From an optimization exercise on the open Yosys and OpenROAD flow, aimed at a short achievable clock period; shortcuts taken in it are not production practice.
Where RTL was checked, it was by simulation tests only, not by an equivalence proof against the original.
Not every run is shown, and edits may drop behaviour that the tests do not exercise.
No functional check of the RTL was part of run 9.
Power figures rest on the tool's default switching activity, not on a simulated workload.

Run 1, signal wires on met2:
The bar under the picture is 200 µm long.
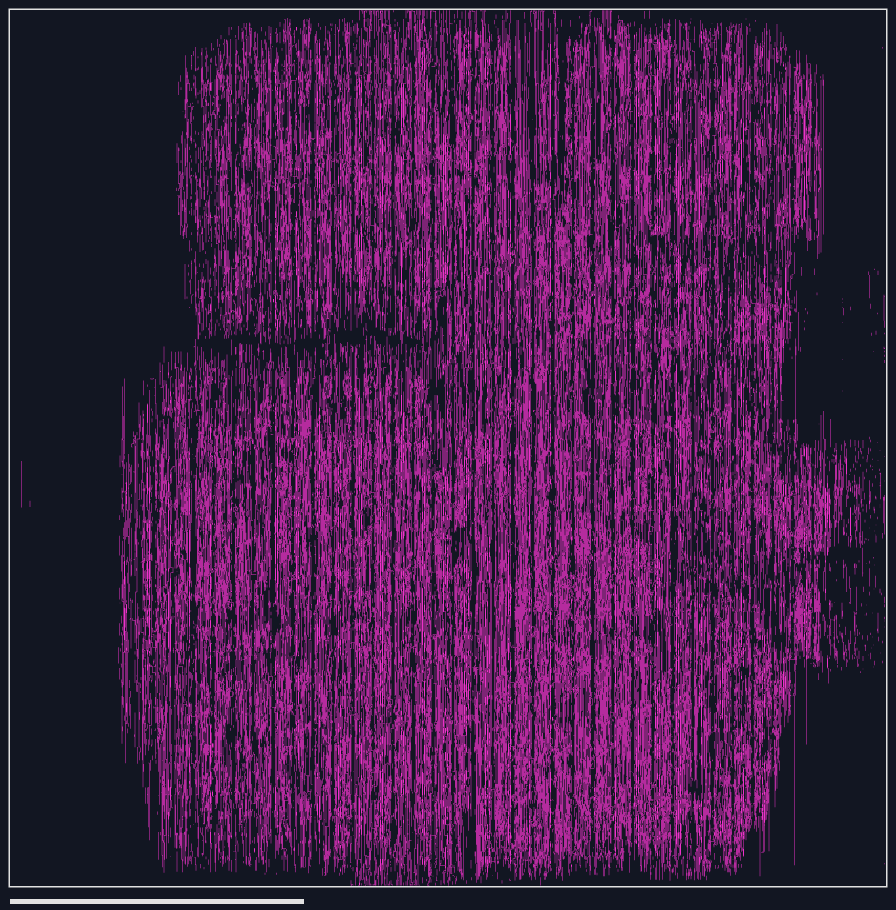
Run 1, I/O pins on the die edge:
Pins as bars across the die edge, other pins in gray.
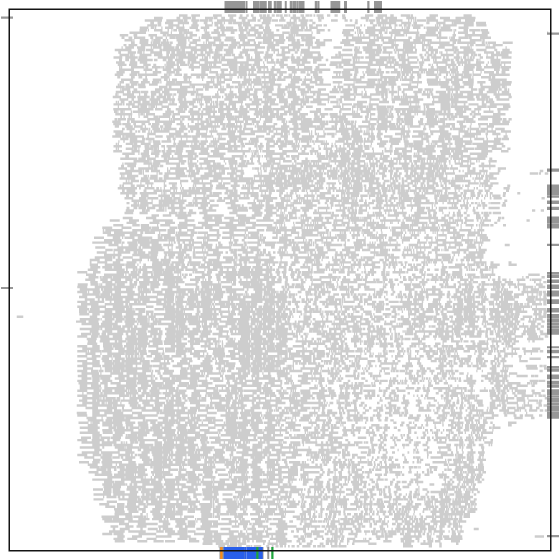
Run 1, the metal 3 layer:
The bar under the picture is 200 µm long. Cells faint in the background.
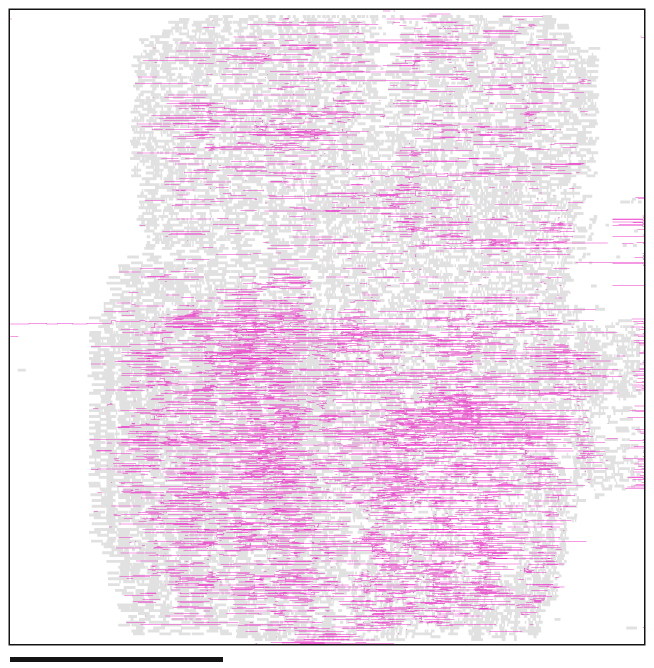
File: flow/flow/run.sh
#!/bin/bash
set -euo pipefail
MARGIN=${SETUP_MARGIN_OVERRIDE:-6}
sed -E "s/\"\\$\\{@:-finish\\}\"/SETUP_SLACK_MARGIN=${MARGIN} \"\${@:-finish}\"/" standard.sh > standard_margin.sh
grep -q "SETUP_SLACK_MARGIN=${MARGIN} " standard_margin.sh
bash standard_margin.sh synth > synth.log 2>&1
bash standard_margin.sh floorplan > floorplan.log 2>&1
bash standard_margin.sh place > place.log 2>&1
bash standard_margin.sh cts > cts.log 2>&1
bash standard_margin.sh route > route.log 2>&1
bash standard_margin.sh finish > finish.log 2>&1
test -f out/final.def
File: flow/standard.sh
#!/bin/bash
# synth_recipe.tcl (not shown) runs the flow's synth.tcl, then flattens the netlist and writes it again
# the make line also repeats each setting of config.mk as NAME=value (left out here)
make -C /OpenROAD-flow-scripts/flow DESIGN_CONFIG=/design/flow/config.mk WORK_HOME=/design/flow/orfs CLKGATE_MAP_FILE= SYNTH_SCRIPT=/design/flow/synth_recipe.tcl "${@:-finish}"
File: flow/config.mk
export PLATFORM = sky130hd
export DESIGN_NAME = pqr5_core_top
export DESIGN_NICKNAME = pqr5_core_top
export VERILOG_FILES = /design/flow/design.v
export SDC_FILE = /design/flow/constraint.sdc
export NUM_CORES = 4
export LEC_CHECK = 0
export ABC_CLOCK_PERIOD_IN_PS = 4000
export CAP_MARGIN = 35
export CORE_MARGIN = 2
export CORE_UTILIZATION = 40
export PLACE_DENSITY = 0.6
export SETUP_SLACK_MARGIN = 5
export SLEW_MARGIN = 35
export TNS_END_PERCENT = 100
File: flow/constraint.sdc
create_clock -name core_clock -period 10.0 [get_ports {clk}]
set_input_delay 2.0000 -clock core_clock [delete_from_list [all_inputs] [get_ports {clk}]]
set_output_delay 2.0000 -clock core_clock [all_outputs]
set_load 0.01 [all_outputs]
File: flow/design.v
package pqr5_core_pkg ;
localparam int   RSIZE  = 32 ;   
localparam int   DSIZE  = RSIZE ;   
localparam [1:0] BYTE   = 2'b00 ;   
localparam [1:0] HWORD  = 2'b01 ;   
localparam [1:0] WORD   = 2'b10 ;   
localparam [6:0] OP_LUI     = 7'b011_0111 ;   
localparam [6:0] OP_AUIPC   = 7'b001_0111 ;   
localparam [6:0] OP_JAL     = 7'b110_1111 ;   
localparam [6:0] OP_JALR    = 7'b110_0111 ;   
localparam [6:0] OP_BRANCH  = 7'b110_0011 ;   
localparam [6:0] OP_LOAD    = 7'b000_0011 ;   
localparam [6:0] OP_STORE   = 7'b010_0011 ;   
localparam [6:0] OP_ALU     = 7'b011_0011 ;   
localparam [6:0] OP_ALUI    = 7'b001_0011 ;   
localparam [2:0] F3_ADDX  = 3'b000 ;
localparam [2:0] F3_SUB   = 3'b000 ;
localparam [2:0] F3_SLTX  = 3'b010 ;
localparam [2:0] F3_SLTUX = 3'b011 ;
localparam [2:0] F3_XORX  = 3'b100 ;
localparam [2:0] F3_ORX   = 3'b110 ;
localparam [2:0] F3_ANDX  = 3'b111 ;
localparam [2:0] F3_SLLX  = 3'b001 ;
localparam [2:0] F3_SRXX  = 3'b101 ;
localparam [2:0] F3_JALR = 3'b000 ;
localparam [2:0] F3_BEQ  = 3'b000 ;
localparam [2:0] F3_BNE  = 3'b001 ;
localparam [2:0] F3_BLT  = 3'b100 ;
localparam [2:0] F3_BGE  = 3'b101 ;  
localparam [2:0] F3_BLTU = 3'b110 ;
localparam [2:0] F3_BGEU = 3'b111 ;
localparam [2:0] F3_LB   = 3'b000 ;
localparam [2:0] F3_LH   = 3'b001 ;
localparam [2:0] F3_LW   = 3'b010 ;
localparam [2:0] F3_LBU  = 3'b100 ;
localparam [2:0] F3_LHU  = 3'b101 ;
localparam [2:0] F3_SB   = 3'b000 ;
localparam [2:0] F3_SH   = 3'b001 ;
localparam [2:0] F3_SW   = 3'b010 ;
localparam [3:0] ALU_ADD  = 4'b0000 ;
localparam [3:0] ALU_SUB  = 4'b0001 ;
localparam [3:0] ALU_SLT  = 4'b010? ;
localparam [3:0] ALU_SLTU = 4'b011? ;
localparam [3:0] ALU_XOR  = 4'b100? ;
localparam [3:0] ALU_OR   = 4'b110? ;
localparam [3:0] ALU_AND  = 4'b111? ;
localparam [3:0] ALU_SLL  = 4'b001? ;
localparam [3:0] ALU_SRL  = 4'b1010 ;
localparam [3:0] ALU_SRA  = 4'b1011 ;
localparam [3:0] ALU_ILLG = 4'b1111 ;   
endpackage
module call_stack #(
   parameter  DPT   = 8  ,          
   parameter  DW    = 32 ,          
   localparam PTRW  = $clog2(DPT)   
)(
   input  logic            clk         ,   
   input  logic            aresetn     ,   
   input  logic            i_rbk_en       ,   
   input  logic [PTRW-1:0] i_rbk_ptr      ,   
   input  logic            i_rbk_full     ,   
   input  logic            i_rbk_incr_ptr ,   
   input  logic [1:0]      i_spec_state   ,   
   output logic [PTRW-1:0] o_stack_ptr ,   
   input  logic            i_push_en   ,   
   input  logic [DW-1:0]   i_push_data ,   
   output logic            o_full      ,   
   output logic            o_alm_full  ,   
   input  logic            i_pop_en    ,   
   output logic [DW-1:0]   o_pop_data  ,   
   output logic            o_empty         
);
localparam [PTRW:0] MAX_CNT = 2**(PTRW);
logic [DW-1:0]   stack [DPT];       
logic [PTRW-1:0] top_ptr_ff;        
logic [PTRW-1:0] top_ptr_m1;        
logic [PTRW-1:0] wr_ptr;            
logic            wr_en;             
logic [DW-1:0]   wr_data;           
logic [PTRW:0]   count_ff;          
logic            push_en, pop_en;   
logic [DW-1:0]   spare_buff[2];     
logic [PTRW-1:0] rbk_ptr_p1;
logic [PTRW-1:0] top_ptr_post_rbk;
always_ff @(posedge clk or negedge aresetn) begin
   if (!aresetn) begin
      top_ptr_ff <= '0 ;
      count_ff   <= '0 ;
   end  
   else if (i_rbk_en) begin
      top_ptr_ff <= top_ptr_post_rbk ;
      count_ff   <= i_rbk_full? MAX_CNT : {1'b0, top_ptr_post_rbk} ;   
   end
   else begin
      if      (push_en) top_ptr_ff <= top_ptr_ff + 1 ;   
      else if (pop_en)  top_ptr_ff <= top_ptr_ff - 1 ;   
      if      (push_en && !o_full) count_ff <= count_ff + 1 ;   
      else if (pop_en)             count_ff <= count_ff - 1 ;   
   end
end
assign rbk_ptr_p1       = i_rbk_ptr + 1 ;
assign top_ptr_post_rbk = i_rbk_incr_ptr? rbk_ptr_p1 : i_rbk_ptr ;
logic rbk_en_ff    ;   
logic rbk_en_gated ;   
logic rbk_en_extnd ;   
logic rbk_cyc_ff   ;   
logic is_rbk_2cyc;
assign is_rbk_2cyc = (i_spec_state == 2'b10);   
always_ff @(posedge clk or negedge aresetn) begin
   if (!aresetn) begin
      rbk_en_ff  <= 1'b0;
      rbk_cyc_ff <= 1'b0;
   end  
   else begin
      rbk_en_ff  <= is_rbk_2cyc? i_rbk_en : 1'b0 ;   
      rbk_cyc_ff <= i_rbk_en? 1'b1 : 1'b0 ;          
   end 
end
assign rbk_en_gated = i_rbk_en && (i_spec_state != 2'b00);   
assign rbk_en_extnd = rbk_en_gated | rbk_en_ff ;             
logic [PTRW-1:0] curr_rbk_ptr;            
logic            curr_rbk_sbuff_addr;     
logic [DW-1:0]   curr_rbk_sbuff;          
logic [PTRW-1:0] nxt_rbk_ptr_ff;          
logic            nxt_rbk_sbuff_addr_ff;   
always_comb begin
   if (~rbk_cyc_ff) begin
      case (i_spec_state)
         2'b01  : begin curr_rbk_ptr = i_rbk_ptr+0; curr_rbk_sbuff_addr = 1'b0; end
         2'b10  : begin curr_rbk_ptr = i_rbk_ptr+0; curr_rbk_sbuff_addr = 1'b1; end
         2'b11  : begin curr_rbk_ptr = i_rbk_ptr-1; curr_rbk_sbuff_addr = 1'b0; end
         default: begin curr_rbk_ptr = i_rbk_ptr+0; curr_rbk_sbuff_addr = 1'b0; end
      endcase  
   end
   else begin
      curr_rbk_ptr        = nxt_rbk_ptr_ff        ;
      curr_rbk_sbuff_addr = nxt_rbk_sbuff_addr_ff ;
   end 
end
assign curr_rbk_sbuff = spare_buff[curr_rbk_sbuff_addr];
always_ff @(posedge clk or negedge aresetn) begin
   if (!aresetn) begin
      nxt_rbk_ptr_ff        <= '0 ;
      nxt_rbk_sbuff_addr_ff <= '0 ;
   end  
   else if (i_rbk_en) begin
      nxt_rbk_ptr_ff        <= is_rbk_2cyc? rbk_ptr_p1 : nxt_rbk_ptr_ff ;   
      nxt_rbk_sbuff_addr_ff <= 1'b0 ;   
   end
end
always_ff @(posedge clk) begin
   if (wr_en) stack[wr_ptr] <= wr_data;
end
always_comb begin
   if (rbk_en_extnd) begin
      wr_ptr  = curr_rbk_ptr  ; 
      wr_data = curr_rbk_sbuff;
   end
   else begin
      wr_ptr  = top_ptr_ff ;
      wr_data = i_push_data;  
   end
end
assign wr_en = rbk_en_extnd | push_en ;   
assign top_ptr_m1 = top_ptr_ff-1 ;
assign o_pop_data = stack[top_ptr_m1]  ;
assign push_en     = i_push_en           ;   
assign pop_en      = i_pop_en & ~o_empty ;   
assign o_full     = (count_ff[PTRW] == 1'b1);   
assign o_empty    = (count_ff == 0);
assign o_alm_full = &count_ff[PTRW-1:0];   
always_ff @(posedge clk or negedge aresetn) begin
   if (!aresetn) begin
      spare_buff[0] <= '0 ;
      spare_buff[1] <= '0 ;
   end  
   else if (push_en && !i_rbk_en) begin
      spare_buff[0] <= stack[wr_ptr];
      spare_buff[1] <= spare_buff[0];
   end
end
assign o_stack_ptr = top_ptr_ff ;
endmodule
module ras_predictor #(
   parameter  ST_DPT   = 8,         
   parameter  ST_DW    = 32,            
   localparam ST_PTRW  = $clog2(ST_DPT)    
)(
   input  logic               clk           ,   
   input  logic               aresetn       ,   
   input  logic               i_st_rbk_en       ,   
   input  logic [ST_PTRW-1:0] i_st_rbk_ptr      ,   
   input  logic               i_st_rbk_full     ,   
   input  logic               i_st_rbk_incr_ptr ,   
   input  logic               i_is_call_fu        ,   
   input  logic               i_is_call_du        ,   
   input  logic               i_is_ret_taken_du   ,   
   input  logic [32-1:0]   i_pc          ,   
   input  logic               i_stall       ,   
   input  logic               i_is_call     ,   
   input  logic               i_is_ret      ,   
   input  logic               i_instr_valid ,   
   output logic [ST_PTRW-1:0] o_st_snap_ptr ,   
   output logic               o_st_snap_full,   
   output logic [32-1:0]   o_ret_addr    ,   
   output logic               o_ret_taken   ,   
   output logic               o_flush           
);
logic               is_call_valid       ;   
logic               is_ret_valid        ;   
logic               ret_taken           ;   
logic               ret_taken_rg        ;   
logic               ras_flush_rg        ;   
logic [32-1:0]   ret_addr_on_call    ;   
logic [32-1:0]   ret_addr_on_ret     ;   
logic [32-1:0]   ret_addr_on_ret_rg  ;   
logic               push_en, pop_en     ;   
logic               st_full,st_empty    ;   
logic               st_alm_full         ;   
logic [ST_PTRW-1:0] curr_st_ptr         ;   
logic [1:0]         cpu_spec_state      ;   
call_stack #(
   .DPT (ST_DPT),
   .DW  (ST_DW)
)  inst_call_stack (
   .clk            (clk),
   .aresetn        (aresetn),
   .i_rbk_en       (i_st_rbk_en),
   .i_rbk_ptr      (i_st_rbk_ptr),
   .i_rbk_full     (i_st_rbk_full),
   .i_rbk_incr_ptr (i_st_rbk_incr_ptr),
   .i_spec_state   (cpu_spec_state),
   .o_stack_ptr    (curr_st_ptr),
   .i_push_en      (push_en),
   .i_push_data    (ret_addr_on_call),
   .o_full         (st_full),
   .o_alm_full     (st_alm_full),
   .i_pop_en       (pop_en),
   .o_pop_data     (ret_addr_on_ret),
   .o_empty        (st_empty)
);
assign is_call_valid    = i_is_call & i_instr_valid ;
assign is_ret_valid     = i_is_ret  & i_instr_valid ;
assign push_en          = is_call_valid  & ~i_stall & ~ras_flush_rg ;
assign pop_en           = is_ret_valid   & ~i_stall & ~ras_flush_rg ;
assign ret_addr_on_call = i_pc + 32'(4);   
always_comb begin
   if   (i_is_ret_taken_du && i_is_call_fu) cpu_spec_state = 2'b11;
   else                                     cpu_spec_state = {1'b0, i_is_call_du} + {1'b0, i_is_call_fu};
end
logic [ST_PTRW-1:0] curr_st_ptr_p1;
logic [ST_PTRW-1:0] curr_st_ptr_m1;
always_ff @(posedge clk or negedge aresetn) begin
   if (!aresetn) begin
      o_st_snap_ptr <= '0;
      o_st_snap_full<= 1'b0;
   end
   else if (!i_stall) begin 
      o_st_snap_ptr <= i_is_call? curr_st_ptr_p1 : (ret_taken? curr_st_ptr_m1 : curr_st_ptr);
      o_st_snap_full<= i_is_call? st_alm_full : st_full ;
   end
end
assign curr_st_ptr_p1 = curr_st_ptr + 1;
assign curr_st_ptr_m1 = curr_st_ptr - 1;
always_ff @(posedge clk or negedge aresetn) begin
   if (!aresetn) begin
      ret_addr_on_ret_rg <= '0;
      ret_taken_rg       <= '0;
   end
   else if (!i_stall) begin 
      ret_addr_on_ret_rg <= ret_addr_on_ret ;   
      ret_taken_rg       <= ret_taken       ;   
   end
end
assign o_ret_addr  = ret_addr_on_ret_rg ;
assign o_ret_taken = ret_taken_rg       ;
assign ret_taken   = (is_ret_valid && !st_empty);   
always_ff @(posedge clk or negedge aresetn) begin
   if (!aresetn) begin
      ras_flush_rg <= 1'b0;
   end
   else begin
      if      (ras_flush_rg) begin ras_flush_rg <= 1'b0      ; end   
      else if (!i_stall)     begin ras_flush_rg <= ret_taken ; end   
   end
end
assign o_flush = ras_flush_rg ;
endmodule
module bhistory_table#(
   parameter  TGT    = "blkram",   
   parameter  DPT    = 64      ,   
   parameter  RSTVAL = 2'b10   ,   
   localparam ADW    = $clog2(DPT),   
   localparam DPT_2N = 2**ADW         
)
(
   input  logic           clk       ,   
   input  logic           aresetn   ,   
   input  logic           i_wren    ,   
   input  logic [ADW-1:0] i_waddr   ,   
   input  logic [1:0]     i_wdata   ,   
   input  logic           i_rden0  ,   
   input  logic [ADW-1:0] i_raddr0 ,   
   output logic [1:0]     o_rdata0 ,   
   input  logic           i_rden1  ,   
   input  logic [ADW-1:0] i_raddr1 ,   
   output logic [1:0]     o_rdata1     
);
logic [DPT_2N-1:0][1:0] ram ;   
logic [1:0] rdata0_rg, rdata1_rg ;   
always_ff @(posedge clk or negedge aresetn) begin
   if (!aresetn) begin
      ram <= {DPT_2N{RSTVAL}};
   end else begin
      for (integer i=0; i<DPT_2N; i=i+1) begin
         if (i_wren && (i_waddr == i[ADW-1:0])) ram[i] <= i_wdata ;
      end
   end
end
always_ff @(posedge clk) begin
   if (i_rden0) begin      
      rdata0_rg <= ram[i_raddr0];
   end
end
always_ff @(posedge clk) begin
   if (i_rden1) begin      
      rdata1_rg <= ram[i_raddr1];
   end
end
assign o_rdata0 = rdata0_rg ;
assign o_rdata1 = rdata1_rg ;
endmodule
module pqGshare_bpredictor#(
   parameter  GHRW     = (8+2),       
   parameter  BHT_IDW  = 8,    
   parameter  BHT_TYPE = "flops",   
   parameter  BHT_BIAS = 2'b10,   
   localparam BHT_DPT  = 2**BHT_IDW,  
   localparam BPCW     = BHT_IDW+2    
)(
   input  logic             clk               ,   
   input  logic             aresetn           ,   
   input  logic [32-1:0] i_req_pc          ,   
   input  logic             i_stall           ,   
   input  logic             i_is_op_jal       ,   
   input  logic             i_is_op_branch    ,   
   input  logic [32-1:0] i_immJ            ,   
   input  logic [32-1:0] i_immB            ,   
   input  logic             i_instr_valid     ,   
   output logic [32-1:0] o_branch_pc       ,   
   output logic             o_pred_btaken     ,   
   output logic [GHRW-1:0]  o_ghr_snapshot    ,   
   output logic             o_flush           ,   
   input  logic             i_upd_ghr         ,   
   input  logic             i_upd_bht         ,   
   input  logic [BPCW-1:0]  i_upd_idx_pc      ,   
   input  logic [GHRW-1:0]  i_upd_idx_ghr     ,   
   input  logic             i_actual_btaken       
);
logic [BPCW-1:0]    req_pc_lower    ;   
logic [BHT_IDW-1:0] req_idx         ;   
logic               req_en          ;   
logic               is_valid_branch ;   
logic               is_valid_jal    ;   
logic [1:0]         bhist           ;   
logic               is_bhist_taken  ;   
logic               en_bht_ff       ;   
logic               en_b_flush_ff   ;   
logic               is_jal_ff       ;   
logic               en_jal_flush_ff ;   
logic               bp_flush        ;   
logic [BPCW-1:0]    upd_pc_lower    ;   
logic [BHT_IDW-1:0] upd_idx         ;   
logic               upd_en          ;   
logic [1:0]         old_bhist       ;   
logic               upd_en_ff       ;   
logic [BHT_IDW-1:0] upd_idx_ff      ;   
logic               actual_btaken_ff;   
logic [1:0]         upd_bhist       ;   
logic [GHRW-1:0]    ghr_ff          ;   
logic [GHRW-1:0]    ghr_p1_ff       ;   
bhistory_table#(
   .TGT    (BHT_TYPE),
   .DPT    (BHT_DPT) ,
   .RSTVAL (BHT_BIAS) 
) inst_bhistory_table (
   .clk       (clk),
   .aresetn   (aresetn),
   .i_wren    (upd_en_ff) ,
   .i_waddr   (upd_idx_ff),
   .i_wdata   (upd_bhist) ,
   .i_rden0   (req_en)    ,
   .i_raddr0  (req_idx)   ,
   .o_rdata0  (bhist)     ,
   .i_rden1   (upd_en)    ,
   .i_raddr1  (upd_idx)   ,
   .o_rdata1  (old_bhist)
);
assign is_valid_branch = i_instr_valid & i_is_op_branch ;
assign is_valid_jal = i_instr_valid & i_is_op_jal ;
assign req_pc_lower = i_req_pc[BPCW-1:0];
assign req_idx      = hash_bht(req_pc_lower, ghr_ff);
assign req_en       = is_valid_branch & ~i_stall ;
always_ff @(posedge clk or negedge aresetn) begin
   if (!aresetn) begin
      en_bht_ff <= 1'b0 ; 
      is_jal_ff <= 1'b0 ;
      ghr_p1_ff <= '0   ;
   end  
   else if (!i_stall) begin
      en_bht_ff <= is_valid_branch ;   
      is_jal_ff <= is_valid_jal    ;
      ghr_p1_ff <= ghr_ff          ;
   end
end
always_ff @(posedge clk or negedge aresetn) begin
   if (!aresetn) begin
      en_b_flush_ff <= 1'b0 ; 
   end  
   else begin
      if      (bp_flush) begin en_b_flush_ff <= 1'b0            ; end   
      else if (!i_stall) begin en_b_flush_ff <= is_valid_branch ; end   
   end
end
always_ff @(posedge clk or negedge aresetn) begin
   if (!aresetn) begin
      en_jal_flush_ff <= 1'b0 ; 
   end  
   else begin
      if      (bp_flush) begin en_jal_flush_ff <= 1'b0         ; end   
      else if (!i_stall) begin en_jal_flush_ff <= is_valid_jal ; end   
   end
end
assign is_bhist_taken = (bhist[1] == 1'b1);                                      
assign o_pred_btaken  = (is_bhist_taken && en_bht_ff)     || is_jal_ff       ;   
assign bp_flush       = (is_bhist_taken && en_b_flush_ff) || en_jal_flush_ff ;   
assign o_flush        =  bp_flush ;
logic [32-1:0] req_pc_offset ;   
logic [32-1:0] branch_pc     ;   
always_comb begin   
   if      (i_is_op_jal)    begin req_pc_offset = i_immJ ; end   
   else if (i_is_op_branch) begin req_pc_offset = i_immB ; end   
   else                     begin req_pc_offset = '0     ; end   
end
assign branch_pc = i_req_pc + req_pc_offset ;
logic [32-1:0] branch_pc_rg ;   
always_ff @(posedge clk or negedge aresetn) begin
   if (!aresetn) begin
      branch_pc_rg <=  '0 ;
   end
   else if (!i_stall) begin  
      branch_pc_rg <= branch_pc ;
   end
end
assign o_branch_pc = branch_pc_rg ;
assign o_ghr_snapshot = ghr_p1_ff ;
always_ff @(posedge clk or negedge aresetn) begin
   if (!aresetn) begin
      ghr_ff <= '0;   
   end  
   else if (i_upd_ghr) begin
      ghr_ff <= {ghr_ff[GHRW-2:0], i_actual_btaken};   
   end
end
assign upd_pc_lower = i_upd_idx_pc ;
assign upd_idx      = hash_bht(upd_pc_lower, i_upd_idx_ghr);
assign upd_en       = i_upd_bht ; 
always_comb begin
   case ({actual_btaken_ff, old_bhist})
      3'b000  : upd_bhist = 2'b00 ;   
      3'b001  : upd_bhist = 2'b00 ;
      3'b010  : upd_bhist = 2'b01 ;
      3'b011  : upd_bhist = 2'b10 ;
      3'b100  : upd_bhist = 2'b01 ;
      3'b101  : upd_bhist = 2'b10 ;
      3'b110  : upd_bhist = 2'b11 ;
      default : upd_bhist = 2'b11 ;   
   endcase  
end
always_ff @(posedge clk or negedge aresetn) begin
   if (!aresetn) begin
      upd_idx_ff       <= '0   ;
      upd_en_ff        <= 1'b0 ;
      actual_btaken_ff <= 1'b0 ;
   end
   else begin
      upd_idx_ff       <= upd_idx ;
      upd_en_ff        <= upd_en  ;
      actual_btaken_ff <= i_actual_btaken ;
   end
end
function automatic logic [BHT_IDW-1:0] hash_bht (
   input logic [BPCW-1:0] pc,   
   input logic [GHRW-1:0] ghr
);
    logic [BHT_IDW-1:0] pc_part  ;
    logic [BHT_IDW-1:0] ghr_fold ;
begin
    pc_part = pc[BPCW-1:2];
    ghr_fold = '0;
    for (integer i=0; i<GHRW; i++) begin
        ghr_fold = ghr_fold ^ (ghr[i] << (i % BHT_IDW));
    end
    hash_bht = pc_part ^ ghr_fold;
end
endfunction
endmodule
module static_bpredictor (  
   input  logic             clk               ,   
   input  logic             aresetn           ,   
   input  logic [32-1:0] i_pc              ,   
   input  logic             i_stall           ,   
   input  logic             i_is_op_jal       ,   
   input  logic             i_is_op_branch    ,   
   input  logic [32-1:0] i_immJ            ,   
   input  logic [32-1:0] i_immB            ,   
   input  logic             i_instr_valid     ,   
   output logic [32-1:0] o_branch_pc       ,   
   output logic             o_branch_taken    ,   
   output logic             o_flush               
);
logic [32-1:0] pc_offset ;   
logic [32-1:0] branch_pc ;   
always_comb begin   
   if      (i_is_op_jal)    begin pc_offset = i_immJ ; end   
   else if (i_is_op_branch) begin pc_offset = i_immB ; end   
   else                     begin pc_offset = '0     ; end   
end
assign branch_pc = i_pc + pc_offset ;
logic branch_taken ;
assign branch_taken = (i_is_op_jal || (i_is_op_branch && i_immB[31])) & i_instr_valid ;  
logic             branch_taken_rg ;   
logic [32-1:0] branch_pc_rg    ;   
always_ff @(posedge clk or negedge aresetn) begin
   if (!aresetn) begin
      branch_taken_rg <= 1'b0 ;
      branch_pc_rg    <=  '0  ;
   end
   else if (!i_stall) begin 
      branch_taken_rg <= branch_taken ; 
      branch_pc_rg    <= branch_pc    ;
   end
end
assign o_branch_taken = branch_taken_rg ;
assign o_branch_pc    = branch_pc_rg    ;
logic bp_flush_rg ;
always_ff @(posedge clk or negedge aresetn) begin
   if (!aresetn) begin
      bp_flush_rg <= 1'b0 ;
   end
   else begin
      if      (bp_flush_rg) begin bp_flush_rg <= 1'b0         ; end   
      else if (!i_stall)    begin bp_flush_rg <= branch_taken ; end   
   end
end
assign o_flush = bp_flush_rg ;
endmodule
import pqr5_core_pkg :: * ;
module fetch_unit #(
   parameter PC_INIT         = 32'h0000_0000        ,   
   parameter EN_BPREDICT_DYN = 1,   
   parameter BHT_IDW         = 8        ,   
   parameter BHT_TYPE        = "flops"       ,   
   parameter BHT_BIAS        = 2'b10       ,   
   parameter GHRW            = (8+2)           ,   
   parameter EN_RAS          = 1         ,   
   parameter RAS_DPT         = 8        ,   
   localparam BPCW           = BHT_IDW+2       ,   
   localparam RPTW           = $clog2(RAS_DPT)     
)
(   
   input  logic             clk                ,   
   input  logic             aresetn            ,   
   output logic [32-1:0] o_imem_pc          ,   
   output logic             o_imem_pc_valid    ,   
   input  logic             i_imem_stall       ,   
   input  logic [32-1:0] i_imem_pc          ,   
   input  logic [32-1:0] i_imem_pkt         ,   
   input  logic             i_imem_pkt_valid   ,   
   output logic             o_imem_stall       ,   
   output logic             o_imem_flush       ,   
   output logic [32-1:0] o_du_pc            ,   
   output logic [32-1:0] o_du_instr         ,   
   output logic             o_du_br_taken      ,   
   output logic [GHRW-1:0]  o_du_ghr_snapshot  ,   
   input  logic             i_ras_rbk_en       ,   
   input  logic [RPTW-1:0]  i_ras_rbk_ptr      ,   
   input  logic             i_ras_rbk_full     ,   
   input  logic             i_ras_rbk_incr_ptr ,   
   input  logic             i_du_is_call       ,   
   input  logic             i_du_is_ret_taken  ,   
   output logic             o_du_is_call       ,   
   output logic [32-1:0] o_du_ras_ret_addr  ,   
   output logic             o_du_ras_ret_taken ,   
   output logic [RPTW-1:0]  o_du_ras_snap_ptr  ,   
   output logic             o_du_ras_snap_full ,   
   output logic             o_du_bubble        ,   
   input  logic             i_du_stall         ,   
   input  logic             i_exu_bp_upd_ghr   ,   
   input  logic             i_exu_bp_upd_bht   ,   
   input  logic [BPCW-1:0]  i_exu_bp_idx_pc    ,   
   input  logic [GHRW-1:0]  i_exu_bp_idx_ghr   ,   
   input  logic             i_exu_bp_sts_btaken,   
   input  logic             i_exu_bu_flush     ,   
   input  logic [32-1:0] i_exu_bu_pc            
);
logic [32-1:0] pc_rg              ;   
logic             pc_valid_rg        ;   
logic             pc_rst_flag_rg     ;   
logic [32-1:0] pc_plus_four       ;   
logic [32-1:0] nxt_pc             ;   
logic [32-1:0] instr_rg [1]       ;   
logic             instr_valid_rg [1] ;   
logic [32-1:0] instr_pc_rg [1]    ;   
logic             branch_taken       ;   
logic             bp_flush           ;   
logic [32-1:0] branch_pc          ;   
logic [32-1:0] instr              ;   
logic             instr_valid        ;   
logic [32-1:0] instr_pc           ;   
logic [6:0]       op                 ;   
logic [2:0]       funct3             ;   
logic [32-1:0] immJ, immB         ;   
logic             is_op_jal          ;   
logic             is_op_branch       ;   
logic [4:0]       rs0, rdt             ;   
logic             is_call, is_ret      ;   
logic [32-1:0] ras_ret_addr         ;   
logic             ras_ret_taken        ;   
logic is_call_rg, is_ret_rg            ;   
logic             ras_flush            ;   
logic             stall           ;   
logic             fu_stall_ext    ;   
logic             flush           ;   
logic             bu_or_ras_flush ;   
logic             bu_or_bp_flush  ;   
logic             bp_or_ras_flush ;   
logic             fu_flush_ext    ;   
always_ff @(posedge clk or negedge aresetn) begin
   if (!aresetn) begin
      pc_rg          <= '0   ; 
      pc_valid_rg    <= 1'b0 ; 
      pc_rst_flag_rg <= 1'b1 ;         
   end   
   else begin
      if      (i_exu_bu_flush) begin pc_rg <= i_exu_bu_pc ; end   
      else if (bp_flush)       begin pc_rg <= branch_pc   ; end   
      else if (ras_flush)      begin pc_rg <= ras_ret_addr; end   
      else if (!i_imem_stall)  begin pc_rg <= nxt_pc      ; end   
      if (!i_imem_stall) begin pc_valid_rg <= 1'b1 ;  end   
      if (!i_imem_stall) begin pc_rst_flag_rg <= 1'b0 ; end              
   end
end 
assign pc_plus_four = pc_rg + 32'(4) ;
assign nxt_pc       = pc_rst_flag_rg ? PC_INIT : pc_plus_four ;
always_ff @(posedge clk or negedge aresetn) begin
   if (!aresetn) begin
      instr_rg      [0] <= 32'h0000_0013 ;
      instr_valid_rg[0] <= 1'b0       ;
      instr_pc_rg   [0] <= PC_INIT    ;
   end
   else begin 
      if (!stall) begin instr_rg[0] <= i_imem_pkt ; end   
      if      (flush)                     begin instr_valid_rg[0] <= 1'b0 ; end               
      else if (bp_or_ras_flush && !stall) begin instr_valid_rg[0] <= 1'b0 ; end               
      else if (!stall)                    begin instr_valid_rg[0] <= i_imem_pkt_valid ; end   
      if (!stall) begin instr_pc_rg[0] <= i_imem_pc ; end             
   end
end
generate
if (!EN_BPREDICT_DYN) begin : GEN_BPREDICT_STT
   static_bpredictor inst_static_bpredictor(
      .clk            (clk)          ,
      .aresetn        (aresetn)      ,
      .i_pc           (instr_pc)     ,            
      .i_stall        (stall)        ,
      .i_is_op_jal    (is_op_jal)    ,    
      .i_is_op_branch (is_op_branch) ,   
      .i_immJ         (immJ)         ,      
      .i_immB         (immB)         , 
      .i_instr_valid  (instr_valid & ~bu_or_ras_flush),   
      .o_branch_pc    (branch_pc)    ,  
      .o_branch_taken (branch_taken) ,
      .o_flush        (bp_flush)
   );
end else begin : GEN_BPREDICT_DYN
   pqGshare_bpredictor#(
      .GHRW     (GHRW),
      .BHT_IDW  (BHT_IDW),
      .BHT_TYPE (BHT_TYPE),
      .BHT_BIAS (BHT_BIAS)
   ) inst_pqGshare_bpredictor (
      .clk            (clk)          ,
      .aresetn        (aresetn)      ,
      .i_req_pc       (instr_pc)     ,   
      .i_stall        (stall)        ,
      .i_is_op_jal    (is_op_jal)    ,    
      .i_is_op_branch (is_op_branch) ,  
      .i_immJ         (immJ)         ,      
      .i_immB         (immB)         ,  
      .i_instr_valid  (instr_valid & ~bu_or_ras_flush),   
      .o_branch_pc    (branch_pc)    ,
      .o_pred_btaken  (branch_taken) ,
      .o_ghr_snapshot (o_du_ghr_snapshot),   
      .o_flush        (bp_flush)     ,
      .i_upd_ghr      (i_exu_bp_upd_ghr),
      .i_upd_bht      (i_exu_bp_upd_bht),
      .i_upd_idx_pc   (i_exu_bp_idx_pc) ,
      .i_upd_idx_ghr  (i_exu_bp_idx_ghr),
      .i_actual_btaken(i_exu_bp_sts_btaken)
   );
end   
endgenerate
generate
if (EN_RAS) begin : GEN_RAS
ras_predictor #(
   .ST_DPT (RAS_DPT),
   .ST_DW  (32)
)  inst_ras_predictor (
   .clk               (clk),
   .aresetn           (aresetn),
   .i_st_rbk_en       (i_ras_rbk_en),
   .i_st_rbk_ptr      (i_ras_rbk_ptr),
   .i_st_rbk_full     (i_ras_rbk_full),
   .i_st_rbk_incr_ptr (i_ras_rbk_incr_ptr),
   .i_is_call_fu      (is_call_rg & instr_valid_rg[0]),   
   .i_is_call_du      (i_du_is_call),                     
   .i_is_ret_taken_du (i_du_is_ret_taken),                
   .i_pc              (instr_pc),
   .i_stall           (stall),
   .i_is_call         (is_call),
   .i_is_ret          (is_ret),
   .i_instr_valid     (instr_valid & ~bu_or_bp_flush),   
   .o_st_snap_ptr     (o_du_ras_snap_ptr),
   .o_st_snap_full    (o_du_ras_snap_full),
   .o_ret_addr        (ras_ret_addr),
   .o_ret_taken       (ras_ret_taken),
   .o_flush           (ras_flush)
);
assign rs0     = instr[19:15];
assign rdt     = instr[11:7];
assign is_call = ((op == OP_JALR) || (op == OP_JAL)) && (rdt == 5'd1);
assign is_ret  =  (op == OP_JALR) && (rs0 == 5'd1)   && (rdt == 5'd0);
always_ff @(posedge clk or negedge aresetn) begin
   if (!aresetn) begin
      is_call_rg <= 1'b0;
      is_ret_rg  <= 1'b0;
   end
   else if (!stall) begin 
      is_call_rg <= is_call ;
      is_ret_rg  <= is_ret  ;              
   end
end
end   
else begin : NO_RAS
   assign is_call_rg = 1'b0 ;   
   assign is_ret_rg  = 1'b0 ;   
   assign ras_flush  = 1'b0 ;   
end
endgenerate
assign instr        = i_imem_pkt        ;
assign instr_valid  = i_imem_pkt_valid  ;
assign instr_pc     = i_imem_pc         ;
assign immJ         = {{(32-20){instr[31]}}, instr[19:12], instr[20], instr[30:21], 1'b0} ;
assign immB         = {{(32-12){instr[31]}}, instr[7], instr[30:25], instr[11:8], 1'b0}   ;
assign op           = instr[6:0]        ;
assign funct3       = instr[14:12]      ;
assign is_op_jal    = (op == OP_JAL)    ;  
assign is_op_branch = (op == OP_BRANCH) && (funct3 != 3'b010) && (funct3 != 3'b011) ;
assign stall        = i_du_stall & instr_valid_rg[0] ;   
assign fu_stall_ext = stall        ;
assign o_imem_stall = fu_stall_ext ;   
assign flush           = i_exu_bu_flush             ;   
assign bu_or_ras_flush = flush    | ras_flush       ;
assign bu_or_bp_flush  = flush    | bp_flush        ; 
assign bp_or_ras_flush = bp_flush | ras_flush       ;
assign fu_flush_ext    = flush    | bp_or_ras_flush ;   
assign o_imem_flush    = fu_flush_ext               ;   
assign o_imem_pc       = pc_rg        ;
assign o_imem_pc_valid = pc_valid_rg  ;
assign o_du_pc       =  instr_pc_rg[0]    ; 
assign o_du_instr    =  instr_rg[0]       ;
assign o_du_br_taken =  branch_taken      ;
assign o_du_bubble   = ~instr_valid_rg[0] ;   
assign o_du_is_call       = is_call_rg    ;
assign o_du_ras_ret_addr  = ras_ret_addr  ;
assign o_du_ras_ret_taken = ras_ret_taken ;
endmodule
module opfwd_control (
   input  logic             clk                 ,
   input  logic             aresetn             ,
   input  logic [4:0]       i_fu_rs0            ,   
   input  logic [4:0]       i_fu_rs1            ,   
   input  logic [4:0]       i_du_rdt            ,   
   input  logic             i_du_hold           ,   
   input  logic             i_exu_hold          ,   
   input  logic             i_wbu_hold          ,   
   input  logic             i_nxt_is_rsb_type   ,   
   input  logic             i_nxt_is_i_type     ,   
   input  logic             i_du_is_rsb_type    ,   
   input  logic             i_du_is_i_type_rg   ,   
   input  logic             i_du_rdt_not_x0     ,   
   input  logic             i_nxt_exu_riuj      ,   
   input  logic             i_nxt_exu_nx0       ,
   input  logic             i_nxt_bu_sel        ,
   input  logic             i_nxt_mac_riuj      ,
   input  logic             i_nxt_mac_nx0       ,
   input  logic             i_nxt_mac_is_load   ,
   input  logic             i_nxt_wb_riuj       ,
   input  logic             i_nxt_wb_nx0        ,
   input  logic             i_nxt_risb          ,
   input  logic             i_nxt_rsb           ,
   input  logic             i_nxt_i_type        ,
   input  logic             i_nxt_u_type        ,
   input  logic             i_nxt_lui           ,
   input  logic [32-1:0] i_rf_op0            ,
   input  logic [32-1:0] i_rf_op1            ,
   input  logic [32-1:0] i_du_pc             ,
   input  logic [4:0]       i_du_rs0            ,
   input  logic [4:0]       i_du_rs1            ,
   input  logic             i_du_is_i_type      ,
   input  logic [11:0]      i_du_i_type_imm     ,
   input  logic             i_du_is_u_type      ,
   input  logic [19:0]      i_du_u_type_imm     ,
   input  logic             i_du_is_lui         ,
   input  logic             i_du_instr_rsb      ,
   input  logic             i_du_instr_risb     ,
   input  logic [32-1:0] i_exu_bu_result     ,   
   input  logic [32-1:0] i_exu_alu_result    ,   
   input  logic             i_exu_bu_sel        ,   
   input  logic [4:0]       i_exu_rdt           ,
   input  logic             i_exu_rdt_not_x0    ,
   input  logic             i_exu_instr_riuj    ,
   input  logic [32-1:0] i_dmem_load_data    ,
   input  logic [32-1:0] i_dmem_rdata        ,   
   input  logic [2:0]       i_maccu_funct3      ,   
   input  logic [1:0]       i_maccu_addr_lsb    ,   
   input  logic [32-1:0] i_maccu_wbdata      ,
   input  logic             i_is_load           ,
   input  logic [4:0]       i_maccu_rdt         ,
   input  logic             i_maccu_rdt_not_x0  ,
   input  logic             i_maccu_instr_riuj  ,
   input  logic [32-1:0] i_wbu_result        ,
   input  logic [4:0]       i_wbu_rdt           ,
   input  logic             i_wbu_rdt_not_x0    ,
   input  logic             i_wbu_instr_riuj    ,
   output logic             o_rs0_eq_exu_rdt    ,
   output logic             o_rs1_eq_exu_rdt    ,
   output logic             o_src_eq_dest       ,   
   output logic [32-1:0] o_fwd_op0           ,
   output logic [32-1:0] o_fwd_rs0           ,   
   output logic [32-1:0] o_fwd_rs1           ,   
   output logic [32-1:0] o_fwd_op1
);
logic e_e0, e_e1, e_m0, e_m1, e_w0, e_w1 ;
logic n_e0, n_e1, n_m0, n_m1, n_w0, n_w1 ;
always_comb begin
   case ({i_du_hold, i_exu_hold})
      2'b00  : begin n_e0 = (i_fu_rs0 == i_du_rdt ); n_e1 = (i_fu_rs1 == i_du_rdt ); end
      2'b01  : begin n_e0 = (i_fu_rs0 == i_exu_rdt); n_e1 = (i_fu_rs1 == i_exu_rdt); end
      2'b10  : begin n_e0 = (i_du_rs0 == i_du_rdt ); n_e1 = (i_du_rs1 == i_du_rdt ); end
      default: begin n_e0 = (i_du_rs0 == i_exu_rdt); n_e1 = (i_du_rs1 == i_exu_rdt); end
   endcase
   case ({i_du_hold, i_exu_hold})
      2'b00  : begin n_m0 = (i_fu_rs0 == i_exu_rdt  ); n_m1 = (i_fu_rs1 == i_exu_rdt  ); end
      2'b01  : begin n_m0 = (i_fu_rs0 == i_maccu_rdt); n_m1 = (i_fu_rs1 == i_maccu_rdt); end
      2'b10  : begin n_m0 = (i_du_rs0 == i_exu_rdt  ); n_m1 = (i_du_rs1 == i_exu_rdt  ); end
      default: begin n_m0 = (i_du_rs0 == i_maccu_rdt); n_m1 = (i_du_rs1 == i_maccu_rdt); end
   endcase
   case ({i_du_hold, i_wbu_hold})
      2'b00  : begin n_w0 = (i_fu_rs0 == i_maccu_rdt); n_w1 = (i_fu_rs1 == i_maccu_rdt); end
      2'b01  : begin n_w0 = (i_fu_rs0 == i_wbu_rdt  ); n_w1 = (i_fu_rs1 == i_wbu_rdt  ); end
      2'b10  : begin n_w0 = (i_du_rs0 == i_maccu_rdt); n_w1 = (i_du_rs1 == i_maccu_rdt); end
      default: begin n_w0 = (i_du_rs0 == i_wbu_rdt  ); n_w1 = (i_du_rs1 == i_wbu_rdt  ); end
   endcase
end
always_ff @(posedge clk or negedge aresetn) begin
   if (!aresetn) begin
      e_e0 <= 1'b1 ; e_e1 <= 1'b1 ;
      e_m0 <= 1'b1 ; e_m1 <= 1'b1 ;
      e_w0 <= 1'b1 ; e_w1 <= 1'b1 ;
   end
   else begin
      e_e0 <= n_e0 ; e_e1 <= n_e1 ;
      e_m0 <= n_m0 ; e_m1 <= n_m1 ;
      e_w0 <= n_w0 ; e_w1 <= n_w1 ;
   end
end
assign o_rs0_eq_exu_rdt = e_e0 ;
logic sed_rg, n_rsb, n_i, n_exu_nx0 ;
assign n_rsb     = i_du_hold  ? i_du_is_rsb_type : i_nxt_is_rsb_type ;
assign n_i       = i_du_hold  ? i_du_is_i_type_rg : i_nxt_is_i_type  ;
assign n_exu_nx0 = i_exu_hold ? i_exu_rdt_not_x0 : i_du_rdt_not_x0   ;
always_ff @(posedge clk or negedge aresetn) begin
   if (!aresetn) sed_rg <= 1'b0 ;
   else          sed_rg <= n_exu_nx0 & ((n_rsb & (n_e0 | n_e1)) | (n_i & n_e0)) ;
end
assign o_src_eq_dest = sed_rg ;
assign o_rs1_eq_exu_rdt = e_e1 ;
function automatic logic [9:0] fwd_sel (
   input logic raw_e, input logic raw_m, input logic raw_w,
   input logic bu_sel, input logic is_load
);
   logic n ;
   n = ~(raw_e | raw_m | raw_w) ;
   fwd_sel = {raw_e & bu_sel, raw_e & ~bu_sel, ~raw_e & raw_m & is_load, ~raw_e & raw_m & ~is_load, ~raw_e & ~raw_m & raw_w, n, 4'b0} ;
endfunction
logic nraw_e0, nraw_m0, nraw_w0, nraw_e1, nraw_m1, nraw_w1 ;
assign nraw_e0 = i_nxt_exu_riuj & i_nxt_risb & n_e0 & i_nxt_exu_nx0 ;
assign nraw_m0 = i_nxt_mac_riuj & i_nxt_risb & n_m0 & i_nxt_mac_nx0 ;
assign nraw_w0 = i_nxt_wb_riuj  & i_nxt_risb & n_w0 & i_nxt_wb_nx0  ;
assign nraw_e1 = i_nxt_exu_riuj & i_nxt_rsb  & n_e1 & i_nxt_exu_nx0 ;
assign nraw_m1 = i_nxt_mac_riuj & i_nxt_rsb  & n_m1 & i_nxt_mac_nx0 ;
assign nraw_w1 = i_nxt_wb_riuj  & i_nxt_rsb  & n_w1 & i_nxt_wb_nx0  ;
logic [9:0] nsel0, nsel1 ;
assign nsel0 = fwd_sel(nraw_e0, nraw_m0, nraw_w0, i_nxt_bu_sel, i_nxt_mac_is_load) ;
assign nsel1 = fwd_sel(nraw_e1, nraw_m1, nraw_w1, i_nxt_bu_sel, i_nxt_mac_is_load) ;
logic s0_ebu, s0_ealu, s0_mld, s0_mwb, s0_wb, s0_rf, s0_pc ;
logic s1_ebu, s1_ealu, s1_mld, s1_mwb, s1_wb, s1_rf, s1_immi, s1_immu ;
logic n0, n1 ;
always_ff @(posedge clk or negedge aresetn) begin
   if (!aresetn) begin
      {s0_ebu, s0_ealu, s0_mld, s0_mwb, s0_wb, n0, s0_rf, s0_pc}          <= 8'b00000110 ;
      {s1_ebu, s1_ealu, s1_mld, s1_mwb, s1_wb, n1, s1_rf, s1_immi, s1_immu} <= 9'b000001100 ;
   end
   else begin
      {s0_ebu, s0_ealu, s0_mld, s0_mwb, s0_wb, n0} <= nsel0[9:4] ;
      s0_rf   <= nsel0[4] & ~i_nxt_u_type ;
      s0_pc   <= nsel0[4] &  i_nxt_u_type & ~i_nxt_lui ;
      {s1_ebu, s1_ealu, s1_mld, s1_mwb, s1_wb, n1} <= nsel1[9:4] ;
      s1_rf   <= nsel1[4] & ~(i_nxt_i_type | i_nxt_u_type) ;
      s1_immi <= nsel1[4] &  i_nxt_i_type ;
      s1_immu <= nsel1[4] & ~i_nxt_i_type & i_nxt_u_type ;
   end
end
logic [32-1:0] immI, immU ;
assign immI = {{(32-12){i_du_i_type_imm[11]}}, i_du_i_type_imm} ;
assign immU = {i_du_u_type_imm, {(32-20){1'b0}}} ;
logic ld_w, ld_h, ld_b, ld_s ;
logic [3:0] lsb_oh, sel_lo, sgn_hi, sgn_mid ;
logic [2:0] sel_mid ;
assign ld_w    = i_maccu_funct3[1] ;
assign ld_h    = ~i_maccu_funct3[1] &  i_maccu_funct3[0] ;
assign ld_b    = ~i_maccu_funct3[1] & ~i_maccu_funct3[0] ;
assign ld_s    = ~i_maccu_funct3[2] ;
assign lsb_oh  = 4'b0001 << i_maccu_addr_lsb ;
assign sel_lo  = ld_w ? 4'b0001 : lsb_oh ;
assign sel_mid = {ld_h & lsb_oh[2], ld_h & lsb_oh[1], ld_w | (ld_h & lsb_oh[0])} ;
assign sgn_mid = {4{ld_b & ld_s}} & lsb_oh ;
assign sgn_hi  = ({4{ld_b & ld_s}} & lsb_oh) | ({4{ld_h & ld_s}} & {lsb_oh[2:0], 1'b0}) ;
function automatic logic [32-1:0] ld_fwd (
   input logic             s,
   input logic [32-1:0] rd,
   input logic [3:0]       lo,
   input logic [2:0]       mid,
   input logic             w,
   input logic [3:0]       shi,
   input logic [3:0]       smid
);
   logic [3:0] lo_s, shi_s, smid_s ;
   logic [2:0] mid_s ;
   logic       w_s, sh, sm ;
   lo_s   = lo   & {4{s}} ;
   mid_s  = mid  & {3{s}} ;
   w_s    = w    & s ;
   shi_s  = shi  & {4{s}} ;
   smid_s = smid & {4{s}} ;
   sh     = |(shi_s  & {rd[31], rd[23], rd[15], rd[7]}) ;
   sm     = |(smid_s & {rd[31], rd[23], rd[15], rd[7]}) ;
   ld_fwd[7:0]   = ({8{lo_s[0]}} & rd[7:0])   | ({8{lo_s[1]}} & rd[15:8]) |
                   ({8{lo_s[2]}} & rd[23:16]) | ({8{lo_s[3]}} & rd[31:24]) ;
   ld_fwd[15:8]  = ({8{mid_s[0]}} & rd[15:8]) | ({8{mid_s[1]}} & rd[23:16]) |
                   ({8{mid_s[2]}} & rd[31:24]) | {8{sm}} ;
   ld_fwd[31:16] = ({16{w_s}} & rd[31:16]) | {16{sh}} ;
endfunction
assign o_fwd_op0 = ({32{s0_ebu }} & i_exu_bu_result ) |
                   ({32{s0_ealu}} & i_exu_alu_result) |
                   ld_fwd(s0_mld, i_dmem_rdata, sel_lo, sel_mid, ld_w, sgn_hi, sgn_mid) |
                   ({32{s0_mwb }} & i_maccu_wbdata  ) |
                   ({32{s0_wb  }} & i_wbu_result    ) |
                   ({32{s0_rf  }} & i_rf_op0        ) |
                   ({32{s0_pc  }} & i_du_pc         ) ;
assign o_fwd_op1 = ({32{s1_ebu }} & i_exu_bu_result ) |
                   ({32{s1_ealu}} & i_exu_alu_result) |
                   ld_fwd(s1_mld, i_dmem_rdata, sel_lo, sel_mid, ld_w, sgn_hi, sgn_mid) |
                   ({32{s1_mwb }} & i_maccu_wbdata  ) |
                   ({32{s1_wb  }} & i_wbu_result    ) |
                   ({32{s1_rf  }} & i_rf_op1        ) |
                   ({32{s1_immi}} & immI            ) |
                   ({32{s1_immu}} & immU            ) ;
assign o_fwd_rs0 = ({32{s0_ebu }} & i_exu_bu_result ) |
                   ({32{s0_ealu}} & i_exu_alu_result) |
                   ld_fwd(s0_mld, i_dmem_rdata, sel_lo, sel_mid, ld_w, sgn_hi, sgn_mid) |
                   ({32{s0_mwb }} & i_maccu_wbdata  ) |
                   ({32{s0_wb  }} & i_wbu_result    ) |
                   ({32{n0     }} & i_rf_op0        ) ;
assign o_fwd_rs1 = ({32{s1_ebu }} & i_exu_bu_result ) |
                   ({32{s1_ealu}} & i_exu_alu_result) |
                   ld_fwd(s1_mld, i_dmem_rdata, sel_lo, sel_mid, ld_w, sgn_hi, sgn_mid) |
                   ({32{s1_mwb }} & i_maccu_wbdata  ) |
                   ({32{s1_wb  }} & i_wbu_result    ) |
                   ({32{n1     }} & i_rf_op1        ) ;
endmodule
module rf_rdctl (
   input  logic       i_du_rf_rden  ,   
   input  logic [4:0] i_du_rs0      ,   
   input  logic [4:0] i_du_rs1      ,   
   input  logic [4:0] i_pkt2exu_rs0 ,   
   input  logic [4:0] i_pkt2exu_rs1 ,   
   input  logic       i_du_stall    ,   
   input  logic [4:0] i_wbk_rdt     ,   
   input  logic       i_wbk_en      ,   
   output logic       o_rf_rden0    ,   
   output logic       o_rf_rden1    ,   
   output logic [4:0] o_rf_rs0_addr ,   
   output logic [4:0] o_rf_rs1_addr     
);
logic is_wbk_rdt_eq_pkt2exu_rs0, is_wbk_rdt_eq_pkt2exu_rs1;
logic rdbk_en_rs0, rdbk_en_rs1;
assign is_wbk_rdt_eq_pkt2exu_rs0 = (i_wbk_rdt == i_pkt2exu_rs0);           
assign is_wbk_rdt_eq_pkt2exu_rs1 = (i_wbk_rdt == i_pkt2exu_rs1);           
assign rdbk_en_rs0               = i_wbk_en & is_wbk_rdt_eq_pkt2exu_rs0;   
assign rdbk_en_rs1               = i_wbk_en & is_wbk_rdt_eq_pkt2exu_rs1;   
assign o_rf_rden0    = i_du_stall? rdbk_en_rs0 : i_du_rf_rden ;              
assign o_rf_rden1    = i_du_stall? rdbk_en_rs1 : i_du_rf_rden ;              
assign o_rf_rs0_addr = (i_du_stall && rdbk_en_rs0)? i_wbk_rdt : i_du_rs0 ;   
assign o_rf_rs1_addr = (i_du_stall && rdbk_en_rs1)? i_wbk_rdt : i_du_rs1 ;   
endmodule
module bram_dp_r2w1#(
   parameter  DTW = 32,   
   parameter  DPT = 32,   
   localparam ADW    = $clog2(DPT),   
   localparam DPT_2N = 2**ADW         
)
(
   input  logic clk,
   input  logic           i_wren  ,   
   input  logic [ADW-1:0] i_waddr ,   
   input  logic [DTW-1:0] i_wdata ,   
   input  logic           i_rden0  ,   
   input  logic [ADW-1:0] i_raddr0 ,   
   output logic [DTW-1:0] o_rdata0 ,   
   input  logic           i_rden1  ,   
   input  logic [ADW-1:0] i_raddr1 ,   
   output logic [DTW-1:0] o_rdata1     
);
(* ram_style = "block" *)
logic [DTW-1:0] ram [DPT_2N]         ;   
logic [DTW-1:0] rdata0_rg, rdata1_rg ;   
always_ff @(posedge clk) begin
   if (i_wren) begin
      ram[i_waddr] <= i_wdata ;
   end
end
always_ff @(posedge clk) begin
   if (i_rden0) begin      
      rdata0_rg <= ram[i_raddr0];
   end
end
always_ff @(posedge clk) begin
   if (i_rden1) begin      
      rdata1_rg <= ram[i_raddr1];
   end
end
assign o_rdata0 = rdata0_rg ;
assign o_rdata1 = rdata1_rg ;
endmodule
import pqr5_core_pkg :: * ;
module regfile #(
   parameter IS_RF_ON_BRAM = 0   
)(
   input  logic             clk        ,   
   input  logic             aresetn    ,   
   input  logic             i_rden0    ,   
   input  logic [4:0]       i_rs0_addr ,   
   output logic [32-1:0] o_rs0_data ,   
   input  logic             i_rden1    ,   
   input  logic [4:0]       i_rs1_addr ,   
   output logic [32-1:0] o_rs1_data ,   
   input  logic             i_wren     ,   
   input  logic [4:0]       i_rdt_addr ,   
   input  logic [32-1:0] i_rdt_data     
);
logic wren ;                          
logic rden0, rden1 ;                  
logic [32-1:0] reg_file [1:31] ;   
generate
if (IS_RF_ON_BRAM) begin : GEN_RF_ON_BRAM
logic [32-1:0] rdata0, rdata1 ;   
bram_dp_r2w1 #(
   .DTW (32),
   .DPT (32)
)  inst_bram_regfile (
   .clk      (clk),
   .i_wren   (wren),
   .i_waddr  (i_rdt_addr),
   .i_wdata  (i_rdt_data),
   .i_rden0  (rden0),      
   .i_raddr0 (i_rs0_addr),
   .o_rdata0 (rdata0),
   .i_rden1  (rden1),  
   .i_raddr1 (i_rs1_addr),
   .o_rdata1 (rdata1)
);
assign wren  = i_wren  ;   
assign rden0 = i_rden0 ;
assign rden1 = i_rden1 ;
logic is_rs0_not_x0_rg ;
always_ff @(posedge clk) begin
   if (rden0) begin      
      is_rs0_not_x0_rg <= |i_rs0_addr ;
   end
end
assign o_rs0_data = is_rs0_not_x0_rg? rdata0 : '0 ;   
logic is_rs1_not_x0_rg ;
always_ff @(posedge clk) begin
   if (rden1) begin      
      is_rs1_not_x0_rg <= |i_rs1_addr ;
   end
end
assign o_rs1_data = is_rs1_not_x0_rg? rdata1 : '0 ;   
end else begin : GEN_RF_ON_FLOPS
logic [32-1:0] rs0_data_rg   ;   
logic [32-1:0] rs1_data_rg   ;   
assign wren  = i_wren  ;   
assign rden0 = i_rden0 ;
assign rden1 = i_rden1 ;
always_ff @(posedge clk) begin
   if (wren) begin
      reg_file[i_rdt_addr] <= i_rdt_data ;
   end
end
always_ff @(posedge clk) begin
   if (rden0) begin      
      if (~|i_rs0_addr) begin rs0_data_rg <= '0                   ; end   
      else              begin rs0_data_rg <= reg_file[i_rs0_addr] ; end
   end
end
assign o_rs0_data = rs0_data_rg ;
always_ff @(posedge clk) begin
   if (rden1) begin
      if (~|i_rs1_addr) begin rs1_data_rg <= '0                   ; end   
      else              begin rs1_data_rg <= reg_file[i_rs1_addr] ; end
   end
end
assign o_rs1_data = rs1_data_rg ;
end   
endgenerate
endmodule
import pqr5_core_pkg :: * ;
module decode_unit #(
   parameter PC_INIT = 32'h0000_0000,   
   parameter GHRW    = (8+2),      
   parameter RPTW    = ($clog2(8))       
)
(
   input  logic             clk                ,   
   input  logic             aresetn            ,   
   input  logic [32-1:0] i_fu_pc            ,   
   input  logic [32-1:0] i_fu_instr         ,   
   input  logic             i_fu_br_taken      ,   
   input  logic [GHRW-1:0]  i_fu_ghr_snapshot  ,   
   input  logic             i_fu_is_call       ,   
   input  logic [32-1:0] i_fu_ras_ret_addr  ,   
   input  logic             i_fu_ras_ret_taken ,   
   input  logic [RPTW-1:0]  i_fu_ras_snap_ptr  ,   
   input  logic             i_fu_ras_snap_full ,   
   input  logic             i_fu_bubble        ,   
   output logic             o_fu_stall         ,   
   output logic             o_rf_rden          ,   
   output logic [4:0]       o_rf_rs0           ,   
   output logic [4:0]       o_rf_rs1           ,   
   input  logic             i_exu_bu_flush     ,   
   output logic             o_exu_bu_br_taken  ,   
   output logic [GHRW-1:0]  o_exu_ghr_snapshot ,   
   output logic [32-1:0] o_exu_pc           ,   
   output logic             o_exu_bubble       ,   
   output logic             o_exu_pkt_valid    ,   
   input  logic             i_exu_stall        ,   
   output logic             o_exu_is_call      ,   
   output logic [32-1:0] o_exu_ras_ret_addr ,   
   output logic             o_exu_ras_ret_taken,   
   output logic [RPTW-1:0]  o_exu_ras_snap_ptr ,   
   output logic             o_exu_ras_snap_full,   
   output logic             o_exu_is_alu_op    ,   
   output logic [3:0]       o_exu_alu_opcode   ,   
   output logic [4:0]       o_exu_rs0          ,   
   output logic [4:0]       o_exu_rs0_cpy_ff   ,   
   output logic [4:0]       o_exu_rs1          ,   
   output logic [4:0]       o_exu_rs1_cpy_ff   ,   
   output logic [4:0]       o_exu_rdt          ,   
   output logic             o_exu_rdt_not_x0   ,   
   output logic [2:0]       o_exu_funct3       ,   
   output logic             o_exu_is_r_type    ,   
   output logic             o_exu_is_i_type    ,   
   output logic             o_exu_is_s_type    ,   
   output logic             o_exu_is_b_type    ,   
   output logic             o_exu_is_u_type    ,   
   output logic             o_exu_is_rsb       ,   
   output logic             o_exu_is_risb      ,   
   output logic             o_exu_is_riuj      ,   
   output logic             o_exu_is_jalr      ,   
   output logic             o_exu_is_j_or_jalr ,   
   output logic             o_exu_is_load      ,   
   output logic             o_exu_is_lui       ,
   output logic             o_nxt_is_rsb_type  ,   
   output logic             o_nxt_is_i_type    ,   
   output logic             o_nxt_risb         ,   
   output logic             o_nxt_rsb          ,   
   output logic             o_nxt_i_type       ,   
   output logic             o_nxt_u_type       ,   
   output logic             o_nxt_lui          ,   
   output logic             o_exu_is_rsb_type  ,   
   output logic             o_exu_is_i_type_rg ,   
   output logic [11:0]      o_exu_i_type_imm   ,   
   output logic [11:0]      o_exu_s_type_imm   ,   
   output logic [11:0]      o_exu_b_type_imm   ,   
   output logic [19:0]      o_exu_u_type_imm       
);
logic [4:0]       rf_reg_src0         ;   
logic [4:0]       rf_reg_src1         ;   
logic [6:0]       fu_opcode           ;   
logic [2:0]       fu_funct3           ;   
logic [6:0]       fu_funct7           ;   
logic [5:0]       instr_type          ;   
logic [5:0]       instr_type_rg       ;   
logic             is_rsb              ;   
logic             is_rsb_rg           ;   
logic             is_risb             ;   
logic             is_risb_rg          ;   
logic             is_jal              ;   
logic             is_jalr             ;   
logic             is_jalr_rg          ;   
logic             is_j_or_jalr        ;   
logic             is_j_or_jalr_rg     ;   
logic             is_load             ;   
logic             is_load_rg          ;   
logic             is_alur             ;   
logic             is_alui             ;   
logic             is_alui_rg          ;   
logic             is_lui              ;   
logic             is_lui_rg           ;   
logic             is_auipc            ;   
logic             is_lui_or_auipc     ;   
logic             is_sli_sri          ;   
logic             is_illegal          ;   
logic             is_alu_op           ;   
logic             is_alu_op_rg        ;   
logic [3:0]       alu_opcode          ;   
logic [3:0]       alu_opcode_rg       ;   
logic             is_r_type           ;   
logic             is_i_type           ;   
logic             is_s_type           ;   
logic             is_b_type           ;   
logic             is_u_type           ;   
logic             is_j_type           ;   
logic [4:0]       reg_src0, reg_src1  ;   
logic [4:0]       reg_dest            ;   
logic [6:0]       du_opcode           ;   
logic [2:0]       funct3              ;   
logic [6:0]       funct7              ;   
logic [32-1:0] du_pc_rg            ;   
logic [32-1:0] du_instr_rg         ;   
logic             du_bubble_rg        ;   
logic             du_pkt_valid_rg     ;   
logic             du_br_taken_rg      ;   
logic             stall               ;   
logic             du_stall_ext        ;   
logic             flush               ;   
always_ff @(posedge clk or negedge aresetn) begin
   if (!aresetn) begin
      instr_type_rg   <= 6'b000000 ;   
      is_risb_rg      <= 1'b0 ; 
      is_rsb_rg       <= 1'b0 ;
      is_jalr_rg      <= 1'b0 ;
      is_j_or_jalr_rg <= 1'b0 ;
      is_load_rg      <= 1'b0 ;
      is_lui_rg       <= 1'b0 ;
      is_alui_rg      <= 1'b0 ;
   end
   else begin 
      if (!stall) begin
         instr_type_rg   <= instr_type   ;
         is_risb_rg      <= is_risb      ;
         is_rsb_rg       <= is_rsb       ;
         is_jalr_rg      <= is_jalr      ;
         is_j_or_jalr_rg <= is_j_or_jalr ;
         is_load_rg      <= is_load      ; 
         is_alui_rg      <= is_alui      ; 
         is_lui_rg       <= is_lui       ;
      end                   
   end
end
always_comb begin
   case (fu_opcode)  
      OP_ALU    : begin 
                     instr_type = 6'b100000    ;   
                     is_risb    = ~i_fu_bubble ;
                     is_rsb     = ~i_fu_bubble ; 
                  end
      OP_JALR,
      OP_LOAD,
      OP_ALUI   : begin 
                     instr_type = 6'b010000    ;   
                     is_risb    = ~i_fu_bubble ; 
                     is_rsb     = 1'b0         ; 
                  end
      OP_STORE  : begin 
                     instr_type = 6'b001000    ;   
                     is_risb    = ~i_fu_bubble ; 
                     is_rsb     = ~i_fu_bubble ;
                  end
      OP_BRANCH : begin 
                     instr_type = 6'b000100    ;   
                     is_risb    = ~i_fu_bubble ; 
                     is_rsb     = ~i_fu_bubble ; 
                  end
      OP_LUI,
      OP_AUIPC  : begin 
                     instr_type = 6'b000010    ;   
                     is_risb    = 1'b0         ; 
                     is_rsb     = 1'b0         ; 
                  end
      OP_JAL    : begin 
                     instr_type = 6'b000001    ;   
                     is_risb    = 1'b0         ; 
                     is_rsb     = 1'b0         ;
                  end
      default   : begin 
                     instr_type = 6'b000000    ;   
                     is_risb    = 1'b0         ; 
                     is_rsb     = 1'b0         ; 
                  end  
   endcase
end
assign is_jal          = (fu_opcode == OP_JAL)  ;
assign is_jalr         = (fu_opcode == OP_JALR) ;
assign is_j_or_jalr    = (is_jal || is_jalr)    ;
assign is_load         = (fu_opcode == OP_LOAD) ;
assign is_alur         = (fu_opcode == OP_ALU)  ;
assign is_alui         = (fu_opcode == OP_ALUI) ;
assign is_lui          = (fu_opcode == OP_LUI)  ;
assign is_auipc        = (fu_opcode == OP_AUIPC);
assign is_lui_or_auipc = (is_lui || is_auipc)   ;
assign is_sli_sri      = (fu_funct3 == F3_SLLX || fu_funct3 == F3_SRXX);
assign is_illegal      = ~|(instr_type);
always_ff @(posedge clk or negedge aresetn) begin
   if (!aresetn) begin
      is_alu_op_rg  <= 1'b0 ;
      alu_opcode_rg <= '0   ;
   end
   else begin 
      if (!stall) begin
         is_alu_op_rg  <= is_alu_op  ;
         alu_opcode_rg <= alu_opcode ;
      end 
   end
end
assign is_alu_op  = (is_alur || is_alui || is_lui_or_auipc);
always_comb begin
   case ({is_lui_or_auipc, (is_alui && !is_sli_sri)})
      2'b10   : alu_opcode = ALU_ADD ;                    
      2'b01   : alu_opcode = {fu_funct3, 1'b0} ;          
      default : alu_opcode = {fu_funct3, fu_funct7[5]};   
   endcase
end
always_ff @(posedge clk or negedge aresetn) begin
   if      (!aresetn) begin du_pc_rg <= PC_INIT ; end
   else if (!stall)   begin du_pc_rg <= i_fu_pc ; end   
end
always_ff @(posedge clk or negedge aresetn) begin
   if      (!aresetn) begin du_instr_rg <= 32'h0000_0013 ; end
   else if (!stall)   begin du_instr_rg <= i_fu_instr ; end   
end
always_ff @(posedge clk or negedge aresetn) begin
   if      (!aresetn) begin du_bubble_rg <= 1'b1        ; end
   else if (flush)    begin du_bubble_rg <= 1'b1        ; end   
   else if (!stall)   begin du_bubble_rg <= i_fu_bubble ; end   
end
always_ff @(posedge clk or negedge aresetn) begin
   if      (!aresetn) begin du_pkt_valid_rg <= 1'b0         ; end
   else if (flush)    begin du_pkt_valid_rg <= 1'b0         ; end   
   else if (!stall)   begin du_pkt_valid_rg <= ~i_fu_bubble ; end   
end
always_ff @(posedge clk or negedge aresetn) begin
   if      (!aresetn) begin du_br_taken_rg <= 1'b0          ; end
   else if (!stall)   begin du_br_taken_rg <= i_fu_br_taken ; end   
end
logic [GHRW-1:0] du_ghr_snapshot_rg ;   
always_ff @(posedge clk or negedge aresetn) begin
   if      (!aresetn) begin du_ghr_snapshot_rg <= '0 ; end
   else if (!stall)   begin du_ghr_snapshot_rg <= i_fu_ghr_snapshot ; end   
end
logic             du_is_call_rg      ;   
logic [32-1:0] du_ras_ret_addr_rg ;   
logic             du_ras_ret_taken_rg;   
logic [RPTW-1:0]  du_ras_snap_ptr_rg ;   
logic             du_ras_snap_full_rg;   
always_ff @(posedge clk or negedge aresetn) begin
   if (!aresetn) begin
      du_is_call_rg       <= 1'b0;
      du_ras_ret_addr_rg  <= '0  ;
      du_ras_ret_taken_rg <= 1'b0;
      du_ras_snap_ptr_rg  <= '0  ;
      du_ras_snap_full_rg <= 1'b0;
   end
   else if (!stall) begin   
      du_is_call_rg       <= i_fu_is_call       ;
      du_ras_ret_addr_rg  <= i_fu_ras_ret_addr  ;
      du_ras_ret_taken_rg <= i_fu_ras_ret_taken ;
      du_ras_snap_ptr_rg  <= i_fu_ras_snap_ptr  ;
      du_ras_snap_full_rg <= i_fu_ras_snap_full ;           
   end
end
always_ff @(posedge clk or negedge aresetn) begin
   if (!aresetn) begin 
      o_exu_rs0_cpy_ff <= '0; 
      o_exu_rs1_cpy_ff <= '0;
   end 
   else if (!stall)   begin
      o_exu_rs0_cpy_ff <= i_fu_instr[19:15]; 
      o_exu_rs1_cpy_ff <= i_fu_instr[24:20]; 
   end
end
assign stall        = i_exu_stall & du_pkt_valid_rg ;   
assign du_stall_ext = stall        ;
assign o_fu_stall   = du_stall_ext ;   
assign flush = i_exu_bu_flush ;   
assign fu_opcode  = i_fu_instr[6:0]    ;
assign fu_funct3  = i_fu_instr[14:12]  ;
assign fu_funct7  = i_fu_instr[31:25]  ;
assign reg_src0   = du_instr_rg[19:15] ;
assign reg_src1   = du_instr_rg[24:20] ;
assign reg_dest   = du_instr_rg[11:7]  ;
assign du_opcode  = du_instr_rg[6:0]   ;
assign is_r_type  = instr_type_rg[5]   ;
assign is_i_type  = instr_type_rg[4]   ;
assign is_s_type  = instr_type_rg[3]   ;
assign is_b_type  = instr_type_rg[2]   ;
assign is_u_type  = instr_type_rg[1]   ;
assign is_j_type  = instr_type_rg[0]   ;
assign funct3     = du_instr_rg[14:12] ;
assign funct7     = du_instr_rg[31:25] ;
assign o_rf_rden   = ~i_fu_bubble      ;   
assign rf_reg_src0 = i_fu_instr[19:15] ; 
assign rf_reg_src1 = i_fu_instr[24:20] ;
assign o_rf_rs0    = rf_reg_src0       ;   
assign o_rf_rs1    = rf_reg_src1       ;   
assign o_exu_pc           = du_pc_rg        ;
assign o_exu_bubble       = du_bubble_rg    ;
assign o_exu_pkt_valid    = du_pkt_valid_rg ;
assign o_exu_bu_br_taken  = du_br_taken_rg  ;
assign o_exu_ghr_snapshot = du_ghr_snapshot_rg ;
assign o_exu_is_alu_op    = is_alu_op_rg  ;
assign o_exu_alu_opcode   = alu_opcode_rg ;
assign o_exu_rs0          = reg_src0      ;
assign o_exu_rs1          = reg_src1      ;
assign o_exu_rdt          = reg_dest      ;
assign o_exu_rdt_not_x0   = |reg_dest     ;
assign o_exu_funct3       = funct3        ;
assign o_exu_is_r_type    = is_r_type  ;
assign o_exu_is_i_type    = is_i_type  ;
assign o_exu_is_s_type    = is_s_type  ;
assign o_exu_is_b_type    = is_b_type  ;
assign o_exu_is_u_type    = is_u_type  ;
assign o_exu_is_rsb       = is_rsb_rg  ;
assign o_exu_is_risb      = is_risb_rg ; 
assign o_exu_is_riuj      = is_r_type | is_i_type | is_u_type | is_j_type ;   
assign o_exu_is_jalr      = is_jalr_rg ;
assign o_exu_is_j_or_jalr = is_j_or_jalr_rg ;
assign o_exu_is_load      = is_load_rg ;
assign o_exu_is_lui       = is_lui_rg  ;
assign o_exu_is_call      = du_is_call_rg       ;
assign o_exu_ras_ret_addr = du_ras_ret_addr_rg  ;
assign o_exu_ras_ret_taken= du_ras_ret_taken_rg ;
assign o_exu_ras_snap_ptr = du_ras_snap_ptr_rg  ;
assign o_exu_ras_snap_full= du_ras_snap_full_rg ;
assign o_exu_i_type_imm   = {du_instr_rg[31:20]}                                                       ;
assign o_exu_s_type_imm   = {du_instr_rg[31:25], du_instr_rg[11:7]}                                    ;
assign o_exu_b_type_imm   = {du_instr_rg[31], du_instr_rg[7], du_instr_rg[30:25], du_instr_rg[11:8]}   ;
assign o_exu_u_type_imm   = {du_instr_rg[31:12]}                                                       ;
assign o_nxt_is_rsb_type  = instr_type[5] | instr_type[3] | instr_type[2] ;
assign o_nxt_is_i_type    = instr_type[4] ;
assign o_exu_is_rsb_type  = instr_type_rg[5] | instr_type_rg[3] | instr_type_rg[2] ;
assign o_exu_is_i_type_rg = instr_type_rg[4] ;
assign o_nxt_risb   = stall ? is_risb_rg       : is_risb       ;
assign o_nxt_rsb    = stall ? is_rsb_rg        : is_rsb        ;
assign o_nxt_i_type = stall ? instr_type_rg[4] : instr_type[4] ;
assign o_nxt_u_type = stall ? instr_type_rg[1] : instr_type[1] ;
assign o_nxt_lui    = stall ? is_lui_rg        : is_lui        ;
endmodule
import pqr5_core_pkg :: * ;
module exu_branch_unit #(
   parameter PC_INIT         = 32'h0000_0000,           
   parameter GHRW            = (8+2),              
   parameter BPCW            = 8+2          
)
(
   input  logic             clk              ,   
   input  logic             aresetn          ,   
   input  logic             i_stall          ,   
   input  logic [32-1:0] i_pc             ,   
   input  logic             i_bubble         ,   
   input  logic             i_is_b_type      ,   
   input  logic             i_is_jalr        ,   
   input  logic             i_is_j_or_jalr   ,   
   input  logic [2:0]       i_funct3         ,   
   input  logic [11:0]      i_immI           ,   
   input  logic [11:0]      i_immB           ,   
   input  logic [32-1:0] i_op0            ,   
   input  logic [32-1:0] i_op1            ,   
   input  logic             i_op0_lt_op1     ,   
   input  logic             i_sign_op0_lt_op1,   
   input  logic             i_branch_taken   ,   
   input  logic [32-1:0] i_ras_ret_addr   ,   
   input  logic             i_ras_ret_taken  ,   
   output logic             o_is_ras_mispred ,   
   input  logic [GHRW-1:0]  i_bp_ghr_snapshot,   
   output logic             o_bp_upd_ghr     ,   
   output logic             o_bp_upd_bht     ,   
   output logic [BPCW-1:0]  o_bp_idx_pc      ,   
   output logic [GHRW-1:0]  o_bp_idx_ghr     ,   
   output logic             o_bp_sts_btaken  ,   
   output logic [32-1:0] o_nxt_instr_pc   ,   
   output logic             o_bubble         ,   
   output logic             o_branch_taken   ,   
   output logic [32-1:0] o_branch_pc      ,   
   output logic             o_flush              
);
logic [32-1:0] nxt_instr_pc_rg               ;   
logic             branch_taken, branch_taken_rg ;   
logic             bp_branch_taken_rg            ;   
logic             en_branch_comp_rg             ;   
logic [32-1:0] branch_tgt, branch_tgt_rg     ;   
logic             use_tgt, use_tgt_rg           ;   
logic             bubble, bubble_rg             ;   
logic             flush                         ;   
logic [32-1:0] immI, immB                    ;   
logic [32-1:0] pc_plus_4                     ;   
logic [32-1:0] pc_plus_immB                  ;   
logic [32-1:0] op0_plus_immI                 ;   
logic [32-1:0] jalr_branch_addr              ;   
logic             is_op0_eq_op1, is_op0_lt_op1  ;   
logic             is_sign_op0_lt_op1            ;   
logic             is_branch_taken_diff          ;   
logic             ovr_bp_sts_btaken_rg          ;   
logic is_ras_pred_true ;   
always_ff @(posedge clk or negedge aresetn) begin
   if (!aresetn) begin
      nxt_instr_pc_rg    <= PC_INIT   ;
      bubble_rg          <= 1'b1      ;
      branch_taken_rg    <= 1'b0      ;
      bp_branch_taken_rg <= 1'b0      ;
      branch_tgt_rg      <= PC_INIT   ;
      use_tgt_rg         <= 1'b0      ;
      ovr_bp_sts_btaken_rg <= 1'b0    ;
   end
   else if (!i_stall) begin 
      nxt_instr_pc_rg    <= pc_plus_4      ;
      bubble_rg          <= bubble         ;  
      branch_taken_rg    <= branch_taken   ;
      bp_branch_taken_rg <= i_ras_ret_taken? is_ras_pred_true : i_branch_taken ;
      branch_tgt_rg      <= branch_tgt     ;
      use_tgt_rg         <= use_tgt        ;
      ovr_bp_sts_btaken_rg <= i_ras_ret_taken;   
   end
end
logic [32-1:0] ras_cmp_z, ras_cmp_k ;
assign ras_cmp_z = {i_ras_ret_addr[32-1:1], i_op0[0] ^ immI[0]} ;
assign ras_cmp_k = (i_op0 & immI) | ((i_op0 | immI) & ~ras_cmp_z) ;
assign is_ras_pred_true = ~i_ras_ret_addr[0] && ((i_op0 ^ immI ^ ras_cmp_z) == {ras_cmp_k[32-2:0], 1'b0}) ;
assign o_is_ras_mispred = i_ras_ret_taken & ~is_ras_pred_true ;   
always_ff @(posedge clk or negedge aresetn) begin
   if (!aresetn) begin
      en_branch_comp_rg  <= 1'b0;
   end
   else if (flush)    begin en_branch_comp_rg <= 1'b0      ; end   
   else if (!i_stall) begin en_branch_comp_rg <= ~i_bubble ; end
end
always_comb begin
   case ({i_is_j_or_jalr, i_is_b_type})
      2'b10   : begin
                   branch_taken = 1'b1 ;
                end
      2'b01   : begin
                   case (i_funct3)
                      F3_BEQ  : branch_taken =  is_op0_eq_op1      ;                
                      F3_BNE  : branch_taken = ~is_op0_eq_op1      ; 
                      F3_BLT  : branch_taken =  is_sign_op0_lt_op1 ;
                      F3_BGE  : branch_taken = ~is_sign_op0_lt_op1 ;
                      F3_BLTU : branch_taken =  is_op0_lt_op1      ;
                      F3_BGEU : branch_taken = ~is_op0_lt_op1      ;
                      default : branch_taken =  1'b0               ;   
                   endcase
                end
      default : branch_taken = 1'b0 ;   
   endcase
end
function automatic logic [32-1:0] ks_add (input logic [32-1:0] a, input logic [32-1:0] b, input logic cin);
   logic [32-1:0] p, g, gg, pp, gn, pn ;
   p  = a ^ b ;
   g  = a & b ;
   gg = g ;
   pp = p ;
   gg[0] = g[0] | (p[0] & cin) ;
   for (integer d = 1; d < 32; d = d * 2) begin
      gn = gg ;
      pn = pp ;
      for (integer i = d; i < 32; i = i + 1) begin
         gn[i] = gg[i] | (pp[i] & gg[i-d]) ;
         pn[i] = pp[i] & pp[i-d] ;
      end
      gg = gn ;
      pp = pn ;
   end
   ks_add = p ^ {gg[32-2:0], cin} ;
endfunction
function automatic logic [1:0] cmp31 (input logic [30:0] a, input logic [30:0] b);
   logic [31:0] lt, eq ;
   lt = {1'b0, ~a & b} ;
   eq = {1'b1, ~(a ^ b)} ;
   for (integer w = 1; w < 32; w = w * 2) begin
      for (integer i = 0; i < 32; i = i + 2*w) begin
         lt[i] = lt[i+w] | (eq[i+w] & lt[i]) ;
         eq[i] = eq[i+w] & eq[i] ;
      end
   end
   cmp31 = {lt[0], eq[0]} ;
endfunction
logic [1:0] cmp_low ;
logic       msb_eq ;
assign cmp_low              = cmp31(i_op0[30:0], i_op1[30:0]) ;
assign msb_eq               = ~(i_op0[31] ^ i_op1[31]) ;
assign is_op0_eq_op1        = msb_eq & cmp_low[0] ;
assign is_op0_lt_op1        = (~i_op0[31] & i_op1[31]) | (msb_eq & cmp_low[1]) ;
assign is_sign_op0_lt_op1   = ( i_op0[31] & ~i_op1[31]) | (msb_eq & cmp_low[1]) ;
always_comb begin
   branch_tgt = i_is_jalr ? jalr_branch_addr : pc_plus_immB ;
   case ({i_is_jalr, i_is_b_type})
      2'b10   : use_tgt = 1'b1 ;
      2'b01   : use_tgt = branch_taken ;
      default : use_tgt = 1'b0 ;
   endcase
end
assign jalr_branch_addr = op0_plus_immI & {{32-1{1'b1}}, 1'b0} ;   
assign is_branch_taken_diff = branch_taken_rg ^ bp_branch_taken_rg     ;   
assign flush                = is_branch_taken_diff & en_branch_comp_rg ;   
assign bubble = i_is_j_or_jalr ? i_bubble : 1'b1 ;   
assign immI          = {{(32-12){i_immI[11]}}, i_immI}             ;   
assign immB          = {{(32-12){i_immB[11]}}, i_immB[10:0], 1'b0} ;   
assign pc_plus_4     = i_pc  + 32'(4) ;
assign op0_plus_immI = ks_add(i_op0, immI, 1'b0) ;
assign pc_plus_immB  = ks_add(i_pc, immB, 1'b0) ;
assign o_nxt_instr_pc = nxt_instr_pc_rg ;
assign o_branch_taken = branch_taken_rg ;
assign o_branch_pc    = use_tgt_rg ? branch_tgt_rg : nxt_instr_pc_rg ;
assign o_bubble       = bubble_rg       ;
assign o_flush        = flush           ;
logic is_legal_branch     ;   
logic upd_ghr, upd_ghr_ff ;   
logic upd_bht, upd_bht_ff ;   
assign is_legal_branch = i_is_b_type && (i_funct3 != 3'b010) && (i_funct3 != 3'b011);
assign upd_ghr = (i_is_j_or_jalr || is_legal_branch) & ~i_bubble ;   
assign upd_bht = is_legal_branch & ~i_bubble ;                       
always_ff @(posedge clk or negedge aresetn) begin
   if (!aresetn) begin
      upd_ghr_ff <= 1'b0 ;
      upd_bht_ff <= 1'b0 ;
   end
   else begin 
      upd_ghr_ff <= i_stall ? 1'b0 : upd_ghr ;   
      upd_bht_ff <= i_stall ? 1'b0 : upd_bht ;   
   end
end
logic [BPCW-1:0] bp_idx_pc_rg  ;
logic [GHRW-1:0] bp_idx_ghr_rg ;
always_ff @(posedge clk or negedge aresetn) begin
   if (!aresetn) begin
      bp_idx_pc_rg  <= '0 ;
      bp_idx_ghr_rg <= '0 ;
   end
   else if (!i_stall) begin 
      bp_idx_pc_rg  <= i_pc[BPCW-1:0]    ; 
      bp_idx_ghr_rg <= i_bp_ghr_snapshot ;
   end
end
assign o_bp_upd_ghr    = upd_ghr_ff      ;
assign o_bp_upd_bht    = upd_bht_ff      ;
assign o_bp_idx_pc     = bp_idx_pc_rg    ;
assign o_bp_idx_ghr    = bp_idx_ghr_rg   ;
assign o_bp_sts_btaken = ovr_bp_sts_btaken_rg? 1'b1 : branch_taken_rg;   
endmodule
import pqr5_core_pkg :: * ;
module alu (
   input  logic             clk                 ,   
   input  logic             aresetn             ,   
   input  logic             i_stall             ,   
   input  logic             i_bubble            ,   
   input  logic             i_is_alu_op         ,   
   input  logic [32-1:0] i_op0               ,   
   input  logic [32-1:0] i_op1               ,   
   input  logic [3:0]       i_opcode            ,   
   output logic [32-1:0] o_result            ,   
   output logic             o_op0_lt_op1        ,   
   output logic             o_sign_op0_lt_op1   ,   
   output logic             o_bubble                
);
logic [32-1:0] result             ;   
logic             is_op0_lt_op1      ;   
logic             is_sign_op0_lt_op1 ;   
logic             bubble             ;   
function automatic logic [32-1:0] ks_add (input logic [32-1:0] a, input logic [32-1:0] b, input logic cin);
   logic [32-1:0] p, g, gg, pp, gn, pn ;
   p  = a ^ b ;
   g  = a & b ;
   gg = g ;
   pp = p ;
   gg[0] = g[0] | (p[0] & cin) ;
   for (integer d = 1; d < 32; d = d * 2) begin
      gn = gg ;
      pn = pp ;
      for (integer i = d; i < 32; i = i + 1) begin
         gn[i] = gg[i] | (pp[i] & gg[i-d]) ;
         pn[i] = pp[i] & pp[i-d] ;
      end
      gg = gn ;
      pp = pn ;
   end
   ks_add = p ^ {gg[32-2:0], cin} ;
endfunction
function automatic logic [1:0] cmp31 (input logic [30:0] a, input logic [30:0] b);
   logic [31:0] lt, eq ;
   lt = {1'b0, ~a & b} ;
   eq = {1'b1, ~(a ^ b)} ;
   for (integer w = 1; w < 32; w = w * 2) begin
      for (integer i = 0; i < 32; i = i + 2*w) begin
         lt[i] = lt[i+w] | (eq[i+w] & lt[i]) ;
         eq[i] = eq[i+w] & eq[i] ;
      end
   end
   cmp31 = {lt[0], eq[0]} ;
endfunction
logic op_add, op_sub, op_slt, op_sltu, op_xor, op_or, op_and, op_sll, op_srl, op_sra ;
assign op_add  = (i_opcode == 4'b0000) ;
assign op_sub  = (i_opcode == 4'b0001) ;
assign op_sll  = (i_opcode[3:1] == 3'b001) ;
assign op_slt  = (i_opcode[3:1] == 3'b010) ;
assign op_sltu = (i_opcode[3:1] == 3'b011) ;
assign op_xor  = (i_opcode[3:1] == 3'b100) ;
assign op_srl  = (i_opcode == 4'b1010) ;
assign op_sra  = (i_opcode == 4'b1011) ;
assign op_or   = (i_opcode[3:1] == 3'b110) ;
assign op_and  = (i_opcode[3:1] == 3'b111) ;
logic [32-1:0] sum, diff, shl, shr ;
logic [1:0]       cmp_low ;
logic             msb_eq ;
assign sum     = ks_add(i_op0,  i_op1, 1'b0) ;
assign diff    = ks_add(i_op0, ~i_op1, 1'b1) ;
assign shl     = i_op0 << i_op1[4:0] ;
assign shr     = (signed'({op_sra & i_op0[32-1], i_op0}) >>> i_op1[4:0]) ;
assign cmp_low = cmp31(i_op0[30:0], i_op1[30:0]) ;
assign msb_eq  = ~(i_op0[31] ^ i_op1[31]) ;
assign is_op0_lt_op1      = (~i_op0[31] & i_op1[31]) | (msb_eq & cmp_low[1]) ;
assign is_sign_op0_lt_op1 = ( i_op0[31] & ~i_op1[31]) | (msb_eq & cmp_low[1]) ;
assign result = ({32{op_add }} & sum            ) |
                ({32{op_sub }} & diff           ) |
                ({32{op_xor }} & (i_op0 ^ i_op1)) |
                ({32{op_or  }} & (i_op0 | i_op1)) |
                ({32{op_and }} & (i_op0 & i_op1)) |
                ({32{op_sll }} & shl            ) |
                ({32{op_srl | op_sra}} & shr    ) |
                {{(32-1){1'b0}}, (op_slt & is_sign_op0_lt_op1) | (op_sltu & is_op0_lt_op1)} ;
assign bubble             = i_is_alu_op? i_bubble : 1'b1 ;   
logic [32-1:0] result_rg ;   
logic             bubble_rg ;   
always_ff @(posedge clk or negedge aresetn) begin
   if (!aresetn) begin
      result_rg <= '0   ;
      bubble_rg <= 1'b1 ;       
   end
   else if (!i_stall) begin
      result_rg <= result ;
      bubble_rg <= bubble ;
   end
end
assign o_result          = result_rg          ;
assign o_op0_lt_op1      = is_op0_lt_op1      ;
assign o_sign_op0_lt_op1 = is_sign_op0_lt_op1 ;
assign o_bubble          = bubble_rg          ;
endmodule
import pqr5_core_pkg :: * ;
module loadstore_unit (
   input  logic             clk         ,   
   input  logic             aresetn     ,   
   input  logic             i_stall     ,   
   input  logic             i_bubble    ,   
   input  logic             i_is_s_type ,   
   input  logic             i_is_load   ,   
   input  logic [2:0]       i_funct3    ,   
   input  logic [11:0]      i_immI      ,   
   input  logic [11:0]      i_immS      ,   
   input  logic [32-1:0] i_op0       ,   
   input  logic [32-1:0] i_op1       ,   
   output logic             o_mem_cmd   ,   
   output logic [32-1:0] o_mem_addr  ,   
   output logic [1:0]       o_mem_size  ,   
   output logic [32-1:0] o_mem_data  ,   
   output logic             o_bubble    ,   
   output logic             o_is_load       
);
localparam LOAD  = 1'b0 ;
localparam STORE = 1'b1 ;
logic             mem_cmd_rg              ;   
logic [32-1:0] mem_addr_rg             ;   
logic [1:0]       mem_size_rg             ;   
logic [32-1:0] mem_data_rg             ;   
logic             bubble, bubble_rg       ;
logic             is_load_rg              ;   
logic [32-1:0] immI, immS              ;   
logic [32-1:0] load_addr, store_addr   ;   
logic [32-1:0] store_data              ;   
logic [1:0]       memacc_size             ;   
logic             is_op_load, is_op_store ;   
always_ff @(posedge clk or negedge aresetn) begin
   if (!aresetn) begin
      mem_cmd_rg  <= LOAD  ; 
      mem_addr_rg <= '0    ;
      mem_size_rg <= BYTE  ;
      mem_data_rg <= '0    ;
      bubble_rg   <= 1'b1  ;
      is_load_rg  <= 1'b0  ;
   end
   else if (!i_stall) begin 
      mem_cmd_rg  <= is_op_store ;      
      mem_addr_rg <= is_op_store ? store_addr : load_addr ;  
      mem_size_rg <= memacc_size ;
      mem_data_rg <= is_op_store ? store_data : '0 ;
      bubble_rg   <= bubble ;
      is_load_rg  <= ~bubble & ~is_op_store ;
   end
end
always_comb begin
   case (memacc_size)
      BYTE    : store_data = i_op1[7:0]  << (8 * store_addr[$clog2(32/8)-1:0]) ;   
      HWORD   : store_data = i_op1[15:0] << (8 * store_addr[$clog2(32/8)-1:0]) ;   
      WORD    : store_data = i_op1 ;                                        
      default : store_data = i_op1 ;                                        
   endcase      
end
assign is_op_load  = i_is_load    ;
assign is_op_store = i_is_s_type  ;
assign memacc_size = i_funct3[1:0];
assign bubble      = (is_op_load || is_op_store)? i_bubble : 1'b1 ;   
assign immI        = {{(32-12){i_immI[11]}}, i_immI} ;   
assign immS        = {{(32-12){i_immS[11]}}, i_immS} ;   
function automatic logic [32-1:0] ks_add (input logic [32-1:0] a, input logic [32-1:0] b, input logic cin);
   logic [32-1:0] p, g, gg, pp, gn, pn ;
   p  = a ^ b ;
   g  = a & b ;
   gg = g ;
   pp = p ;
   gg[0] = g[0] | (p[0] & cin) ;
   for (integer d = 1; d < 32; d = d * 2) begin
      gn = gg ;
      pn = pp ;
      for (integer i = d; i < 32; i = i + 1) begin
         gn[i] = gg[i] | (pp[i] & gg[i-d]) ;
         pn[i] = pp[i] & pp[i-d] ;
      end
      gg = gn ;
      pp = pn ;
   end
   ks_add = p ^ {gg[32-2:0], cin} ;
endfunction
assign store_addr  = ks_add(i_op0, (is_op_store ? immS : immI), 1'b0) ;   
assign load_addr   = store_addr ;
assign o_mem_cmd   = mem_cmd_rg  ;
assign o_mem_addr  = mem_addr_rg ;
assign o_mem_size  = mem_size_rg ;
assign o_mem_data  = mem_data_rg ;
assign o_bubble    = bubble_rg   ;
assign o_is_load   = is_load_rg  ;
endmodule
import pqr5_core_pkg :: * ;
module execution_unit #(
   parameter PC_INIT         = 32'h0000_0000,           
   parameter GHRW            = (8+2) ,             
   parameter BPCW            = 8+2,         
   parameter RPTW            = ($clog2(8))               
)
(
   input  logic             clk                 ,   
   input  logic             aresetn             ,   
   input  logic [32-1:0] i_op0               ,   
   input  logic [32-1:0] i_op1               ,   
   input  logic [32-1:0] i_rs0               ,   
   input  logic [32-1:0] i_rs1               ,   
   output logic             o_exu_bu_flush      ,   
   output logic [32-1:0] o_exu_bu_pc         ,   
   input  logic             i_exu_bu_pred_btaken,   
   input  logic [GHRW-1:0]  i_du_ghr_snapshot   ,   
   output logic             o_bp_upd_ghr        ,   
   output logic             o_bp_upd_bht        ,   
   output logic [BPCW-1:0]  o_bp_idx_pc         ,   
   output logic [GHRW-1:0]  o_bp_idx_ghr        ,   
   output logic             o_bp_sts_btaken     ,   
   input  logic [32-1:0] i_du_pc             ,   
   input  logic             i_du_bubble         ,   
   input  logic             i_du_pkt_valid      ,   
   output logic             o_du_stall          ,   
   output logic             o_pipe_inlock       ,   
   output logic             o_nxt_exu_riuj      ,   
   output logic             o_nxt_exu_nx0       ,   
   output logic             o_nxt_bu_sel        ,   
   input  logic             i_du_is_call        ,   
   input  logic [32-1:0] i_du_ras_ret_addr   ,   
   input  logic             i_du_ras_ret_taken  ,   
   input  logic [RPTW-1:0]  i_du_ras_snap_ptr   ,   
   input  logic             i_du_ras_snap_full  ,   
   output logic             o_ras_rbk_en        ,   
   output logic [RPTW-1:0]  o_ras_rbk_ptr       ,   
   output logic             o_ras_rbk_full      ,   
   output logic             o_ras_rbk_incr_ptr  ,   
   input  logic             i_du_is_alu_op      ,   
   input  logic [3:0]       i_du_alu_opcode     ,   
   input  logic [4:0]       i_du_rs0            ,   
   input  logic [4:0]       i_du_rs1            ,   
   input  logic             i_rs0_eq_exu_rdt    ,   
   input  logic             i_rs1_eq_exu_rdt    ,   
   input  logic             i_src_eq_dest       ,   
   input  logic [4:0]       i_du_rdt            ,   
   input  logic             i_du_rdt_not_x0     ,   
   input  logic [2:0]       i_du_funct3         ,   
   input  logic             i_du_is_r_type      ,   
   input  logic             i_du_is_i_type      ,   
   input  logic             i_du_is_s_type      ,   
   input  logic             i_du_is_b_type      ,   
   input  logic             i_du_is_riuj        ,   
   input  logic             i_du_is_jalr        ,   
   input  logic             i_du_is_jal_or_jalr ,   
   input  logic             i_du_is_load        ,   
   input  logic [11:0]      i_du_i_type_imm     ,   
   input  logic [11:0]      i_du_s_type_imm     ,   
   input  logic [11:0]      i_du_b_type_imm     ,   
   output logic             o_maccu_is_riuj     ,   
   output logic [2:0]       o_maccu_funct3      ,   
   output logic             o_maccu_bubble      ,   
   input  logic             i_maccu_stall       ,   
   output logic [4:0]       o_maccu_rdt_addr    ,   
   output logic [32-1:0] o_maccu_rdt_data    ,   
   output logic [32-1:0] o_maccu_bu_result   ,   
   output logic [32-1:0] o_maccu_alu_result  ,   
   output logic             o_maccu_bu_sel      ,   
   output logic             o_maccu_rdt_not_x0  ,   
   output logic             o_maccu_is_macc_op  ,   
   output logic             o_maccu_macc_cmd    ,   
   output logic [32-1:0] o_maccu_macc_addr   ,   
   output logic [1:0]       o_maccu_macc_size   ,   
   output logic [32-1:0] o_maccu_macc_data       
);
logic [32-1:0] bu_result          ;   
logic             bu_bubble          ;   
logic             bu_branch_taken    ;   
logic [32-1:0] bu_branch_pc       ;   
logic             bu_flush           ;   
logic [3:0]       alu_opcode         ;   
logic [32-1:0] alu_op0, alu_op1   ;   
logic [32-1:0] alu_result         ;   
logic             alu_bubble         ;   
logic             lsu_mem_cmd        ;   
logic [32-1:0] lsu_mem_addr       ;   
logic [1:0]       lsu_mem_size       ;   
logic [32-1:0] lsu_mem_data       ;   
logic             lsu_bubble         ;   
logic             du_bubble          ;   
logic [2:0]       exu_funct3_rg      ;   
logic             exu_is_riuj_rg     ;   
logic [4:0]       exu_rdt_rg         ;   
logic             exu_rdt_not_x0_rg  ;   
logic             exu_bubble         ;   
logic             exu_bubble_rg      ;   
logic [32-1:0] exu_result         ;   
logic             bubble_insert      ;   
logic             is_exu_instr_load    ;   
logic             is_src_eq_dest       ;   
logic             is_du_rs0_eq_exu_rdt ;   
logic             is_du_rs1_eq_exu_rdt ;   
logic             is_du_rsx_eq_exu_rdt ;   
logic             is_exu_rdt_not_x0    ;   
logic [3:0]       is_du_instr_risb     ;   
logic             is_du_instr_valid    ;   
logic             is_exu_result_wb     ;   
logic             is_exu_result_mem    ;   
logic             is_pipe_inlock       ;
logic             lsu_is_load          ;   
logic             stall         ;   
logic             exu_stall_ext ;   
logic             op0_lt_op1      ;   
logic             sign_op0_lt_op1 ;   
logic             is_ras_mispred  ;   
exu_branch_unit #(
   .PC_INIT         (PC_INIT),
   .GHRW            (GHRW),
   .BPCW            (BPCW)
)  inst_exu_branch_unit (
   .clk               (clk)     ,
   .aresetn           (aresetn) ,
   .i_stall           (stall)             ,
   .i_pc              (i_du_pc)           ,    
   .i_bubble          (du_bubble)         ,  
   .i_is_b_type       (i_du_is_b_type)    ,  
   .i_is_jalr         (i_du_is_jalr)      ,
   .i_is_j_or_jalr    (i_du_is_jal_or_jalr),
   .i_funct3          (i_du_funct3)       ,    
   .i_immI            (i_du_i_type_imm)   ,    
   .i_immB            (i_du_b_type_imm)   ,    
   .i_op0             (i_rs0)             ,
   .i_op1             (i_rs1)             ,
   .i_op0_lt_op1      (op0_lt_op1)        ,  
   .i_sign_op0_lt_op1 (sign_op0_lt_op1)   ,
   .i_branch_taken    (i_exu_bu_pred_btaken) ,
   .i_ras_ret_addr    (i_du_ras_ret_addr) ,
   .i_ras_ret_taken   (i_du_ras_ret_taken),
   .o_is_ras_mispred  (is_ras_mispred),
   .i_bp_ghr_snapshot (i_du_ghr_snapshot),
   .o_bp_upd_ghr      (o_bp_upd_ghr)    ,
   .o_bp_upd_bht      (o_bp_upd_bht)    ,
   .o_bp_idx_pc       (o_bp_idx_pc)     ,
   .o_bp_idx_ghr      (o_bp_idx_ghr)    ,
   .o_bp_sts_btaken   (o_bp_sts_btaken) ,
   .o_nxt_instr_pc    (bu_result)       ,  
   .o_bubble          (bu_bubble)       , 
   .o_branch_taken    (bu_branch_taken) ,
   .o_branch_pc       (bu_branch_pc)    , 
   .o_flush           (bu_flush)      
);
alu inst_alu (
   .clk               (clk)            , 
   .aresetn           (aresetn)        ,
   .i_stall           (stall)          ,
   .i_bubble          (du_bubble)      ,
   .i_is_alu_op       (i_du_is_alu_op) ,  
   .i_op0             (alu_op0)        , 
   .i_op1             (alu_op1)        , 
   .i_opcode          (alu_opcode)     ,
   .o_result          (alu_result)     ,
   .o_op0_lt_op1      (op0_lt_op1)     ,
   .o_sign_op0_lt_op1 (sign_op0_lt_op1) ,
   .o_bubble          (alu_bubble)
);
loadstore_unit inst_loadstore_unit (
   .clk         (clk)     ,
   .aresetn     (aresetn) ,
   .i_stall     (stall)           ,
   .i_bubble    (du_bubble)       ,
   .i_is_s_type (i_du_is_s_type)  ,
   .i_is_load   (i_du_is_load)    ,
   .i_funct3    (i_du_funct3)     ,
   .i_immI      (i_du_i_type_imm) ,
   .i_immS      (i_du_s_type_imm) ,
   .i_op0       (i_rs0)           ,
   .i_op1       (i_rs1)           ,
   .o_mem_cmd   (lsu_mem_cmd)  ,
   .o_mem_addr  (lsu_mem_addr) ,
   .o_mem_size  (lsu_mem_size) ,
   .o_mem_data  (lsu_mem_data) ,    
   .o_bubble    (lsu_bubble)   ,
   .o_is_load   (lsu_is_load)  
);
assign bubble_insert = bu_flush | is_pipe_inlock   ;
assign du_bubble     = i_du_bubble | bubble_insert ;
always_comb begin
   case ({i_du_is_jal_or_jalr, i_du_is_alu_op, i_du_is_s_type, i_du_is_load})
      4'b1000,
      4'b0100,
      4'b0010,
      4'b0001 : exu_bubble = du_bubble ;
      default : exu_bubble = 1'b1      ;   
   endcase   
end
always_ff @(posedge clk or negedge aresetn) begin
   if      (!aresetn) begin exu_bubble_rg <= 1'b1       ; end
   else if (!stall)   begin exu_bubble_rg <= exu_bubble ; end 
end
assign alu_op1    = i_op1 ;
assign alu_op0    = i_op0 ;
assign alu_opcode = i_du_alu_opcode ;
always_ff @(posedge clk or negedge aresetn) begin
   if (!aresetn) begin 
      exu_is_riuj_rg    <= 1'b0 ;
      exu_funct3_rg     <= 3'h0 ;
      exu_rdt_rg        <= '0   ; 
      exu_rdt_not_x0_rg <= 1'b0 ;
   end
   else if (!stall) begin   
      exu_is_riuj_rg    <= i_du_is_riuj & ~exu_bubble ; 
      exu_funct3_rg     <= i_du_funct3     ;
      exu_rdt_rg        <= i_du_rdt        ;  
      exu_rdt_not_x0_rg <= i_du_rdt_not_x0 ;
   end 
end
logic [RPTW-1:0] ras_rbk_ptr_rg      ;   
logic            ras_rbk_full_rg     ;   
logic            ras_rbk_incr_ptr_rg ;   
always_ff @(posedge clk or negedge aresetn) begin
   if (!aresetn) begin 
      ras_rbk_ptr_rg      <= '0;
      ras_rbk_full_rg     <= 1'b0;
      ras_rbk_incr_ptr_rg <= 1'b0;
   end
   else if (!stall) begin
      ras_rbk_ptr_rg      <= i_du_ras_snap_ptr;
      ras_rbk_full_rg     <= i_du_ras_snap_full;
      ras_rbk_incr_ptr_rg <= is_ras_mispred;   
   end 
end
assign o_ras_rbk_en       = bu_flush            ;   
assign o_ras_rbk_ptr      = ras_rbk_ptr_rg      ;
assign o_ras_rbk_full     = ras_rbk_full_rg     ; 
assign o_ras_rbk_incr_ptr = ras_rbk_incr_ptr_rg ;
always_comb begin
   case ({bu_bubble, alu_bubble})       
      2'b01   : exu_result = bu_result  ;
      2'b10   : exu_result = alu_result ;      
      default : exu_result = alu_result ;
   endcase   
end 
assign is_exu_result_wb  = ~bu_bubble | ~alu_bubble ;    
assign is_exu_result_mem = ~lsu_bubble  ;                
always_comb begin
   case (is_du_instr_risb)
      4'b1000 ,  
      4'b0010 ,  
      4'b0001 : is_src_eq_dest = is_du_rsx_eq_exu_rdt && is_exu_rdt_not_x0 ;   
      4'b0100 : is_src_eq_dest = is_du_rs0_eq_exu_rdt && is_exu_rdt_not_x0 ;   
      default : is_src_eq_dest = 1'b0 ;   
   endcase
end
assign is_du_rs0_eq_exu_rdt = i_rs0_eq_exu_rdt ;
assign is_du_rs1_eq_exu_rdt = i_rs1_eq_exu_rdt ;
assign is_du_rsx_eq_exu_rdt = is_du_rs0_eq_exu_rdt | is_du_rs1_eq_exu_rdt ;
assign is_exu_rdt_not_x0    = exu_rdt_not_x0_rg ;
assign is_du_instr_risb     = {i_du_is_r_type, i_du_is_i_type, i_du_is_s_type, i_du_is_b_type} ;
assign is_du_instr_valid    = i_du_pkt_valid ;
assign is_exu_instr_load    = ~lsu_mem_cmd  ;
assign is_pipe_inlock = lsu_is_load & is_du_instr_valid & i_src_eq_dest ;
assign stall         = i_maccu_stall           ;   
assign exu_stall_ext = stall | is_pipe_inlock  ;   
assign o_du_stall    = exu_stall_ext           ;
assign o_pipe_inlock = is_pipe_inlock          ;   
assign o_exu_bu_flush = bu_flush     ;
assign o_exu_bu_pc    = bu_branch_pc ;
assign o_maccu_funct3     = exu_funct3_rg     ;
assign o_maccu_is_riuj    = exu_is_riuj_rg    ;
assign o_maccu_bubble     = exu_bubble_rg     ;
assign o_maccu_rdt_addr   = exu_rdt_rg        ;
assign o_maccu_rdt_data   = exu_result        ;
assign o_maccu_bu_result  = bu_result         ;
assign o_maccu_alu_result = alu_result        ;
assign o_maccu_bu_sel     = ~bu_bubble & alu_bubble ;
assign o_maccu_rdt_not_x0 = exu_rdt_not_x0_rg ;
assign o_maccu_is_macc_op = is_exu_result_mem ;
assign o_maccu_macc_cmd   = lsu_mem_cmd       ;
assign o_maccu_macc_addr  = lsu_mem_addr      ;
assign o_maccu_macc_size  = lsu_mem_size      ;
assign o_maccu_macc_data  = lsu_mem_data      ;
logic nxt_bu_bubble, nxt_alu_bubble ;
assign o_nxt_exu_riuj = stall ? exu_is_riuj_rg    : (i_du_is_riuj & ~exu_bubble) ;
assign o_nxt_exu_nx0  = stall ? exu_rdt_not_x0_rg : i_du_rdt_not_x0 ;
assign nxt_bu_bubble  = stall ? bu_bubble  : (i_du_is_jal_or_jalr ? du_bubble : 1'b1) ;
assign nxt_alu_bubble = stall ? alu_bubble : (i_du_is_alu_op      ? du_bubble : 1'b1) ;
assign o_nxt_bu_sel   = ~nxt_bu_bubble & nxt_alu_bubble ;
endmodule
import pqr5_core_pkg :: * ;
module memory_access_unit #(
   parameter PC_INIT = 32'h0000_0000   
)
( 
   input  logic             clk                ,   
   input  logic             aresetn            ,   
   input  logic             i_exu_is_riuj      ,   
   input  logic [2:0]       i_exu_funct3       ,   
   input  logic             i_exu_bubble       ,   
   output logic             o_exu_stall        ,   
   input  logic [4:0]       i_exu_rdt_addr     ,   
   input  logic [32-1:0] i_exu_rdt_data     ,   
   input  logic             i_exu_rdt_not_x0   ,   
   input  logic             i_exu_is_macc_op   ,   
   input  logic             i_exu_macc_cmd     ,   
   input  logic [32-1:0] i_exu_macc_addr    ,   
   input  logic [1:0]       i_exu_macc_size    ,   
   input  logic [32-1:0] i_exu_macc_data    ,   
   output logic             o_dmem_wen         ,   
   output logic [32-1:0] o_dmem_addr        ,   
   output logic [1:0]       o_dmem_size        ,   
   output logic [32-1:0] o_dmem_wdata       ,   
   output logic             o_dmem_req         ,   
   input  logic             i_dmem_stall       ,
   input  logic             i_ext_stall        ,   
   output logic             o_nxt_mac_riuj     ,   
   output logic             o_nxt_mac_nx0      ,   
   output logic             o_nxt_mac_is_load  ,   
   input  logic             i_dmem_ack         ,   
   output logic             o_dmem_flush       ,   
   output logic             o_wbu_is_riuj      ,   
   output logic [2:0]       o_wbu_funct3       ,   
   output logic             o_wbu_bubble       ,   
   input  logic             i_wbu_stall        ,   
   output logic [4:0]       o_wbu_rdt_addr     ,   
   output logic [32-1:0] o_wbu_rdt_data     ,   
   output logic             o_wbu_rdt_not_x0   ,   
   output logic             o_wbu_is_macc      ,   
   output logic             o_wbu_is_load      ,   
   output logic             o_wbu_is_dwback    ,   
   output logic [$clog2(32/8)-1:0] o_wbu_macc_addr_lsb    
);
localparam LOAD  = 1'b0 ;
localparam STORE = 1'b1 ;
logic             exu_bubble          ;   
logic [2:0]       maccu_funct3_rg     ;   
logic             maccu_is_riuj_rg    ;   
logic             maccu_bubble_rg     ;   
logic [4:0]       rdt_addr_rg         ;   
logic [32-1:0] rdt_data_rg         ;   
logic             rdt_not_x0_rg       ;   
logic             is_macc             ;   
logic             is_macc_rg          ;   
logic             is_cmd_load         ;   
logic             is_load             ;   
logic             is_load_rg          ;   
logic             is_store            ;   
logic             is_dwback           ;   
logic             is_dwback_rg        ;   
logic [$clog2(32/8)-1:0] macc_addr_lsb_rg    ;   
logic             stall           ;   
logic             maccu_stall_ext ;   
always_ff @(posedge clk or negedge aresetn) begin
   if (!aresetn) begin
      maccu_is_riuj_rg    <= 1'b0       ;
      maccu_funct3_rg     <= 3'h0       ;
      maccu_bubble_rg     <= 1'b1       ;
      rdt_addr_rg         <= '0         ;  
      rdt_data_rg         <= '0         ;
      rdt_not_x0_rg       <= 1'b0       ;
      is_macc_rg          <= 1'b0       ;
      is_load_rg          <= 1'b0       ;
      is_dwback_rg        <= 1'b0       ;
      macc_addr_lsb_rg    <= '0         ;
   end
   else if (!stall) begin   
      maccu_is_riuj_rg    <= i_exu_is_riuj & ~exu_bubble ;
      maccu_funct3_rg     <= i_exu_funct3     ;
      maccu_bubble_rg     <= exu_bubble       ;
      rdt_addr_rg         <= i_exu_rdt_addr   ;  
      rdt_data_rg         <= i_exu_rdt_data   ;
      rdt_not_x0_rg       <= i_exu_rdt_not_x0 ;
      is_macc_rg          <= is_macc          ;  
      is_load_rg          <= is_load          ;
      is_dwback_rg        <= is_dwback        ;
      macc_addr_lsb_rg    <= i_exu_macc_addr[$clog2(32/8)-1:0];
   end
end
assign exu_bubble  =  i_exu_bubble | i_wbu_stall ;     
assign is_macc     =  i_exu_is_macc_op & ~exu_bubble ;
assign is_cmd_load =  (i_exu_macc_cmd == LOAD);
assign is_load     =  is_macc &&  is_cmd_load ;
assign is_store    =  is_macc && !is_cmd_load ;
assign is_dwback   = ~i_exu_is_macc_op & ~exu_bubble ;
assign stall           = (i_wbu_stall | i_dmem_stall) & ~maccu_bubble_rg ;   
assign maccu_stall_ext = stall           ;  
assign o_exu_stall     = maccu_stall_ext ;   
logic dmem_req_pre, dmem_wen_pre, dmem_ack_ok ;
assign dmem_req_pre = i_exu_is_macc_op & ~i_exu_bubble ;
assign dmem_wen_pre = dmem_req_pre & ~is_cmd_load ;
assign dmem_ack_ok  = ~is_macc_rg | i_dmem_ack ;
assign o_dmem_wen   = dmem_wen_pre & ~i_ext_stall & dmem_ack_ok ;
assign o_dmem_addr  = i_exu_macc_addr ;
assign o_dmem_size  = i_exu_macc_size ;
assign o_dmem_wdata = i_exu_macc_data ;
assign o_dmem_req   = dmem_req_pre & ~i_ext_stall & dmem_ack_ok ;
assign o_dmem_flush = 1'b0 ;   
assign o_wbu_is_riuj       = maccu_is_riuj_rg    ;
assign o_wbu_funct3        = maccu_funct3_rg     ;
assign o_wbu_bubble        = maccu_bubble_rg     ;
assign o_wbu_rdt_addr      = rdt_addr_rg         ;
assign o_wbu_rdt_data      = rdt_data_rg         ;
assign o_wbu_rdt_not_x0    = rdt_not_x0_rg       ;
assign o_wbu_is_macc       = is_macc_rg          ;
assign o_wbu_is_load       = is_load_rg          ;
assign o_wbu_is_dwback     = is_dwback_rg        ;
assign o_wbu_macc_addr_lsb = macc_addr_lsb_rg    ;
assign o_nxt_mac_riuj    = stall ? maccu_is_riuj_rg : (i_exu_is_riuj & ~exu_bubble) ;
assign o_nxt_mac_nx0     = stall ? rdt_not_x0_rg    : i_exu_rdt_not_x0 ;
assign o_nxt_mac_is_load = stall ? is_load_rg       : is_load ;
endmodule
import pqr5_core_pkg :: * ;
module writeback_unit #(
   parameter PC_INIT = 32'h0000_0000   
)
(
   input  logic             clk                   ,   
   input  logic             aresetn               ,   
   input  logic [32-1:0] i_dmem_rdata          ,   
   input  logic             i_dmem_ack            ,   
   output logic             o_dmem_stall          ,   
   output logic [32-1:0] o_load_data           ,   
   input  logic             i_maccu_is_riuj       ,   
   input  logic [2:0]       i_maccu_funct3        ,   
   input  logic             i_maccu_bubble        ,   
   output logic             o_maccu_stall         ,   
   input  logic [4:0]       i_maccu_rdt_addr      ,   
   input  logic [32-1:0] i_maccu_rdt_data      ,   
   input  logic             i_maccu_rdt_not_x0    ,   
   input  logic             i_maccu_is_macc       ,   
   input  logic             i_maccu_is_load       ,   
   input  logic             i_maccu_is_dwback     ,   
   input  logic [$clog2(32/8)-1:0] i_maccu_macc_addr_lsb ,   
   output logic             o_rf_wren             ,   
   output logic [4:0]       o_rf_rdt_addr         ,   
   output logic [32-1:0] o_rf_rdt_data         ,   
   output logic             o_is_riuj             ,   
   output logic             o_rdt_wren            ,   
   output logic [4:0]       o_rdt_addr            ,   
   output logic [32-1:0] o_rdt_data            ,   
   output logic             o_rdt_not_x0          ,   
   output logic             o_pkt_valid           ,   
   output logic             o_nxt_wb_riuj         ,   
   output logic             o_nxt_wb_nx0          ,   
   input  logic             i_stall                   
);
logic             wbu_is_riuj_rg    ;   
logic             wbu_pkt_valid_rg  ;   
logic             is_dmem_acc      ;   
logic             is_dmem_acc_load ;   
logic             is_dir_writeback ;   
logic             is_usig_macc     ;   
logic [$clog2(32/8)-1:0] maddr_lsb        ;   
logic [1:0]       msize            ;   
logic [7:0]       load_byte        ;   
logic [15:0]      load_hword       ;   
logic [31:0]      load_word        ;   
logic [32-1:0] load_data        ;   
logic             rdt_wren         ;   
logic [4:0]       rdt_addr         ;   
logic [32-1:0] rdt_data         ;   
logic             rdt_wren_rg      ;   
logic [4:0]       rdt_addr_rg      ;   
logic [32-1:0] rdt_data_rg      ;   
logic             rdt_not_x0_rg    ;   
logic             ext_stall        ;   
logic             dmem_stall_ext   ;   
logic             dmem_acc_stall   ;   
logic             pipe_stall       ;   
logic             wbu_stall_ext    ;   
always_ff @(posedge clk or negedge aresetn) begin
   if (!aresetn) begin
      wbu_is_riuj_rg   <= 1'b0       ;
      wbu_pkt_valid_rg <= 1'b0       ;      
   end
   else if (!pipe_stall) begin
      wbu_is_riuj_rg   <= i_maccu_is_riuj & ~i_maccu_bubble ;
      wbu_pkt_valid_rg <= ~i_maccu_bubble ;      
   end
end
always_ff @(posedge clk or negedge aresetn) begin
   if (!aresetn) begin
      rdt_wren_rg   <= 1'b0 ;
      rdt_addr_rg   <= '0   ;
      rdt_data_rg   <= '0   ; 
      rdt_not_x0_rg <= 1'b0 ;     
   end
   else if (!pipe_stall) begin
      rdt_wren_rg   <= rdt_wren ;      	
      rdt_data_rg   <= rdt_data ;
      rdt_addr_rg   <= rdt_addr ;
      rdt_not_x0_rg <= i_maccu_rdt_not_x0 ;       
   end
end
assign rdt_wren = pipe_stall ? 1'b0 : ((is_dmem_acc_load | is_dir_writeback) && i_maccu_rdt_not_x0);
assign rdt_addr = i_maccu_rdt_addr ;
assign rdt_data = is_dmem_acc_load ? load_data : i_maccu_rdt_data ;   
assign is_usig_macc = i_maccu_funct3[2]     ;   
assign maddr_lsb    = i_maccu_macc_addr_lsb ;   
assign msize        = i_maccu_funct3[1:0]   ;   
logic ld_w, ld_h, ld_b, ld_s ;
logic [3:0] lsb_oh ;
logic [3:0] sel_lo ;    
logic [2:0] sel_mid ;   
logic [3:0] sgn_hi ;    
logic [3:0] sgn_mid ;   
logic       s_hi, s_mid ;
assign ld_w   = msize[1] ;
assign ld_h   = ~msize[1] &  msize[0] ;
assign ld_b   = ~msize[1] & ~msize[0] ;
assign ld_s   = ~is_usig_macc ;
assign lsb_oh = 4'b0001 << maddr_lsb ;
assign sel_lo  = ld_w ? 4'b0001 : lsb_oh ;
assign sel_mid = {ld_h & lsb_oh[2], ld_h & lsb_oh[1], ld_w | (ld_h & lsb_oh[0])} ;
assign sgn_mid = {4{ld_b & ld_s}} & lsb_oh ;
assign sgn_hi  = ({4{ld_b & ld_s}} & lsb_oh) | ({4{ld_h & ld_s}} & {lsb_oh[2:0], 1'b0}) ;
assign s_hi    = |(sgn_hi  & {i_dmem_rdata[31], i_dmem_rdata[23], i_dmem_rdata[15], i_dmem_rdata[7]}) ;
assign s_mid   = |(sgn_mid & {i_dmem_rdata[31], i_dmem_rdata[23], i_dmem_rdata[15], i_dmem_rdata[7]}) ;
assign load_data[7:0]   = ({8{sel_lo[0]}} & i_dmem_rdata[7:0])   | ({8{sel_lo[1]}} & i_dmem_rdata[15:8]) |
                          ({8{sel_lo[2]}} & i_dmem_rdata[23:16]) | ({8{sel_lo[3]}} & i_dmem_rdata[31:24]) ;
assign load_data[15:8]  = ({8{sel_mid[0]}} & i_dmem_rdata[15:8]) | ({8{sel_mid[1]}} & i_dmem_rdata[23:16]) |
                          ({8{sel_mid[2]}} & i_dmem_rdata[31:24]) | {8{s_mid}} ;
assign load_data[31:16] = ({16{ld_w}} & i_dmem_rdata[31:16]) | {16{s_hi}} ;
assign o_load_data  = load_data ;
assign ext_stall      = i_stall                    ;   
assign dmem_stall_ext = ext_stall                  ;   
assign dmem_acc_stall = is_dmem_acc & ~i_dmem_ack  ;   
assign pipe_stall     = ext_stall | dmem_acc_stall ;   
assign wbu_stall_ext  = pipe_stall                 ;   
assign o_dmem_stall   = dmem_stall_ext             ;   
assign o_maccu_stall  = wbu_stall_ext              ;   
assign is_dmem_acc      = i_maccu_is_macc   ;   
assign is_dmem_acc_load = i_maccu_is_load   ;   
assign is_dir_writeback = i_maccu_is_dwback ;   
assign o_rf_wren     = rdt_wren ;
assign o_rf_rdt_addr = rdt_addr ;
assign o_rf_rdt_data = rdt_data ;
assign o_is_riuj     = wbu_is_riuj_rg   ;
assign o_rdt_wren    = rdt_wren_rg      ;
assign o_rdt_addr    = rdt_addr_rg      ;
assign o_rdt_data    = rdt_data_rg      ;
assign o_rdt_not_x0  = rdt_not_x0_rg    ;
assign o_pkt_valid   = wbu_pkt_valid_rg ;
assign o_nxt_wb_riuj = pipe_stall ? wbu_is_riuj_rg : (i_maccu_is_riuj & ~i_maccu_bubble) ;
assign o_nxt_wb_nx0  = pipe_stall ? rdt_not_x0_rg  : i_maccu_rdt_not_x0 ;
endmodule
import pqr5_core_pkg :: * ;
module pqr5_core_top #(
   parameter PC_INIT         = 32'h0000_0000,           
   parameter IS_RF_ON_BRAM   = 0,     
   parameter EN_BPREDICT_DYN = 1,   
   parameter BHT_IDW         = 8,           
   parameter BHT_TYPE        = "flops",          
   parameter BHT_BIAS        = 2'b10,          
   parameter GHRW            = (8+2),              
   parameter EN_RAS          = 1,            
   parameter RAS_DPT         = 8            
)
(   
   input  logic             clk                 ,   
   input  logic             aresetn             ,   
   input  logic             i_ext_stall         ,   
   output logic [32-1:0] o_imem_pc           ,   
   output logic             o_imem_pc_valid     ,   
   input  logic             i_imem_stall        ,   
   input  logic [32-1:0] i_imem_pc           ,   
   input  logic [32-1:0] i_imem_pkt          ,   
   input  logic             i_imem_pkt_valid    ,   
   output logic             o_imem_stall        ,   
   output logic             o_imem_flush        ,   
   output logic             o_dmem_wen          ,   
   output logic [32-1:0] o_dmem_addr         ,   
   output logic [1:0]       o_dmem_size         ,   
   output logic [32-1:0] o_dmem_wdata        ,   
   output logic             o_dmem_req          ,   
   input  logic             i_dmem_stall        ,   
   output logic             o_dmem_flush        ,   
   input  logic [32-1:0] i_dmem_rdata        ,   
   input  logic             i_dmem_ack          ,   
   output logic             o_dmem_stall            
);
localparam BPCW  = BHT_IDW+2 ;         
localparam RPTW  = $clog2(RAS_DPT) ;   
logic [32-1:0] fu_du_pc          ;   
logic [32-1:0] fu_du_instr       ;   
logic             fu_du_br_taken    ;   
logic             fu_du_bubble      ;   
logic             du_fu_stall       ;   
logic             fu_du_is_call      ;   
logic [32-1:0] fu_du_ras_ret_addr ;   
logic             fu_du_ras_ret_taken;   
logic [RPTW-1:0]  fu_du_ras_snap_ptr ;   
logic             fu_du_ras_snap_full;   
logic             du_rf_rden        ;   
logic [4:0]       du_rf_rs0         ;   
logic [4:0]       du_rf_rs1         ;   
logic             rf_rden0          ;   
logic             rf_rden1          ;   
logic [4:0]       rf_rs0_addr       ;   
logic [4:0]       rf_rs1_addr       ;   
logic [32-1:0] opfwd_exu_op0     ;
logic             opfwd_rs0_eq_exu_rdt ;
logic             exu_pipe_inlock      ;
logic             nxt_exu_riuj ;
logic             nxt_exu_nx0 ;
logic             nxt_bu_sel ;
logic             nxt_mac_riuj ;
logic             nxt_mac_nx0 ;
logic             nxt_mac_is_load ;
logic             nxt_wb_riuj ;
logic             nxt_wb_nx0 ;
logic             nxt_risb ;
logic             nxt_rsb ;
logic             nxt_i_type ;
logic             nxt_u_type ;
logic             nxt_lui ;
logic             opfwd_src_eq_dest    ;
logic [32-1:0] opfwd_exu_rs0        ;
logic [32-1:0] opfwd_exu_rs1        ;
logic             du_nxt_is_rsb_type   ;
logic             du_nxt_is_i_type     ;
logic             du_exu_is_rsb_type   ;
logic             du_exu_is_i_type_rg  ;
logic             opfwd_rs1_eq_exu_rdt ;
logic [32-1:0] exu_maccu_bu_result  ;
logic [32-1:0] exu_maccu_alu_result ;
logic             exu_maccu_bu_sel     ;   
logic [32-1:0] opfwd_exu_op1     ;   
logic             exu_bu_flush          ;   
logic [32-1:0] exu_bu_pc             ;   
logic             du_exu_bu_pred_btaken ;   
logic [32-1:0] rf_exu_op0        ;   
logic [32-1:0] rf_exu_op1        ;   
logic [32-1:0] du_exu_pc         ;   
logic             du_exu_bubble     ;   
logic             du_exu_pkt_valid  ;   
logic             exu_du_stall      ;   
logic [6:0]       du_exu_opcode     ;   
logic             du_exu_is_alu_op  ;   
logic [3:0]       du_exu_alu_opcode ;   
logic [4:0]       du_exu_rs0        ;   
logic [4:0]       du_exu_rs0_cpy    ;   
logic [4:0]       du_exu_rs1        ;   
logic [4:0]       du_exu_rs1_cpy    ;   
logic [4:0]       du_exu_rdt        ;   
logic             du_exu_rdt_not_x0 ;   
logic [2:0]       du_exu_funct3     ;   
logic             du_exu_is_r_type    ;   
logic             du_exu_is_i_type    ;   
logic             du_exu_is_s_type    ;   
logic             du_exu_is_b_type    ;   
logic             du_exu_is_u_type    ;   
logic             du_exu_is_j_type    ;   
logic             du_exu_is_rsb       ;   
logic             du_exu_is_risb      ;   
logic             du_exu_is_riuj      ;   
logic             du_exu_is_j_or_jalr ;   
logic             du_exu_is_jalr      ;   
logic             du_exu_is_load      ;   
logic             du_exu_is_lui       ;   
logic             du_exu_is_call      ;   
logic [32-1:0] du_exu_ras_ret_addr ;   
logic             du_exu_ras_ret_taken;   
logic [RPTW-1:0]  du_exu_ras_snap_ptr ;   
logic             du_exu_ras_snap_full;   
logic [11:0]      du_exu_i_type_imm   ;   
logic [11:0]      du_exu_s_type_imm   ;   
logic [11:0]      du_exu_b_type_imm   ;   
logic [19:0]      du_exu_u_type_imm   ;   
logic [19:0]      du_exu_j_type_imm   ;   
logic             exu_maccu_is_riuj       ;   
logic [2:0]       exu_maccu_funct3        ;   
logic             exu_maccu_bubble        ;   
logic             maccu_exu_stall         ;   
logic [4:0]       exu_maccu_rdt_addr      ;   
logic [32-1:0] exu_maccu_rdt_data      ;   
logic             exu_maccu_rdt_not_x0    ;   
logic             exu_maccu_is_macc_op    ;   
logic             exu_maccu_cmd           ;   
logic [32-1:0] exu_maccu_addr          ;   
logic [1:0]       exu_maccu_size          ;   
logic [32-1:0] exu_maccu_data          ;   
logic             maccu_wbu_is_riuj       ;   
logic [2:0]       maccu_wbu_funct3        ;   
logic             maccu_wbu_bubble        ;   
logic             wbu_maccu_stall         ;   
logic [4:0]       maccu_wbu_rdt_addr      ;   
logic [32-1:0] maccu_wbu_rdt_data      ;   
logic             maccu_wbu_rdt_not_x0    ;   
logic             maccu_wbu_is_macc       ;   
logic             maccu_wbu_is_load       ;   
logic             maccu_wbu_is_dwback     ;   
logic [$clog2(32/8)-1:0] maccu_wbu_macc_addr_lsb ;   
logic [32-1:0] dmem_load_data          ;   
logic             wbu_rf_wren      ;   
logic [4:0]       wbu_rf_rdt_addr  ;   
logic [32-1:0] wbu_rf_rdt_data  ;   
logic             wbu_is_riuj_out      ;   
logic             wbu_pkt_valid_out    ;   
logic             wbu_rdt_wren_out     ;   
logic [4:0]       wbu_rdt_addr_out     ;   
logic [32-1:0] wbu_rdt_data_out     ;   
logic             wbu_rdt_not_x0_out   ;   
logic [GHRW-1:0] fu_du_ghr_snapshot  ;   
logic [GHRW-1:0] du_exu_ghr_snapshot ;   
logic            exu_bp_upd_ghr      ;   
logic            exu_bp_upd_bht      ;   
logic [BPCW-1:0] exu_bp_upd_pc       ;   
logic            exu_bp_sts_btaken   ;   
logic [BPCW-1:0] exu_bp_idx_pc       ;   
logic [GHRW-1:0] exu_bp_idx_ghr      ;   
logic             ras_rbk_en       ;   
logic [RPTW-1:0]  ras_rbk_ptr      ;   
logic             ras_rbk_full     ;   
logic             ras_rbk_incr_ptr ;   
fetch_unit #(
   .PC_INIT         (PC_INIT),
   .EN_BPREDICT_DYN (EN_BPREDICT_DYN),
   .BHT_IDW         (BHT_IDW),
   .BHT_TYPE        (BHT_TYPE),
   .BHT_BIAS        (BHT_BIAS),
   .GHRW            (GHRW),
   .EN_RAS          (EN_RAS),
   .RAS_DPT         (RAS_DPT)
)  inst_fetch_unit (
   .clk                 (clk),
   .aresetn             (aresetn),
   .o_imem_pc           (o_imem_pc),
   .o_imem_pc_valid     (o_imem_pc_valid) ,
   .i_imem_stall        (i_imem_stall),
   .i_imem_pc           (i_imem_pc),
   .i_imem_pkt          (i_imem_pkt),
   .i_imem_pkt_valid    (i_imem_pkt_valid),
   .o_imem_stall        (),
   .o_imem_flush        (o_imem_flush),
   .o_du_pc             (fu_du_pc),
   .o_du_instr          (fu_du_instr),
   .o_du_br_taken       (fu_du_br_taken),
   .o_du_ghr_snapshot   (fu_du_ghr_snapshot),
   .i_ras_rbk_en        (ras_rbk_en),
   .i_ras_rbk_ptr       (ras_rbk_ptr),
   .i_ras_rbk_full      (ras_rbk_full),
   .i_ras_rbk_incr_ptr  (ras_rbk_incr_ptr),
   .i_du_is_call        (du_exu_is_call       & ~du_exu_bubble),   
   .i_du_is_ret_taken   (du_exu_ras_ret_taken & ~du_exu_bubble),   
   .o_du_is_call        (fu_du_is_call),
   .o_du_ras_ret_addr   (fu_du_ras_ret_addr),
   .o_du_ras_ret_taken  (fu_du_ras_ret_taken),
   .o_du_ras_snap_ptr   (fu_du_ras_snap_ptr),
   .o_du_ras_snap_full  (fu_du_ras_snap_full),
   .o_du_bubble         (fu_du_bubble),
   .i_du_stall          (du_fu_stall),
   .i_exu_bp_upd_ghr    (exu_bp_upd_ghr),
   .i_exu_bp_upd_bht    (exu_bp_upd_bht),
   .i_exu_bp_idx_pc     (exu_bp_idx_pc),
   .i_exu_bp_idx_ghr    (exu_bp_idx_ghr),
   .i_exu_bp_sts_btaken (exu_bp_sts_btaken),
   .i_exu_bu_flush      (exu_bu_flush),
   .i_exu_bu_pc         (exu_bu_pc)
);
decode_unit #(
   .PC_INIT (PC_INIT),
   .GHRW    (GHRW)   
)  inst_decode_unit (
   .clk               (clk),     
   .aresetn           (aresetn),
   .i_fu_pc           (fu_du_pc),      
   .i_fu_instr        (fu_du_instr),
   .i_fu_br_taken     (fu_du_br_taken),
   .i_fu_ghr_snapshot (fu_du_ghr_snapshot),
   .i_fu_is_call      (fu_du_is_call),
   .i_fu_ras_ret_addr (fu_du_ras_ret_addr),
   .i_fu_ras_ret_taken(fu_du_ras_ret_taken),
   .i_fu_ras_snap_ptr (fu_du_ras_snap_ptr),
   .i_fu_ras_snap_full(fu_du_ras_snap_full),
   .i_fu_bubble       (fu_du_bubble),
   .o_fu_stall        (du_fu_stall),
   .o_rf_rden         (du_rf_rden),      
   .o_rf_rs0          (du_rf_rs0),      
   .o_rf_rs1          (du_rf_rs1),      
   .i_exu_bu_flush    (exu_bu_flush),
   .o_exu_bu_br_taken (du_exu_bu_pred_btaken),
   .o_exu_ghr_snapshot(du_exu_ghr_snapshot),
   .o_exu_pc          (du_exu_pc),
   .o_exu_bubble      (du_exu_bubble),  
   .o_exu_pkt_valid   (du_exu_pkt_valid),
   .i_exu_stall       (exu_du_stall),
   .o_exu_is_call      (du_exu_is_call),
   .o_exu_ras_ret_addr (du_exu_ras_ret_addr),
   .o_exu_ras_ret_taken(du_exu_ras_ret_taken),
   .o_exu_ras_snap_ptr (du_exu_ras_snap_ptr),
   .o_exu_ras_snap_full(du_exu_ras_snap_full),
   .o_exu_is_alu_op   (du_exu_is_alu_op),
   .o_exu_alu_opcode  (du_exu_alu_opcode),
   .o_exu_rs0         (du_exu_rs0),
   .o_exu_rs0_cpy_ff  (du_exu_rs0_cpy),
   .o_exu_rs1         (du_exu_rs1),
   .o_exu_rs1_cpy_ff  (du_exu_rs1_cpy),
   .o_exu_rdt         (du_exu_rdt), 
   .o_exu_rdt_not_x0  (du_exu_rdt_not_x0),
   .o_exu_funct3      (du_exu_funct3), 
   .o_exu_is_r_type   (du_exu_is_r_type),
   .o_exu_is_i_type   (du_exu_is_i_type),
   .o_exu_is_s_type   (du_exu_is_s_type),
   .o_exu_is_b_type   (du_exu_is_b_type),
   .o_exu_is_u_type   (du_exu_is_u_type),
   .o_exu_is_rsb      (du_exu_is_rsb),
   .o_exu_is_risb     (du_exu_is_risb),
   .o_exu_is_riuj     (du_exu_is_riuj),
   .o_exu_is_jalr     (du_exu_is_jalr),
   .o_exu_is_j_or_jalr(du_exu_is_j_or_jalr),
   .o_exu_is_load     (du_exu_is_load),
   .o_exu_is_lui      (du_exu_is_lui),
   .o_nxt_is_rsb_type (du_nxt_is_rsb_type),
   .o_nxt_is_i_type   (du_nxt_is_i_type),
   .o_nxt_risb        (nxt_risb),
   .o_nxt_rsb         (nxt_rsb),
   .o_nxt_i_type      (nxt_i_type),
   .o_nxt_u_type      (nxt_u_type),
   .o_nxt_lui         (nxt_lui),
   .o_exu_is_rsb_type (du_exu_is_rsb_type),
   .o_exu_is_i_type_rg(du_exu_is_i_type_rg),
   .o_exu_i_type_imm  (du_exu_i_type_imm),
   .o_exu_s_type_imm  (du_exu_s_type_imm),
   .o_exu_b_type_imm  (du_exu_b_type_imm),
   .o_exu_u_type_imm  (du_exu_u_type_imm) 
);
rf_rdctl inst_rf_rdctl (
   .i_du_rf_rden  (du_rf_rden),
   .i_du_rs0      (du_rf_rs0),
   .i_du_rs1      (du_rf_rs1),
   .i_du_stall    (du_fu_stall),
   .i_pkt2exu_rs0 (du_exu_rs0),
   .i_pkt2exu_rs1 (du_exu_rs1),
   .i_wbk_rdt     (wbu_rdt_addr_out),
   .i_wbk_en      (wbu_rdt_wren_out),
   .o_rf_rden0    (rf_rden0),
   .o_rf_rden1    (rf_rden1),
   .o_rf_rs0_addr (rf_rs0_addr),
   .o_rf_rs1_addr (rf_rs1_addr)
);
regfile #(
   .IS_RF_ON_BRAM (IS_RF_ON_BRAM)
)  inst_regfile (
   .clk        (clk),  
   .aresetn    (aresetn), 
   .i_rden0    (rf_rden0),
   .i_rs0_addr (rf_rs0_addr),  
   .o_rs0_data (rf_exu_op0),  
   .i_rden1    (rf_rden1),
   .i_rs1_addr (rf_rs1_addr),  
   .o_rs1_data (rf_exu_op1),  
   .i_wren     (wbu_rf_wren),
   .i_rdt_addr (wbu_rf_rdt_addr), 
   .i_rdt_data (wbu_rf_rdt_data)
);
opfwd_control inst_opfwd_control (
   .clk                 (clk)                  ,
   .aresetn             (aresetn)              ,
   .i_fu_rs0            (fu_du_instr[19:15])   ,
   .i_fu_rs1            (fu_du_instr[24:20])   ,
   .i_du_rdt            (du_exu_rdt)           ,
   .i_du_hold           (du_fu_stall)          ,
   .i_exu_hold          (maccu_exu_stall)      ,
   .i_wbu_hold          (wbu_maccu_stall)      ,
   .i_nxt_is_rsb_type   (du_nxt_is_rsb_type)   ,
   .i_nxt_is_i_type     (du_nxt_is_i_type)     ,
   .i_du_is_rsb_type    (du_exu_is_rsb_type)   ,
   .i_du_is_i_type_rg   (du_exu_is_i_type_rg)  ,
   .i_du_rdt_not_x0     (du_exu_rdt_not_x0)    ,
   .i_nxt_exu_riuj      (nxt_exu_riuj),
   .i_nxt_exu_nx0       (nxt_exu_nx0),
   .i_nxt_bu_sel        (nxt_bu_sel),
   .i_nxt_mac_riuj      (nxt_mac_riuj),
   .i_nxt_mac_nx0       (nxt_mac_nx0),
   .i_nxt_mac_is_load   (nxt_mac_is_load),
   .i_nxt_wb_riuj       (nxt_wb_riuj),
   .i_nxt_wb_nx0        (nxt_wb_nx0),
   .i_nxt_risb          (nxt_risb),
   .i_nxt_rsb           (nxt_rsb),
   .i_nxt_i_type        (nxt_i_type),
   .i_nxt_u_type        (nxt_u_type),
   .i_nxt_lui           (nxt_lui),
   .i_rf_op0            (rf_exu_op0)           ,
   .i_rf_op1            (rf_exu_op1)           ,
   .i_du_pc             (du_exu_pc)            ,
   .i_du_rs0            (du_exu_rs0)           ,
   .i_du_rs1            (du_exu_rs1)           ,
   .i_du_is_i_type      (du_exu_is_i_type)     ,
   .i_du_i_type_imm     (du_exu_i_type_imm)    ,
   .i_du_is_u_type      (du_exu_is_u_type)     ,
   .i_du_u_type_imm     (du_exu_u_type_imm)    ,
   .i_du_is_lui         (du_exu_is_lui)        ,
   .i_du_instr_rsb      (du_exu_is_rsb)        ,
   .i_du_instr_risb     (du_exu_is_risb)       ,
   .i_exu_bu_result     (exu_maccu_bu_result)  ,
   .i_exu_alu_result    (exu_maccu_alu_result) ,
   .i_exu_bu_sel        (exu_maccu_bu_sel)     ,
   .i_exu_rdt           (exu_maccu_rdt_addr)   ,
   .i_exu_rdt_not_x0    (exu_maccu_rdt_not_x0) ,
   .i_exu_instr_riuj    (exu_maccu_is_riuj)    ,
   .i_dmem_load_data    (dmem_load_data)       ,
   .i_dmem_rdata        (i_dmem_rdata)         ,
   .i_maccu_funct3      (maccu_wbu_funct3)     ,
   .i_maccu_addr_lsb    (maccu_wbu_macc_addr_lsb),
   .i_maccu_wbdata      (maccu_wbu_rdt_data)   ,
   .i_is_load           (maccu_wbu_is_load)    ,
   .i_maccu_rdt         (maccu_wbu_rdt_addr)   ,
   .i_maccu_rdt_not_x0  (maccu_wbu_rdt_not_x0) ,
   .i_maccu_instr_riuj  (maccu_wbu_is_riuj)    ,
   .i_wbu_result        (wbu_rdt_data_out)     ,
   .i_wbu_rdt           (wbu_rdt_addr_out)     ,
   .i_wbu_rdt_not_x0    (wbu_rdt_not_x0_out)   ,
   .i_wbu_instr_riuj    (wbu_is_riuj_out)      ,
   .o_rs0_eq_exu_rdt    (opfwd_rs0_eq_exu_rdt) ,
   .o_rs1_eq_exu_rdt    (opfwd_rs1_eq_exu_rdt) ,
   .o_src_eq_dest       (opfwd_src_eq_dest)    ,
   .o_fwd_op0           (opfwd_exu_op0)        ,
   .o_fwd_rs0           (opfwd_exu_rs0)        ,
   .o_fwd_rs1           (opfwd_exu_rs1)        ,
   .o_fwd_op1           (opfwd_exu_op1)
);
execution_unit #(
   .PC_INIT         (PC_INIT),
   .GHRW            (GHRW), 
   .BPCW            (BPCW)
)  inst_execution_unit (
   .clk                  (clk),          
   .aresetn              (aresetn),
   .i_op0                (opfwd_exu_op0),
   .i_op1                (opfwd_exu_op1),
   .i_rs0              (opfwd_exu_rs0),
   .i_rs1              (opfwd_exu_rs1),
   .o_exu_bu_flush       (exu_bu_flush),   
   .o_exu_bu_pc          (exu_bu_pc),  
   .i_exu_bu_pred_btaken (du_exu_bu_pred_btaken),
   .i_du_ghr_snapshot  (du_exu_ghr_snapshot),
   .o_bp_upd_ghr       (exu_bp_upd_ghr),
   .o_bp_upd_bht       (exu_bp_upd_bht),
   .o_bp_idx_pc        (exu_bp_idx_pc),
   .o_bp_idx_ghr       (exu_bp_idx_ghr),
   .o_bp_sts_btaken    (exu_bp_sts_btaken),
   .i_du_pc            (du_exu_pc),
   .i_du_bubble        (du_exu_bubble),
   .i_du_pkt_valid     (du_exu_pkt_valid),
   .o_du_stall         (exu_du_stall),
   .o_pipe_inlock      (exu_pipe_inlock),
   .o_nxt_exu_riuj     (nxt_exu_riuj),
   .o_nxt_exu_nx0      (nxt_exu_nx0),
   .o_nxt_bu_sel       (nxt_bu_sel),
   .i_du_is_call       (du_exu_is_call),
   .i_du_ras_ret_addr  (du_exu_ras_ret_addr),
   .i_du_ras_ret_taken (du_exu_ras_ret_taken),
   .i_du_ras_snap_ptr  (du_exu_ras_snap_ptr),
   .i_du_ras_snap_full (du_exu_ras_snap_full),
   .o_ras_rbk_en       (ras_rbk_en),
   .o_ras_rbk_ptr      (ras_rbk_ptr),
   .o_ras_rbk_full     (ras_rbk_full),
   .o_ras_rbk_incr_ptr (ras_rbk_incr_ptr),
   .i_du_is_alu_op     (du_exu_is_alu_op),
   .i_du_alu_opcode    (du_exu_alu_opcode),
   .i_du_rs0           (du_exu_rs0),
   .i_du_rs1           (du_exu_rs1),
   .i_rs0_eq_exu_rdt   (opfwd_rs0_eq_exu_rdt),
   .i_rs1_eq_exu_rdt   (opfwd_rs1_eq_exu_rdt),
   .i_src_eq_dest      (opfwd_src_eq_dest),
   .i_du_rdt           (du_exu_rdt),
   .i_du_rdt_not_x0    (du_exu_rdt_not_x0),
   .i_du_funct3        (du_exu_funct3),
   .i_du_is_r_type     (du_exu_is_r_type),
   .i_du_is_i_type     (du_exu_is_i_type),
   .i_du_is_s_type     (du_exu_is_s_type),
   .i_du_is_b_type     (du_exu_is_b_type),
   .i_du_is_riuj       (du_exu_is_riuj),
   .i_du_is_jal_or_jalr(du_exu_is_j_or_jalr),
   .i_du_is_jalr       (du_exu_is_jalr),
   .i_du_is_load       (du_exu_is_load),
   .i_du_i_type_imm    (du_exu_i_type_imm),
   .i_du_s_type_imm    (du_exu_s_type_imm),
   .i_du_b_type_imm    (du_exu_b_type_imm),
   .o_maccu_is_riuj    (exu_maccu_is_riuj),
   .o_maccu_funct3     (exu_maccu_funct3),
   .o_maccu_bubble     (exu_maccu_bubble),
   .i_maccu_stall      (maccu_exu_stall),
   .o_maccu_rdt_addr   (exu_maccu_rdt_addr),
   .o_maccu_rdt_data   (exu_maccu_rdt_data),
   .o_maccu_bu_result  (exu_maccu_bu_result),
   .o_maccu_alu_result (exu_maccu_alu_result),
   .o_maccu_bu_sel     (exu_maccu_bu_sel),
   .o_maccu_rdt_not_x0 (exu_maccu_rdt_not_x0),
   .o_maccu_is_macc_op (exu_maccu_is_macc_op), 
   .o_maccu_macc_cmd   (exu_maccu_cmd),
   .o_maccu_macc_addr  (exu_maccu_addr),
   .o_maccu_macc_size  (exu_maccu_size),
   .o_maccu_macc_data  (exu_maccu_data)
);
memory_access_unit #(
   .PC_INIT(PC_INIT)
)  inst_memory_access_unit (   
   .clk                 (clk)     ,
   .aresetn             (aresetn) ,
   .i_exu_is_riuj       (exu_maccu_is_riuj)    ,
   .i_exu_funct3        (exu_maccu_funct3)     ,
   .i_exu_bubble        (exu_maccu_bubble)     ,
   .o_exu_stall         (maccu_exu_stall)      ,
   .i_exu_rdt_addr      (exu_maccu_rdt_addr)   ,
   .i_exu_rdt_data      (exu_maccu_rdt_data)   ,
   .i_exu_rdt_not_x0    (exu_maccu_rdt_not_x0) ,
   .i_exu_is_macc_op    (exu_maccu_is_macc_op) ,
   .i_exu_macc_cmd      (exu_maccu_cmd)        ,
   .i_exu_macc_addr     (exu_maccu_addr)       ,
   .i_exu_macc_size     (exu_maccu_size)       ,
   .i_exu_macc_data     (exu_maccu_data)       ,
   .o_dmem_wen          (o_dmem_wen)           ,
   .o_dmem_addr         (o_dmem_addr)          ,
   .o_dmem_size         (o_dmem_size)          ,
   .o_dmem_wdata        (o_dmem_wdata)         ,
   .o_dmem_req          (o_dmem_req)           ,
   .i_dmem_stall        (i_dmem_stall)         ,
   .i_ext_stall         (i_ext_stall)          ,
   .o_nxt_mac_riuj      (nxt_mac_riuj)         ,
   .o_nxt_mac_nx0       (nxt_mac_nx0)          ,
   .o_nxt_mac_is_load   (nxt_mac_is_load)      ,
   .i_dmem_ack          (i_dmem_ack)           ,
   .o_dmem_flush        (o_dmem_flush)         ,
   .o_wbu_is_riuj       (maccu_wbu_is_riuj)    ,
   .o_wbu_funct3        (maccu_wbu_funct3)     ,
   .o_wbu_bubble        (maccu_wbu_bubble)     ,
   .i_wbu_stall         (wbu_maccu_stall)      ,
   .o_wbu_rdt_addr      (maccu_wbu_rdt_addr)   ,
   .o_wbu_rdt_data      (maccu_wbu_rdt_data)   ,
   .o_wbu_rdt_not_x0    (maccu_wbu_rdt_not_x0) ,
   .o_wbu_is_macc       (maccu_wbu_is_macc)    ,
   .o_wbu_is_load       (maccu_wbu_is_load)    ,
   .o_wbu_is_dwback     (maccu_wbu_is_dwback)  ,
   .o_wbu_macc_addr_lsb (maccu_wbu_macc_addr_lsb)  
);
writeback_unit #(
   .PC_INIT(PC_INIT)
)  inst_writeback_unit ( 
   .clk                   (clk),
   .aresetn               (aresetn),
   .i_dmem_rdata          (i_dmem_rdata),
   .i_dmem_ack            (i_dmem_ack),
   .o_dmem_stall          (o_dmem_stall),
   .o_load_data           (dmem_load_data),
   .i_maccu_is_riuj       (maccu_wbu_is_riuj),
   .i_maccu_funct3        (maccu_wbu_funct3),
   .i_maccu_bubble        (maccu_wbu_bubble),
   .o_maccu_stall         (wbu_maccu_stall),
   .i_maccu_rdt_addr      (maccu_wbu_rdt_addr),
   .i_maccu_rdt_data      (maccu_wbu_rdt_data),
   .i_maccu_rdt_not_x0    (maccu_wbu_rdt_not_x0),
   .i_maccu_is_macc       (maccu_wbu_is_macc),
   .i_maccu_is_load       (maccu_wbu_is_load),
   .i_maccu_is_dwback     (maccu_wbu_is_dwback),
   .i_maccu_macc_addr_lsb (maccu_wbu_macc_addr_lsb),
   .o_rf_wren             (wbu_rf_wren),
   .o_rf_rdt_addr         (wbu_rf_rdt_addr),
   .o_rf_rdt_data         (wbu_rf_rdt_data),
   .o_is_riuj             (wbu_is_riuj_out),  
   .o_pkt_valid           (wbu_pkt_valid_out),
   .o_nxt_wb_riuj         (nxt_wb_riuj),
   .o_nxt_wb_nx0          (nxt_wb_nx0),
   .o_rdt_wren            (wbu_rdt_wren_out),
   .o_rdt_addr            (wbu_rdt_addr_out),
   .o_rdt_data            (wbu_rdt_data_out), 
   .o_rdt_not_x0          (wbu_rdt_not_x0_out), 
   .i_stall               (i_ext_stall)        
);
assign o_imem_stall = ~fu_du_bubble & du_exu_pkt_valid &
                      (exu_pipe_inlock | (~maccu_wbu_bubble & (i_ext_stall | i_dmem_stall | (maccu_wbu_is_macc & ~i_dmem_ack)))) ;
endmodule
==> impl_metrics.toml, run 1 <==
[clock_tree]
cts_num_sinks = 2543
cts-root-buf = "clkbuf_16"
cts_buffer_depth = 4
insertion_delay_ps = 950
path_clk_slew_ps = 70
postCtsHoldBufs = 0
tritoncts = "built"
numCtsBuffers = 280
cts_max_level = 5

[timing]
tightest_slew_ps = 1020
fmax_mhz = 185
fin_tns_setup_ps = 0
finalHoldViolations = 0
rsz0062_at_grt = "true"
fin_crit_sh = 0.540
skew_ps = 51.1
slew_headroom = 0.317
setup_viol = 0
layout_min_cycle_time_ps = 5400
final_max_slew_viol_count = 0

[setup_path]
setup.worst_path.start = "i_dmem_rdata[31]"
r2r_slack_ps = 4720
critPathLaunchType = "primary input"
rr_worst_depth = 18
rr_startpoint = "inst_opfwd_control.s0_mld"
regToRegEndpoint = "inst_execution_unit.inst_alu.result_rg[30]"
required_ps = 10810
arrival_ps = 6210
cp_max_fo = 7
end_kind = "flop"
crit_path_end = "inst_execution_unit.inst_alu.result_rg[30]"
path_class = "in2reg"

[global_route]
antenna_found_initial = 43
top_usage_layer = "met2"
grt_pass1_vias = 109000
met2_usage = 0.473
met3_usage = 0.0967
grt_usage = 0.320
global_route.usage.met1 = 0.412
grt_max_degree = 151
overflow = 0
grt_pass1_wl_um = 820000

[synth]
synth_cell_types = 100
synth_top_cell_area_share = 0.283
ys_seq_area_frac = 0.505
synth_flop_cell = "edfxtp_1"
synth_seq_cells = 2543
yosys_warnings = 24
syn-num-nets = 13100
synth-edff-count = 1315
avgSynthCellArea_um2 = 11.0
async_flop_share = 0.483
yosysTopAreaCell = "edfxtp_1"
netlist_top_cells_area = "edfxtp_1, dfrtp_1, mux4_2, nand2_1, dfstp_2"
synth_area_mm2 = 0.140
syn_inst = 12700

[floorplan]
dieHeight_um = 595
die_w_um = 595
start_util = 0.403
die_area_mm2 = 0.354
rows = 216
io_pins = 208
coreArea_mm2 = 0.347

[placement]
place_area_mm2 = 0.149
gp_congestion = 1.02
numPortBuffers = 206
hpwl_um = 362000
place_inst = 16900

[routing]
vias = 115000
firstDrtPassIters = 7
routedWlPerCell_um = 32.4
ant_nets = 0
drt_wl_total_um = 587000
vias_per_cell = 6.34
drc = 0
drtIter0Drc = 15900

[finish]
fin_cells = 18100
drive_gt1_frac = 0.295
nets = 13800
fillers = 30000
postLayoutCellArea_mm2 = 0.174
area_delta_synth_final_pct = 24.3

[status]
outcome = "finished clean"

[pwr]
p_per_area_mw_per_mm2 = 193
irDropWorstVdd_v = 0.000153
p_total_mw = 33.6
leakagePower_nw = 67.2

[run]
max-cap-violations = 0

[hold_path]
hold_class = "reg2reg"
Back to the opening pictures, 'signal wires on met2':
wire length on this layer	253 mm
share of all routed wire	43%
nets with wire on the layer	11376
main direction	vertical

Back to the opening pictures, 'I/O pins on the die edge':
color	port	pins	direction	edge
green	`o_dmem_size`	2	output	bottom
orange	`i_dmem_ack`	1	input	bottom
blue	`i_dmem_rdata`	32	input	bottom

Back to the opening pictures, 'the metal 3 layer':
wire length on this layer	72.0 mm
nets with wire on the layer	1922

## run 1: report_power, final
| group | internal [mW] | switching [mW] |
|---|---|---|
| logic | 3.60 | 5.98 |
| registers | 12.2 | 1.18 |
| clock network | 6.04 | 4.60 |
| total | 21.8 | 11.8 |
## run 1: cells by family (layout without fill, tap and decap cells)
group	after synthesis	after routing	share of synthesized area
other	1	21	0.0000268
buffers and inverters	1101	1935	0.0312
xor gates and xnor gates	348	348	0.0219
AOI/OAI and AO/OA	2589	2589	0.118
and+or+nand+nor	4349	4362	0.130
adders and majority gates	337	337	0.0322
DFF	2543	2543	0.505
muxes	1410	1422	0.162
## run 1: cell usage in the layout, fill, tap and decap left out, types with 63 or more instances in the layout
| cell | n |
|---|---|
| mux4_2 | 634 |
| nand4_1 | 74 |
| inv_1 | 178 |
| xor2_1 | 130 |
| a21oi_4 | 63 |
| o21ai_0 | 571 |
| xnor2_1 | 145 |
| a21oi_2 | 111 |
| and3_1 | 78 |
| a21oi_1 | 516 |
| o21ai_1 | 86 |
| clkbuf_16 | 293 |
| nor3_1 | 73 |
| clkdlybuf4s50_1 | 105 |
| buf_12 | 123 |
| nor2_4 | 83 |
| nand3_1 | 256 |
| a221oi_1 | 64 |
| edfxtp_1 | 1315 |
| a22oi_1 | 144 |
| a21o_1 | 84 |
| mux2_2 | 417 |
| dfstp_2 | 270 |
| buf_4 | 596 |
| buf_16 | 73 |
| nand2_1 | 2606 |
| a31oi_1 | 78 |
| dfrtp_1 | 934 |
| mux2i_1 | 307 |
| ha_1 | 226 |
| nor2_1 | 700 |
| buf_6 | 167 |
## run 1: final cells by class
type / count / area [µm²] / share of cell area
inverters: 225 / 951 / 0.00548
repair inverters: 3 / 26.3 / 0.000151
diodes: 20 / 50.0 / 0.000288
clock inverters: 130 / 1470 / 0.00844
flip-flops and latches: 2543 / 70600 / 0.407
clock buffers: 376 / 7740 / 0.0446
well taps: 4578 / 5730 / 0.0330
repair buffers: 1201 / 13900 / 0.0799
multi-input cells: 9059 / 73200 / 0.422
## run 1: critical path, cell delays in order
cell and delay (ps):
buf_8 100, mux4_2 480, nor3b_4 190, buf_4 180, o31ai_4 260, nand3_4 230
ha_4 390, nand2_4 60, a21o_1 200, a211oi_4 300, o21ai_2 100, a211o_1 340
a2111o_1 510, a211oi_4 310, nor3_2 60, nand4b_1 170, o32a_1 310
## run 1: synth_stat cells (74+ instances only)
cell type     n
clkbuf_1    619
xor2_1      151
nor2_1      821
a221oi_1     82
o21ai_0     718
nand3_1     277
nand4_1      74
buf_2       146
edfxtp_1   1315
a22oi_1     160
buf_1        99
mux2_2      426
inv_1       216
mux2i_1     349
a211oi_1    117
and3_1       84
a2111oi_0    75
dfrtp_1     958
xnor2_1     196
a21oi_1     689
nor3_1      106
nand2_1    2692
a21o_1       97
a31oi_1      98
ha_1        300
dfstp_2     270
mux4_2      634
## run 1: layer usage
layer / wire length (µm) / vias to the layer above
met1: 218000 / 57600
met2: 253000 / 7594
met4: 44000 / 39
li1: - / 47900
met5: 483 / -
met3: 72000 / 1881
## run 1: how the worst min path moves through the flow
| stage | cells after the start | slack, ps | start | to |
|---|---|---|---|---|
| after global routing | 2 | 480 | inst_fetch_unit.instr_pc_rg[0][5] | inst_decode_unit.du_pc_rg[5] |
| after detailed placement | 2 | 450 | inst_fetch_unit.instr_pc_rg[0][9] | inst_decode_unit.du_pc_rg[9] |
| after floorplan | 0 | 390 | flop | flop |
| after CTS | 2 | 460 | inst_fetch_unit.instr_pc_rg[0][5] | inst_decode_unit.du_pc_rg[5] |
| final | 2 | 460 | flop | inst_decode_unit.du_ghr_snapshot_rg[7] |
| after global placement | 2 | 450 | inst_fetch_unit.instr_pc_rg[0][5] | inst_decode_unit.du_pc_rg[5] |
## run 1: what timing repair did
item,CTS,global route
gates cloned,95,13
pin swaps,392,375
setup endpoints to repair,2256,400
resized for setup,1473,494
buffers inserted,449,176
## run 1: per-stage QoR
| stage | util | hold slack [ps] | setup WS (ps) |
|---|---|---|---|
| final | 0.500 | 463 | 4600 |
| after global routing | 0.500 | 479 | 4550 |
| after CTS | 0.489 | 464 | 4670 |
| after detailed placement | 0.429 | 450 | 1920 |
| after global placement | 0.428 | 447 | 1930 |
| after floorplan | - | 391 | 4100 |
==> run 2, diff against run 1 <==
--- a/flow/design.v
+++ b/flow/design.v
@@ -595,4 +595,5 @@
    output logic [RPTW-1:0]  o_du_ras_snap_ptr  ,   
    output logic             o_du_ras_snap_full ,   
+   output logic             o_nxt_instr_valid  ,   
    output logic             o_du_bubble        ,   
    input  logic             i_du_stall         ,   
@@ -786,4 +787,5 @@
 assign o_du_ras_ret_addr  = ras_ret_addr  ;
 assign o_du_ras_ret_taken = ras_ret_taken ;
+assign o_nxt_instr_valid = flush ? 1'b0 : (stall ? instr_valid_rg[0] : (~bp_or_ras_flush & i_imem_pkt_valid)) ;
 endmodule
 module opfwd_control (
@@ -814,4 +816,6 @@
    input  logic             i_nxt_u_type        ,
    input  logic             i_nxt_lui           ,
+   input  logic [2:0]       i_nxt_funct3        ,   
+   input  logic [1:0]       i_nxt_addr_lsb      ,   
    input  logic [32-1:0] i_rf_op0            ,
    input  logic [32-1:0] i_rf_op1            ,
@@ -848,4 +852,5 @@
    output logic             o_rs1_eq_exu_rdt    ,
    output logic             o_src_eq_dest       ,   
+   output logic             o_nxt_src_eq_dest   ,   
    output logic [32-1:0] o_fwd_op0           ,
    output logic [32-1:0] o_fwd_rs0           ,   
@@ -894,6 +899,7 @@
 always_ff @(posedge clk or negedge aresetn) begin
    if (!aresetn) sed_rg <= 1'b0 ;
-   else          sed_rg <= n_exu_nx0 & ((n_rsb & (n_e0 | n_e1)) | (n_i & n_e0)) ;
+   else          sed_rg <= o_nxt_src_eq_dest ;
 end
+assign o_nxt_src_eq_dest = n_exu_nx0 & ((n_rsb & (n_e0 | n_e1)) | (n_i & n_e0)) ;
 assign o_src_eq_dest = sed_rg ;
 assign o_rs1_eq_exu_rdt = e_e1 ;
@@ -937,44 +943,46 @@
 assign immI = {{(32-12){i_du_i_type_imm[11]}}, i_du_i_type_imm} ;
 assign immU = {i_du_u_type_imm, {(32-20){1'b0}}} ;
-logic ld_w, ld_h, ld_b, ld_s ;
-logic [3:0] lsb_oh, sel_lo, sgn_hi, sgn_mid ;
-logic [2:0] sel_mid ;
-assign ld_w    = i_maccu_funct3[1] ;
-assign ld_h    = ~i_maccu_funct3[1] &  i_maccu_funct3[0] ;
-assign ld_b    = ~i_maccu_funct3[1] & ~i_maccu_funct3[0] ;
-assign ld_s    = ~i_maccu_funct3[2] ;
-assign lsb_oh  = 4'b0001 << i_maccu_addr_lsb ;
-assign sel_lo  = ld_w ? 4'b0001 : lsb_oh ;
-assign sel_mid = {ld_h & lsb_oh[2], ld_h & lsb_oh[1], ld_w | (ld_h & lsb_oh[0])} ;
-assign sgn_mid = {4{ld_b & ld_s}} & lsb_oh ;
-assign sgn_hi  = ({4{ld_b & ld_s}} & lsb_oh) | ({4{ld_h & ld_s}} & {lsb_oh[2:0], 1'b0}) ;
-function automatic logic [32-1:0] ld_fwd (
-   input logic             s,
-   input logic [32-1:0] rd,
-   input logic [3:0]       lo,
-   input logic [2:0]       mid,
-   input logic             w,
-   input logic [3:0]       shi,
-   input logic [3:0]       smid
-);
-   logic [3:0] lo_s, shi_s, smid_s ;
-   logic [2:0] mid_s ;
-   logic       w_s, sh, sm ;
-   lo_s   = lo   & {4{s}} ;
-   mid_s  = mid  & {3{s}} ;
-   w_s    = w    & s ;
-   shi_s  = shi  & {4{s}} ;
-   smid_s = smid & {4{s}} ;
-   sh     = |(shi_s  & {rd[31], rd[23], rd[15], rd[7]}) ;
-   sm     = |(smid_s & {rd[31], rd[23], rd[15], rd[7]}) ;
-   ld_fwd[7:0]   = ({8{lo_s[0]}} & rd[7:0])   | ({8{lo_s[1]}} & rd[15:8]) |
-                   ({8{lo_s[2]}} & rd[23:16]) | ({8{lo_s[3]}} & rd[31:24]) ;
-   ld_fwd[15:8]  = ({8{mid_s[0]}} & rd[15:8]) | ({8{mid_s[1]}} & rd[23:16]) |
-                   ({8{mid_s[2]}} & rd[31:24]) | {8{sm}} ;
-   ld_fwd[31:16] = ({16{w_s}} & rd[31:16]) | {16{sh}} ;
+function automatic logic [15:0] ld_sel (input logic s, input logic [2:0] f3, input logic [1:0] lsb);
+   logic w, h, b, sg ;
+   logic [3:0] oh, lo, shi, smid ;
+   logic [2:0] mid ;
+   w    = f3[1] ;
+   h    = ~f3[1] &  f3[0] ;
+   b    = ~f3[1] & ~f3[0] ;
+   sg   = ~f3[2] ;
+   oh   = 4'b0001 << lsb ;
+   lo   = w ? 4'b0001 : oh ;
+   mid  = {h & oh[2], h & oh[1], w | (h & oh[0])} ;
+   smid = {4{b & sg}} & oh ;
+   shi  = ({4{b & sg}} & oh) | ({4{h & sg}} & {oh[2:0], 1'b0}) ;
+   ld_sel = {lo & {4{s}}, shi & {4{s}}, mid & {3{s}}, w & s, smid & {4{s}}} ;
+endfunction
+logic [15:0] ls0, ls1 ;
+always_ff @(posedge clk or negedge aresetn) begin
+   if (!aresetn) begin
+      ls0 <= '0 ;
+      ls1 <= '0 ;
+   end
+   else begin
+      ls0 <= ld_sel(nsel0[7], i_nxt_funct3, i_nxt_addr_lsb) ;
+      ls1 <= ld_sel(nsel1[7], i_nxt_funct3, i_nxt_addr_lsb) ;
+   end
+end
+function automatic logic [32-1:0] ld_fwd (input logic [32-1:0] rd, input logic [15:0] ls);
+   logic [3:0] lo, shi, smid ;
+   logic [2:0] mid ;
+   logic       w, sh, sm ;
+   {lo, shi, mid, w, smid} = ls ;
+   sh = |(shi  & {rd[31], rd[23], rd[15], rd[7]}) ;
+   sm = |(smid & {rd[31], rd[23], rd[15], rd[7]}) ;
+   ld_fwd[7:0]   = ({8{lo[0]}} & rd[7:0])   | ({8{lo[1]}} & rd[15:8]) |
+                   ({8{lo[2]}} & rd[23:16]) | ({8{lo[3]}} & rd[31:24]) ;
+   ld_fwd[15:8]  = ({8{mid[0]}} & rd[15:8]) | ({8{mid[1]}} & rd[23:16]) |
+                   ({8{mid[2]}} & rd[31:24]) | {8{sm}} ;
+   ld_fwd[31:16] = ({16{w}} & rd[31:16]) | {16{sh}} ;
 endfunction
 assign o_fwd_op0 = ({32{s0_ebu }} & i_exu_bu_result ) |
                    ({32{s0_ealu}} & i_exu_alu_result) |
-                   ld_fwd(s0_mld, i_dmem_rdata, sel_lo, sel_mid, ld_w, sgn_hi, sgn_mid) |
+                   ld_fwd(i_dmem_rdata, ls0) |
                    ({32{s0_mwb }} & i_maccu_wbdata  ) |
                    ({32{s0_wb  }} & i_wbu_result    ) |
@@ -983,5 +991,5 @@
 assign o_fwd_op1 = ({32{s1_ebu }} & i_exu_bu_result ) |
                    ({32{s1_ealu}} & i_exu_alu_result) |
-                   ld_fwd(s1_mld, i_dmem_rdata, sel_lo, sel_mid, ld_w, sgn_hi, sgn_mid) |
+                   ld_fwd(i_dmem_rdata, ls1) |
                    ({32{s1_mwb }} & i_maccu_wbdata  ) |
                    ({32{s1_wb  }} & i_wbu_result    ) |
@@ -991,5 +999,5 @@
 assign o_fwd_rs0 = ({32{s0_ebu }} & i_exu_bu_result ) |
                    ({32{s0_ealu}} & i_exu_alu_result) |
-                   ld_fwd(s0_mld, i_dmem_rdata, sel_lo, sel_mid, ld_w, sgn_hi, sgn_mid) |
+                   ld_fwd(i_dmem_rdata, ls0) |
                    ({32{s0_mwb }} & i_maccu_wbdata  ) |
                    ({32{s0_wb  }} & i_wbu_result    ) |
@@ -997,5 +1005,5 @@
 assign o_fwd_rs1 = ({32{s1_ebu }} & i_exu_bu_result ) |
                    ({32{s1_ealu}} & i_exu_alu_result) |
-                   ld_fwd(s1_mld, i_dmem_rdata, sel_lo, sel_mid, ld_w, sgn_hi, sgn_mid) |
+                   ld_fwd(i_dmem_rdata, ls1) |
                    ({32{s1_mwb }} & i_maccu_wbdata  ) |
                    ({32{s1_wb  }} & i_wbu_result    ) |
@@ -1211,4 +1219,7 @@
    output logic             o_nxt_u_type       ,   
    output logic             o_nxt_lui          ,   
+   output logic             o_nxt_pkt_valid    ,   
+   output logic [32-1:0] o_exu_pc4          ,   
+   output logic [32-1:0] o_exu_pcb          ,   
    output logic             o_exu_is_rsb_type  ,   
    output logic             o_exu_is_i_type_rg ,   
@@ -1489,4 +1500,19 @@
 assign o_nxt_u_type = stall ? instr_type_rg[1] : instr_type[1] ;
 assign o_nxt_lui    = stall ? is_lui_rg        : is_lui        ;
+assign o_nxt_pkt_valid = flush ? 1'b0 : (stall ? du_pkt_valid_rg : ~i_fu_bubble) ;
+logic [32-1:0] du_pc4_rg, du_pcb_rg, fu_immB ;
+assign fu_immB = {{(32-12){i_fu_instr[31]}}, i_fu_instr[7], i_fu_instr[30:25], i_fu_instr[11:8], 1'b0} ;
+always_ff @(posedge clk or negedge aresetn) begin
+   if (!aresetn) begin
+      du_pc4_rg <= PC_INIT + 32'(4) ;
+      du_pcb_rg <= PC_INIT ;
+   end
+   else if (!stall) begin
+      du_pc4_rg <= i_fu_pc + 32'(4) ;
+      du_pcb_rg <= i_fu_pc + fu_immB ;
+   end
+end
+assign o_exu_pc4 = du_pc4_rg ;
+assign o_exu_pcb = du_pcb_rg ;
 endmodule
 import pqr5_core_pkg :: * ;
@@ -1508,4 +1534,6 @@
    input  logic [11:0]      i_immI           ,   
    input  logic [11:0]      i_immB           ,   
+   input  logic [32-1:0] i_pc4            ,   
+   input  logic [32-1:0] i_pcb            ,   
    input  logic [32-1:0] i_op0            ,   
    input  logic [32-1:0] i_op1            ,   
@@ -1649,7 +1677,7 @@
 assign immI          = {{(32-12){i_immI[11]}}, i_immI}             ;   
 assign immB          = {{(32-12){i_immB[11]}}, i_immB[10:0], 1'b0} ;   
-assign pc_plus_4     = i_pc  + 32'(4) ;
+assign pc_plus_4     = i_pc4 ;
 assign op0_plus_immI = ks_add(i_op0, immI, 1'b0) ;
-assign pc_plus_immB  = ks_add(i_pc, immB, 1'b0) ;
+assign pc_plus_immB  = i_pcb ;
 assign o_nxt_instr_pc = nxt_instr_pc_rg ;
 assign o_branch_taken = branch_taken_rg ;
@@ -1807,5 +1835,8 @@
    output logic [32-1:0] o_mem_data  ,   
    output logic             o_bubble    ,   
-   output logic             o_is_load       
+   output logic             o_is_load   ,   
+   output logic             o_nxt_is_macc_op ,   
+   output logic             o_nxt_is_store   ,   
+   output logic             o_nxt_is_load        
 );
 localparam LOAD  = 1'b0 ;
@@ -1881,4 +1912,7 @@
 assign o_bubble    = bubble_rg   ;
 assign o_is_load   = is_load_rg  ;
+assign o_nxt_is_macc_op = ~(i_stall ? bubble_rg : bubble) ;
+assign o_nxt_is_store   = i_stall ? mem_cmd_rg : is_op_store ;
+assign o_nxt_is_load    = i_stall ? is_load_rg : (~bubble & ~is_op_store) ;
 endmodule
 import pqr5_core_pkg :: * ;
@@ -1896,4 +1930,6 @@
    input  logic [32-1:0] i_rs0               ,   
    input  logic [32-1:0] i_rs1               ,   
+   input  logic [32-1:0] i_du_pc4            ,   
+   input  logic [32-1:0] i_du_pcb            ,   
    output logic             o_exu_bu_flush      ,   
    output logic [32-1:0] o_exu_bu_pc         ,   
@@ -1913,4 +1949,7 @@
    output logic             o_nxt_exu_nx0       ,   
    output logic             o_nxt_bu_sel        ,   
+   output logic             o_nxt_dmem_req      ,   
+   output logic             o_nxt_dmem_wen      ,   
+   output logic             o_nxt_lsu_is_load   ,   
    input  logic             i_du_is_call        ,   
    input  logic [32-1:0] i_du_ras_ret_addr   ,   
@@ -1993,5 +2032,7 @@
 logic             is_exu_result_mem    ;   
 logic             is_pipe_inlock       ;
-logic             lsu_is_load          ;   
+logic             lsu_is_load          ;
+logic             nxt_lsu_is_macc_op   ;
+logic             nxt_lsu_is_store     ;   
 logic             stall         ;   
 logic             exu_stall_ext ;   
@@ -2007,4 +2048,6 @@
    .aresetn           (aresetn) ,
    .i_stall           (stall)             ,
+   .i_pc4             (i_du_pc4)          ,
+   .i_pcb             (i_du_pcb)          ,
    .i_pc              (i_du_pc)           ,    
    .i_bubble          (du_bubble)         ,  
@@ -2066,5 +2109,8 @@
    .o_mem_data  (lsu_mem_data) ,    
    .o_bubble    (lsu_bubble)   ,
-   .o_is_load   (lsu_is_load)  
+   .o_is_load   (lsu_is_load)  ,
+   .o_nxt_is_macc_op (nxt_lsu_is_macc_op),
+   .o_nxt_is_store   (nxt_lsu_is_store),
+   .o_nxt_is_load    (o_nxt_lsu_is_load)
 );
 assign bubble_insert = bu_flush | is_pipe_inlock   ;
@@ -2171,4 +2217,8 @@
 assign nxt_alu_bubble = stall ? alu_bubble : (i_du_is_alu_op      ? du_bubble : 1'b1) ;
 assign o_nxt_bu_sel   = ~nxt_bu_bubble & nxt_alu_bubble ;
+logic nxt_exu_bubble ;
+assign nxt_exu_bubble = stall ? exu_bubble_rg : exu_bubble ;
+assign o_nxt_dmem_req = nxt_lsu_is_macc_op & ~nxt_exu_bubble ;
+assign o_nxt_dmem_wen = nxt_lsu_is_macc_op & ~nxt_exu_bubble & nxt_lsu_is_store ;
 endmodule
 import pqr5_core_pkg :: * ;
@@ -2201,4 +2251,8 @@
    output logic             o_nxt_mac_nx0      ,   
    output logic             o_nxt_mac_is_load  ,   
+   output logic             o_nxt_mac_bubble   ,   
+   output logic             o_nxt_mac_is_macc  ,   
+   output logic [2:0]       o_nxt_funct3       ,   
+   output logic [$clog2(32/8)-1:0] o_nxt_addr_lsb     ,   
    input  logic             i_dmem_ack         ,   
    output logic             o_dmem_flush       ,   
@@ -2293,4 +2347,8 @@
 assign o_nxt_mac_nx0     = stall ? rdt_not_x0_rg    : i_exu_rdt_not_x0 ;
 assign o_nxt_mac_is_load = stall ? is_load_rg       : is_load ;
+assign o_nxt_mac_bubble  = stall ? maccu_bubble_rg : exu_bubble ;
+assign o_nxt_mac_is_macc = stall ? is_macc_rg      : is_macc ;
+assign o_nxt_funct3   = stall ? maccu_funct3_rg  : i_exu_funct3 ;
+assign o_nxt_addr_lsb = stall ? macc_addr_lsb_rg : i_exu_macc_addr[$clog2(32/8)-1:0] ;
 endmodule
 import pqr5_core_pkg :: * ;
@@ -2486,4 +2544,16 @@
 logic             opfwd_rs0_eq_exu_rdt ;
 logic             exu_pipe_inlock      ;
+logic [32-1:0] du_exu_pc4           ;
+logic [32-1:0] du_exu_pcb           ;
+logic [2:0]       nxt_mac_funct3       ;
+logic [1:0]       nxt_mac_addr_lsb     ;
+logic             nxt_fu_instr_valid   ;
+logic             nxt_du_pkt_valid     ;
+logic             nxt_mac_bubble       ;
+logic             nxt_mac_is_macc      ;
+logic             nxt_dmem_req         ;
+logic             nxt_dmem_wen         ;
+logic             nxt_lsu_is_load      ;
+logic             nxt_src_eq_dest      ;
 logic             nxt_exu_riuj ;
 logic             nxt_exu_nx0 ;
@@ -2633,4 +2703,5 @@
    .o_du_ras_snap_ptr   (fu_du_ras_snap_ptr),
    .o_du_ras_snap_full  (fu_du_ras_snap_full),
+   .o_nxt_instr_valid   (nxt_fu_instr_valid),
    .o_du_bubble         (fu_du_bubble),
    .i_du_stall          (du_fu_stall),
@@ -2703,4 +2774,7 @@
    .o_nxt_u_type      (nxt_u_type),
    .o_nxt_lui         (nxt_lui),
+   .o_nxt_pkt_valid   (nxt_du_pkt_valid),
+   .o_exu_pc4         (du_exu_pc4),
+   .o_exu_pcb         (du_exu_pcb),
    .o_exu_is_rsb_type (du_exu_is_rsb_type),
    .o_exu_is_i_type_rg(du_exu_is_i_type_rg),
@@ -2766,4 +2840,6 @@
    .i_nxt_u_type        (nxt_u_type),
    .i_nxt_lui           (nxt_lui),
+   .i_nxt_funct3        (nxt_mac_funct3),
+   .i_nxt_addr_lsb      (nxt_mac_addr_lsb),
    .i_rf_op0            (rf_exu_op0)           ,
    .i_rf_op1            (rf_exu_op1)           ,
@@ -2800,4 +2876,5 @@
    .o_rs1_eq_exu_rdt    (opfwd_rs1_eq_exu_rdt) ,
    .o_src_eq_dest       (opfwd_src_eq_dest)    ,
+   .o_nxt_src_eq_dest   (nxt_src_eq_dest)      ,
    .o_fwd_op0           (opfwd_exu_op0)        ,
    .o_fwd_rs0           (opfwd_exu_rs0)        ,
@@ -2816,4 +2893,6 @@
    .i_rs0              (opfwd_exu_rs0),
    .i_rs1              (opfwd_exu_rs1),
+   .i_du_pc4           (du_exu_pc4),
+   .i_du_pcb           (du_exu_pcb),
    .o_exu_bu_flush       (exu_bu_flush),   
    .o_exu_bu_pc          (exu_bu_pc),  
@@ -2833,4 +2912,7 @@
    .o_nxt_exu_nx0      (nxt_exu_nx0),
    .o_nxt_bu_sel       (nxt_bu_sel),
+   .o_nxt_dmem_req     (nxt_dmem_req),
+   .o_nxt_dmem_wen     (nxt_dmem_wen),
+   .o_nxt_lsu_is_load  (nxt_lsu_is_load),
    .i_du_is_call       (du_exu_is_call),
    .i_du_ras_ret_addr  (du_exu_ras_ret_addr),
@@ -2896,9 +2978,9 @@
    .i_exu_macc_size     (exu_maccu_size)       ,
    .i_exu_macc_data     (exu_maccu_data)       ,
-   .o_dmem_wen          (o_dmem_wen)           ,
+   .o_dmem_wen          ()                     ,
    .o_dmem_addr         (o_dmem_addr)          ,
    .o_dmem_size         (o_dmem_size)          ,
    .o_dmem_wdata        (o_dmem_wdata)         ,
-   .o_dmem_req          (o_dmem_req)           ,
+   .o_dmem_req          ()                     ,
    .i_dmem_stall        (i_dmem_stall)         ,
    .i_ext_stall         (i_ext_stall)          ,
@@ -2906,4 +2988,8 @@
    .o_nxt_mac_nx0       (nxt_mac_nx0)          ,
    .o_nxt_mac_is_load   (nxt_mac_is_load)      ,
+   .o_nxt_mac_bubble    (nxt_mac_bubble)       ,
+   .o_nxt_mac_is_macc   (nxt_mac_is_macc)      ,
+   .o_nxt_funct3        (nxt_mac_funct3)       ,
+   .o_nxt_addr_lsb      (nxt_mac_addr_lsb)     ,
    .i_dmem_ack          (i_dmem_ack)           ,
    .o_dmem_flush        (o_dmem_flush)         ,
@@ -2953,5 +3039,24 @@
    .i_stall               (i_ext_stall)        
 );
-assign o_imem_stall = ~fu_du_bubble & du_exu_pkt_valid &
-                      (exu_pipe_inlock | (~maccu_wbu_bubble & (i_ext_stall | i_dmem_stall | (maccu_wbu_is_macc & ~i_dmem_ack)))) ;
+logic os_p1, os_p2, os_p3, dq_x1, dq_x2, dw_y1, dw_y2 ;
+logic nxt_v2 ;
+assign nxt_v2 = nxt_fu_instr_valid & nxt_du_pkt_valid ;
+always_ff @(posedge clk or negedge aresetn) begin
+   if (!aresetn) begin
+      os_p1 <= 1'b0 ; os_p2 <= 1'b0 ; os_p3 <= 1'b0 ;
+      dq_x1 <= 1'b0 ; dq_x2 <= 1'b0 ; dw_y1 <= 1'b0 ; dw_y2 <= 1'b0 ;
+   end
+   else begin
+      os_p1 <= nxt_v2 & nxt_lsu_is_load & nxt_src_eq_dest ;
+      os_p2 <= nxt_v2 & ~nxt_mac_bubble ;
+      os_p3 <= nxt_v2 & ~nxt_mac_bubble & nxt_mac_is_macc ;
+      dq_x1 <= nxt_dmem_req & ~nxt_mac_is_macc ;
+      dq_x2 <= nxt_dmem_req &  nxt_mac_is_macc ;
+      dw_y1 <= nxt_dmem_wen & ~nxt_mac_is_macc ;
+      dw_y2 <= nxt_dmem_wen &  nxt_mac_is_macc ;
+   end
+end
+assign o_imem_stall = os_p1 | (os_p2 & (i_ext_stall | i_dmem_stall)) | (os_p3 & ~i_dmem_ack) ;
+assign o_dmem_req   = ~i_ext_stall & (dq_x1 | (dq_x2 & i_dmem_ack)) ;
+assign o_dmem_wen   = ~i_ext_stall & (dw_y1 | (dw_y2 & i_dmem_ack)) ;
 endmodule
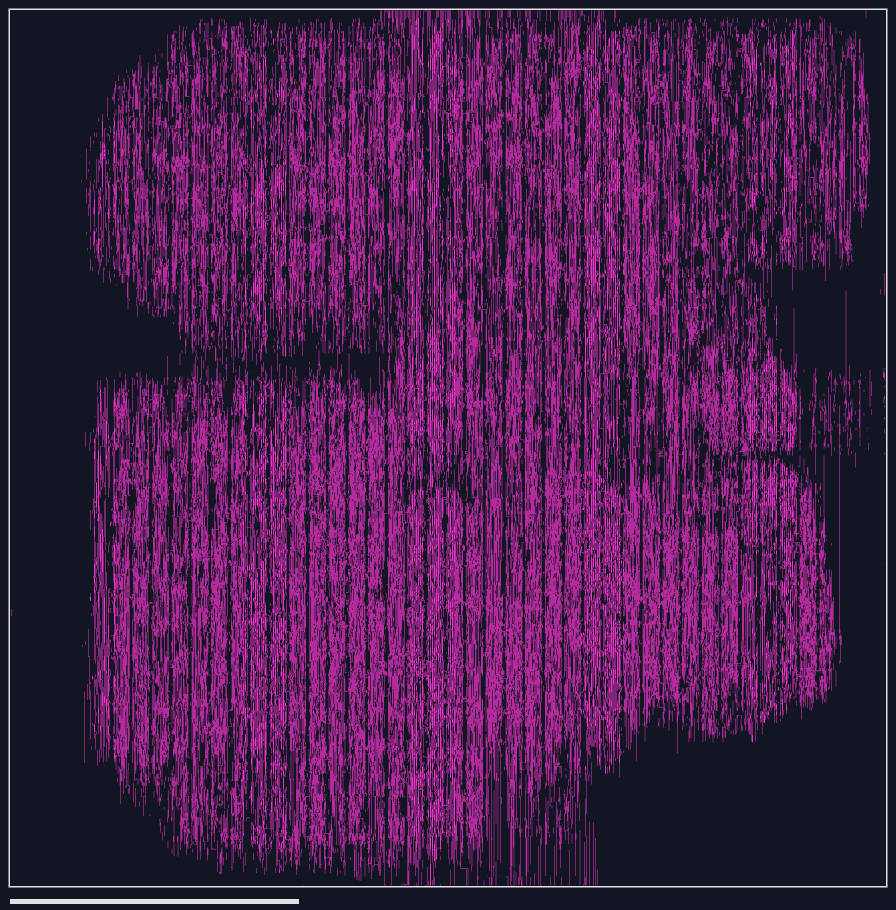
Run 2: signal wires on met2
The bar under the picture is 200 µm long.
nets with wire on the layer	12780
main direction	vertical
longest straight run	197 µm
wire length on this layer	278 mm
GRT met2 Usage: 0.501
vias: 132000
DRT Wirelength: 682000 µm

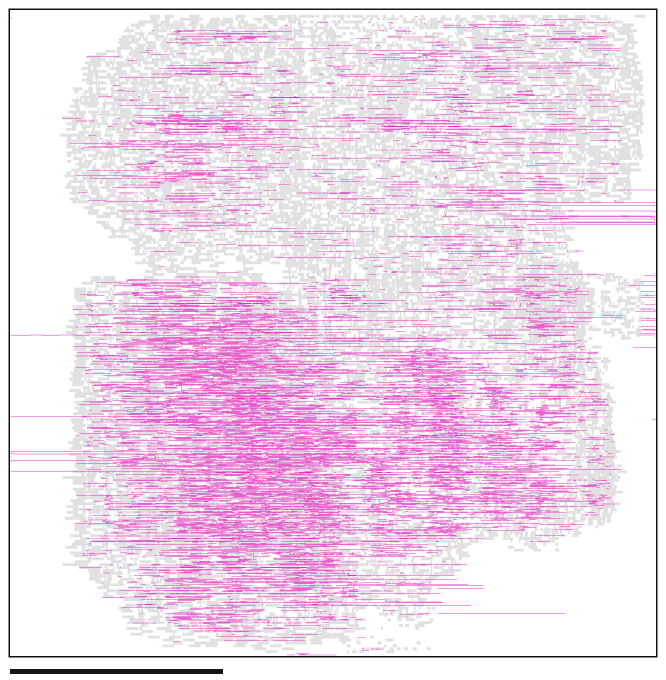
Run 2: the metal 3 layer
The bar under the picture is 200 µm long. Cells faint in the background.
wire length on this layer	95.0 mm
share of all routed wire	14%

==> impl_metrics.toml, run 2 <==
[timing]
slew_headroom = 0.288
tightest_slew_ps = 1070
setup_viol = 0
layout_min_cycle_time_ps = 4920
fin_tns_setup_ps = 0
final_max_slew_viol_count = 0
skew_ps = 75.9
fin_crit_sh = 0.492
finalHoldViolations = 0
rsz0062_at_grt = "true"
fmax_mhz = 203

[setup_path]
r2r_slack_ps = 5470
cp_max_fo = 5
setup.worst_path.start = "i_dmem_rdata[23]"
path_class = "in2reg"
crit_path_end = "inst_execution_unit.inst_alu.result_rg[28]"
required_ps = 10820
slowest_stage = "a221o_2"
crit_chain = "buf_8 > buf_12 > a22oi_2 > and3_4 > nand4_1 > a221o_2 > ha_4 > buf_6 > nand2_2 > o2111ai_2 > a211oi_4 > nor2_4 > a31oi_4 > o211ai_1 > nor3_1 > nor3_1 > o32a_1"
end_kind = "flop"
arrival_ps = 5740
critPathLaunchType = "primary input"
slowest_delay_ps = 500
rr_worst_depth = 14
regToRegEndpoint = "inst_execution_unit.inst_alu.result_rg[13]"
critPathMostFrequentCell = "nor3_1"
rr_startpoint = "inst_opfwd_control.s0_rf"

[clock_tree]
path_clk_slew_ps = 60
cts_max_level = 5
cts-root-buf = "clkbuf_16"
cts_num_sinks = 2639
numCtsBuffers = 294
postCtsHoldBufs = 0
cts_buffer_depth = 4
tritoncts = "built"
insertion_delay_ps = 990

[pwr]
p_per_area_mw_per_mm2 = 208
leakagePower_nw = 71.5
irDropWorstVdd_v = 0.000187

[synth]
synth.most_common_cell = "nand2_1"
yosysTopAreaCell = "edfxtp_1"
synth-edff-count = 1315
syn_inst = 14700
yosys_warnings = 25
netlist_top_cells_area = "edfxtp_1, dfrtp_1, nand2_1, dfstp_2, mux4_2"
ys_seq_area_frac = 0.504
synth_cell_types = 100
synth_top_cell_area_share = 0.273
synth_flop_cell = "edfxtp_1"
synth_seq_cells = 2639
avgSynthCellArea_um2 = 9.88
synth_area_mm2 = 0.145
synth_common_cells = "nand2_1, edfxtp_1, dfrtp_1"
async_flop_share = 0.502
syn-num-nets = 15100

[routing]
top_layer_used = "met5"
wl_met1_um = 243000
ant_nets = 0
firstDrtPassIters = 12
vias_per_cell = 6.46
drtIter0Drc = 20500
drc = 0
route.met3.wl_um = 95000
wl_met2_um = 278000
routedWlPerCell_um = 33.5

[placement]
gp_congestion = 1.02
place_area_mm2 = 0.155
hpwl_um = 399000
numPortBuffers = 206

[finish]
multi_input_area_mm2 = 0.0763
fillers = 31400
final_cell_mix = "nand2_1, edfxtp_1, dfrtp_1"
nets = 15800
area_delta_synth_final_pct = 25.8
drive_gt1_frac = 0.258
final_common_cell = "nand2_1"
regArea_mm2 = 0.0730
postLayoutCellArea_mm2 = 0.182

[global_route]
grt_max_degree = 166
grt_pass1_vias = 122000
grt_usage = 0.353
overflow = 0
grt_pass1_wl_um = 926000
antenna_found_initial = 50

[floorplan]
start_util = 0.402
rows = 220
dieHeight_um = 606
die_w_um = 606
die_area_mm2 = 0.367
io_pins = 208
coreArea_mm2 = 0.360

[status]
outcome = "finished clean"

[hold_path]
hold_class = "reg2reg"

[run]
max-cap-violations = 0
## run 2: timing repair
| item | CTS | global route |
|---|---|---|
| setup endpoints to repair | 2668 | 346 |
| setup buffers | 542 | 194 |
| resized for setup | 1424 | 607 |
| pin swaps | 437 | 423 |
| gates cloned | 99 | 44 |
## run 2: where the power goes
group | leakage (nW) | internal [mW] | switching [mW]
sequential | 28.2 | 12.8 | 1.55
clock | 4.84 | 6.49 | 4.93
combinational | 38.4 | 4.55 | 7.59
total | 71.5 | 23.8 | 14.1
## run 2: critical path: cells and delay by family
family / cells / cell delay (ps)
AND/OR/NAND/NOR: 6 / 910
adder cells (fa/ha/maj): 1 / 290
AO/OA/AOI/OAI: 7 / 2160
buffers and inverters: 3 / 370
## run 2: final cells by class
type / instances / area share
inverter: 239 / 0.00547
clock buffer: 378 / 0.0440
tap: 4773 / 0.0328
timing repair buffer: 1361 / 0.0871
antenna: 38 / 0.000522
multi-input combinational: 10800 / 0.419
clock inverter: 157 / 0.0105
sequential: 2639 / 0.401
## run 2: logic make-up after synthesis
group                      Yosys count  share of synthesized area
other                                1                  0.0000259
muxes                             1041                      0.102
AOI/OAI and AO/OA                 2756                      0.123
DFF                               2639                      0.504
xor gates and xnor gates           335                     0.0207
buffers and inverters             1278                     0.0348
and+or+nand+nor                   6265                      0.184
adders and majority gates          339                     0.0312
## run 2: worst min-delay path by stage
| stage | startpoint | to | slack (ps) | cells after the start |
|---|---|---|---|---|
| 2_1_floorplan | flop | flop | 390 | 0 |
| 3_3_place_gp | inst_fetch_unit.instr_rg[0][0] | inst_fetch_unit.instr_rg[0][0] | 450 | 2 |
| 3_5_place_dp | flop | inst_decode_unit.du_ras_snap_ptr_rg[0] | 450 | 2 |
| 6_report | flop | inst_decode_unit.du_ras_snap_ptr_rg[0] | 440 | 2 |
| 5_1_grt | flop | inst_decode_unit.du_ghr_snapshot_rg[0] | 480 | 2 |
| 4_1_cts | flop | inst_decode_unit.du_ras_snap_ptr_rg[0] | 440 | 2 |
## run 2: per-layer routing
metal | track usage | vias up
li1 | - | 54300
met1 | 0.436 | 64400
met2 | 0.501 | 9820
met3 | 0.134 | 3006
met4 | 0.261 | 30
met5 | 0.00614 | -
## run 2: stage by stage
stage | power [mW] | worst slack [ps] | hold WS, ps | instances | utilization
5_1_grt | 38.8 | 5060 | 475 | 20300 | 0.506
2_1_floorplan | 19.6 | 4690 | 391 | 14700 | -
3_3_place_gp | 23.7 | 2570 | 445 | 18900 | 0.428
4_1_cts | 36.6 | 5170 | 444 | 20100 | 0.491
6_report | 37.9 | 5080 | 444 | 20400 | 0.506
3_5_place_dp | 23.9 | 2510 | 452 | 18900 | 0.429
==> run 3, diff against run 2 <==
--- a/flow/design.v
+++ b/flow/design.v
@@ -832,4 +832,9 @@
    input  logic [32-1:0] i_exu_bu_result     ,   
    input  logic [32-1:0] i_exu_alu_result    ,   
+   input  logic [32-1:0] i_exu_alu_sum       ,   
+   input  logic [32-1:0] i_exu_alu_diff      ,   
+   input  logic [32-1:0] i_exu_alu_oth       ,   
+   input  logic             i_nxt_alu_is_add    ,   
+   input  logic             i_nxt_alu_is_sub    ,   
    input  logic             i_exu_bu_sel        ,   
    input  logic [4:0]       i_exu_rdt           ,
@@ -923,12 +928,20 @@
 assign nsel1 = fwd_sel(nraw_e1, nraw_m1, nraw_w1, i_nxt_bu_sel, i_nxt_mac_is_load) ;
 logic s0_ebu, s0_ealu, s0_mld, s0_mwb, s0_wb, s0_rf, s0_pc ;
+logic s0_esum, s0_ediff, s0_eoth, s1_esum, s1_ediff, s1_eoth ;
 logic s1_ebu, s1_ealu, s1_mld, s1_mwb, s1_wb, s1_rf, s1_immi, s1_immu ;
 logic n0, n1 ;
 always_ff @(posedge clk or negedge aresetn) begin
    if (!aresetn) begin
+      {s0_esum, s0_ediff, s0_eoth, s1_esum, s1_ediff, s1_eoth} <= 6'b000000 ;
       {s0_ebu, s0_ealu, s0_mld, s0_mwb, s0_wb, n0, s0_rf, s0_pc}          <= 8'b00000110 ;
       {s1_ebu, s1_ealu, s1_mld, s1_mwb, s1_wb, n1, s1_rf, s1_immi, s1_immu} <= 9'b000001100 ;
    end
    else begin
+      s0_esum  <= nsel0[8] & i_nxt_alu_is_add ;
+      s0_ediff <= nsel0[8] & ~i_nxt_alu_is_add & i_nxt_alu_is_sub ;
+      s0_eoth  <= nsel0[8] & ~i_nxt_alu_is_add & ~i_nxt_alu_is_sub ;
+      s1_esum  <= nsel1[8] & i_nxt_alu_is_add ;
+      s1_ediff <= nsel1[8] & ~i_nxt_alu_is_add & i_nxt_alu_is_sub ;
+      s1_eoth  <= nsel1[8] & ~i_nxt_alu_is_add & ~i_nxt_alu_is_sub ;
       {s0_ebu, s0_ealu, s0_mld, s0_mwb, s0_wb, n0} <= nsel0[9:4] ;
       s0_rf   <= nsel0[4] & ~i_nxt_u_type ;
@@ -983,5 +996,7 @@
 endfunction
 assign o_fwd_op0 = ({32{s0_ebu }} & i_exu_bu_result ) |
-                   ({32{s0_ealu}} & i_exu_alu_result) |
+                   ({32{s0_esum }} & i_exu_alu_sum   ) |
+                   ({32{s0_ediff}} & i_exu_alu_diff  ) |
+                   ({32{s0_eoth }} & i_exu_alu_oth   ) |
                    ld_fwd(i_dmem_rdata, ls0) |
                    ({32{s0_mwb }} & i_maccu_wbdata  ) |
@@ -990,5 +1005,7 @@
                    ({32{s0_pc  }} & i_du_pc         ) ;
 assign o_fwd_op1 = ({32{s1_ebu }} & i_exu_bu_result ) |
-                   ({32{s1_ealu}} & i_exu_alu_result) |
+                   ({32{s1_esum }} & i_exu_alu_sum   ) |
+                   ({32{s1_ediff}} & i_exu_alu_diff  ) |
+                   ({32{s1_eoth }} & i_exu_alu_oth   ) |
                    ld_fwd(i_dmem_rdata, ls1) |
                    ({32{s1_mwb }} & i_maccu_wbdata  ) |
@@ -998,5 +1015,7 @@
                    ({32{s1_immu}} & immU            ) ;
 assign o_fwd_rs0 = ({32{s0_ebu }} & i_exu_bu_result ) |
-                   ({32{s0_ealu}} & i_exu_alu_result) |
+                   ({32{s0_esum }} & i_exu_alu_sum   ) |
+                   ({32{s0_ediff}} & i_exu_alu_diff  ) |
+                   ({32{s0_eoth }} & i_exu_alu_oth   ) |
                    ld_fwd(i_dmem_rdata, ls0) |
                    ({32{s0_mwb }} & i_maccu_wbdata  ) |
@@ -1004,5 +1023,7 @@
                    ({32{n0     }} & i_rf_op0        ) ;
 assign o_fwd_rs1 = ({32{s1_ebu }} & i_exu_bu_result ) |
-                   ({32{s1_ealu}} & i_exu_alu_result) |
+                   ({32{s1_esum }} & i_exu_alu_sum   ) |
+                   ({32{s1_ediff}} & i_exu_alu_diff  ) |
+                   ({32{s1_eoth }} & i_exu_alu_oth   ) |
                    ld_fwd(i_dmem_rdata, ls1) |
                    ({32{s1_mwb }} & i_maccu_wbdata  ) |
@@ -1560,5 +1581,6 @@
 logic             bp_branch_taken_rg            ;   
 logic             en_branch_comp_rg             ;   
-logic [32-1:0] branch_tgt, branch_tgt_rg     ;   
+logic [32-1:0] jalr_tgt_rg, pcb_tgt_rg       ;   
+logic             tgt_is_jalr_rg                ;   
 logic             use_tgt, use_tgt_rg           ;   
 logic             bubble, bubble_rg             ;   
@@ -1580,5 +1602,7 @@
       branch_taken_rg    <= 1'b0      ;
       bp_branch_taken_rg <= 1'b0      ;
-      branch_tgt_rg      <= PC_INIT   ;
+      jalr_tgt_rg        <= PC_INIT   ;
+      pcb_tgt_rg         <= PC_INIT   ;
+      tgt_is_jalr_rg     <= 1'b0      ;
       use_tgt_rg         <= 1'b0      ;
       ovr_bp_sts_btaken_rg <= 1'b0    ;
@@ -1589,5 +1613,7 @@
       branch_taken_rg    <= branch_taken   ;
       bp_branch_taken_rg <= i_ras_ret_taken? is_ras_pred_true : i_branch_taken ;
-      branch_tgt_rg      <= branch_tgt     ;
+      jalr_tgt_rg        <= jalr_branch_addr ;
+      pcb_tgt_rg         <= pc_plus_immB   ;
+      tgt_is_jalr_rg     <= i_is_jalr      ;
       use_tgt_rg         <= use_tgt        ;
       ovr_bp_sts_btaken_rg <= i_ras_ret_taken;   
@@ -1664,5 +1690,4 @@
 assign is_sign_op0_lt_op1   = ( i_op0[31] & ~i_op1[31]) | (msb_eq & cmp_low[1]) ;
 always_comb begin
-   branch_tgt = i_is_jalr ? jalr_branch_addr : pc_plus_immB ;
    case ({i_is_jalr, i_is_b_type})
       2'b10   : use_tgt = 1'b1 ;
@@ -1682,5 +1707,5 @@
 assign o_nxt_instr_pc = nxt_instr_pc_rg ;
 assign o_branch_taken = branch_taken_rg ;
-assign o_branch_pc    = use_tgt_rg ? branch_tgt_rg : nxt_instr_pc_rg ;
+assign o_branch_pc    = use_tgt_rg ? (tgt_is_jalr_rg ? jalr_tgt_rg : pcb_tgt_rg) : nxt_instr_pc_rg ;
 assign o_bubble       = bubble_rg       ;
 assign o_flush        = flush           ;
@@ -1730,9 +1755,13 @@
    input  logic [3:0]       i_opcode            ,   
    output logic [32-1:0] o_result            ,   
+   output logic [32-1:0] o_sum               ,   
+   output logic [32-1:0] o_diff              ,   
+   output logic [32-1:0] o_oth               ,   
+   output logic             o_nxt_is_add        ,   
+   output logic             o_nxt_is_sub        ,   
    output logic             o_op0_lt_op1        ,   
    output logic             o_sign_op0_lt_op1   ,   
    output logic             o_bubble                
 );
-logic [32-1:0] result             ;   
 logic             is_op0_lt_op1      ;   
 logic             is_sign_op0_lt_op1 ;   
@@ -1791,7 +1820,6 @@
 assign is_op0_lt_op1      = (~i_op0[31] & i_op1[31]) | (msb_eq & cmp_low[1]) ;
 assign is_sign_op0_lt_op1 = ( i_op0[31] & ~i_op1[31]) | (msb_eq & cmp_low[1]) ;
-assign result = ({32{op_add }} & sum            ) |
-                ({32{op_sub }} & diff           ) |
-                ({32{op_xor }} & (i_op0 ^ i_op1)) |
+logic [32-1:0] oth ;
+assign oth    = ({32{op_xor }} & (i_op0 ^ i_op1)) |
                 ({32{op_or  }} & (i_op0 | i_op1)) |
                 ({32{op_and }} & (i_op0 & i_op1)) |
@@ -1800,17 +1828,31 @@
                 {{(32-1){1'b0}}, (op_slt & is_sign_op0_lt_op1) | (op_sltu & is_op0_lt_op1)} ;
 assign bubble             = i_is_alu_op? i_bubble : 1'b1 ;   
-logic [32-1:0] result_rg ;   
+logic [32-1:0] sum_rg, diff_rg, oth_rg ;
+logic             is_add_rg, is_sub_rg ;
 logic             bubble_rg ;   
 always_ff @(posedge clk or negedge aresetn) begin
    if (!aresetn) begin
-      result_rg <= '0   ;
-      bubble_rg <= 1'b1 ;       
+      sum_rg    <= '0   ;
+      diff_rg   <= '0   ;
+      oth_rg    <= '0   ;
+      is_add_rg <= 1'b0 ;
+      is_sub_rg <= 1'b0 ;
+      bubble_rg <= 1'b1 ;
    end
    else if (!i_stall) begin
-      result_rg <= result ;
+      sum_rg    <= sum    ;
+      diff_rg   <= diff   ;
+      oth_rg    <= oth    ;
+      is_add_rg <= op_add ;
+      is_sub_rg <= op_sub ;
       bubble_rg <= bubble ;
    end
 end
-assign o_result          = result_rg          ;
+assign o_result          = is_add_rg ? sum_rg : (is_sub_rg ? diff_rg : oth_rg) ;
+assign o_sum             = sum_rg             ;
+assign o_diff            = diff_rg            ;
+assign o_oth             = oth_rg             ;
+assign o_nxt_is_add      = i_stall ? is_add_rg : op_add ;
+assign o_nxt_is_sub      = i_stall ? is_sub_rg : op_sub ;
 assign o_op0_lt_op1      = is_op0_lt_op1      ;
 assign o_sign_op0_lt_op1 = is_sign_op0_lt_op1 ;
@@ -1990,4 +2032,9 @@
    output logic [32-1:0] o_maccu_bu_result   ,   
    output logic [32-1:0] o_maccu_alu_result  ,   
+   output logic [32-1:0] o_maccu_alu_sum     ,   
+   output logic [32-1:0] o_maccu_alu_diff    ,   
+   output logic [32-1:0] o_maccu_alu_oth     ,   
+   output logic             o_nxt_alu_is_add    ,   
+   output logic             o_nxt_alu_is_sub    ,   
    output logic             o_maccu_bu_sel      ,   
    output logic             o_maccu_rdt_not_x0  ,   
@@ -2087,4 +2134,9 @@
    .i_op1             (alu_op1)        , 
    .i_opcode          (alu_opcode)     ,
+   .o_sum             (o_maccu_alu_sum)  ,
+   .o_diff            (o_maccu_alu_diff) ,
+   .o_oth             (o_maccu_alu_oth)  ,
+   .o_nxt_is_add      (o_nxt_alu_is_add) ,
+   .o_nxt_is_sub      (o_nxt_alu_is_sub) ,
    .o_result          (alu_result)     ,
    .o_op0_lt_op1      (op0_lt_op1)     ,
@@ -2544,4 +2596,9 @@
 logic             opfwd_rs0_eq_exu_rdt ;
 logic             exu_pipe_inlock      ;
+logic [32-1:0] exu_maccu_alu_sum    ;
+logic [32-1:0] exu_maccu_alu_diff   ;
+logic [32-1:0] exu_maccu_alu_oth    ;
+logic             nxt_alu_is_add       ;
+logic             nxt_alu_is_sub       ;
 logic [32-1:0] du_exu_pc4           ;
 logic [32-1:0] du_exu_pcb           ;
@@ -2856,4 +2913,9 @@
    .i_exu_bu_result     (exu_maccu_bu_result)  ,
    .i_exu_alu_result    (exu_maccu_alu_result) ,
+   .i_exu_alu_sum       (exu_maccu_alu_sum)    ,
+   .i_exu_alu_diff      (exu_maccu_alu_diff)   ,
+   .i_exu_alu_oth       (exu_maccu_alu_oth)    ,
+   .i_nxt_alu_is_add    (nxt_alu_is_add)       ,
+   .i_nxt_alu_is_sub    (nxt_alu_is_sub)       ,
    .i_exu_bu_sel        (exu_maccu_bu_sel)     ,
    .i_exu_rdt           (exu_maccu_rdt_addr)   ,
@@ -2953,4 +3015,9 @@
    .o_maccu_bu_result  (exu_maccu_bu_result),
    .o_maccu_alu_result (exu_maccu_alu_result),
+   .o_maccu_alu_sum    (exu_maccu_alu_sum),
+   .o_maccu_alu_diff   (exu_maccu_alu_diff),
+   .o_maccu_alu_oth    (exu_maccu_alu_oth),
+   .o_nxt_alu_is_add   (nxt_alu_is_add),
+   .o_nxt_alu_is_sub   (nxt_alu_is_sub),
    .o_maccu_bu_sel     (exu_maccu_bu_sel),
    .o_maccu_rdt_not_x0 (exu_maccu_rdt_not_x0),
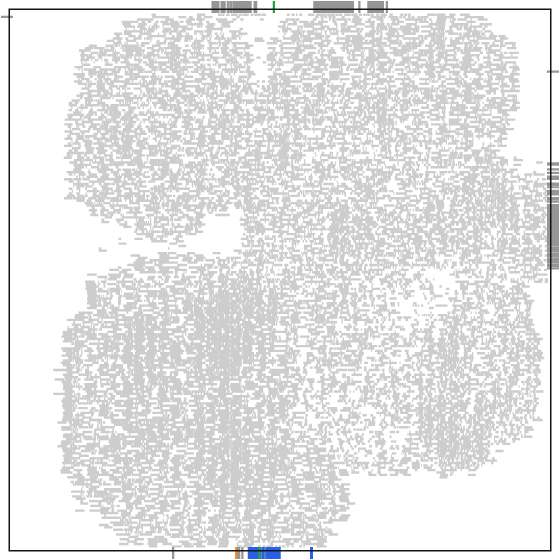
Run 3: I/O pins on the die edge
Pins as bars across the die edge, other pins in gray.
color	port	pins	direction	edge
green	`o_dmem_size`	2	output	1 bottom, 1 top
blue	`i_dmem_rdata`	32	input	bottom
orange	`i_dmem_ack`	1	input	bottom
all pins by edge	102 top, 65 right, 40 bottom, 1 left
height of the die: 616 µm
I/O Buffers: 206
chip width: 616 µm

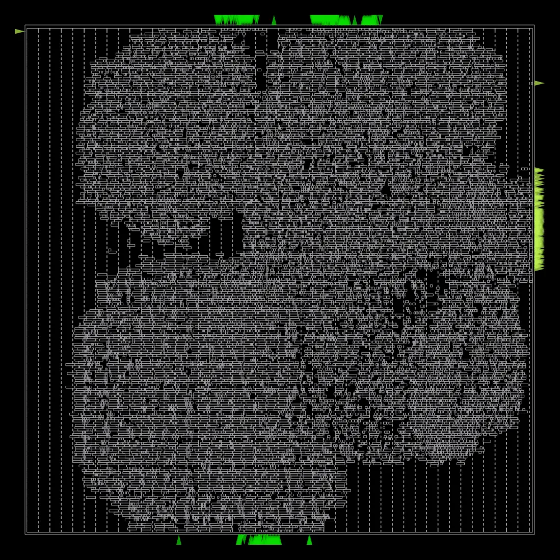
Run 3: cell placement
Final Util: 0.503
area of the core: 0.372 mm²

==> impl_metrics.toml, run 3 <==
[setup_path]
slowest_stage = "a21oi_4"
critPathLaunchType = "primary input"
slowest_delay_ps = 530
required_ps = 8000
setup.worst_path.start = "i_dmem_ack"
path_class = "in2out"
arrival_ps = 2900
end_kind = "output port"
crit_chain = "buf_16 > a21oi_4 > nor2_2 > buf_2"
rr_startpoint = "inst_opfwd_control.s0_mwb"
cp_max_fo = 4

[synth]
syn-num-nets = 15200
yosys_warnings = 25
async_flop_share = 0.520
syn_inst = 14700
synth.most_common_cell = "nand2_1"
synth-edff-count = 1315
synth_seq_cells = 2739
synth_area_mm2 = 0.150
ys_seq_area_frac = 0.504
avgSynthCellArea_um2 = 10.2
netlist_top_cells_area = "edfxtp_1, dfrtp_1, nand2_1, mux4_2, dfstp_2"
synth_flop_cell = "edfxtp_1"
synth_common_cells = "nand2_1, edfxtp_1, dfrtp_1"
yosysTopAreaCell = "edfxtp_1"
synth_top_cell_area_share = 0.264
synth_cell_types = 113

[timing]
fin_crit_sh = 0.490
finalHoldViolations = 0
layout_min_cycle_time_ps = 4900
fmax_mhz = 204
final_max_slew_viol_count = 0
skew_ps = 86.2
fin_ws_ps = 5100
setup_viol = 0
fin_tns_setup_ps = 0
rsz0062_at_grt = "true"
tightest_slew_ps = 1080
slew_headroom = 0.281

[routing]
drc = 0
vias = 134000
routedWlPerCell_um = 33.8
vias_per_cell = 6.48
drtIter0Drc = 20000
firstDrtPassIters = 11
drt_wl_total_um = 697000
ant_nets = 0

[global_route]
grt_pass1_vias = 124000
grt_max_degree = 182
grt_usage = 0.350
overflow = 0
antenna_found_initial = 51
grt_pass1_wl_um = 958000

[pwr]
irDropWorstVdd_v = 0.000190
p_total_mw = 40.8
p_per_area_mw_per_mm2 = 218
leakagePower_nw = 73.4

[run]
max-cap-violations = 0

[finish]
final_common_cell = "nand2_1"
drive_gt1_frac = 0.256
nets = 15800
fillers = 32700
final_cell_mix = "nand2_1, edfxtp_1, dfrtp_1"
area_delta_synth_final_pct = 25.0

[clock_tree]
cts_buffer_depth = 4
path_clk_slew_ps = 60
cts_max_level = 5
cts_num_sinks = 2739
cts-root-buf = "clkbuf_16"
postCtsHoldBufs = 0
tritoncts = "built"
numCtsBuffers = 308
insertion_delay_ps = 990

[floorplan]
rows = 224
io_pins = 208
start_util = 0.402
die_area_mm2 = 0.379

[hold_path]
hold_class = "reg2reg"
hp-start = "inst_decode_unit.du_pc4_rg[3]"

[placement]
pre_cts_ws_ps = 2530
hpwl_um = 412000
gp_congestion = 0.994

[status]
outcome = "finished clean"
run 3: cell types whose count changed after synthesis, sizes merged, moves of 45 or more:
cell,delta
nand3,-472
a21oi,+142
nand2,-136
dfrtp,+100
mux2i,+99
buf,+98
a31oi,+84
clkbuf,-81
a22oi,+76
and3,+65
nand4,-52
o211ai,+51
mux4,+50
a211oi,-45
run 3: stage by stage:
step	instance area, µm²	instances	hold slack [ps]
detailed placement	159000	19200	445
floorplan	153000	14700	391
CTS	182000	20400	442
global placement	159000	19100	442
finish	187000	20600	441
global route	187000	20600	461
run 3: power by group:
group | switching (mW) | leakage, nW | internal (mW)
Sequential | 1.91 | 29.4 | 13.4
Combinational | 8.34 | 38.9 | 5.29
Clock | 5.09 | 5.04 | 6.78
run 3: cells by family after synthesis:
group | synth area share
and+or+nand+nor | 0.161
other | 0.0000250
DFF | 0.504
muxes | 0.113
AOI/OAI and AO/OA | 0.136
buffers and inverters | 0.0360
xor gates and xnor gates | 0.0206
adders and majority gates | 0.0301
run 3: final cells by class:
cell class              instances  area, µm²  area share
diodes                         37       92.6    0.000494
multi-input cells           10700      78000       0.417
well taps                    4972       6220      0.0332
inverters                     243       1150     0.00614
clock inverters               142       1570     0.00838
repair inverters                3       33.8    0.000180
clock buffers                 426       8740      0.0467
repair buffers               1347      15900      0.0848
flip-flops and latches       2739      75500       0.403
run 3: worst paths after layout:
kind / endpoint / slack (ps) / cells past startpoint
max in group asynchronous: asynchronous set/reset pin / 6770 / 4
worst min-delay path: flop / 440 / 2
worst max register to register: inst_execution_unit.inst_alu.sum_rg[31] / 5370 / 16
min in group asynchronous: inst_opfwd_control.ls1[6] / 1000 / 1
worst min register to register: flop / 440 / 2
worst max-delay path: o_dmem_wen / 5100 / 4
run 3: layer usage:
metal  up-vias  wire length [µm]  GRT usage
met4        34             60800      0.232
met3      2738             95600      0.113
li1      54900                 -          -
met1     66100            253000      0.449
met2      9959            288000      0.505
met5         -               311          0
run 3: worst max-delay path: cells and delay by family:
kind | cells | cell delay (ps)
compound gates | 1 | 530
simple gates | 1 | 60
buf+inv | 2 | 290
run 3: what timing repair did:
item,CTS,global route
setup buffers,537,176
endpoints found under the setup margin,2746,720
cloned,106,24
gates resized for setup,1428,549
pin swaps,449,350
==> run 4, diff against run 3 <==
--- a/flow/design.v
+++ b/flow/design.v
@@ -1043,5 +1043,8 @@
    output logic       o_rf_rden1    ,   
    output logic [4:0] o_rf_rs0_addr ,   
-   output logic [4:0] o_rf_rs1_addr     
+   output logic [4:0] o_rf_rs1_addr ,   
+   output logic [4:0] o_rf_alt_addr ,   
+   output logic       o_rf_rs0_alt  ,   
+   output logic       o_rf_rs1_alt      
 );
 logic is_wbk_rdt_eq_pkt2exu_rs0, is_wbk_rdt_eq_pkt2exu_rs1;
@@ -1053,6 +1056,9 @@
 assign o_rf_rden0    = i_du_stall? rdbk_en_rs0 : i_du_rf_rden ;              
 assign o_rf_rden1    = i_du_stall? rdbk_en_rs1 : i_du_rf_rden ;              
-assign o_rf_rs0_addr = (i_du_stall && rdbk_en_rs0)? i_wbk_rdt : i_du_rs0 ;   
-assign o_rf_rs1_addr = (i_du_stall && rdbk_en_rs1)? i_wbk_rdt : i_du_rs1 ;   
+assign o_rf_rs0_addr = i_du_rs0 ;
+assign o_rf_rs0_alt  = i_du_stall && rdbk_en_rs0 ;
+assign o_rf_alt_addr = i_wbk_rdt ;   
+assign o_rf_rs1_addr = i_du_rs1 ;
+assign o_rf_rs1_alt  = i_du_stall && rdbk_en_rs1 ;   
 endmodule
 module bram_dp_r2w1#(
@@ -1107,4 +1113,7 @@
    input  logic [4:0]       i_rs1_addr ,   
    output logic [32-1:0] o_rs1_data ,   
+   input  logic [4:0]       i_alt_addr ,   
+   input  logic             i_rs0_alt  ,   
+   input  logic             i_rs1_alt  ,   
    input  logic             i_wren     ,   
    input  logic [4:0]       i_rdt_addr ,   
@@ -1160,8 +1169,11 @@
    end
 end
+logic [32-1:0] rd_a0, rd_a1, rd_alt ;
+assign rd_a0  = (~|i_rs0_addr) ? '0 : reg_file[i_rs0_addr] ;
+assign rd_a1  = (~|i_rs1_addr) ? '0 : reg_file[i_rs1_addr] ;
+assign rd_alt = (~|i_alt_addr) ? '0 : reg_file[i_alt_addr] ;
 always_ff @(posedge clk) begin
-   if (rden0) begin      
-      if (~|i_rs0_addr) begin rs0_data_rg <= '0                   ; end   
-      else              begin rs0_data_rg <= reg_file[i_rs0_addr] ; end
+   if (rden0) begin
+      rs0_data_rg <= i_rs0_alt ? rd_alt : rd_a0 ;
    end
 end
@@ -1169,6 +1181,5 @@
 always_ff @(posedge clk) begin
    if (rden1) begin
-      if (~|i_rs1_addr) begin rs1_data_rg <= '0                   ; end   
-      else              begin rs1_data_rg <= reg_file[i_rs1_addr] ; end
+      rs1_data_rg <= i_rs1_alt ? rd_alt : rd_a1 ;
    end
 end
@@ -2596,4 +2607,7 @@
 logic             opfwd_rs0_eq_exu_rdt ;
 logic             exu_pipe_inlock      ;
+logic [4:0]       rf_alt_addr          ;
+logic             rf_rs0_alt           ;
+logic             rf_rs1_alt           ;
 logic [32-1:0] exu_maccu_alu_sum    ;
 logic [32-1:0] exu_maccu_alu_diff   ;
@@ -2853,5 +2867,8 @@
    .o_rf_rden1    (rf_rden1),
    .o_rf_rs0_addr (rf_rs0_addr),
-   .o_rf_rs1_addr (rf_rs1_addr)
+   .o_rf_rs1_addr (rf_rs1_addr),
+   .o_rf_alt_addr (rf_alt_addr),
+   .o_rf_rs0_alt  (rf_rs0_alt),
+   .o_rf_rs1_alt  (rf_rs1_alt)
 );
 regfile #(
@@ -2866,4 +2883,7 @@
    .i_rs1_addr (rf_rs1_addr),  
    .o_rs1_data (rf_exu_op1),  
+   .i_alt_addr (rf_alt_addr),
+   .i_rs0_alt  (rf_rs0_alt),
+   .i_rs1_alt  (rf_rs1_alt),
    .i_wren     (wbu_rf_wren),
    .i_rdt_addr (wbu_rf_rdt_addr), 
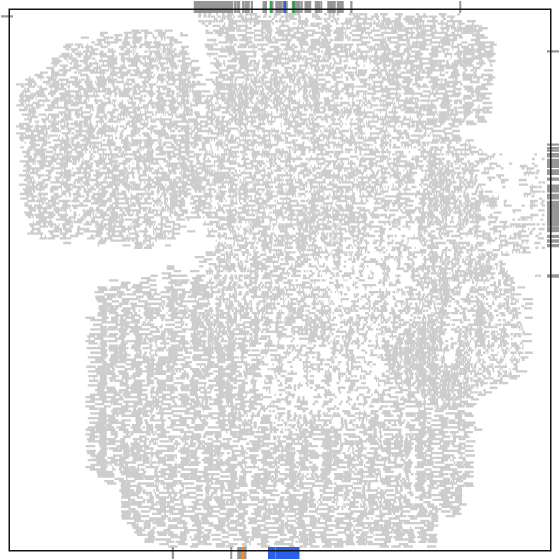
Run 4: I/O pins on the die edge
Pins as bars across the die edge, other pins in gray.
color	port	pins	direction	edge
green	`o_dmem_size`	2	output	top
orange	`i_dmem_ack`	1	input	bottom
blue	`i_dmem_rdata`	32	input	31 bottom, 1 top
all pins by edge	105 top, 60 right, 42 bottom, 1 left

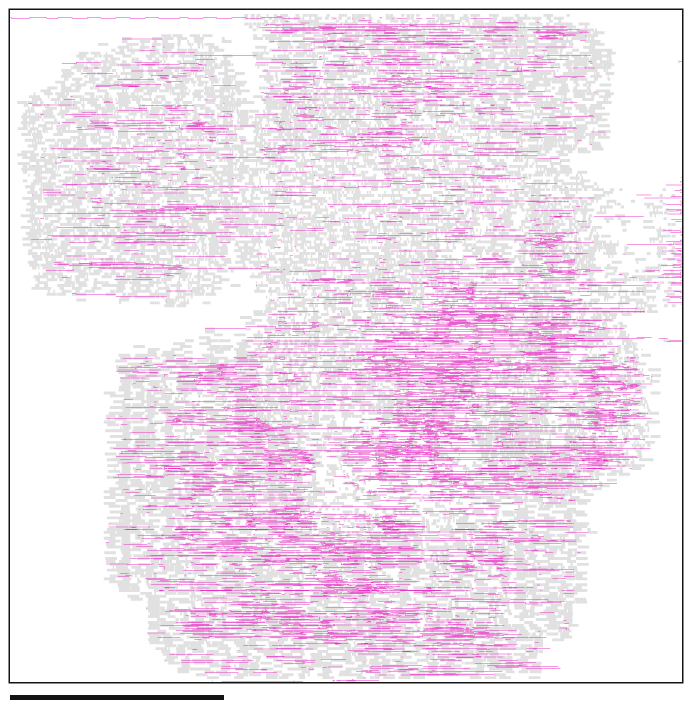
Run 4: the metal 3 layer
The bar under the picture is 200 µm long. Cells faint in the background.
wire length on this layer	78.6 mm
share of all routed wire	12%

==> impl_metrics.toml, run 4 <==
[status]
outcome = "finished clean"

[setup_path]
end_kind = "flop"
cp_max_fo = 6
slowest_stage = "or4b_1"
path_class = "in2reg"
critPathLaunchType = "primary input"
slowest_delay_ps = 540
arrival_ps = 5700
crit_chain = "buf_12 > a22o_1 > a221oi_4 > buf_12 > buf_4 > buf_6 > nand4_1 > a221o_2 > ha_4 > nor2_1 > nor4b_2 > a21boi_2 > o31a_1 > a211oi_4 > or4b_1 > a31oi_1 > or3_1 > a31oi_1"
required_ps = 10840

[finish]
fin_cells = 19600
final_core_util = 0.480
postLayoutCellArea_mm2 = 0.187
final_cell_mix = "nand2_1, edfxtp_1, dfrtp_1"
drive_gt1_frac = 0.287
final_common_cell = "nand2_1"
area_delta_synth_final_pct = 19.4
nets = 14500

[timing]
rsz0062_at_grt = "true"
final_max_slew_viol_count = 0
slew_headroom = 0.227
layout_min_cycle_time_ps = 4860
fin_crit_sh = 0.486
tightest_slew_ps = 1160
skew_ps = 66.2
fin_tns_setup_ps = 0
setup_viol = 0
finalHoldViolations = 0
fmax_mhz = 206
fin_ws_ps = 5140
holdWs_ps = 451

[floorplan]
rows = 229
coreArea_mm2 = 0.389
start_util = 0.402
die_area_mm2 = 0.396
die_w_um = 629
dieHeight_um = 629
io_pins = 208

[global_route]
overflow = 0
grt_usage = 0.320
grt_pass1_vias = 120000
grt_max_degree = 159
grt_pass1_wl_um = 917000
antenna_found_initial = 48

[routing]
firstDrtPassIters = 8
vias_per_cell = 6.46
vias = 126000
ant_nets = 0
drtIter0Drc = 18500
routedWlPerCell_um = 33.6
drt_wl_total_um = 657000
drc = 0

[placement]
pre_cts_ws_ps = 2900
hpwl_um = 421000
place_area_mm2 = 0.166
place_inst = 18400
gp_congestion = 1.03
numPortBuffers = 206

[synth]
synth_cell_types = 116
yosysTopAreaCell = "edfxtp_1"
synth_area_mm2 = 0.156
netlist_top_cells_area = "edfxtp_1, dfrtp_1, mux4_2, nand2_1, dfstp_2"
synth_top_cell_area_share = 0.253
syn-num-nets = 14200
synth_seq_cells = 2739
syn_inst = 13700
ys_seq_area_frac = 0.483
synth_common_cells = "nand2_1, edfxtp_1, dfrtp_1"
avgSynthCellArea_um2 = 11.4
async_flop_share = 0.520
synth_flop_cell = "edfxtp_1"
synth.most_common_cell = "nand2_1"
yosys_warnings = 25
synth-edff-count = 1315

[clock_tree]
path_clk_slew_ps = 60
cts_max_level = 5
insertion_delay_ps = 970
cts_num_sinks = 2739
cts_buffer_depth = 4
cts-root-buf = "clkbuf_16"
tritoncts = "built"
numCtsBuffers = 320

[pwr]
p_per_area_mw_per_mm2 = 208
irDropWorstVdd_v = 0.000198
p_total_mw = 38.8
leakagePower_nw = 71.0

[run]
max-cap-violations = 0

[hold_path]
hold_class = "reg2reg"
-- run 4: changes by cell type in the layout (fill, tap and decap cells not counted), sizes merged, moves of 98 or more --
cell	delta
and3	-130
nand3	-330
mux4	+499
o21ai	+98
mux2i	+207
a31oi	-166
buf	-280
mux2	+112
a221oi	+100
nand2	-1209
-- run 4: power by group --
part           switching, mW  internal [mW]
Combinational           7.21           4.62
Sequential              1.84           13.2
Clock                   5.05           6.82
Total                   14.1           24.7
-- run 4: critical path: cells and delay by family --
| kind | cells | cell delay, ps |
|---|---|---|
| simple gates | 5 | 1110 |
| buf+inv | 4 | 460 |
| compound gates | 8 | 1820 |
| fa+ha+maj | 1 | 280 |
-- run 4: layout make-up --
type	count	area (µm²)
diodes	48	120
clock buffers	456	9100
clock inverters	128	1300
fillers	34500	202000
inverters	249	1130
multi-input cells	9692	82200
flip-flops and latches	2739	75600
well taps	5197	6500
repair buffers	1042	10800
repair inverters	2	27.5
-- run 4: cells by family (layout without fill, tap and decap cells) --
| group | Yosys count | in the layout | share of synthesized area |
|---|---|---|---|
| buffers and inverters | 1297 | 1877 | 0.0339 |
| and+or+nand+nor | 3989 | 3995 | 0.109 |
| other | 1 | 49 | 0.0000240 |
| muxes | 2026 | 2026 | 0.203 |
| adders and majority gates | 337 | 337 | 0.0287 |
| xor gates and xnor gates | 356 | 356 | 0.0202 |
| DFF | 2739 | 2739 | 0.483 |
| AOI/OAI and AO/OA | 2971 | 2977 | 0.123 |
-- run 4: repair_timing --
action | in CTS | in global routing
resized for setup | 1039 | 447
hold buffers | 0 | 0
setup endpoints to repair | 3067 | 716
pin swaps | 307 | 282
cloned | 25 | 10
setup buffers | 358 | 144
-- run 4: final timing paths --
check | from | to | slack [ps] | cells past startpoint
max in group asynchronous | aresetn | inst_fetch_unit.pc_rg[18] | 6950 | 3
worst min-delay path | inst_decode_unit.du_pc4_rg[10] | flop | 450 | 2
worst min register to register | inst_decode_unit.du_pc4_rg[10] | flop | 450 | 2
worst max-delay path | i_dmem_rdata[15] | inst_execution_unit.inst_alu.diff_rg[25] | 5140 | 18
worst max register to register | inst_opfwd_control.s1_rf | inst_execution_unit.inst_alu.sum_rg[24] | 5600 | 16
min in group asynchronous | aresetn | inst_writeback_unit.rdt_data_rg[7] | 1020 | 1
-- run 4: per-layer routing --
metal	global-route usage	part of all wire
met1	0.431	0.39
met2	0.465	0.43
met3	0.0856	0.12
met4	0.183	0.069
met5	0.00217	0.00026
==> run 5, diff against run 4 <==
--- a/flow/config.mk
+++ b/flow/config.mk
@@ -9,6 +9,6 @@
 export CAP_MARGIN = 35
 export CORE_MARGIN = 2
-export CORE_UTILIZATION = 40
-export PLACE_DENSITY = 0.6
+export CORE_UTILIZATION = 55
+export PLACE_DENSITY = 0.72
 export SETUP_SLACK_MARGIN = 5
 export SLEW_MARGIN = 35
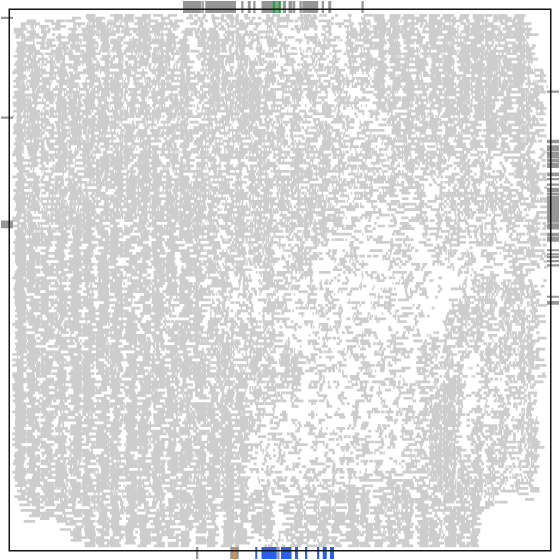
Run 5: I/O pins on the die edge
Pins as bars across the die edge, other pins in gray.
color	port	pins	direction	edge
blue	`i_dmem_rdata`	32	input	bottom
orange	`i_dmem_ack`	1	input	bottom
green	`o_dmem_size`	2	output	top
all pins by edge	100 top, 60 right, 41 bottom, 7 left

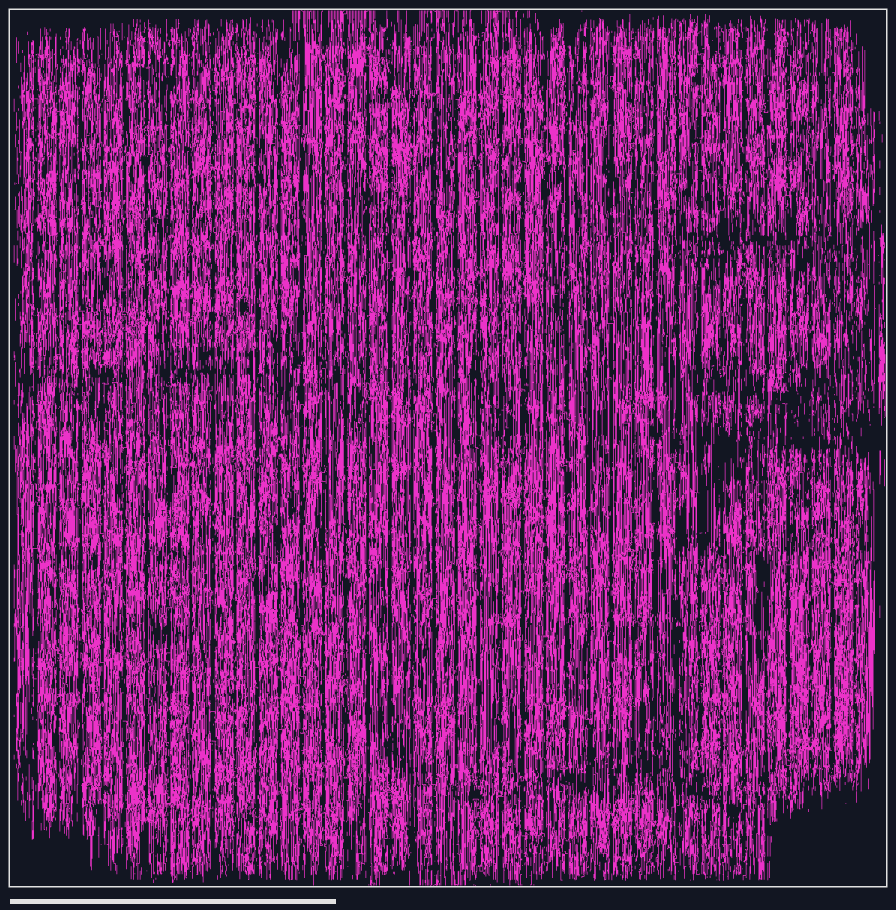
Run 5: signal wires on met2
The bar under the picture is 200 µm long.
nets with wire on the layer	12369
main direction	vertical
wire length on this layer	279 mm

==> impl_metrics.toml, run 5 <==
[status]
outcome = "finished clean"

[global_route]
grt_pass1_vias = 127000
grt_usage = 0.456
grt_pass1_wl_um = 938000
overflow = 0
antenna_found_initial = 36
grt_max_degree = 212

[timing]
layout_min_cycle_time_ps = 4830
fmax_mhz = 207
fin_tns_setup_ps = 0
skew_ps = 108
setup_viol = 0
final_max_slew_viol_count = 0
finalHoldViolations = 0
fin_ws_ps = 5170
tightest_slew_ps = 1060
slew_headroom = 0.293
fin_crit_sh = 0.483
rsz0062_at_grt = "true"
holdWs_ps = 460

[placement]
hpwl_um = 430000
gp_congestion = 1.05
pre_cts_ws_ps = 2670
place_area_mm2 = 0.164
place_inst = 16900
numPortBuffers = 206

[clock_tree]
cts-root-buf = "clkbuf_16"
path_clk_slew_ps = 60
numCtsBuffers = 305
insertion_delay_ps = 990
tritoncts = "built"
cts_max_level = 5
cts_num_sinks = 2739
cts_buffer_depth = 4

[pwr]
p_per_area_mw_per_mm2 = 209
leakagePower_nw = 71.2
p_total_mw = 38.9
irDropWorstVdd_v = 0.000238

[setup_path]
critPathLaunchType = "primary input"
arrival_ps = 5610
crit_chain = "buf_12 > a22o_1 > a221oi_4 > buf_12 > nand4_1 > a221o_2 > ha_4 > nor2_2 > nor4b_4 > a21boi_4 > o31a_1 > a211oi_4 > buf_6 > buf_12 > o41ai_4 > buf_6 > a41oi_2 > xnor2_1 > o21ai_1"
slowest_delay_ps = 440
path_buf_inv = 5
cpLargestDelayFamily = "compound AO/OA/AOI/OAI gates"
critPathMostFrequentCell = "buf_12"
cp_max_fo = 7
end_kind = "flop"
required_ps = 10780
slowest_stage = "a221o_2"
path_class = "in2reg"

[synth]
yosys_warnings = 25
netlist_top_cells_area = "edfxtp_1, dfrtp_1, mux4_2, nand2_1, dfstp_2"
async_flop_share = 0.520
synth_cell_types = 116
synth_top_cell_area_share = 0.253
synth_area_mm2 = 0.156
syn_inst = 13700
avgSynthCellArea_um2 = 11.4
synth_common_cells = "nand2_1, edfxtp_1, dfrtp_1"
synth-edff-count = 1315
synth_flop_cell = "edfxtp_1"
synth_seq_cells = 2739
synth.most_common_cell = "nand2_1"
ys_seq_area_frac = 0.483
yosysTopAreaCell = "edfxtp_1"
syn-num-nets = 14200

[routing]
vias_per_cell = 7.26
drt_wl_total_um = 674000
drtIter0Drc = 21000
routedWlPerCell_um = 37.3
vias = 131000
firstDrtPassIters = 10
ant_nets = 0
drc = 0

[run]
max-cap-violations = 0

[floorplan]
dieHeight_um = 537
die_w_um = 537
rows = 195
io_pins = 208
start_util = 0.553
die_area_mm2 = 0.289
coreArea_mm2 = 0.283

[hold_path]
hold_class = "reg2reg"

[finish]
nets = 14500
fin_cells = 18100
drive_gt1_frac = 0.295
final_core_util = 0.659
final_cell_mix = "nand2_1, edfxtp_1, dfrtp_1"
final_common_cell = "nand2_1"
postLayoutCellArea_mm2 = 0.186
area_delta_synth_final_pct = 19.1
[run 5: power by group]
part	switching [mW]	internal [mW]
clock	4.98	6.58
sequential	1.93	13.2
combinational	7.41	4.76
[run 5: logic make-up after synthesis]
logic type | after synthesis | share of synthesized area
and+or+nand+nor | 3989 | 0.109
AOI/OAI and AO/OA | 2971 | 0.123
DFF | 2739 | 0.483
muxes | 2026 | 0.203
buffers and inverters | 1297 | 0.0339
xor gates and xnor gates | 356 | 0.0202
adders and majority gates | 337 | 0.0287
other | 1 | 0.0000240
[run 5: path summary, 6_finish.rpt]
path	startpoint	to	slack, ps	depth (start not counted)
worst max-delay path	i_dmem_rdata[7]	inst_execution_unit.inst_alu.diff_rg[29]	5170	19
worst min-delay path	flop	inst_decode_unit.du_ghr_snapshot_rg[0]	460	2
min in group asynchronous	aresetn	inst_opfwd_control.ls0[13]	990	1
max in group asynchronous	aresetn	inst_fetch_unit.pc_rg[5]	6600	4
worst max register to register	inst_opfwd_control.s1_wb	inst_execution_unit.inst_alu.diff_rg[29]	5310	17
worst min register to register	flop	inst_decode_unit.du_ghr_snapshot_rg[0]	460	2
[run 5: per-layer routing]
metal / wire (µm) / GRT usage / up-vias
met5: 183 / 0.000658 / -
met4: 55300 / 0.288 / 20
met3: 102000 / 0.160 / 2744
met2: 279000 / 0.644 / 10800
met1: 238000 / 0.602 / 65400
li1: - / - / 52200
[run 5: area by class of cell]
type,instances,area [µm²]
clock buffers,411,8460
clock inverters,147,1600
repair buffers,1070,11500
multi-input cells,9695,83200
fillers,20600,96400
well taps,3743,4680
diodes,18,45.0
inverters,249,1170
flip-flops and latches,2739,75600
repair inverters,3,26.3
[run 5: repair_timing]
item | 4_1_cts | 5_1_grt
setup buffers | 355 | 180
hold buffers | 0 | 0
pin swaps | 311 | 318
gates cloned | 42 | 7
resized for setup | 1088 | 529
setup endpoints to repair | 2934 | 563
[run 5: worst register-to-register path, stage by stage, from the launching register on]
cell      delay, ps
dfrtp_1         700
buf_4           480
a221oi_1        400
nand4_1         200
a221o_2         440
ha_4            290
nor2_2           80
nor4b_4         190
a21boi_4        240
o31a_1          290
a211oi_4        100
buf_6           160
buf_12          120
o41ai_4         220
buf_6           190
a41oi_2         120
xnor2_1         200
o21ai_1          70
==> run 6, diff against run 5 <==
--- a/flow/config.mk
+++ b/flow/config.mk
@@ -9,6 +9,6 @@
 export CAP_MARGIN = 35
 export CORE_MARGIN = 2
-export CORE_UTILIZATION = 55
-export PLACE_DENSITY = 0.72
+export CORE_UTILIZATION = 30
+export PLACE_DENSITY = 0.5
 export SETUP_SLACK_MARGIN = 5
 export SLEW_MARGIN = 35
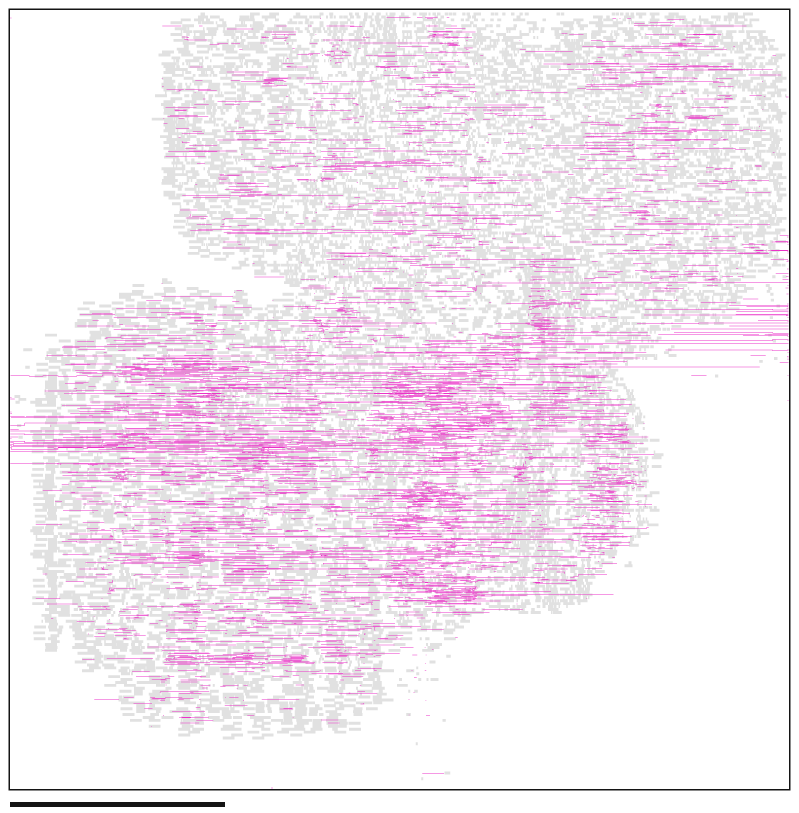
Run 6: the metal 3 layer
The bar under the picture is 200 µm long. Cells faint in the background.
wire length on this layer	69.4 mm
main direction	horizontal
nets with wire on the layer	1664
longest straight run	331 µm
share of all routed wire	9.9%
M3 GR Usage: 0.0653
vias: 124000
DRT Wirelength: 699000 µm

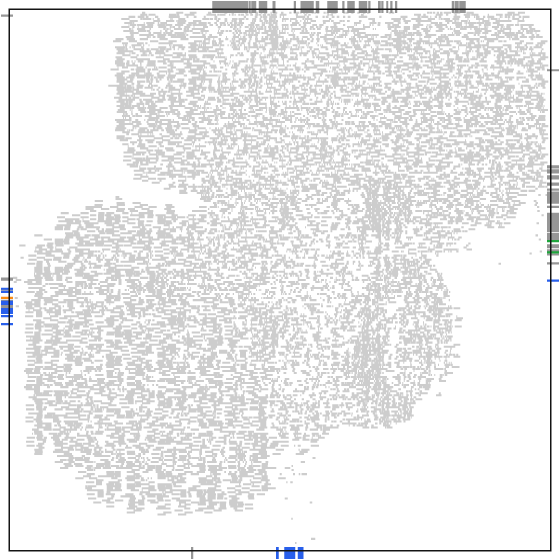
Run 6: I/O pins on the die edge
Pins as bars across the die edge, other pins in gray.
color	port	pins	direction	edge
green	`o_dmem_size`	2	output	right
blue	`i_dmem_rdata`	32	input	20 bottom, 11 left, 1 right
orange	`i_dmem_ack`	1	input	left
all pins by edge	119 top, 49 right, 21 bottom, 19 left
chip width: 726 µm
height of the die: 726 µm

==> impl_metrics.toml, run 6 <==
[synth]
syn-num-nets = 14200
synth-edff-count = 1315
synth_flop_cell = "edfxtp_1"
netlist_top_cells_area = "edfxtp_1, dfrtp_1, mux4_2, nand2_1, dfstp_2"
synth_compound_area_frac = 0.123
ys_seq_area_frac = 0.483
avgSynthCellArea_um2 = 11.4
syn_inst = 13700
yosysTopAreaCell = "edfxtp_1"
synthAdderAreaFrac = 0.0287
synth_top_family_by_area = "multiplexers"
yosys.area_share.simple = 0.109
synth_top_cell_area_share = 0.253
synth_xor_xnor_area_share = 0.0202
async_flop_share = 0.520
synth_seq_cells = 2739
synth_common_cells = "nand2_1, edfxtp_1, dfrtp_1"

[timing]
fmax_mhz = 209
fin_tns_setup_ps = 0
slew_headroom = 0.261
layout_min_cycle_time_ps = 4790
skew_ps = 115
setup_viol = 0
final_max_slew_viol_count = 0
holdWs_ps = 391
fin_crit_sh = 0.479
tightest_slew_ps = 1110

[global_route]
grt_max_degree = 178
grt_pass1_wl_um = 966000
grt_pass1_vias = 120000

[routing]
routedWlPerCell_um = 32.7
ant_nets = 0
vias_per_cell = 5.81
firstDrtPassIters = 7
drc = 0

[clock_tree]
cts_num_sinks = 2739
insertion_delay_ps = 1070
tritoncts = "built"
cts_max_level = 5
numCtsBuffers = 331

[setup_path]
required_ps = 10810
slowest_delay_ps = 430
crit_chain = "buf_12 > a22o_4 > a221oi_4 > buf_6 > buf_6 > nand4_1 > a221o_2 > ha_4 > buf_6 > buf_6 > nand3_4 > buf_6 > buf_6 > o221ai_4 > a31o_4 > a21o_4 > a21oi_4 > o21ai_4 > a211oi_2 > xnor2_1 > o21ai_1"
cp_max_fo = 5
end_kind = "flop"
slowest_stage = "a221o_2"
arrival_ps = 5590

[finish]
final_core_util = 0.366
drive_gt1_frac = 0.294
final_cell_mix = "nand2_1, edfxtp_1, dfrtp_1"
final_common_cell = "nand2_1"
nets = 14500
fillers = 50800

[placement]
gp_congestion = 0.992
pre_cts_ws_ps = 2610
hpwl_um = 455000

[status]
outcome = "finished clean"

[pwr]
irDropWorstVdd_v = 0.000180
p_per_area_mw_per_mm2 = 210
leakagePower_nw = 71.8

[run]
max-cap-violations = 0

[floorplan]
io_pins = 208
start_util = 0.301

[hold_path]
hold_class = "reg2reg"
run 6: final cells by class:
cell class                 instances  area, µm²  share of cell area
antenna                           12       30.0            0.000158
clock buffer                     443       9230              0.0485
clock inverter                   170       1890             0.00995
inverter                         249       1140             0.00598
multi-input combinational       9689      82500               0.433
sequential                      2739      75600               0.397
tap                             6942       8690              0.0457
timing repair buffer            1096      11200              0.0588
run 6: kinds of logic after synthesis:
kind of cell | Yosys count
muxes | 2026
DFF | 2739
and+or+nand+nor | 3989
xor gates and xnor gates | 356
AOI/OAI and AO/OA | 2971
other | 1
adders and majority gates | 337
buffers and inverters | 1297
run 6: metrics by stage:
step | cells | instance area (µm²) | power (mW)
finish | 21300 | 190000 | 39.9
global route | 21300 | 190000 | 41.1
CTS | 21200 | 187000 | 39.1
detailed placement | 20200 | 168000 | 25.7
global placement | 20100 | 168000 | 25.6
floorplan | 13700 | 159000 | 20.8
run 6: routing by layer:
| layer | vias up | GRT usage | part of all wire |
|---|---|---|---|
| met4 | 36 | 0.143 | 0.069 |
| li1 | 52300 | - | - |
| met2 | 6538 | 0.382 | 0.43 |
| met3 | 1587 | 0.0653 | 0.099 |
| met1 | 63600 | 0.337 | 0.40 |
| met5 | - | 0 | 0.00053 |
run 6: worst paths after layout:
kind / startpoint / end / slack [ps] / cells after the start
max: i_dmem_rdata[7] / inst_execution_unit.inst_alu.sum_rg[30] / 5210 / 21
min: flop / inst_decode_unit.du_ras_snap_ptr_rg[2] / 390 / 2
max reg2reg: flop / inst_execution_unit.inst_alu.diff_rg[29] / 5570 / 17
min reg2reg: flop / inst_decode_unit.du_ras_snap_ptr_rg[2] / 390 / 2
max in group asynchronous: aresetn / inst_fetch_unit.pc_rg[3] / 6830 / 4
min in group asynchronous: aresetn / inst_memory_access_unit.maccu_funct3_rg[1] / 830 / 1
run 6: power by group:
group | switching, mW | internal [mW]
clock | 5.28 | 7.27
sequential | 1.94 | 13.2
combinational | 7.46 | 4.68
run 6: what timing repair did:
| action | 4_1_cts | 5_1_grt |
|---|---|---|
| cloned | 26 | 5 |
| hold buffers | 0 | 0 |
| gates resized for setup | 1156 | 404 |
| endpoints found under the setup margin | 2842 | 421 |
| pin swaps | 311 | 305 |
| buffers inserted | 382 | 129 |
run 6: critical path, delay by kind of cell:
family	cells	cell delay, ps
adder cells (fa/ha/maj)	1	300
XOR/XNOR	1	150
AND/OR/NAND/NOR	2	230
buffers and inverters	7	820
AO/OA/AOI/OAI	10	2070
==> run 7, diff against run 6 <==
--- a/flow/config.mk
+++ b/flow/config.mk
@@ -9,6 +9,6 @@
 export CAP_MARGIN = 35
 export CORE_MARGIN = 2
-export CORE_UTILIZATION = 30
-export PLACE_DENSITY = 0.5
+export CORE_UTILIZATION = 60
+export PLACE_DENSITY = 0.76
 export SETUP_SLACK_MARGIN = 5
 export SLEW_MARGIN = 35
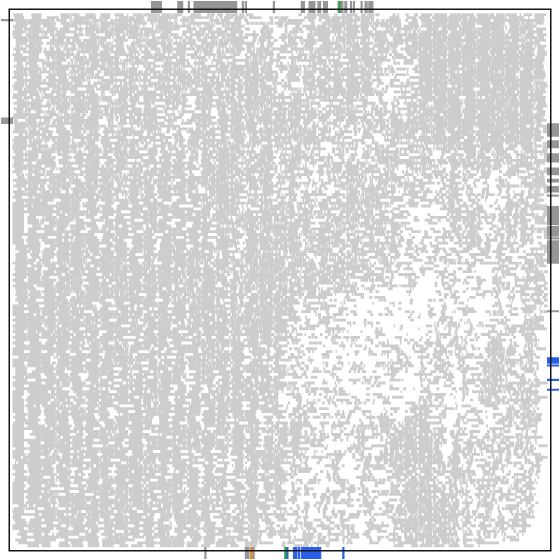
Run 7: I/O pins on the die edge
Pins as bars across the die edge, other pins in gray.
color	port	pins	direction	edge
orange	`i_dmem_ack`	1	input	bottom
blue	`i_dmem_rdata`	32	input	25 bottom, 7 right
green	`o_dmem_size`	2	output	1 bottom, 1 top
chip width: 515 µm
height of the die: 515 µm

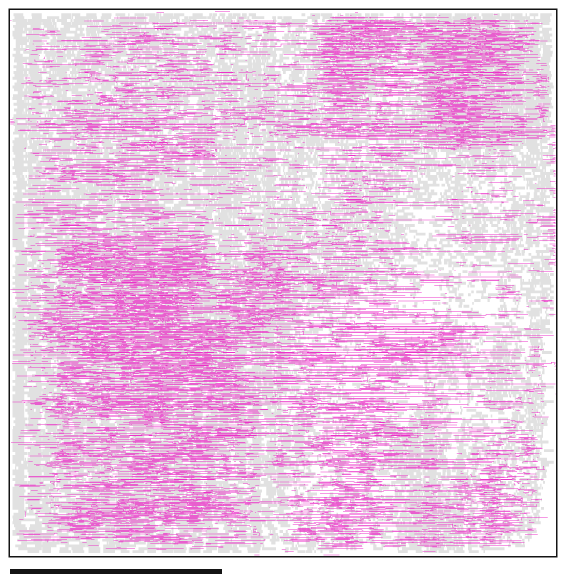
Run 7: the metal 3 layer
The bar under the picture is 200 µm long. Cells faint in the background.
main direction	horizontal
share of all routed wire	17%
vias: 137000
M3 GR Usage: 0.212

==> impl_metrics.toml, run 7 <==
[status]
outcome = "finished clean"

[setup_path]
arrival_ps = 5690
path_buf_inv = 6
end_kind = "flop"
cp_max_fo = 6
slowest_delay_ps = 540
path_class = "in2reg"
cpLargestDelayFamily = "compound AO/OA/AOI/OAI gates"
required_ps = 10790
critPathLaunchType = "primary input"
crit_chain = "clkdlybuf4s15_2 > a22oi_1 > and3_1 > nand3_2 > ha_4 > nor3_1 > a21boi_4 > o31a_1 > buf_6 > a211oi_4 > buf_4 > o41ai_4 > buf_6 > buf_4 > buf_6 > xnor2_2 > o21ai_1"
slowest_stage = "nor3_1"

[placement]
gp_congestion = 1.05
hpwl_um = 421000
place_area_mm2 = 0.163
place_inst = 16600

[clock_tree]
tritoncts = "built"
cts_max_level = 5
insertion_delay_ps = 990
cts_num_sinks = 2739
postCtsHoldBufs = 0
numCtsBuffers = 295

[pwr]
p_clk_frac = 0.293
leakagePower_nw = 72.9
p_seq_frac = 0.380
p_per_area_mw_per_mm2 = 209
power.internal_mw = 24.7
combPwrFrac = 0.327
irDropWorstVdd_v = 0.000246
p_sw_mw = 14.9
netSwitchingFraction = 0.377

[timing]
fin_crit_sh = 0.489
layout_min_cycle_time_ps = 4890
slew_headroom = 0.240
skew_ps = 99.8
tightest_slew_ps = 1140
final_max_slew_viol_count = 0
setup_viol = 0
fmax_mhz = 204
fin_tns_setup_ps = 0

[routing]
vias_per_cell = 7.64
routedWlPerCell_um = 39.2
ant_nets = 0
drt_wl_total_um = 704000
drc = 0
firstDrtPassIters = 12

[global_route]
grt_pass1_vias = 131000
overflow = 0
grt_max_degree = 166
grt_pass1_wl_um = 961000

[finish]
fin_cells = 17900
final_common_cell = "nand2_1"
drive_gt1_frac = 0.313
postLayoutCellArea_mm2 = 0.190
final_cell_mix = "nand2_1, edfxtp_1, dfrtp_1"
nets = 14700

[floorplan]
io_pins = 208
start_util = 0.603

[synth]
yosys.area_share.simple = 0.109
synth-edff-count = 1315
synthAdderAreaFrac = 0.0287
syn-num-nets = 14200
synth_flop_cell = "edfxtp_1"
avgSynthCellArea_um2 = 11.4
synth_top_family_by_area = "multiplexers"
synth_seq_cells = 2739
netlist_top_cells_area = "edfxtp_1, dfrtp_1, mux4_2, nand2_1, dfstp_2"
syn_inst = 13700
synth_common_cells = "nand2_1, edfxtp_1, dfrtp_1"
ys_seq_area_frac = 0.483
async_flop_share = 0.520
yosysTopAreaCell = "edfxtp_1"
synth_xor_xnor_area_share = 0.0202
synth_top_cell_area_share = 0.253
synth_compound_area_frac = 0.123

[run]
max-cap-violations = 0

[hold_path]
hold_class = "reg2reg"
## run 7: cell counts after synthesis
No cell type changed its count.
## run 7: worst paths after layout
check                                               from                                       end  slack, ps  depth (start not counted)
max in group asynchronous                        aresetn                asynchronous set/reset pin       6490                          5
hold / removal             inst_decode_unit.du_pc4_rg[5]                                      flop        440                          2
min in group asynchronous                        aresetn        inst_writeback_unit.rdt_data_rg[3]        980                          1
setup reg to reg               inst_opfwd_control.s1_ebu  inst_execution_unit.inst_alu.diff_rg[23]       5310                         20
setup / recovery                        i_dmem_rdata[13]  inst_execution_unit.inst_alu.diff_rg[23]       5110                         17
hold reg to reg            inst_decode_unit.du_pc4_rg[5]                                      flop        440                          2
## run 7: logic make-up after synthesis
| group | count (synthesis) |
|---|---|
| other | 1 |
| muxes | 2026 |
| adders and majority gates | 337 |
| xor gates and xnor gates | 356 |
| DFF | 2739 |
| and+or+nand+nor | 3989 |
| buffers and inverters | 1297 |
| AOI/OAI and AO/OA | 2971 |
## run 7: layout make-up
| class | count | area [µm²] |
|---|---|---|
| Clock inverter | 147 | 1700 |
| Inverter | 249 | 1220 |
| Tap cell | 3402 | 4260 |
| Multi-Input combinational cell | 9704 | 84300 |
| Timing Repair inverter | 3 | 57.6 |
| Antenna cell | 27 | 67.6 |
| Sequential cell | 2739 | 75600 |
| Fill cell | 16600 | 69900 |
| Timing Repair Buffer | 1281 | 14100 |
| Clock buffer | 390 | 8290 |
## run 7: worst min-delay path, cell delays in order, from the launching register on
cell and delay (ps):
dfrtp_1 340, nand2_1 50, nand2_1 50
## run 7: layer usage
layer,GRT usage,part of all wire,vias to the layer above
li1,-,-,52700
met1,0.647,0.33,66900
met2,0.708,0.41,13500
met3,0.212,0.17,3935
met4,0.342,0.094,50
met5,0.00913,0.0014,-
## run 7: power groups by stage
| stage | Clock (mW) | Combinational (mW) | Sequential, mW |
|---|---|---|---|
| 2_1_floorplan | 0 | 6.71 | 14.0 |
| 3_3_place_gp | 0 | 9.85 | 15.1 |
| 3_5_place_dp | 0 | 10.1 | 15.1 |
| 4_1_cts | 11.5 | 11.4 | 14.9 |
| 5_1_grt | 12.0 | 13.2 | 15.0 |
| 6_report | 11.6 | 13.0 | 15.1 |
## run 7: what timing repair did
item / 4_1_cts / 5_1_grt
pin swaps: 360 / 394
gates cloned: 62 / 33
buffers inserted: 465 / 247
gates resized for setup: 1220 / 758
endpoints found under the setup margin: 2782 / 913
## run 7: per-stage QoR
step                      setup slack (ps)  utilization  total power [mW]  hold WS (ps)
after floorplan                       4830            -              20.8           391
after global placement                2910        0.629              25.0           448
after detailed placement              2970        0.630              25.2           452
after CTS                             5320        0.705              37.8           442
after global routing                  5050        0.730              40.2           466
final                                 5110        0.731              39.6           435
==> run 8, diff against run 7 <==
--- a/flow/config.mk
+++ b/flow/config.mk
@@ -9,6 +9,6 @@
 export CAP_MARGIN = 35
 export CORE_MARGIN = 2
-export CORE_UTILIZATION = 60
-export PLACE_DENSITY = 0.76
+export CORE_UTILIZATION = 25
+export PLACE_DENSITY = 0.45
 export SETUP_SLACK_MARGIN = 5
 export SLEW_MARGIN = 35
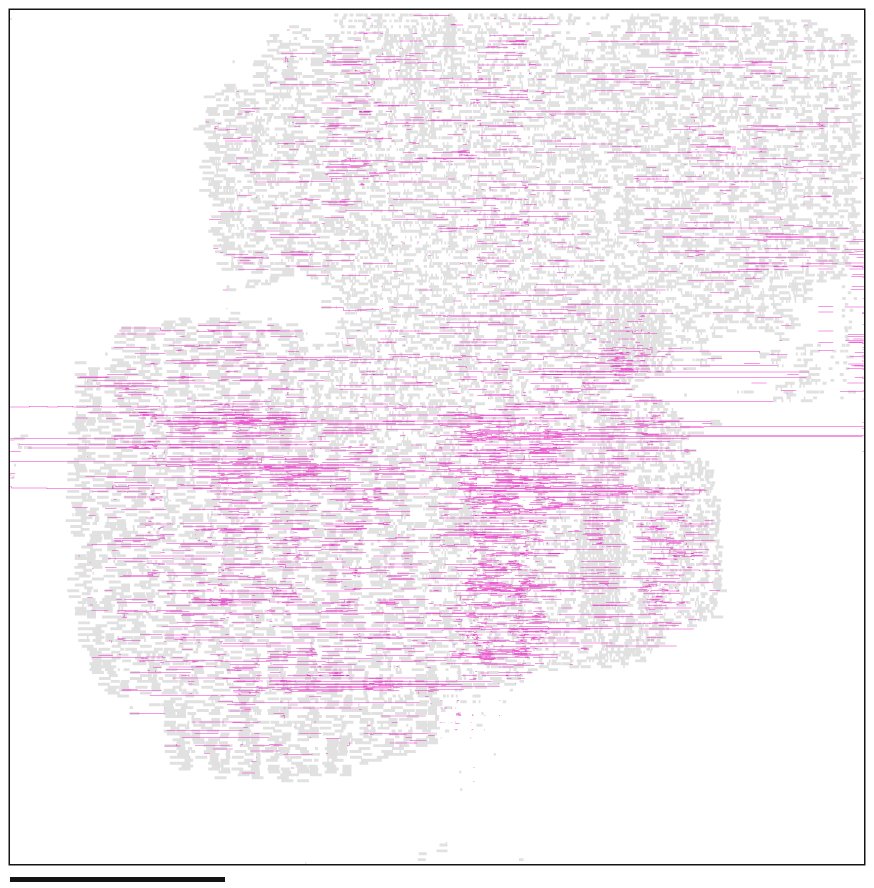
Run 8: the metal 3 layer
The bar under the picture is 200 µm long. Cells faint in the background.
longest straight run	291 µm
share of all routed wire	7.9%
nets with wire on the layer	1558
wire length on this layer	57.1 mm
vias: 124000
DRT Wirelength: 722000 µm

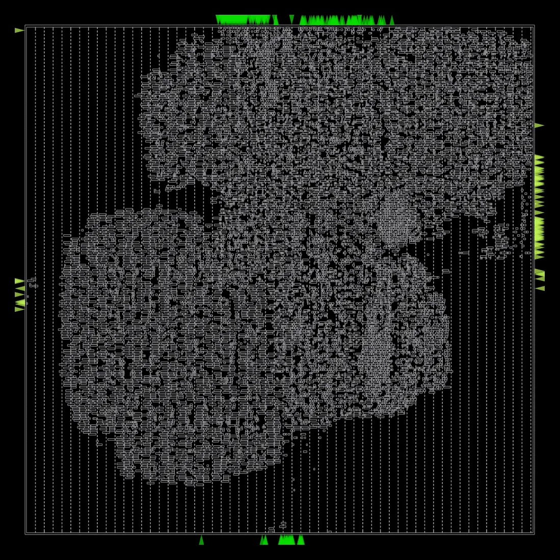
Run 8: cell placement
FILL cells: 63200
area of the core: 0.623 mm²
Seq cells: 2739
post-route insts no fill: 22800

==> impl_metrics.toml, run 8 <==
[timing]
fin_crit_sh = 0.477
holdWs_ps = 425
fin_tns_setup_ps = 0
slew_headroom = 0.271
setup_viol = 0
rsz0062_at_grt = "true"
final_max_slew_viol_count = 0
tightest_slew_ps = 1090
fmax_mhz = 210
layout_min_cycle_time_ps = 4770
skew_ps = 131
finalHoldViolations = 0

[setup_path]
path_buf_inv = 2
slowest_delay_ps = 380
arrival_ps = 2770
required_ps = 8000
cp_max_fo = 4
end_kind = "output port"
rr_startpoint = "inst_opfwd_control.s1_mwb"
setup.worst_path.start = "i_dmem_ack"
crit_chain = "buf_12 > a21oi_4 > nor2_2 > buf_2"
rr_worst_depth = 19
path_class = "in2out"
slowest_stage = "a21oi_4"
r2r_slack_ps = 5590
cpLargestDelayFamily = "compound AO/OA/AOI/OAI gates"
critPathLaunchType = "primary input"

[status]
outcome = "finished clean"

[finish]
area_delta_synth_final_pct = 23.9
final_common_cell = "nand2_1"
drive_gt1_frac = 0.305
final_cell_mix = "nand2_1, edfxtp_1, dfrtp_1"
nets = 14600

[synth]
syn-num-nets = 14200
synth_common_cells = "nand2_1, edfxtp_1, dfrtp_1"
synth_area_mm2 = 0.156
synth_cell_types = 116
synth_top_cell_area_share = 0.253
ys_seq_area_frac = 0.483
synth-edff-count = 1315
synth_flop_cell = "edfxtp_1"
syn_inst = 13700
yosysTopAreaCell = "edfxtp_1"
synth.most_common_cell = "nand2_1"
netlist_top_cells_area = "edfxtp_1, dfrtp_1, mux4_2, nand2_1, dfstp_2"
async_flop_share = 0.520
synth_seq_cells = 2739
avgSynthCellArea_um2 = 11.4
yosys_warnings = 25

[global_route]
grt_usage = 0.219
grt_pass1_wl_um = 994000
grt_max_degree = 156
antenna_found_initial = 67
grt_pass1_vias = 121000
overflow = 0

[floorplan]
start_util = 0.251
dieHeight_um = 795
io_pins = 208
die_area_mm2 = 0.632
die_w_um = 795
rows = 290

[clock_tree]
cts_max_level = 5
cts_num_sinks = 2739
tritoncts = "built"
cts-root-buf = "clkbuf_16"
insertion_delay_ps = 1040
path_clk_slew_ps = 60
cts_buffer_depth = 4
numCtsBuffers = 335

[pwr]
irDropWorstVdd_v = 0.000207
p_per_area_mw_per_mm2 = 208
leakagePower_nw = 72.4

[routing]
drc = 0
routedWlPerCell_um = 31.6
ant_nets = 0
drtIter0Drc = 14700
firstDrtPassIters = 10
vias_per_cell = 5.42

[run]
max-cap-violations = 0

[placement]
hpwl_um = 477000
numPortBuffers = 206
gp_congestion = 0.975

[hold_path]
hold_depth = 2
hold_class = "reg2reg"
hp-start = "inst_decode_unit.du_pc4_rg[24]"
## run 8: kinds of logic after synthesis
kind of cell | Yosys count | synth area share
AO/OA/AOI/OAI | 2971 | 0.123
XOR/XNOR | 356 | 0.0202
adder cells (fa/ha/maj) | 337 | 0.0287
buffers and inverters | 1297 | 0.0339
flip-flops | 2739 | 0.483
multiplexers | 2026 | 0.203
other | 1 | 0.0000240
AND/OR/NAND/NOR | 3989 | 0.109
## run 8: layout make-up
type	count	area, µm²	share of cell area
antenna	27	67.6	0.000349
sequential	2739	75600	0.390
timing repair buffer	1190	12100	0.0626
clock buffer	451	9260	0.0478
multi-input combinational	9690	83100	0.429
tap	8322	10400	0.0537
inverter	249	1160	0.00601
clock inverter	165	1980	0.0102
## run 8: worst max-delay path by stage
stage | to | slack (ps) | depth (start not counted)
6_report | o_dmem_req | 5230 | 4
5_1_grt | flop | 5140 | 22
4_1_cts | o_dmem_req | 5270 | 4
3_5_place_dp | inst_execution_unit.inst_alu.diff_rg[25] | 2560 | 16
3_3_place_gp | inst_execution_unit.inst_alu.diff_rg[25] | 2440 | 16
2_1_floorplan | inst_execution_unit.inst_alu.diff_rg[30] | 4830 | 18
## run 8: stage by stage
| stage | util | std cells | power (mW) | setup WS, ps | area (µm²) |
|---|---|---|---|---|---|
| 2_1_floorplan | - | 13700 | 20.8 | 4830 | 159000 |
| 3_3_place_gp | 0.272 | 21500 | 25.9 | 2440 | 170000 |
| 3_5_place_dp | 0.273 | 21600 | 25.9 | 2560 | 170000 |
| 4_1_cts | 0.304 | 22600 | 39.7 | 5270 | 189000 |
| 5_1_grt | 0.311 | 22800 | 41.7 | 5140 | 194000 |
| 6_report | 0.311 | 22800 | 40.3 | 5230 | 194000 |
## run 8: what timing repair did
| action | CTS | global route |
|---|---|---|
| gates resized for setup | 1210 | 506 |
| buffers inserted | 395 | 191 |
| hold buffers | 0 | 0 |
| setup endpoints to repair | 2792 | 542 |
| gates cloned | 26 | 9 |
| pin swaps | 347 | 339 |
## run 8: power by group
group,switching (mW),internal (mW)
registers,1.97,13.2
clock network,5.35,7.37
logic,7.62,4.81
total,14.9,25.4
## run 8: worst reg2reg max path, delay by kind of cell (launching register included)
family / cells / cell delay, ps
simple gates: 5 / 1070
compound gates: 8 / 1550
flops: 1 / 370
fa+ha+maj: 1 / 300
buf+inv: 5 / 890
## run 8: layer usage
| layer | part of all wire | global-route usage |
|---|---|---|
| met5 | 0.00019 | 0 |
| met2 | 0.45 | 0.343 |
| met4 | 0.061 | 0.106 |
| met1 | 0.41 | 0.293 |
| met3 | 0.079 | 0.0412 |
## Run 9: large edit since run 8, in outline
flow/design.v: 3149 -> 2636 lines; modules unchanged: 6
  fetch_unit: edited, 232 -> 230 lines
  opfwd_control: edited, 242 -> 124 lines
  rf_rdctl: edited, 31 -> 25 lines
  regfile: edited, 86 -> 81 lines
  decode_unit: edited, 359 -> 323 lines
  exu_branch_unit: edited, 206 -> 161 lines
  alu: edited, 114 -> 53 lines
  loadstore_unit: edited, 98 -> 68 lines
  execution_unit: edited, 315 -> 273 lines
  memory_access_unit: edited, 129 -> 109 lines
  writeback_unit: edited, 134 -> 127 lines
  pqr5_core_top: edited, 597 -> 456 lines
==> module regfile as of run 9 <==
module regfile #(
   parameter IS_RF_ON_BRAM = 0   
)(
   input  logic             clk        ,   
   input  logic             aresetn    ,   
   input  logic             i_rden0    ,   
   input  logic [4:0]       i_rs0_addr ,   
   output logic [32-1:0] o_rs0_data ,   
   input  logic             i_rden1    ,   
   input  logic [4:0]       i_rs1_addr ,   
   output logic [32-1:0] o_rs1_data ,   
   input  logic             i_wren     ,   
   input  logic [4:0]       i_rdt_addr ,   
   input  logic [32-1:0] i_rdt_data     
);
logic wren ;                          
logic rden0, rden1 ;                  
logic [32-1:0] reg_file [1:31] ;   
generate
if (IS_RF_ON_BRAM) begin : GEN_RF_ON_BRAM
logic [32-1:0] rdata0, rdata1 ;   
bram_dp_r2w1 #(
   .DTW (32),
   .DPT (32)
)  inst_bram_regfile (
   .clk      (clk),
   .i_wren   (wren),
   .i_waddr  (i_rdt_addr),
   .i_wdata  (i_rdt_data),
   .i_rden0  (rden0),      
   .i_raddr0 (i_rs0_addr),
   .o_rdata0 (rdata0),
   .i_rden1  (rden1),  
   .i_raddr1 (i_rs1_addr),
   .o_rdata1 (rdata1)
);
assign wren  = i_wren  ;   
assign rden0 = i_rden0 ;
assign rden1 = i_rden1 ;
logic is_rs0_not_x0_rg ;
always_ff @(posedge clk) begin
   if (rden0) begin      
      is_rs0_not_x0_rg <= |i_rs0_addr ;
   end
end
assign o_rs0_data = is_rs0_not_x0_rg? rdata0 : '0 ;   
logic is_rs1_not_x0_rg ;
always_ff @(posedge clk) begin
   if (rden1) begin      
      is_rs1_not_x0_rg <= |i_rs1_addr ;
   end
end
assign o_rs1_data = is_rs1_not_x0_rg? rdata1 : '0 ;   
end else begin : GEN_RF_ON_FLOPS
logic [32-1:0] rs0_data_rg   ;   
logic [32-1:0] rs1_data_rg   ;   
assign wren  = i_wren  ;   
assign rden0 = i_rden0 ;
assign rden1 = i_rden1 ;
always_ff @(posedge clk) begin
   if (wren) begin
      reg_file[i_rdt_addr] <= i_rdt_data ;
   end
end
always_ff @(posedge clk) begin
   if (rden0) begin      
      if (~|i_rs0_addr) begin rs0_data_rg <= '0                   ; end   
      else              begin rs0_data_rg <= reg_file[i_rs0_addr] ; end
   end
end
assign o_rs0_data = rs0_data_rg ;
always_ff @(posedge clk) begin
   if (rden1) begin
      if (~|i_rs1_addr) begin rs1_data_rg <= '0                   ; end   
      else              begin rs1_data_rg <= reg_file[i_rs1_addr] ; end
   end
end
assign o_rs1_data = rs1_data_rg ;
end   
endgenerate
endmodule
==> module rf_rdctl as of run 9 <==
module rf_rdctl (
   input  logic       i_du_rf_rden  ,   
   input  logic [4:0] i_du_rs0      ,   
   input  logic [4:0] i_du_rs1      ,   
   input  logic [4:0] i_pkt2exu_rs0 ,   
   input  logic [4:0] i_pkt2exu_rs1 ,   
   input  logic       i_du_stall    ,   
   input  logic [4:0] i_wbk_rdt     ,   
   input  logic       i_wbk_en      ,   
   output logic       o_rf_rden0    ,   
   output logic       o_rf_rden1    ,   
   output logic [4:0] o_rf_rs0_addr ,   
   output logic [4:0] o_rf_rs1_addr     
);
logic is_wbk_rdt_eq_pkt2exu_rs0, is_wbk_rdt_eq_pkt2exu_rs1;
logic rdbk_en_rs0, rdbk_en_rs1;
assign is_wbk_rdt_eq_pkt2exu_rs0 = (i_wbk_rdt == i_pkt2exu_rs0);           
assign is_wbk_rdt_eq_pkt2exu_rs1 = (i_wbk_rdt == i_pkt2exu_rs1);           
assign rdbk_en_rs0               = i_wbk_en & is_wbk_rdt_eq_pkt2exu_rs0;   
assign rdbk_en_rs1               = i_wbk_en & is_wbk_rdt_eq_pkt2exu_rs1;   
assign o_rf_rden0    = i_du_stall? rdbk_en_rs0 : i_du_rf_rden ;              
assign o_rf_rden1    = i_du_stall? rdbk_en_rs1 : i_du_rf_rden ;              
assign o_rf_rs0_addr = (i_du_stall && rdbk_en_rs0)? i_wbk_rdt : i_du_rs0 ;   
assign o_rf_rs1_addr = (i_du_stall && rdbk_en_rs1)? i_wbk_rdt : i_du_rs1 ;   
endmodule
==> flow/run.sh (new file) <==
#!/bin/bash
# synth_recipe.tcl (not shown) runs the flow's synth.tcl, then flattens the netlist and writes it again
# the make line also repeats each setting of config.mk as NAME=value (left out here)
make -C /OpenROAD-flow-scripts/flow DESIGN_CONFIG=/design/flow/config.mk WORK_HOME=/design/flow/orfs CLKGATE_MAP_FILE= SYNTH_SCRIPT=/design/flow/synth_recipe.tcl finish
--- a/flow/config.mk
+++ b/flow/config.mk
@@ -9,6 +9,6 @@
 export CAP_MARGIN = 35
 export CORE_MARGIN = 2
-export CORE_UTILIZATION = 25
-export PLACE_DENSITY = 0.45
+export CORE_UTILIZATION = 40
+export PLACE_DENSITY = 0.6
 export SETUP_SLACK_MARGIN = 5
 export SLEW_MARGIN = 35
removed: flow/flow/run.sh
removed: flow/standard.sh
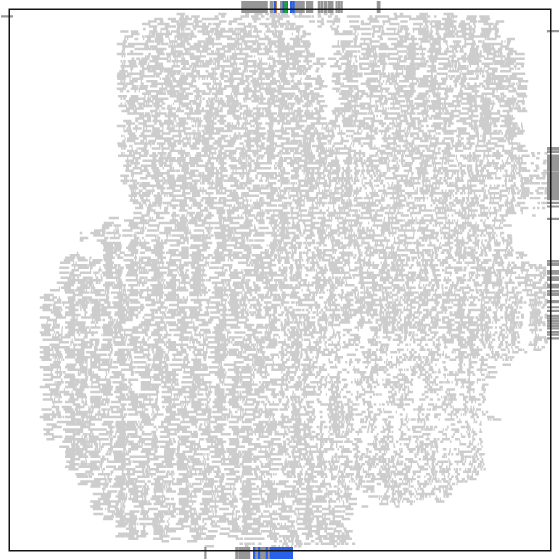
Run 9: I/O pins on the die edge
Pins as bars across the die edge, other pins in gray.
color	port	pins	direction	edge
green	`o_dmem_size`	2	output	top
orange	`i_dmem_ack`	1	input	top
blue	`i_dmem_rdata`	32	input	26 bottom, 6 top
height of the die: 591 µm
chip width: 591 µm

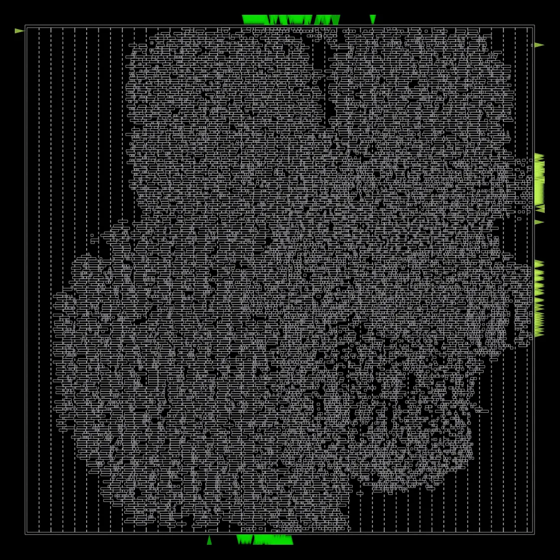
Run 9: cell placement
Seq area share: 0.433
area of the core: 0.343 mm²

==> impl_metrics.toml, run 9 <==
[timing]
tightest_slew_ps = 1070
setup_viol = 0
fin_crit_sh = 0.613
layout_min_cycle_time_ps = 6130
fin_ws_ps = 3870
holdWs_ps = 436
finalHoldViolations = 0
fin_tns_setup_ps = 0
fmax_mhz = 163

[finish]
final_common_cell = "nand2_1"
area_delta_synth_final_pct = 17.9
drive_gt1_frac = 0.227
final_cell_mix = "nand2_1, edfxtp_1, dfrtp_1"
nets = 13300
fillers = 31100

[setup_path]
end_kind = "flop"
path_class = "in2reg"
slowest_delay_ps = 530
setup.worst_path.start = "i_dmem_rdata[15]"
r2r_slack_ps = 3980
arrival_ps = 6920
crit_chain = "buf_2 > mux4_2 > and3b_4 > a211oi_4 > a21oi_2 > buf_12 > nand2_1 > nand4_1 > ha_4 > inv_1 > a21oi_2 > o31ai_2 > o31a_4 > a41o_1 > or4_4 > a31oi_4 > buf_12 > buf_12 > mux2_4 > a221oi_2 > nor2_1"
path_buf_inv = 5
rr_startpoint = "inst_memory_access_unit.is_load_rg"
critPathLaunchType = "primary input"
slowest_stage = "mux4_2"
required_ps = 10790
cp_max_fo = 33

[clock_tree]
cts_num_sinks = 2529
postCtsHoldBufs = 0
path_clk_slew_ps = 60
cts_max_level = 5
cts-root-buf = "clkbuf_16"
insertion_delay_ps = 940

[global_route]
grt_pass1_wl_um = 801000
grt_pass1_vias = 106000
antenna_found_initial = 37
overflow = 0
grt_usage = 0.319

[routing]
drt_wl_total_um = 573000
ant_nets = 0
vias = 112000
drtIter0Drc = 15000
drc = 0
routedWlPerCell_um = 32.3

[hold_path]
hp-start = "inst_fetch_unit.instr_pc_rg[0][6]"
hold_class = "reg2reg"

[placement]
numPortBuffers = 206
pre_cts_ws_ps = 1380
gp_congestion = 1.04
hpwl_um = 363000

[pwr]
leakagePower_nw = 62.0
irDropWorstVdd_v = 0.000170

[synth]
ys_seq_area_frac = 0.510
synth_flop_cell = "edfxtp_1"
synth.most_common_cell = "nand2_1"
synth_seq_cells = 2529
syn_inst = 12700
synth-edff-count = 1315
avgSynthCellArea_um2 = 10.8
async_flop_share = 0.480
syn-num-nets = 13100
synth_common_cells = "nand2_1, edfxtp_1, nor2_1"
netlist_top_cells_area = "edfxtp_1, dfrtp_1, mux4_2, nand2_1, dfstp_2"

[floorplan]
die_area_mm2 = 0.349
io_pins = 208
start_util = 0.402
rows = 215

[status]
outcome = "finished clean"

[run]
max-cap-violations = 0
-- run 9: cell count changes after synthesis, sizes merged, moves of 151 or more --
cell / before / now
nand2: 2318 / 2700
mux4: 859 / 541
mux2i: 640 / 336
dfrtp: 1153 / 942
a22oi: 251 / 51
o21ai: 865 / 666
a311oi: 10 / 161
-- run 9: routing by layer --
metal,vias up,GRT usage,part of all wire,wire [µm]
met1,56400,0.422,0.38,218000
met2,7215,0.474,0.43,249000
met5,-,0,0.00016,91
met4,14,0.183,0.068,38900
li1,47200,-,-,-
met3,1538,0.0836,0.12,67100
-- run 9: cell type report --
| type | instances | area share |
|---|---|---|
| sequential | 2529 | 0.433 |
| multi-input combinational | 9099 | 0.418 |
| timing repair buffer | 820 | 0.0504 |
| clock buffer | 397 | 0.0497 |
| tap | 4557 | 0.0351 |
| clock inverter | 128 | 0.00888 |
| inverter | 179 | 0.00495 |
| antenna | 30 | 0.000462 |
| timing repair inverter | 2 | 0.000108 |
-- run 9: final timing paths --
check,end,depth (start not counted)
max,flop,21
min,inst_decode_unit.du_pc_rg[6],2
max reg2reg,flop,21
min reg2reg,inst_decode_unit.du_pc_rg[6],2
max in group asynchronous,asynchronous set/reset pin,4
min in group asynchronous,asynchronous set/reset pin,1
-- run 9: power breakdown --
| part | internal (mW) | switching, mW |
|---|---|---|
| registers | 12.2 | 1.11 |
| clock network | 6.26 | 4.60 |
| logic | 3.40 | 6.10 |
| total | 21.8 | 11.8 |
-- run 9: repair_timing --
item | in CTS | in global routing
gates cloned | 29 | 6
endpoints found under the hold margin | 0 | 0
setup endpoints to repair | 651 | 277
buffers inserted | 189 | 93
pin swaps | 131 | 131
resized for setup | 612 | 264
-- run 9: kinds of logic after synthesis --
family / share of synthesized area
AO/OA/AOI/OAI: 0.121
buffers and inverters: 0.0317
other: 0.0000272
AND/OR/NAND/NOR: 0.141
adder cells (fa/ha/maj): 0.0271
multiplexers: 0.146
flip-flops: 0.510
XOR/XNOR: 0.0233
-- run 9: worst min-delay path, cell delays in order, from the launching register on --
cell and delay (ps):
dfrtp_1 340, nand2_1 50, nand2_1 50
-- run 9: per-stage QoR --
step                cells  power [mW]  utilization  instance area, µm²
finish              17700        33.6        0.474              162000
global placement    16900        21.4        0.427              146000
detailed placement  16900        21.4        0.428              147000
global route        17700        34.6        0.474              162000
CTS                 17600        33.0        0.467              160000
floorplan           12700        17.8            -              139000

==> screenshots <==
Signal wires on met2.
The bar under the picture is 200 µm long.
panel A
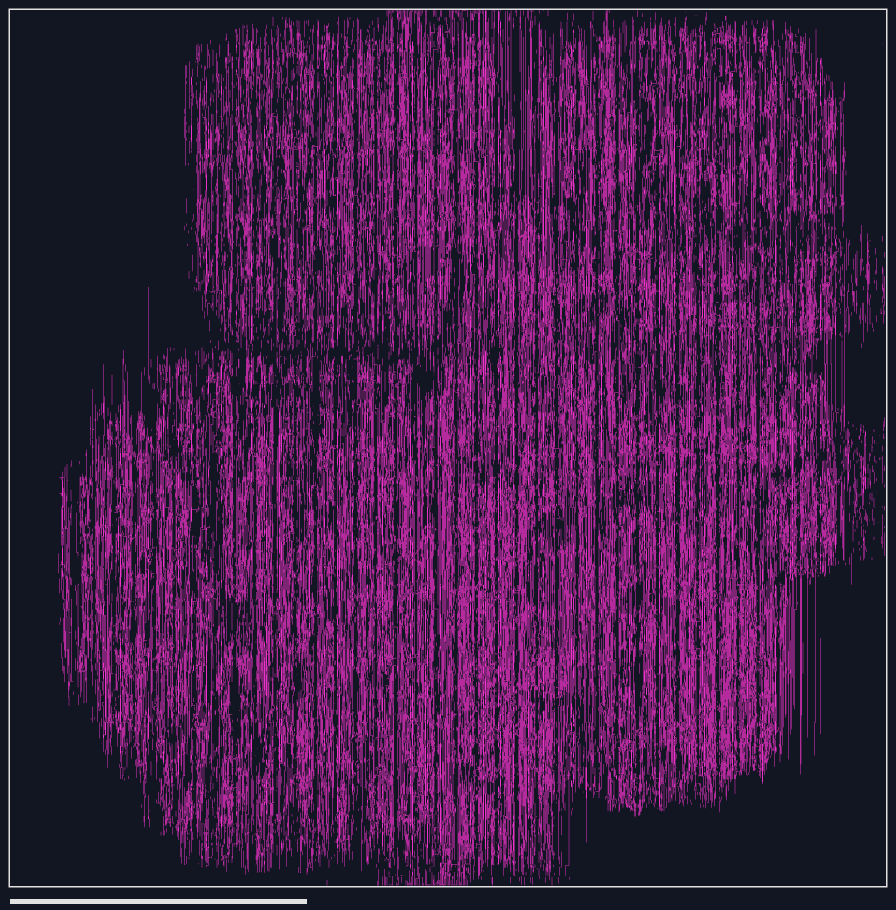
panel B
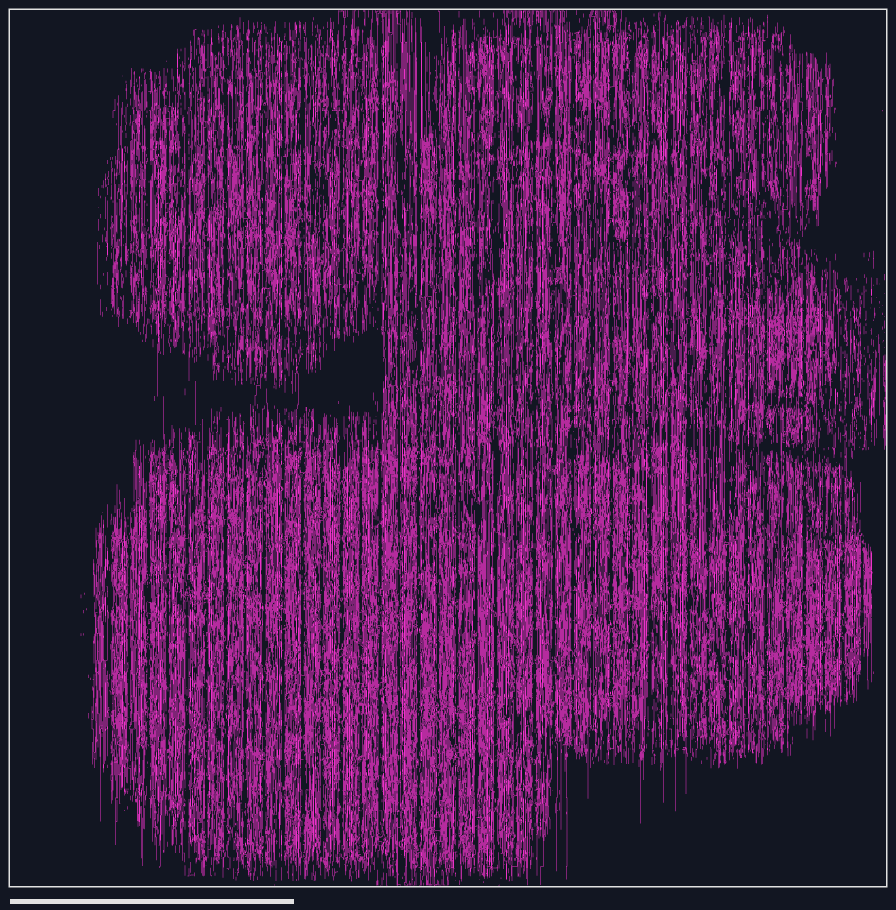
panel C
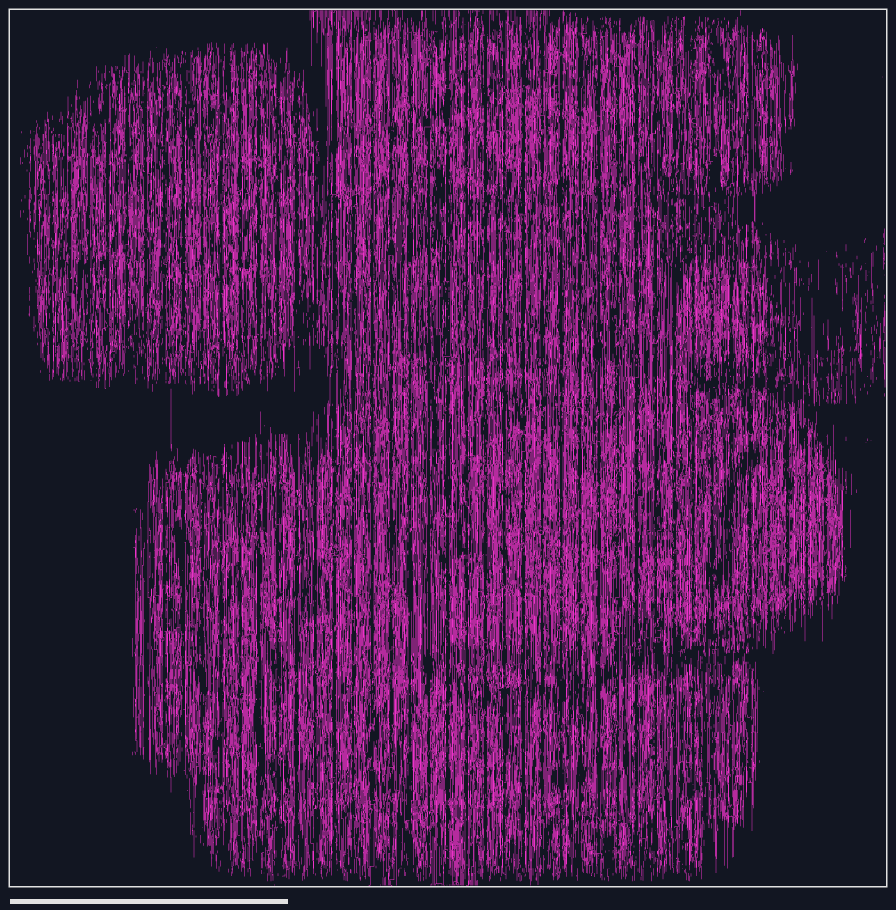
panel D
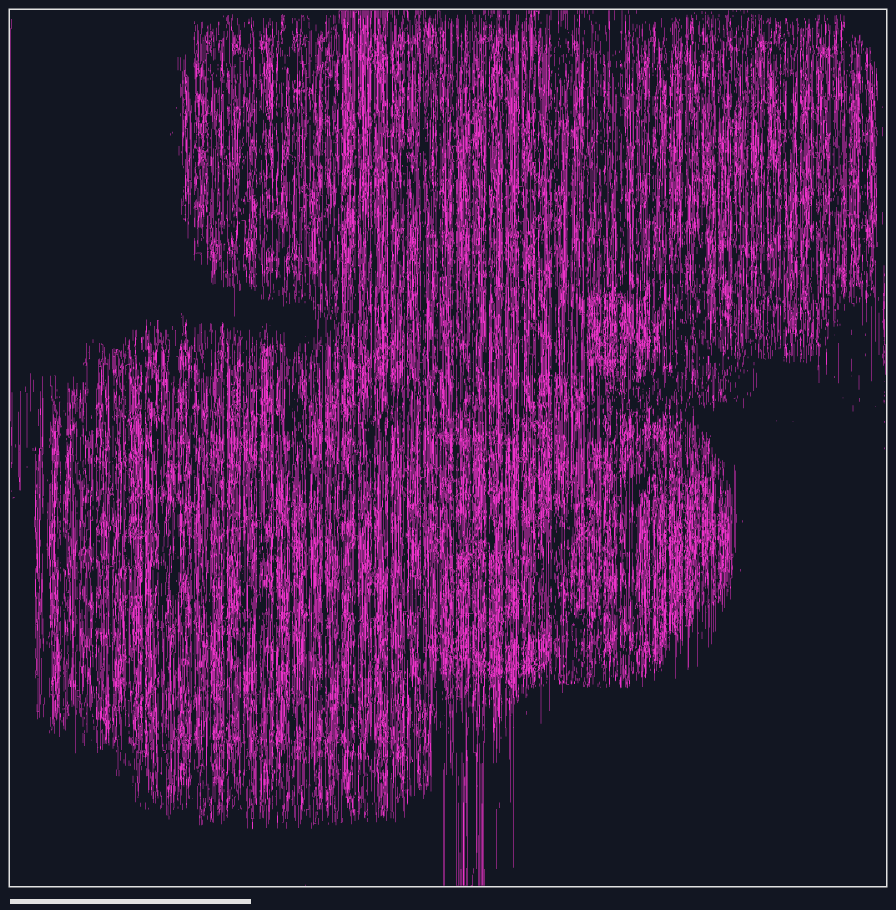
panel E
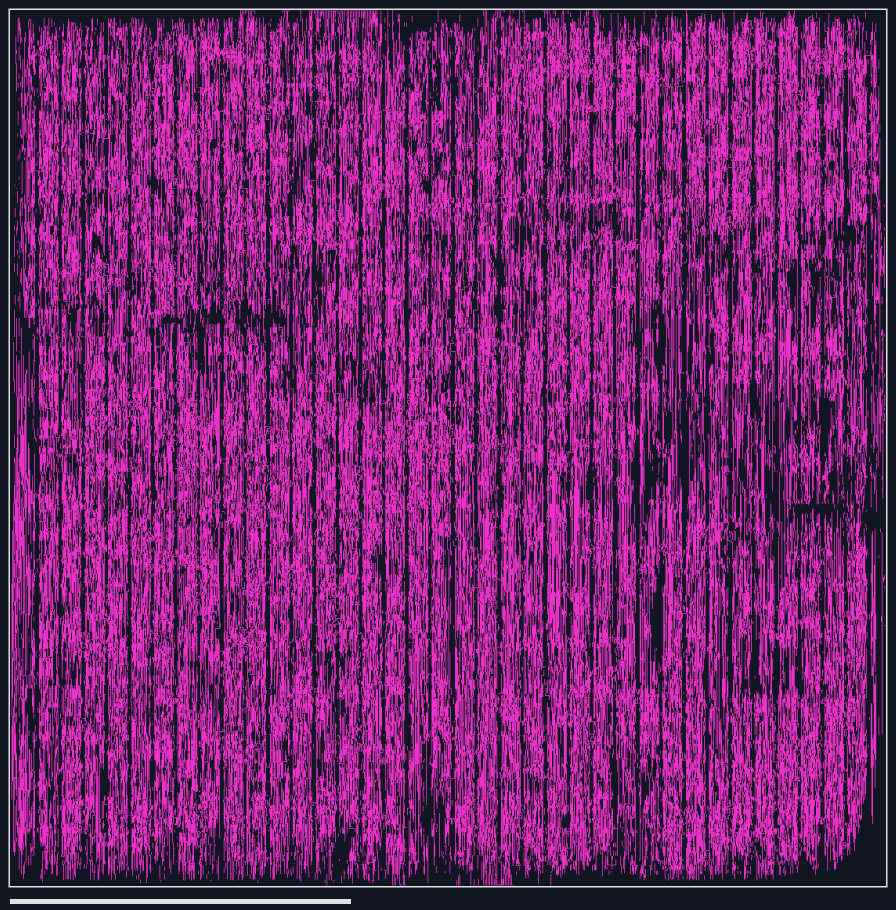
- smallest die: panel E
- largest die: panel D
Panel C is run 4.
Panel D is run 6.
Panel A is run 9.
Panel B is run 3.
Panel E is run 7.

Key to panel E:
longest straight run	204 µm
main direction	vertical
wire length on this layer	287 mm
nets with wire on the layer	12899
share of all routed wire	41%


## Gallery

The metal 3 layer.
The bar under the picture is 200 µm long. Cells faint in the background.
shot_01.png
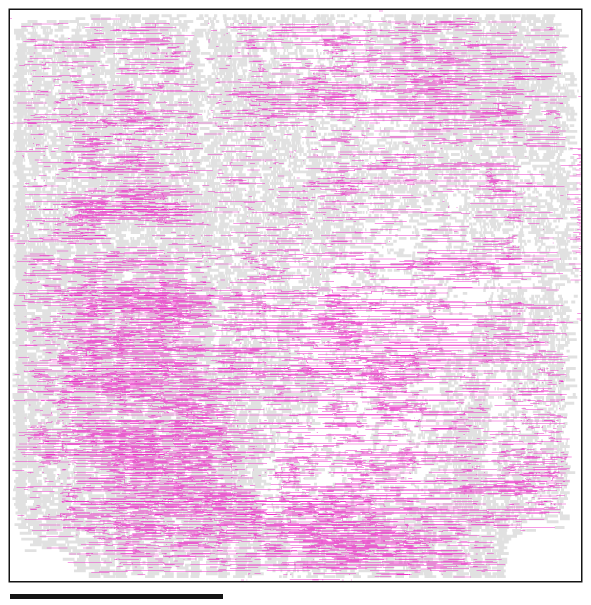
shot_02.png
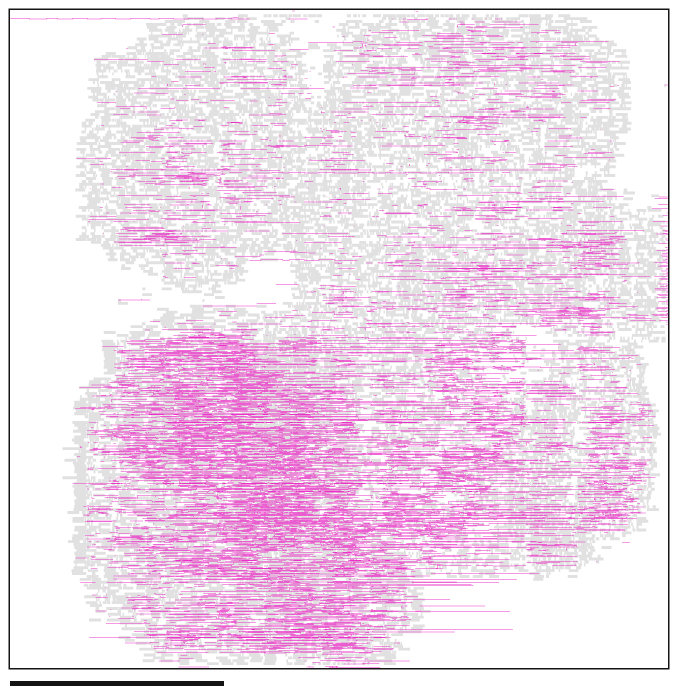
shot_01.png is run 5.
shot_02.png is run 3.

[what the ideal ports hide]
How much do the figures lean on ideal ports? The routed layouts below were timed once more, with nothing changed but the port constraints. Step 1, drivers: a clkbuf_16 drives clk and a buf_2 each remaining input, both assumed. Step 2, shift: input delay + t, output delay - t, t = (earliest + latest rising clock arrival at the registers) / 2. This alone moves slack from input paths to output paths. Three values: no drivers, after step 1, after step 2; two values: the first two.
| run | t (ns) | setup slack, ns | latest minus earliest clock arrival (ns) |
|---|---|---|---|
| run 1 | 1.028 | 4.603 / 4.635 / 3.607 | 0.054 / 0.054 |
| run 2 | 1.056 | 5.078 / 5.044 / 3.987 | 0.081 / 0.081 |
| run 3 | 1.067 | 5.102 / 5.040 / 4.062 | 0.089 / 0.090 |
| run 4 | 1.060 | 5.136 / 5.109 / 4.048 | 0.082 / 0.083 |
| run 5 | 1.045 | 5.171 / 5.174 / 4.129 | 0.109 / 0.110 |
| run 6 | 1.104 | 5.215 / 5.076 / 3.972 | 0.127 / 0.127 |
| run 7 | 1.043 | 5.106 / 5.168 / 4.125 | 0.110 / 0.110 |
| run 8 | 1.107 | 5.229 / 5.044 / 4.064 | 0.131 / 0.131 |
| run 9 | 1.008 | 3.871 / 3.754 / 2.746 | 0.073 / 0.074 |
After both steps setup and hold are still met in every run listed. The setup slack of run 6, which loses most, moves by -0.139 ns with the drivers and by -1.243 ns with both steps.
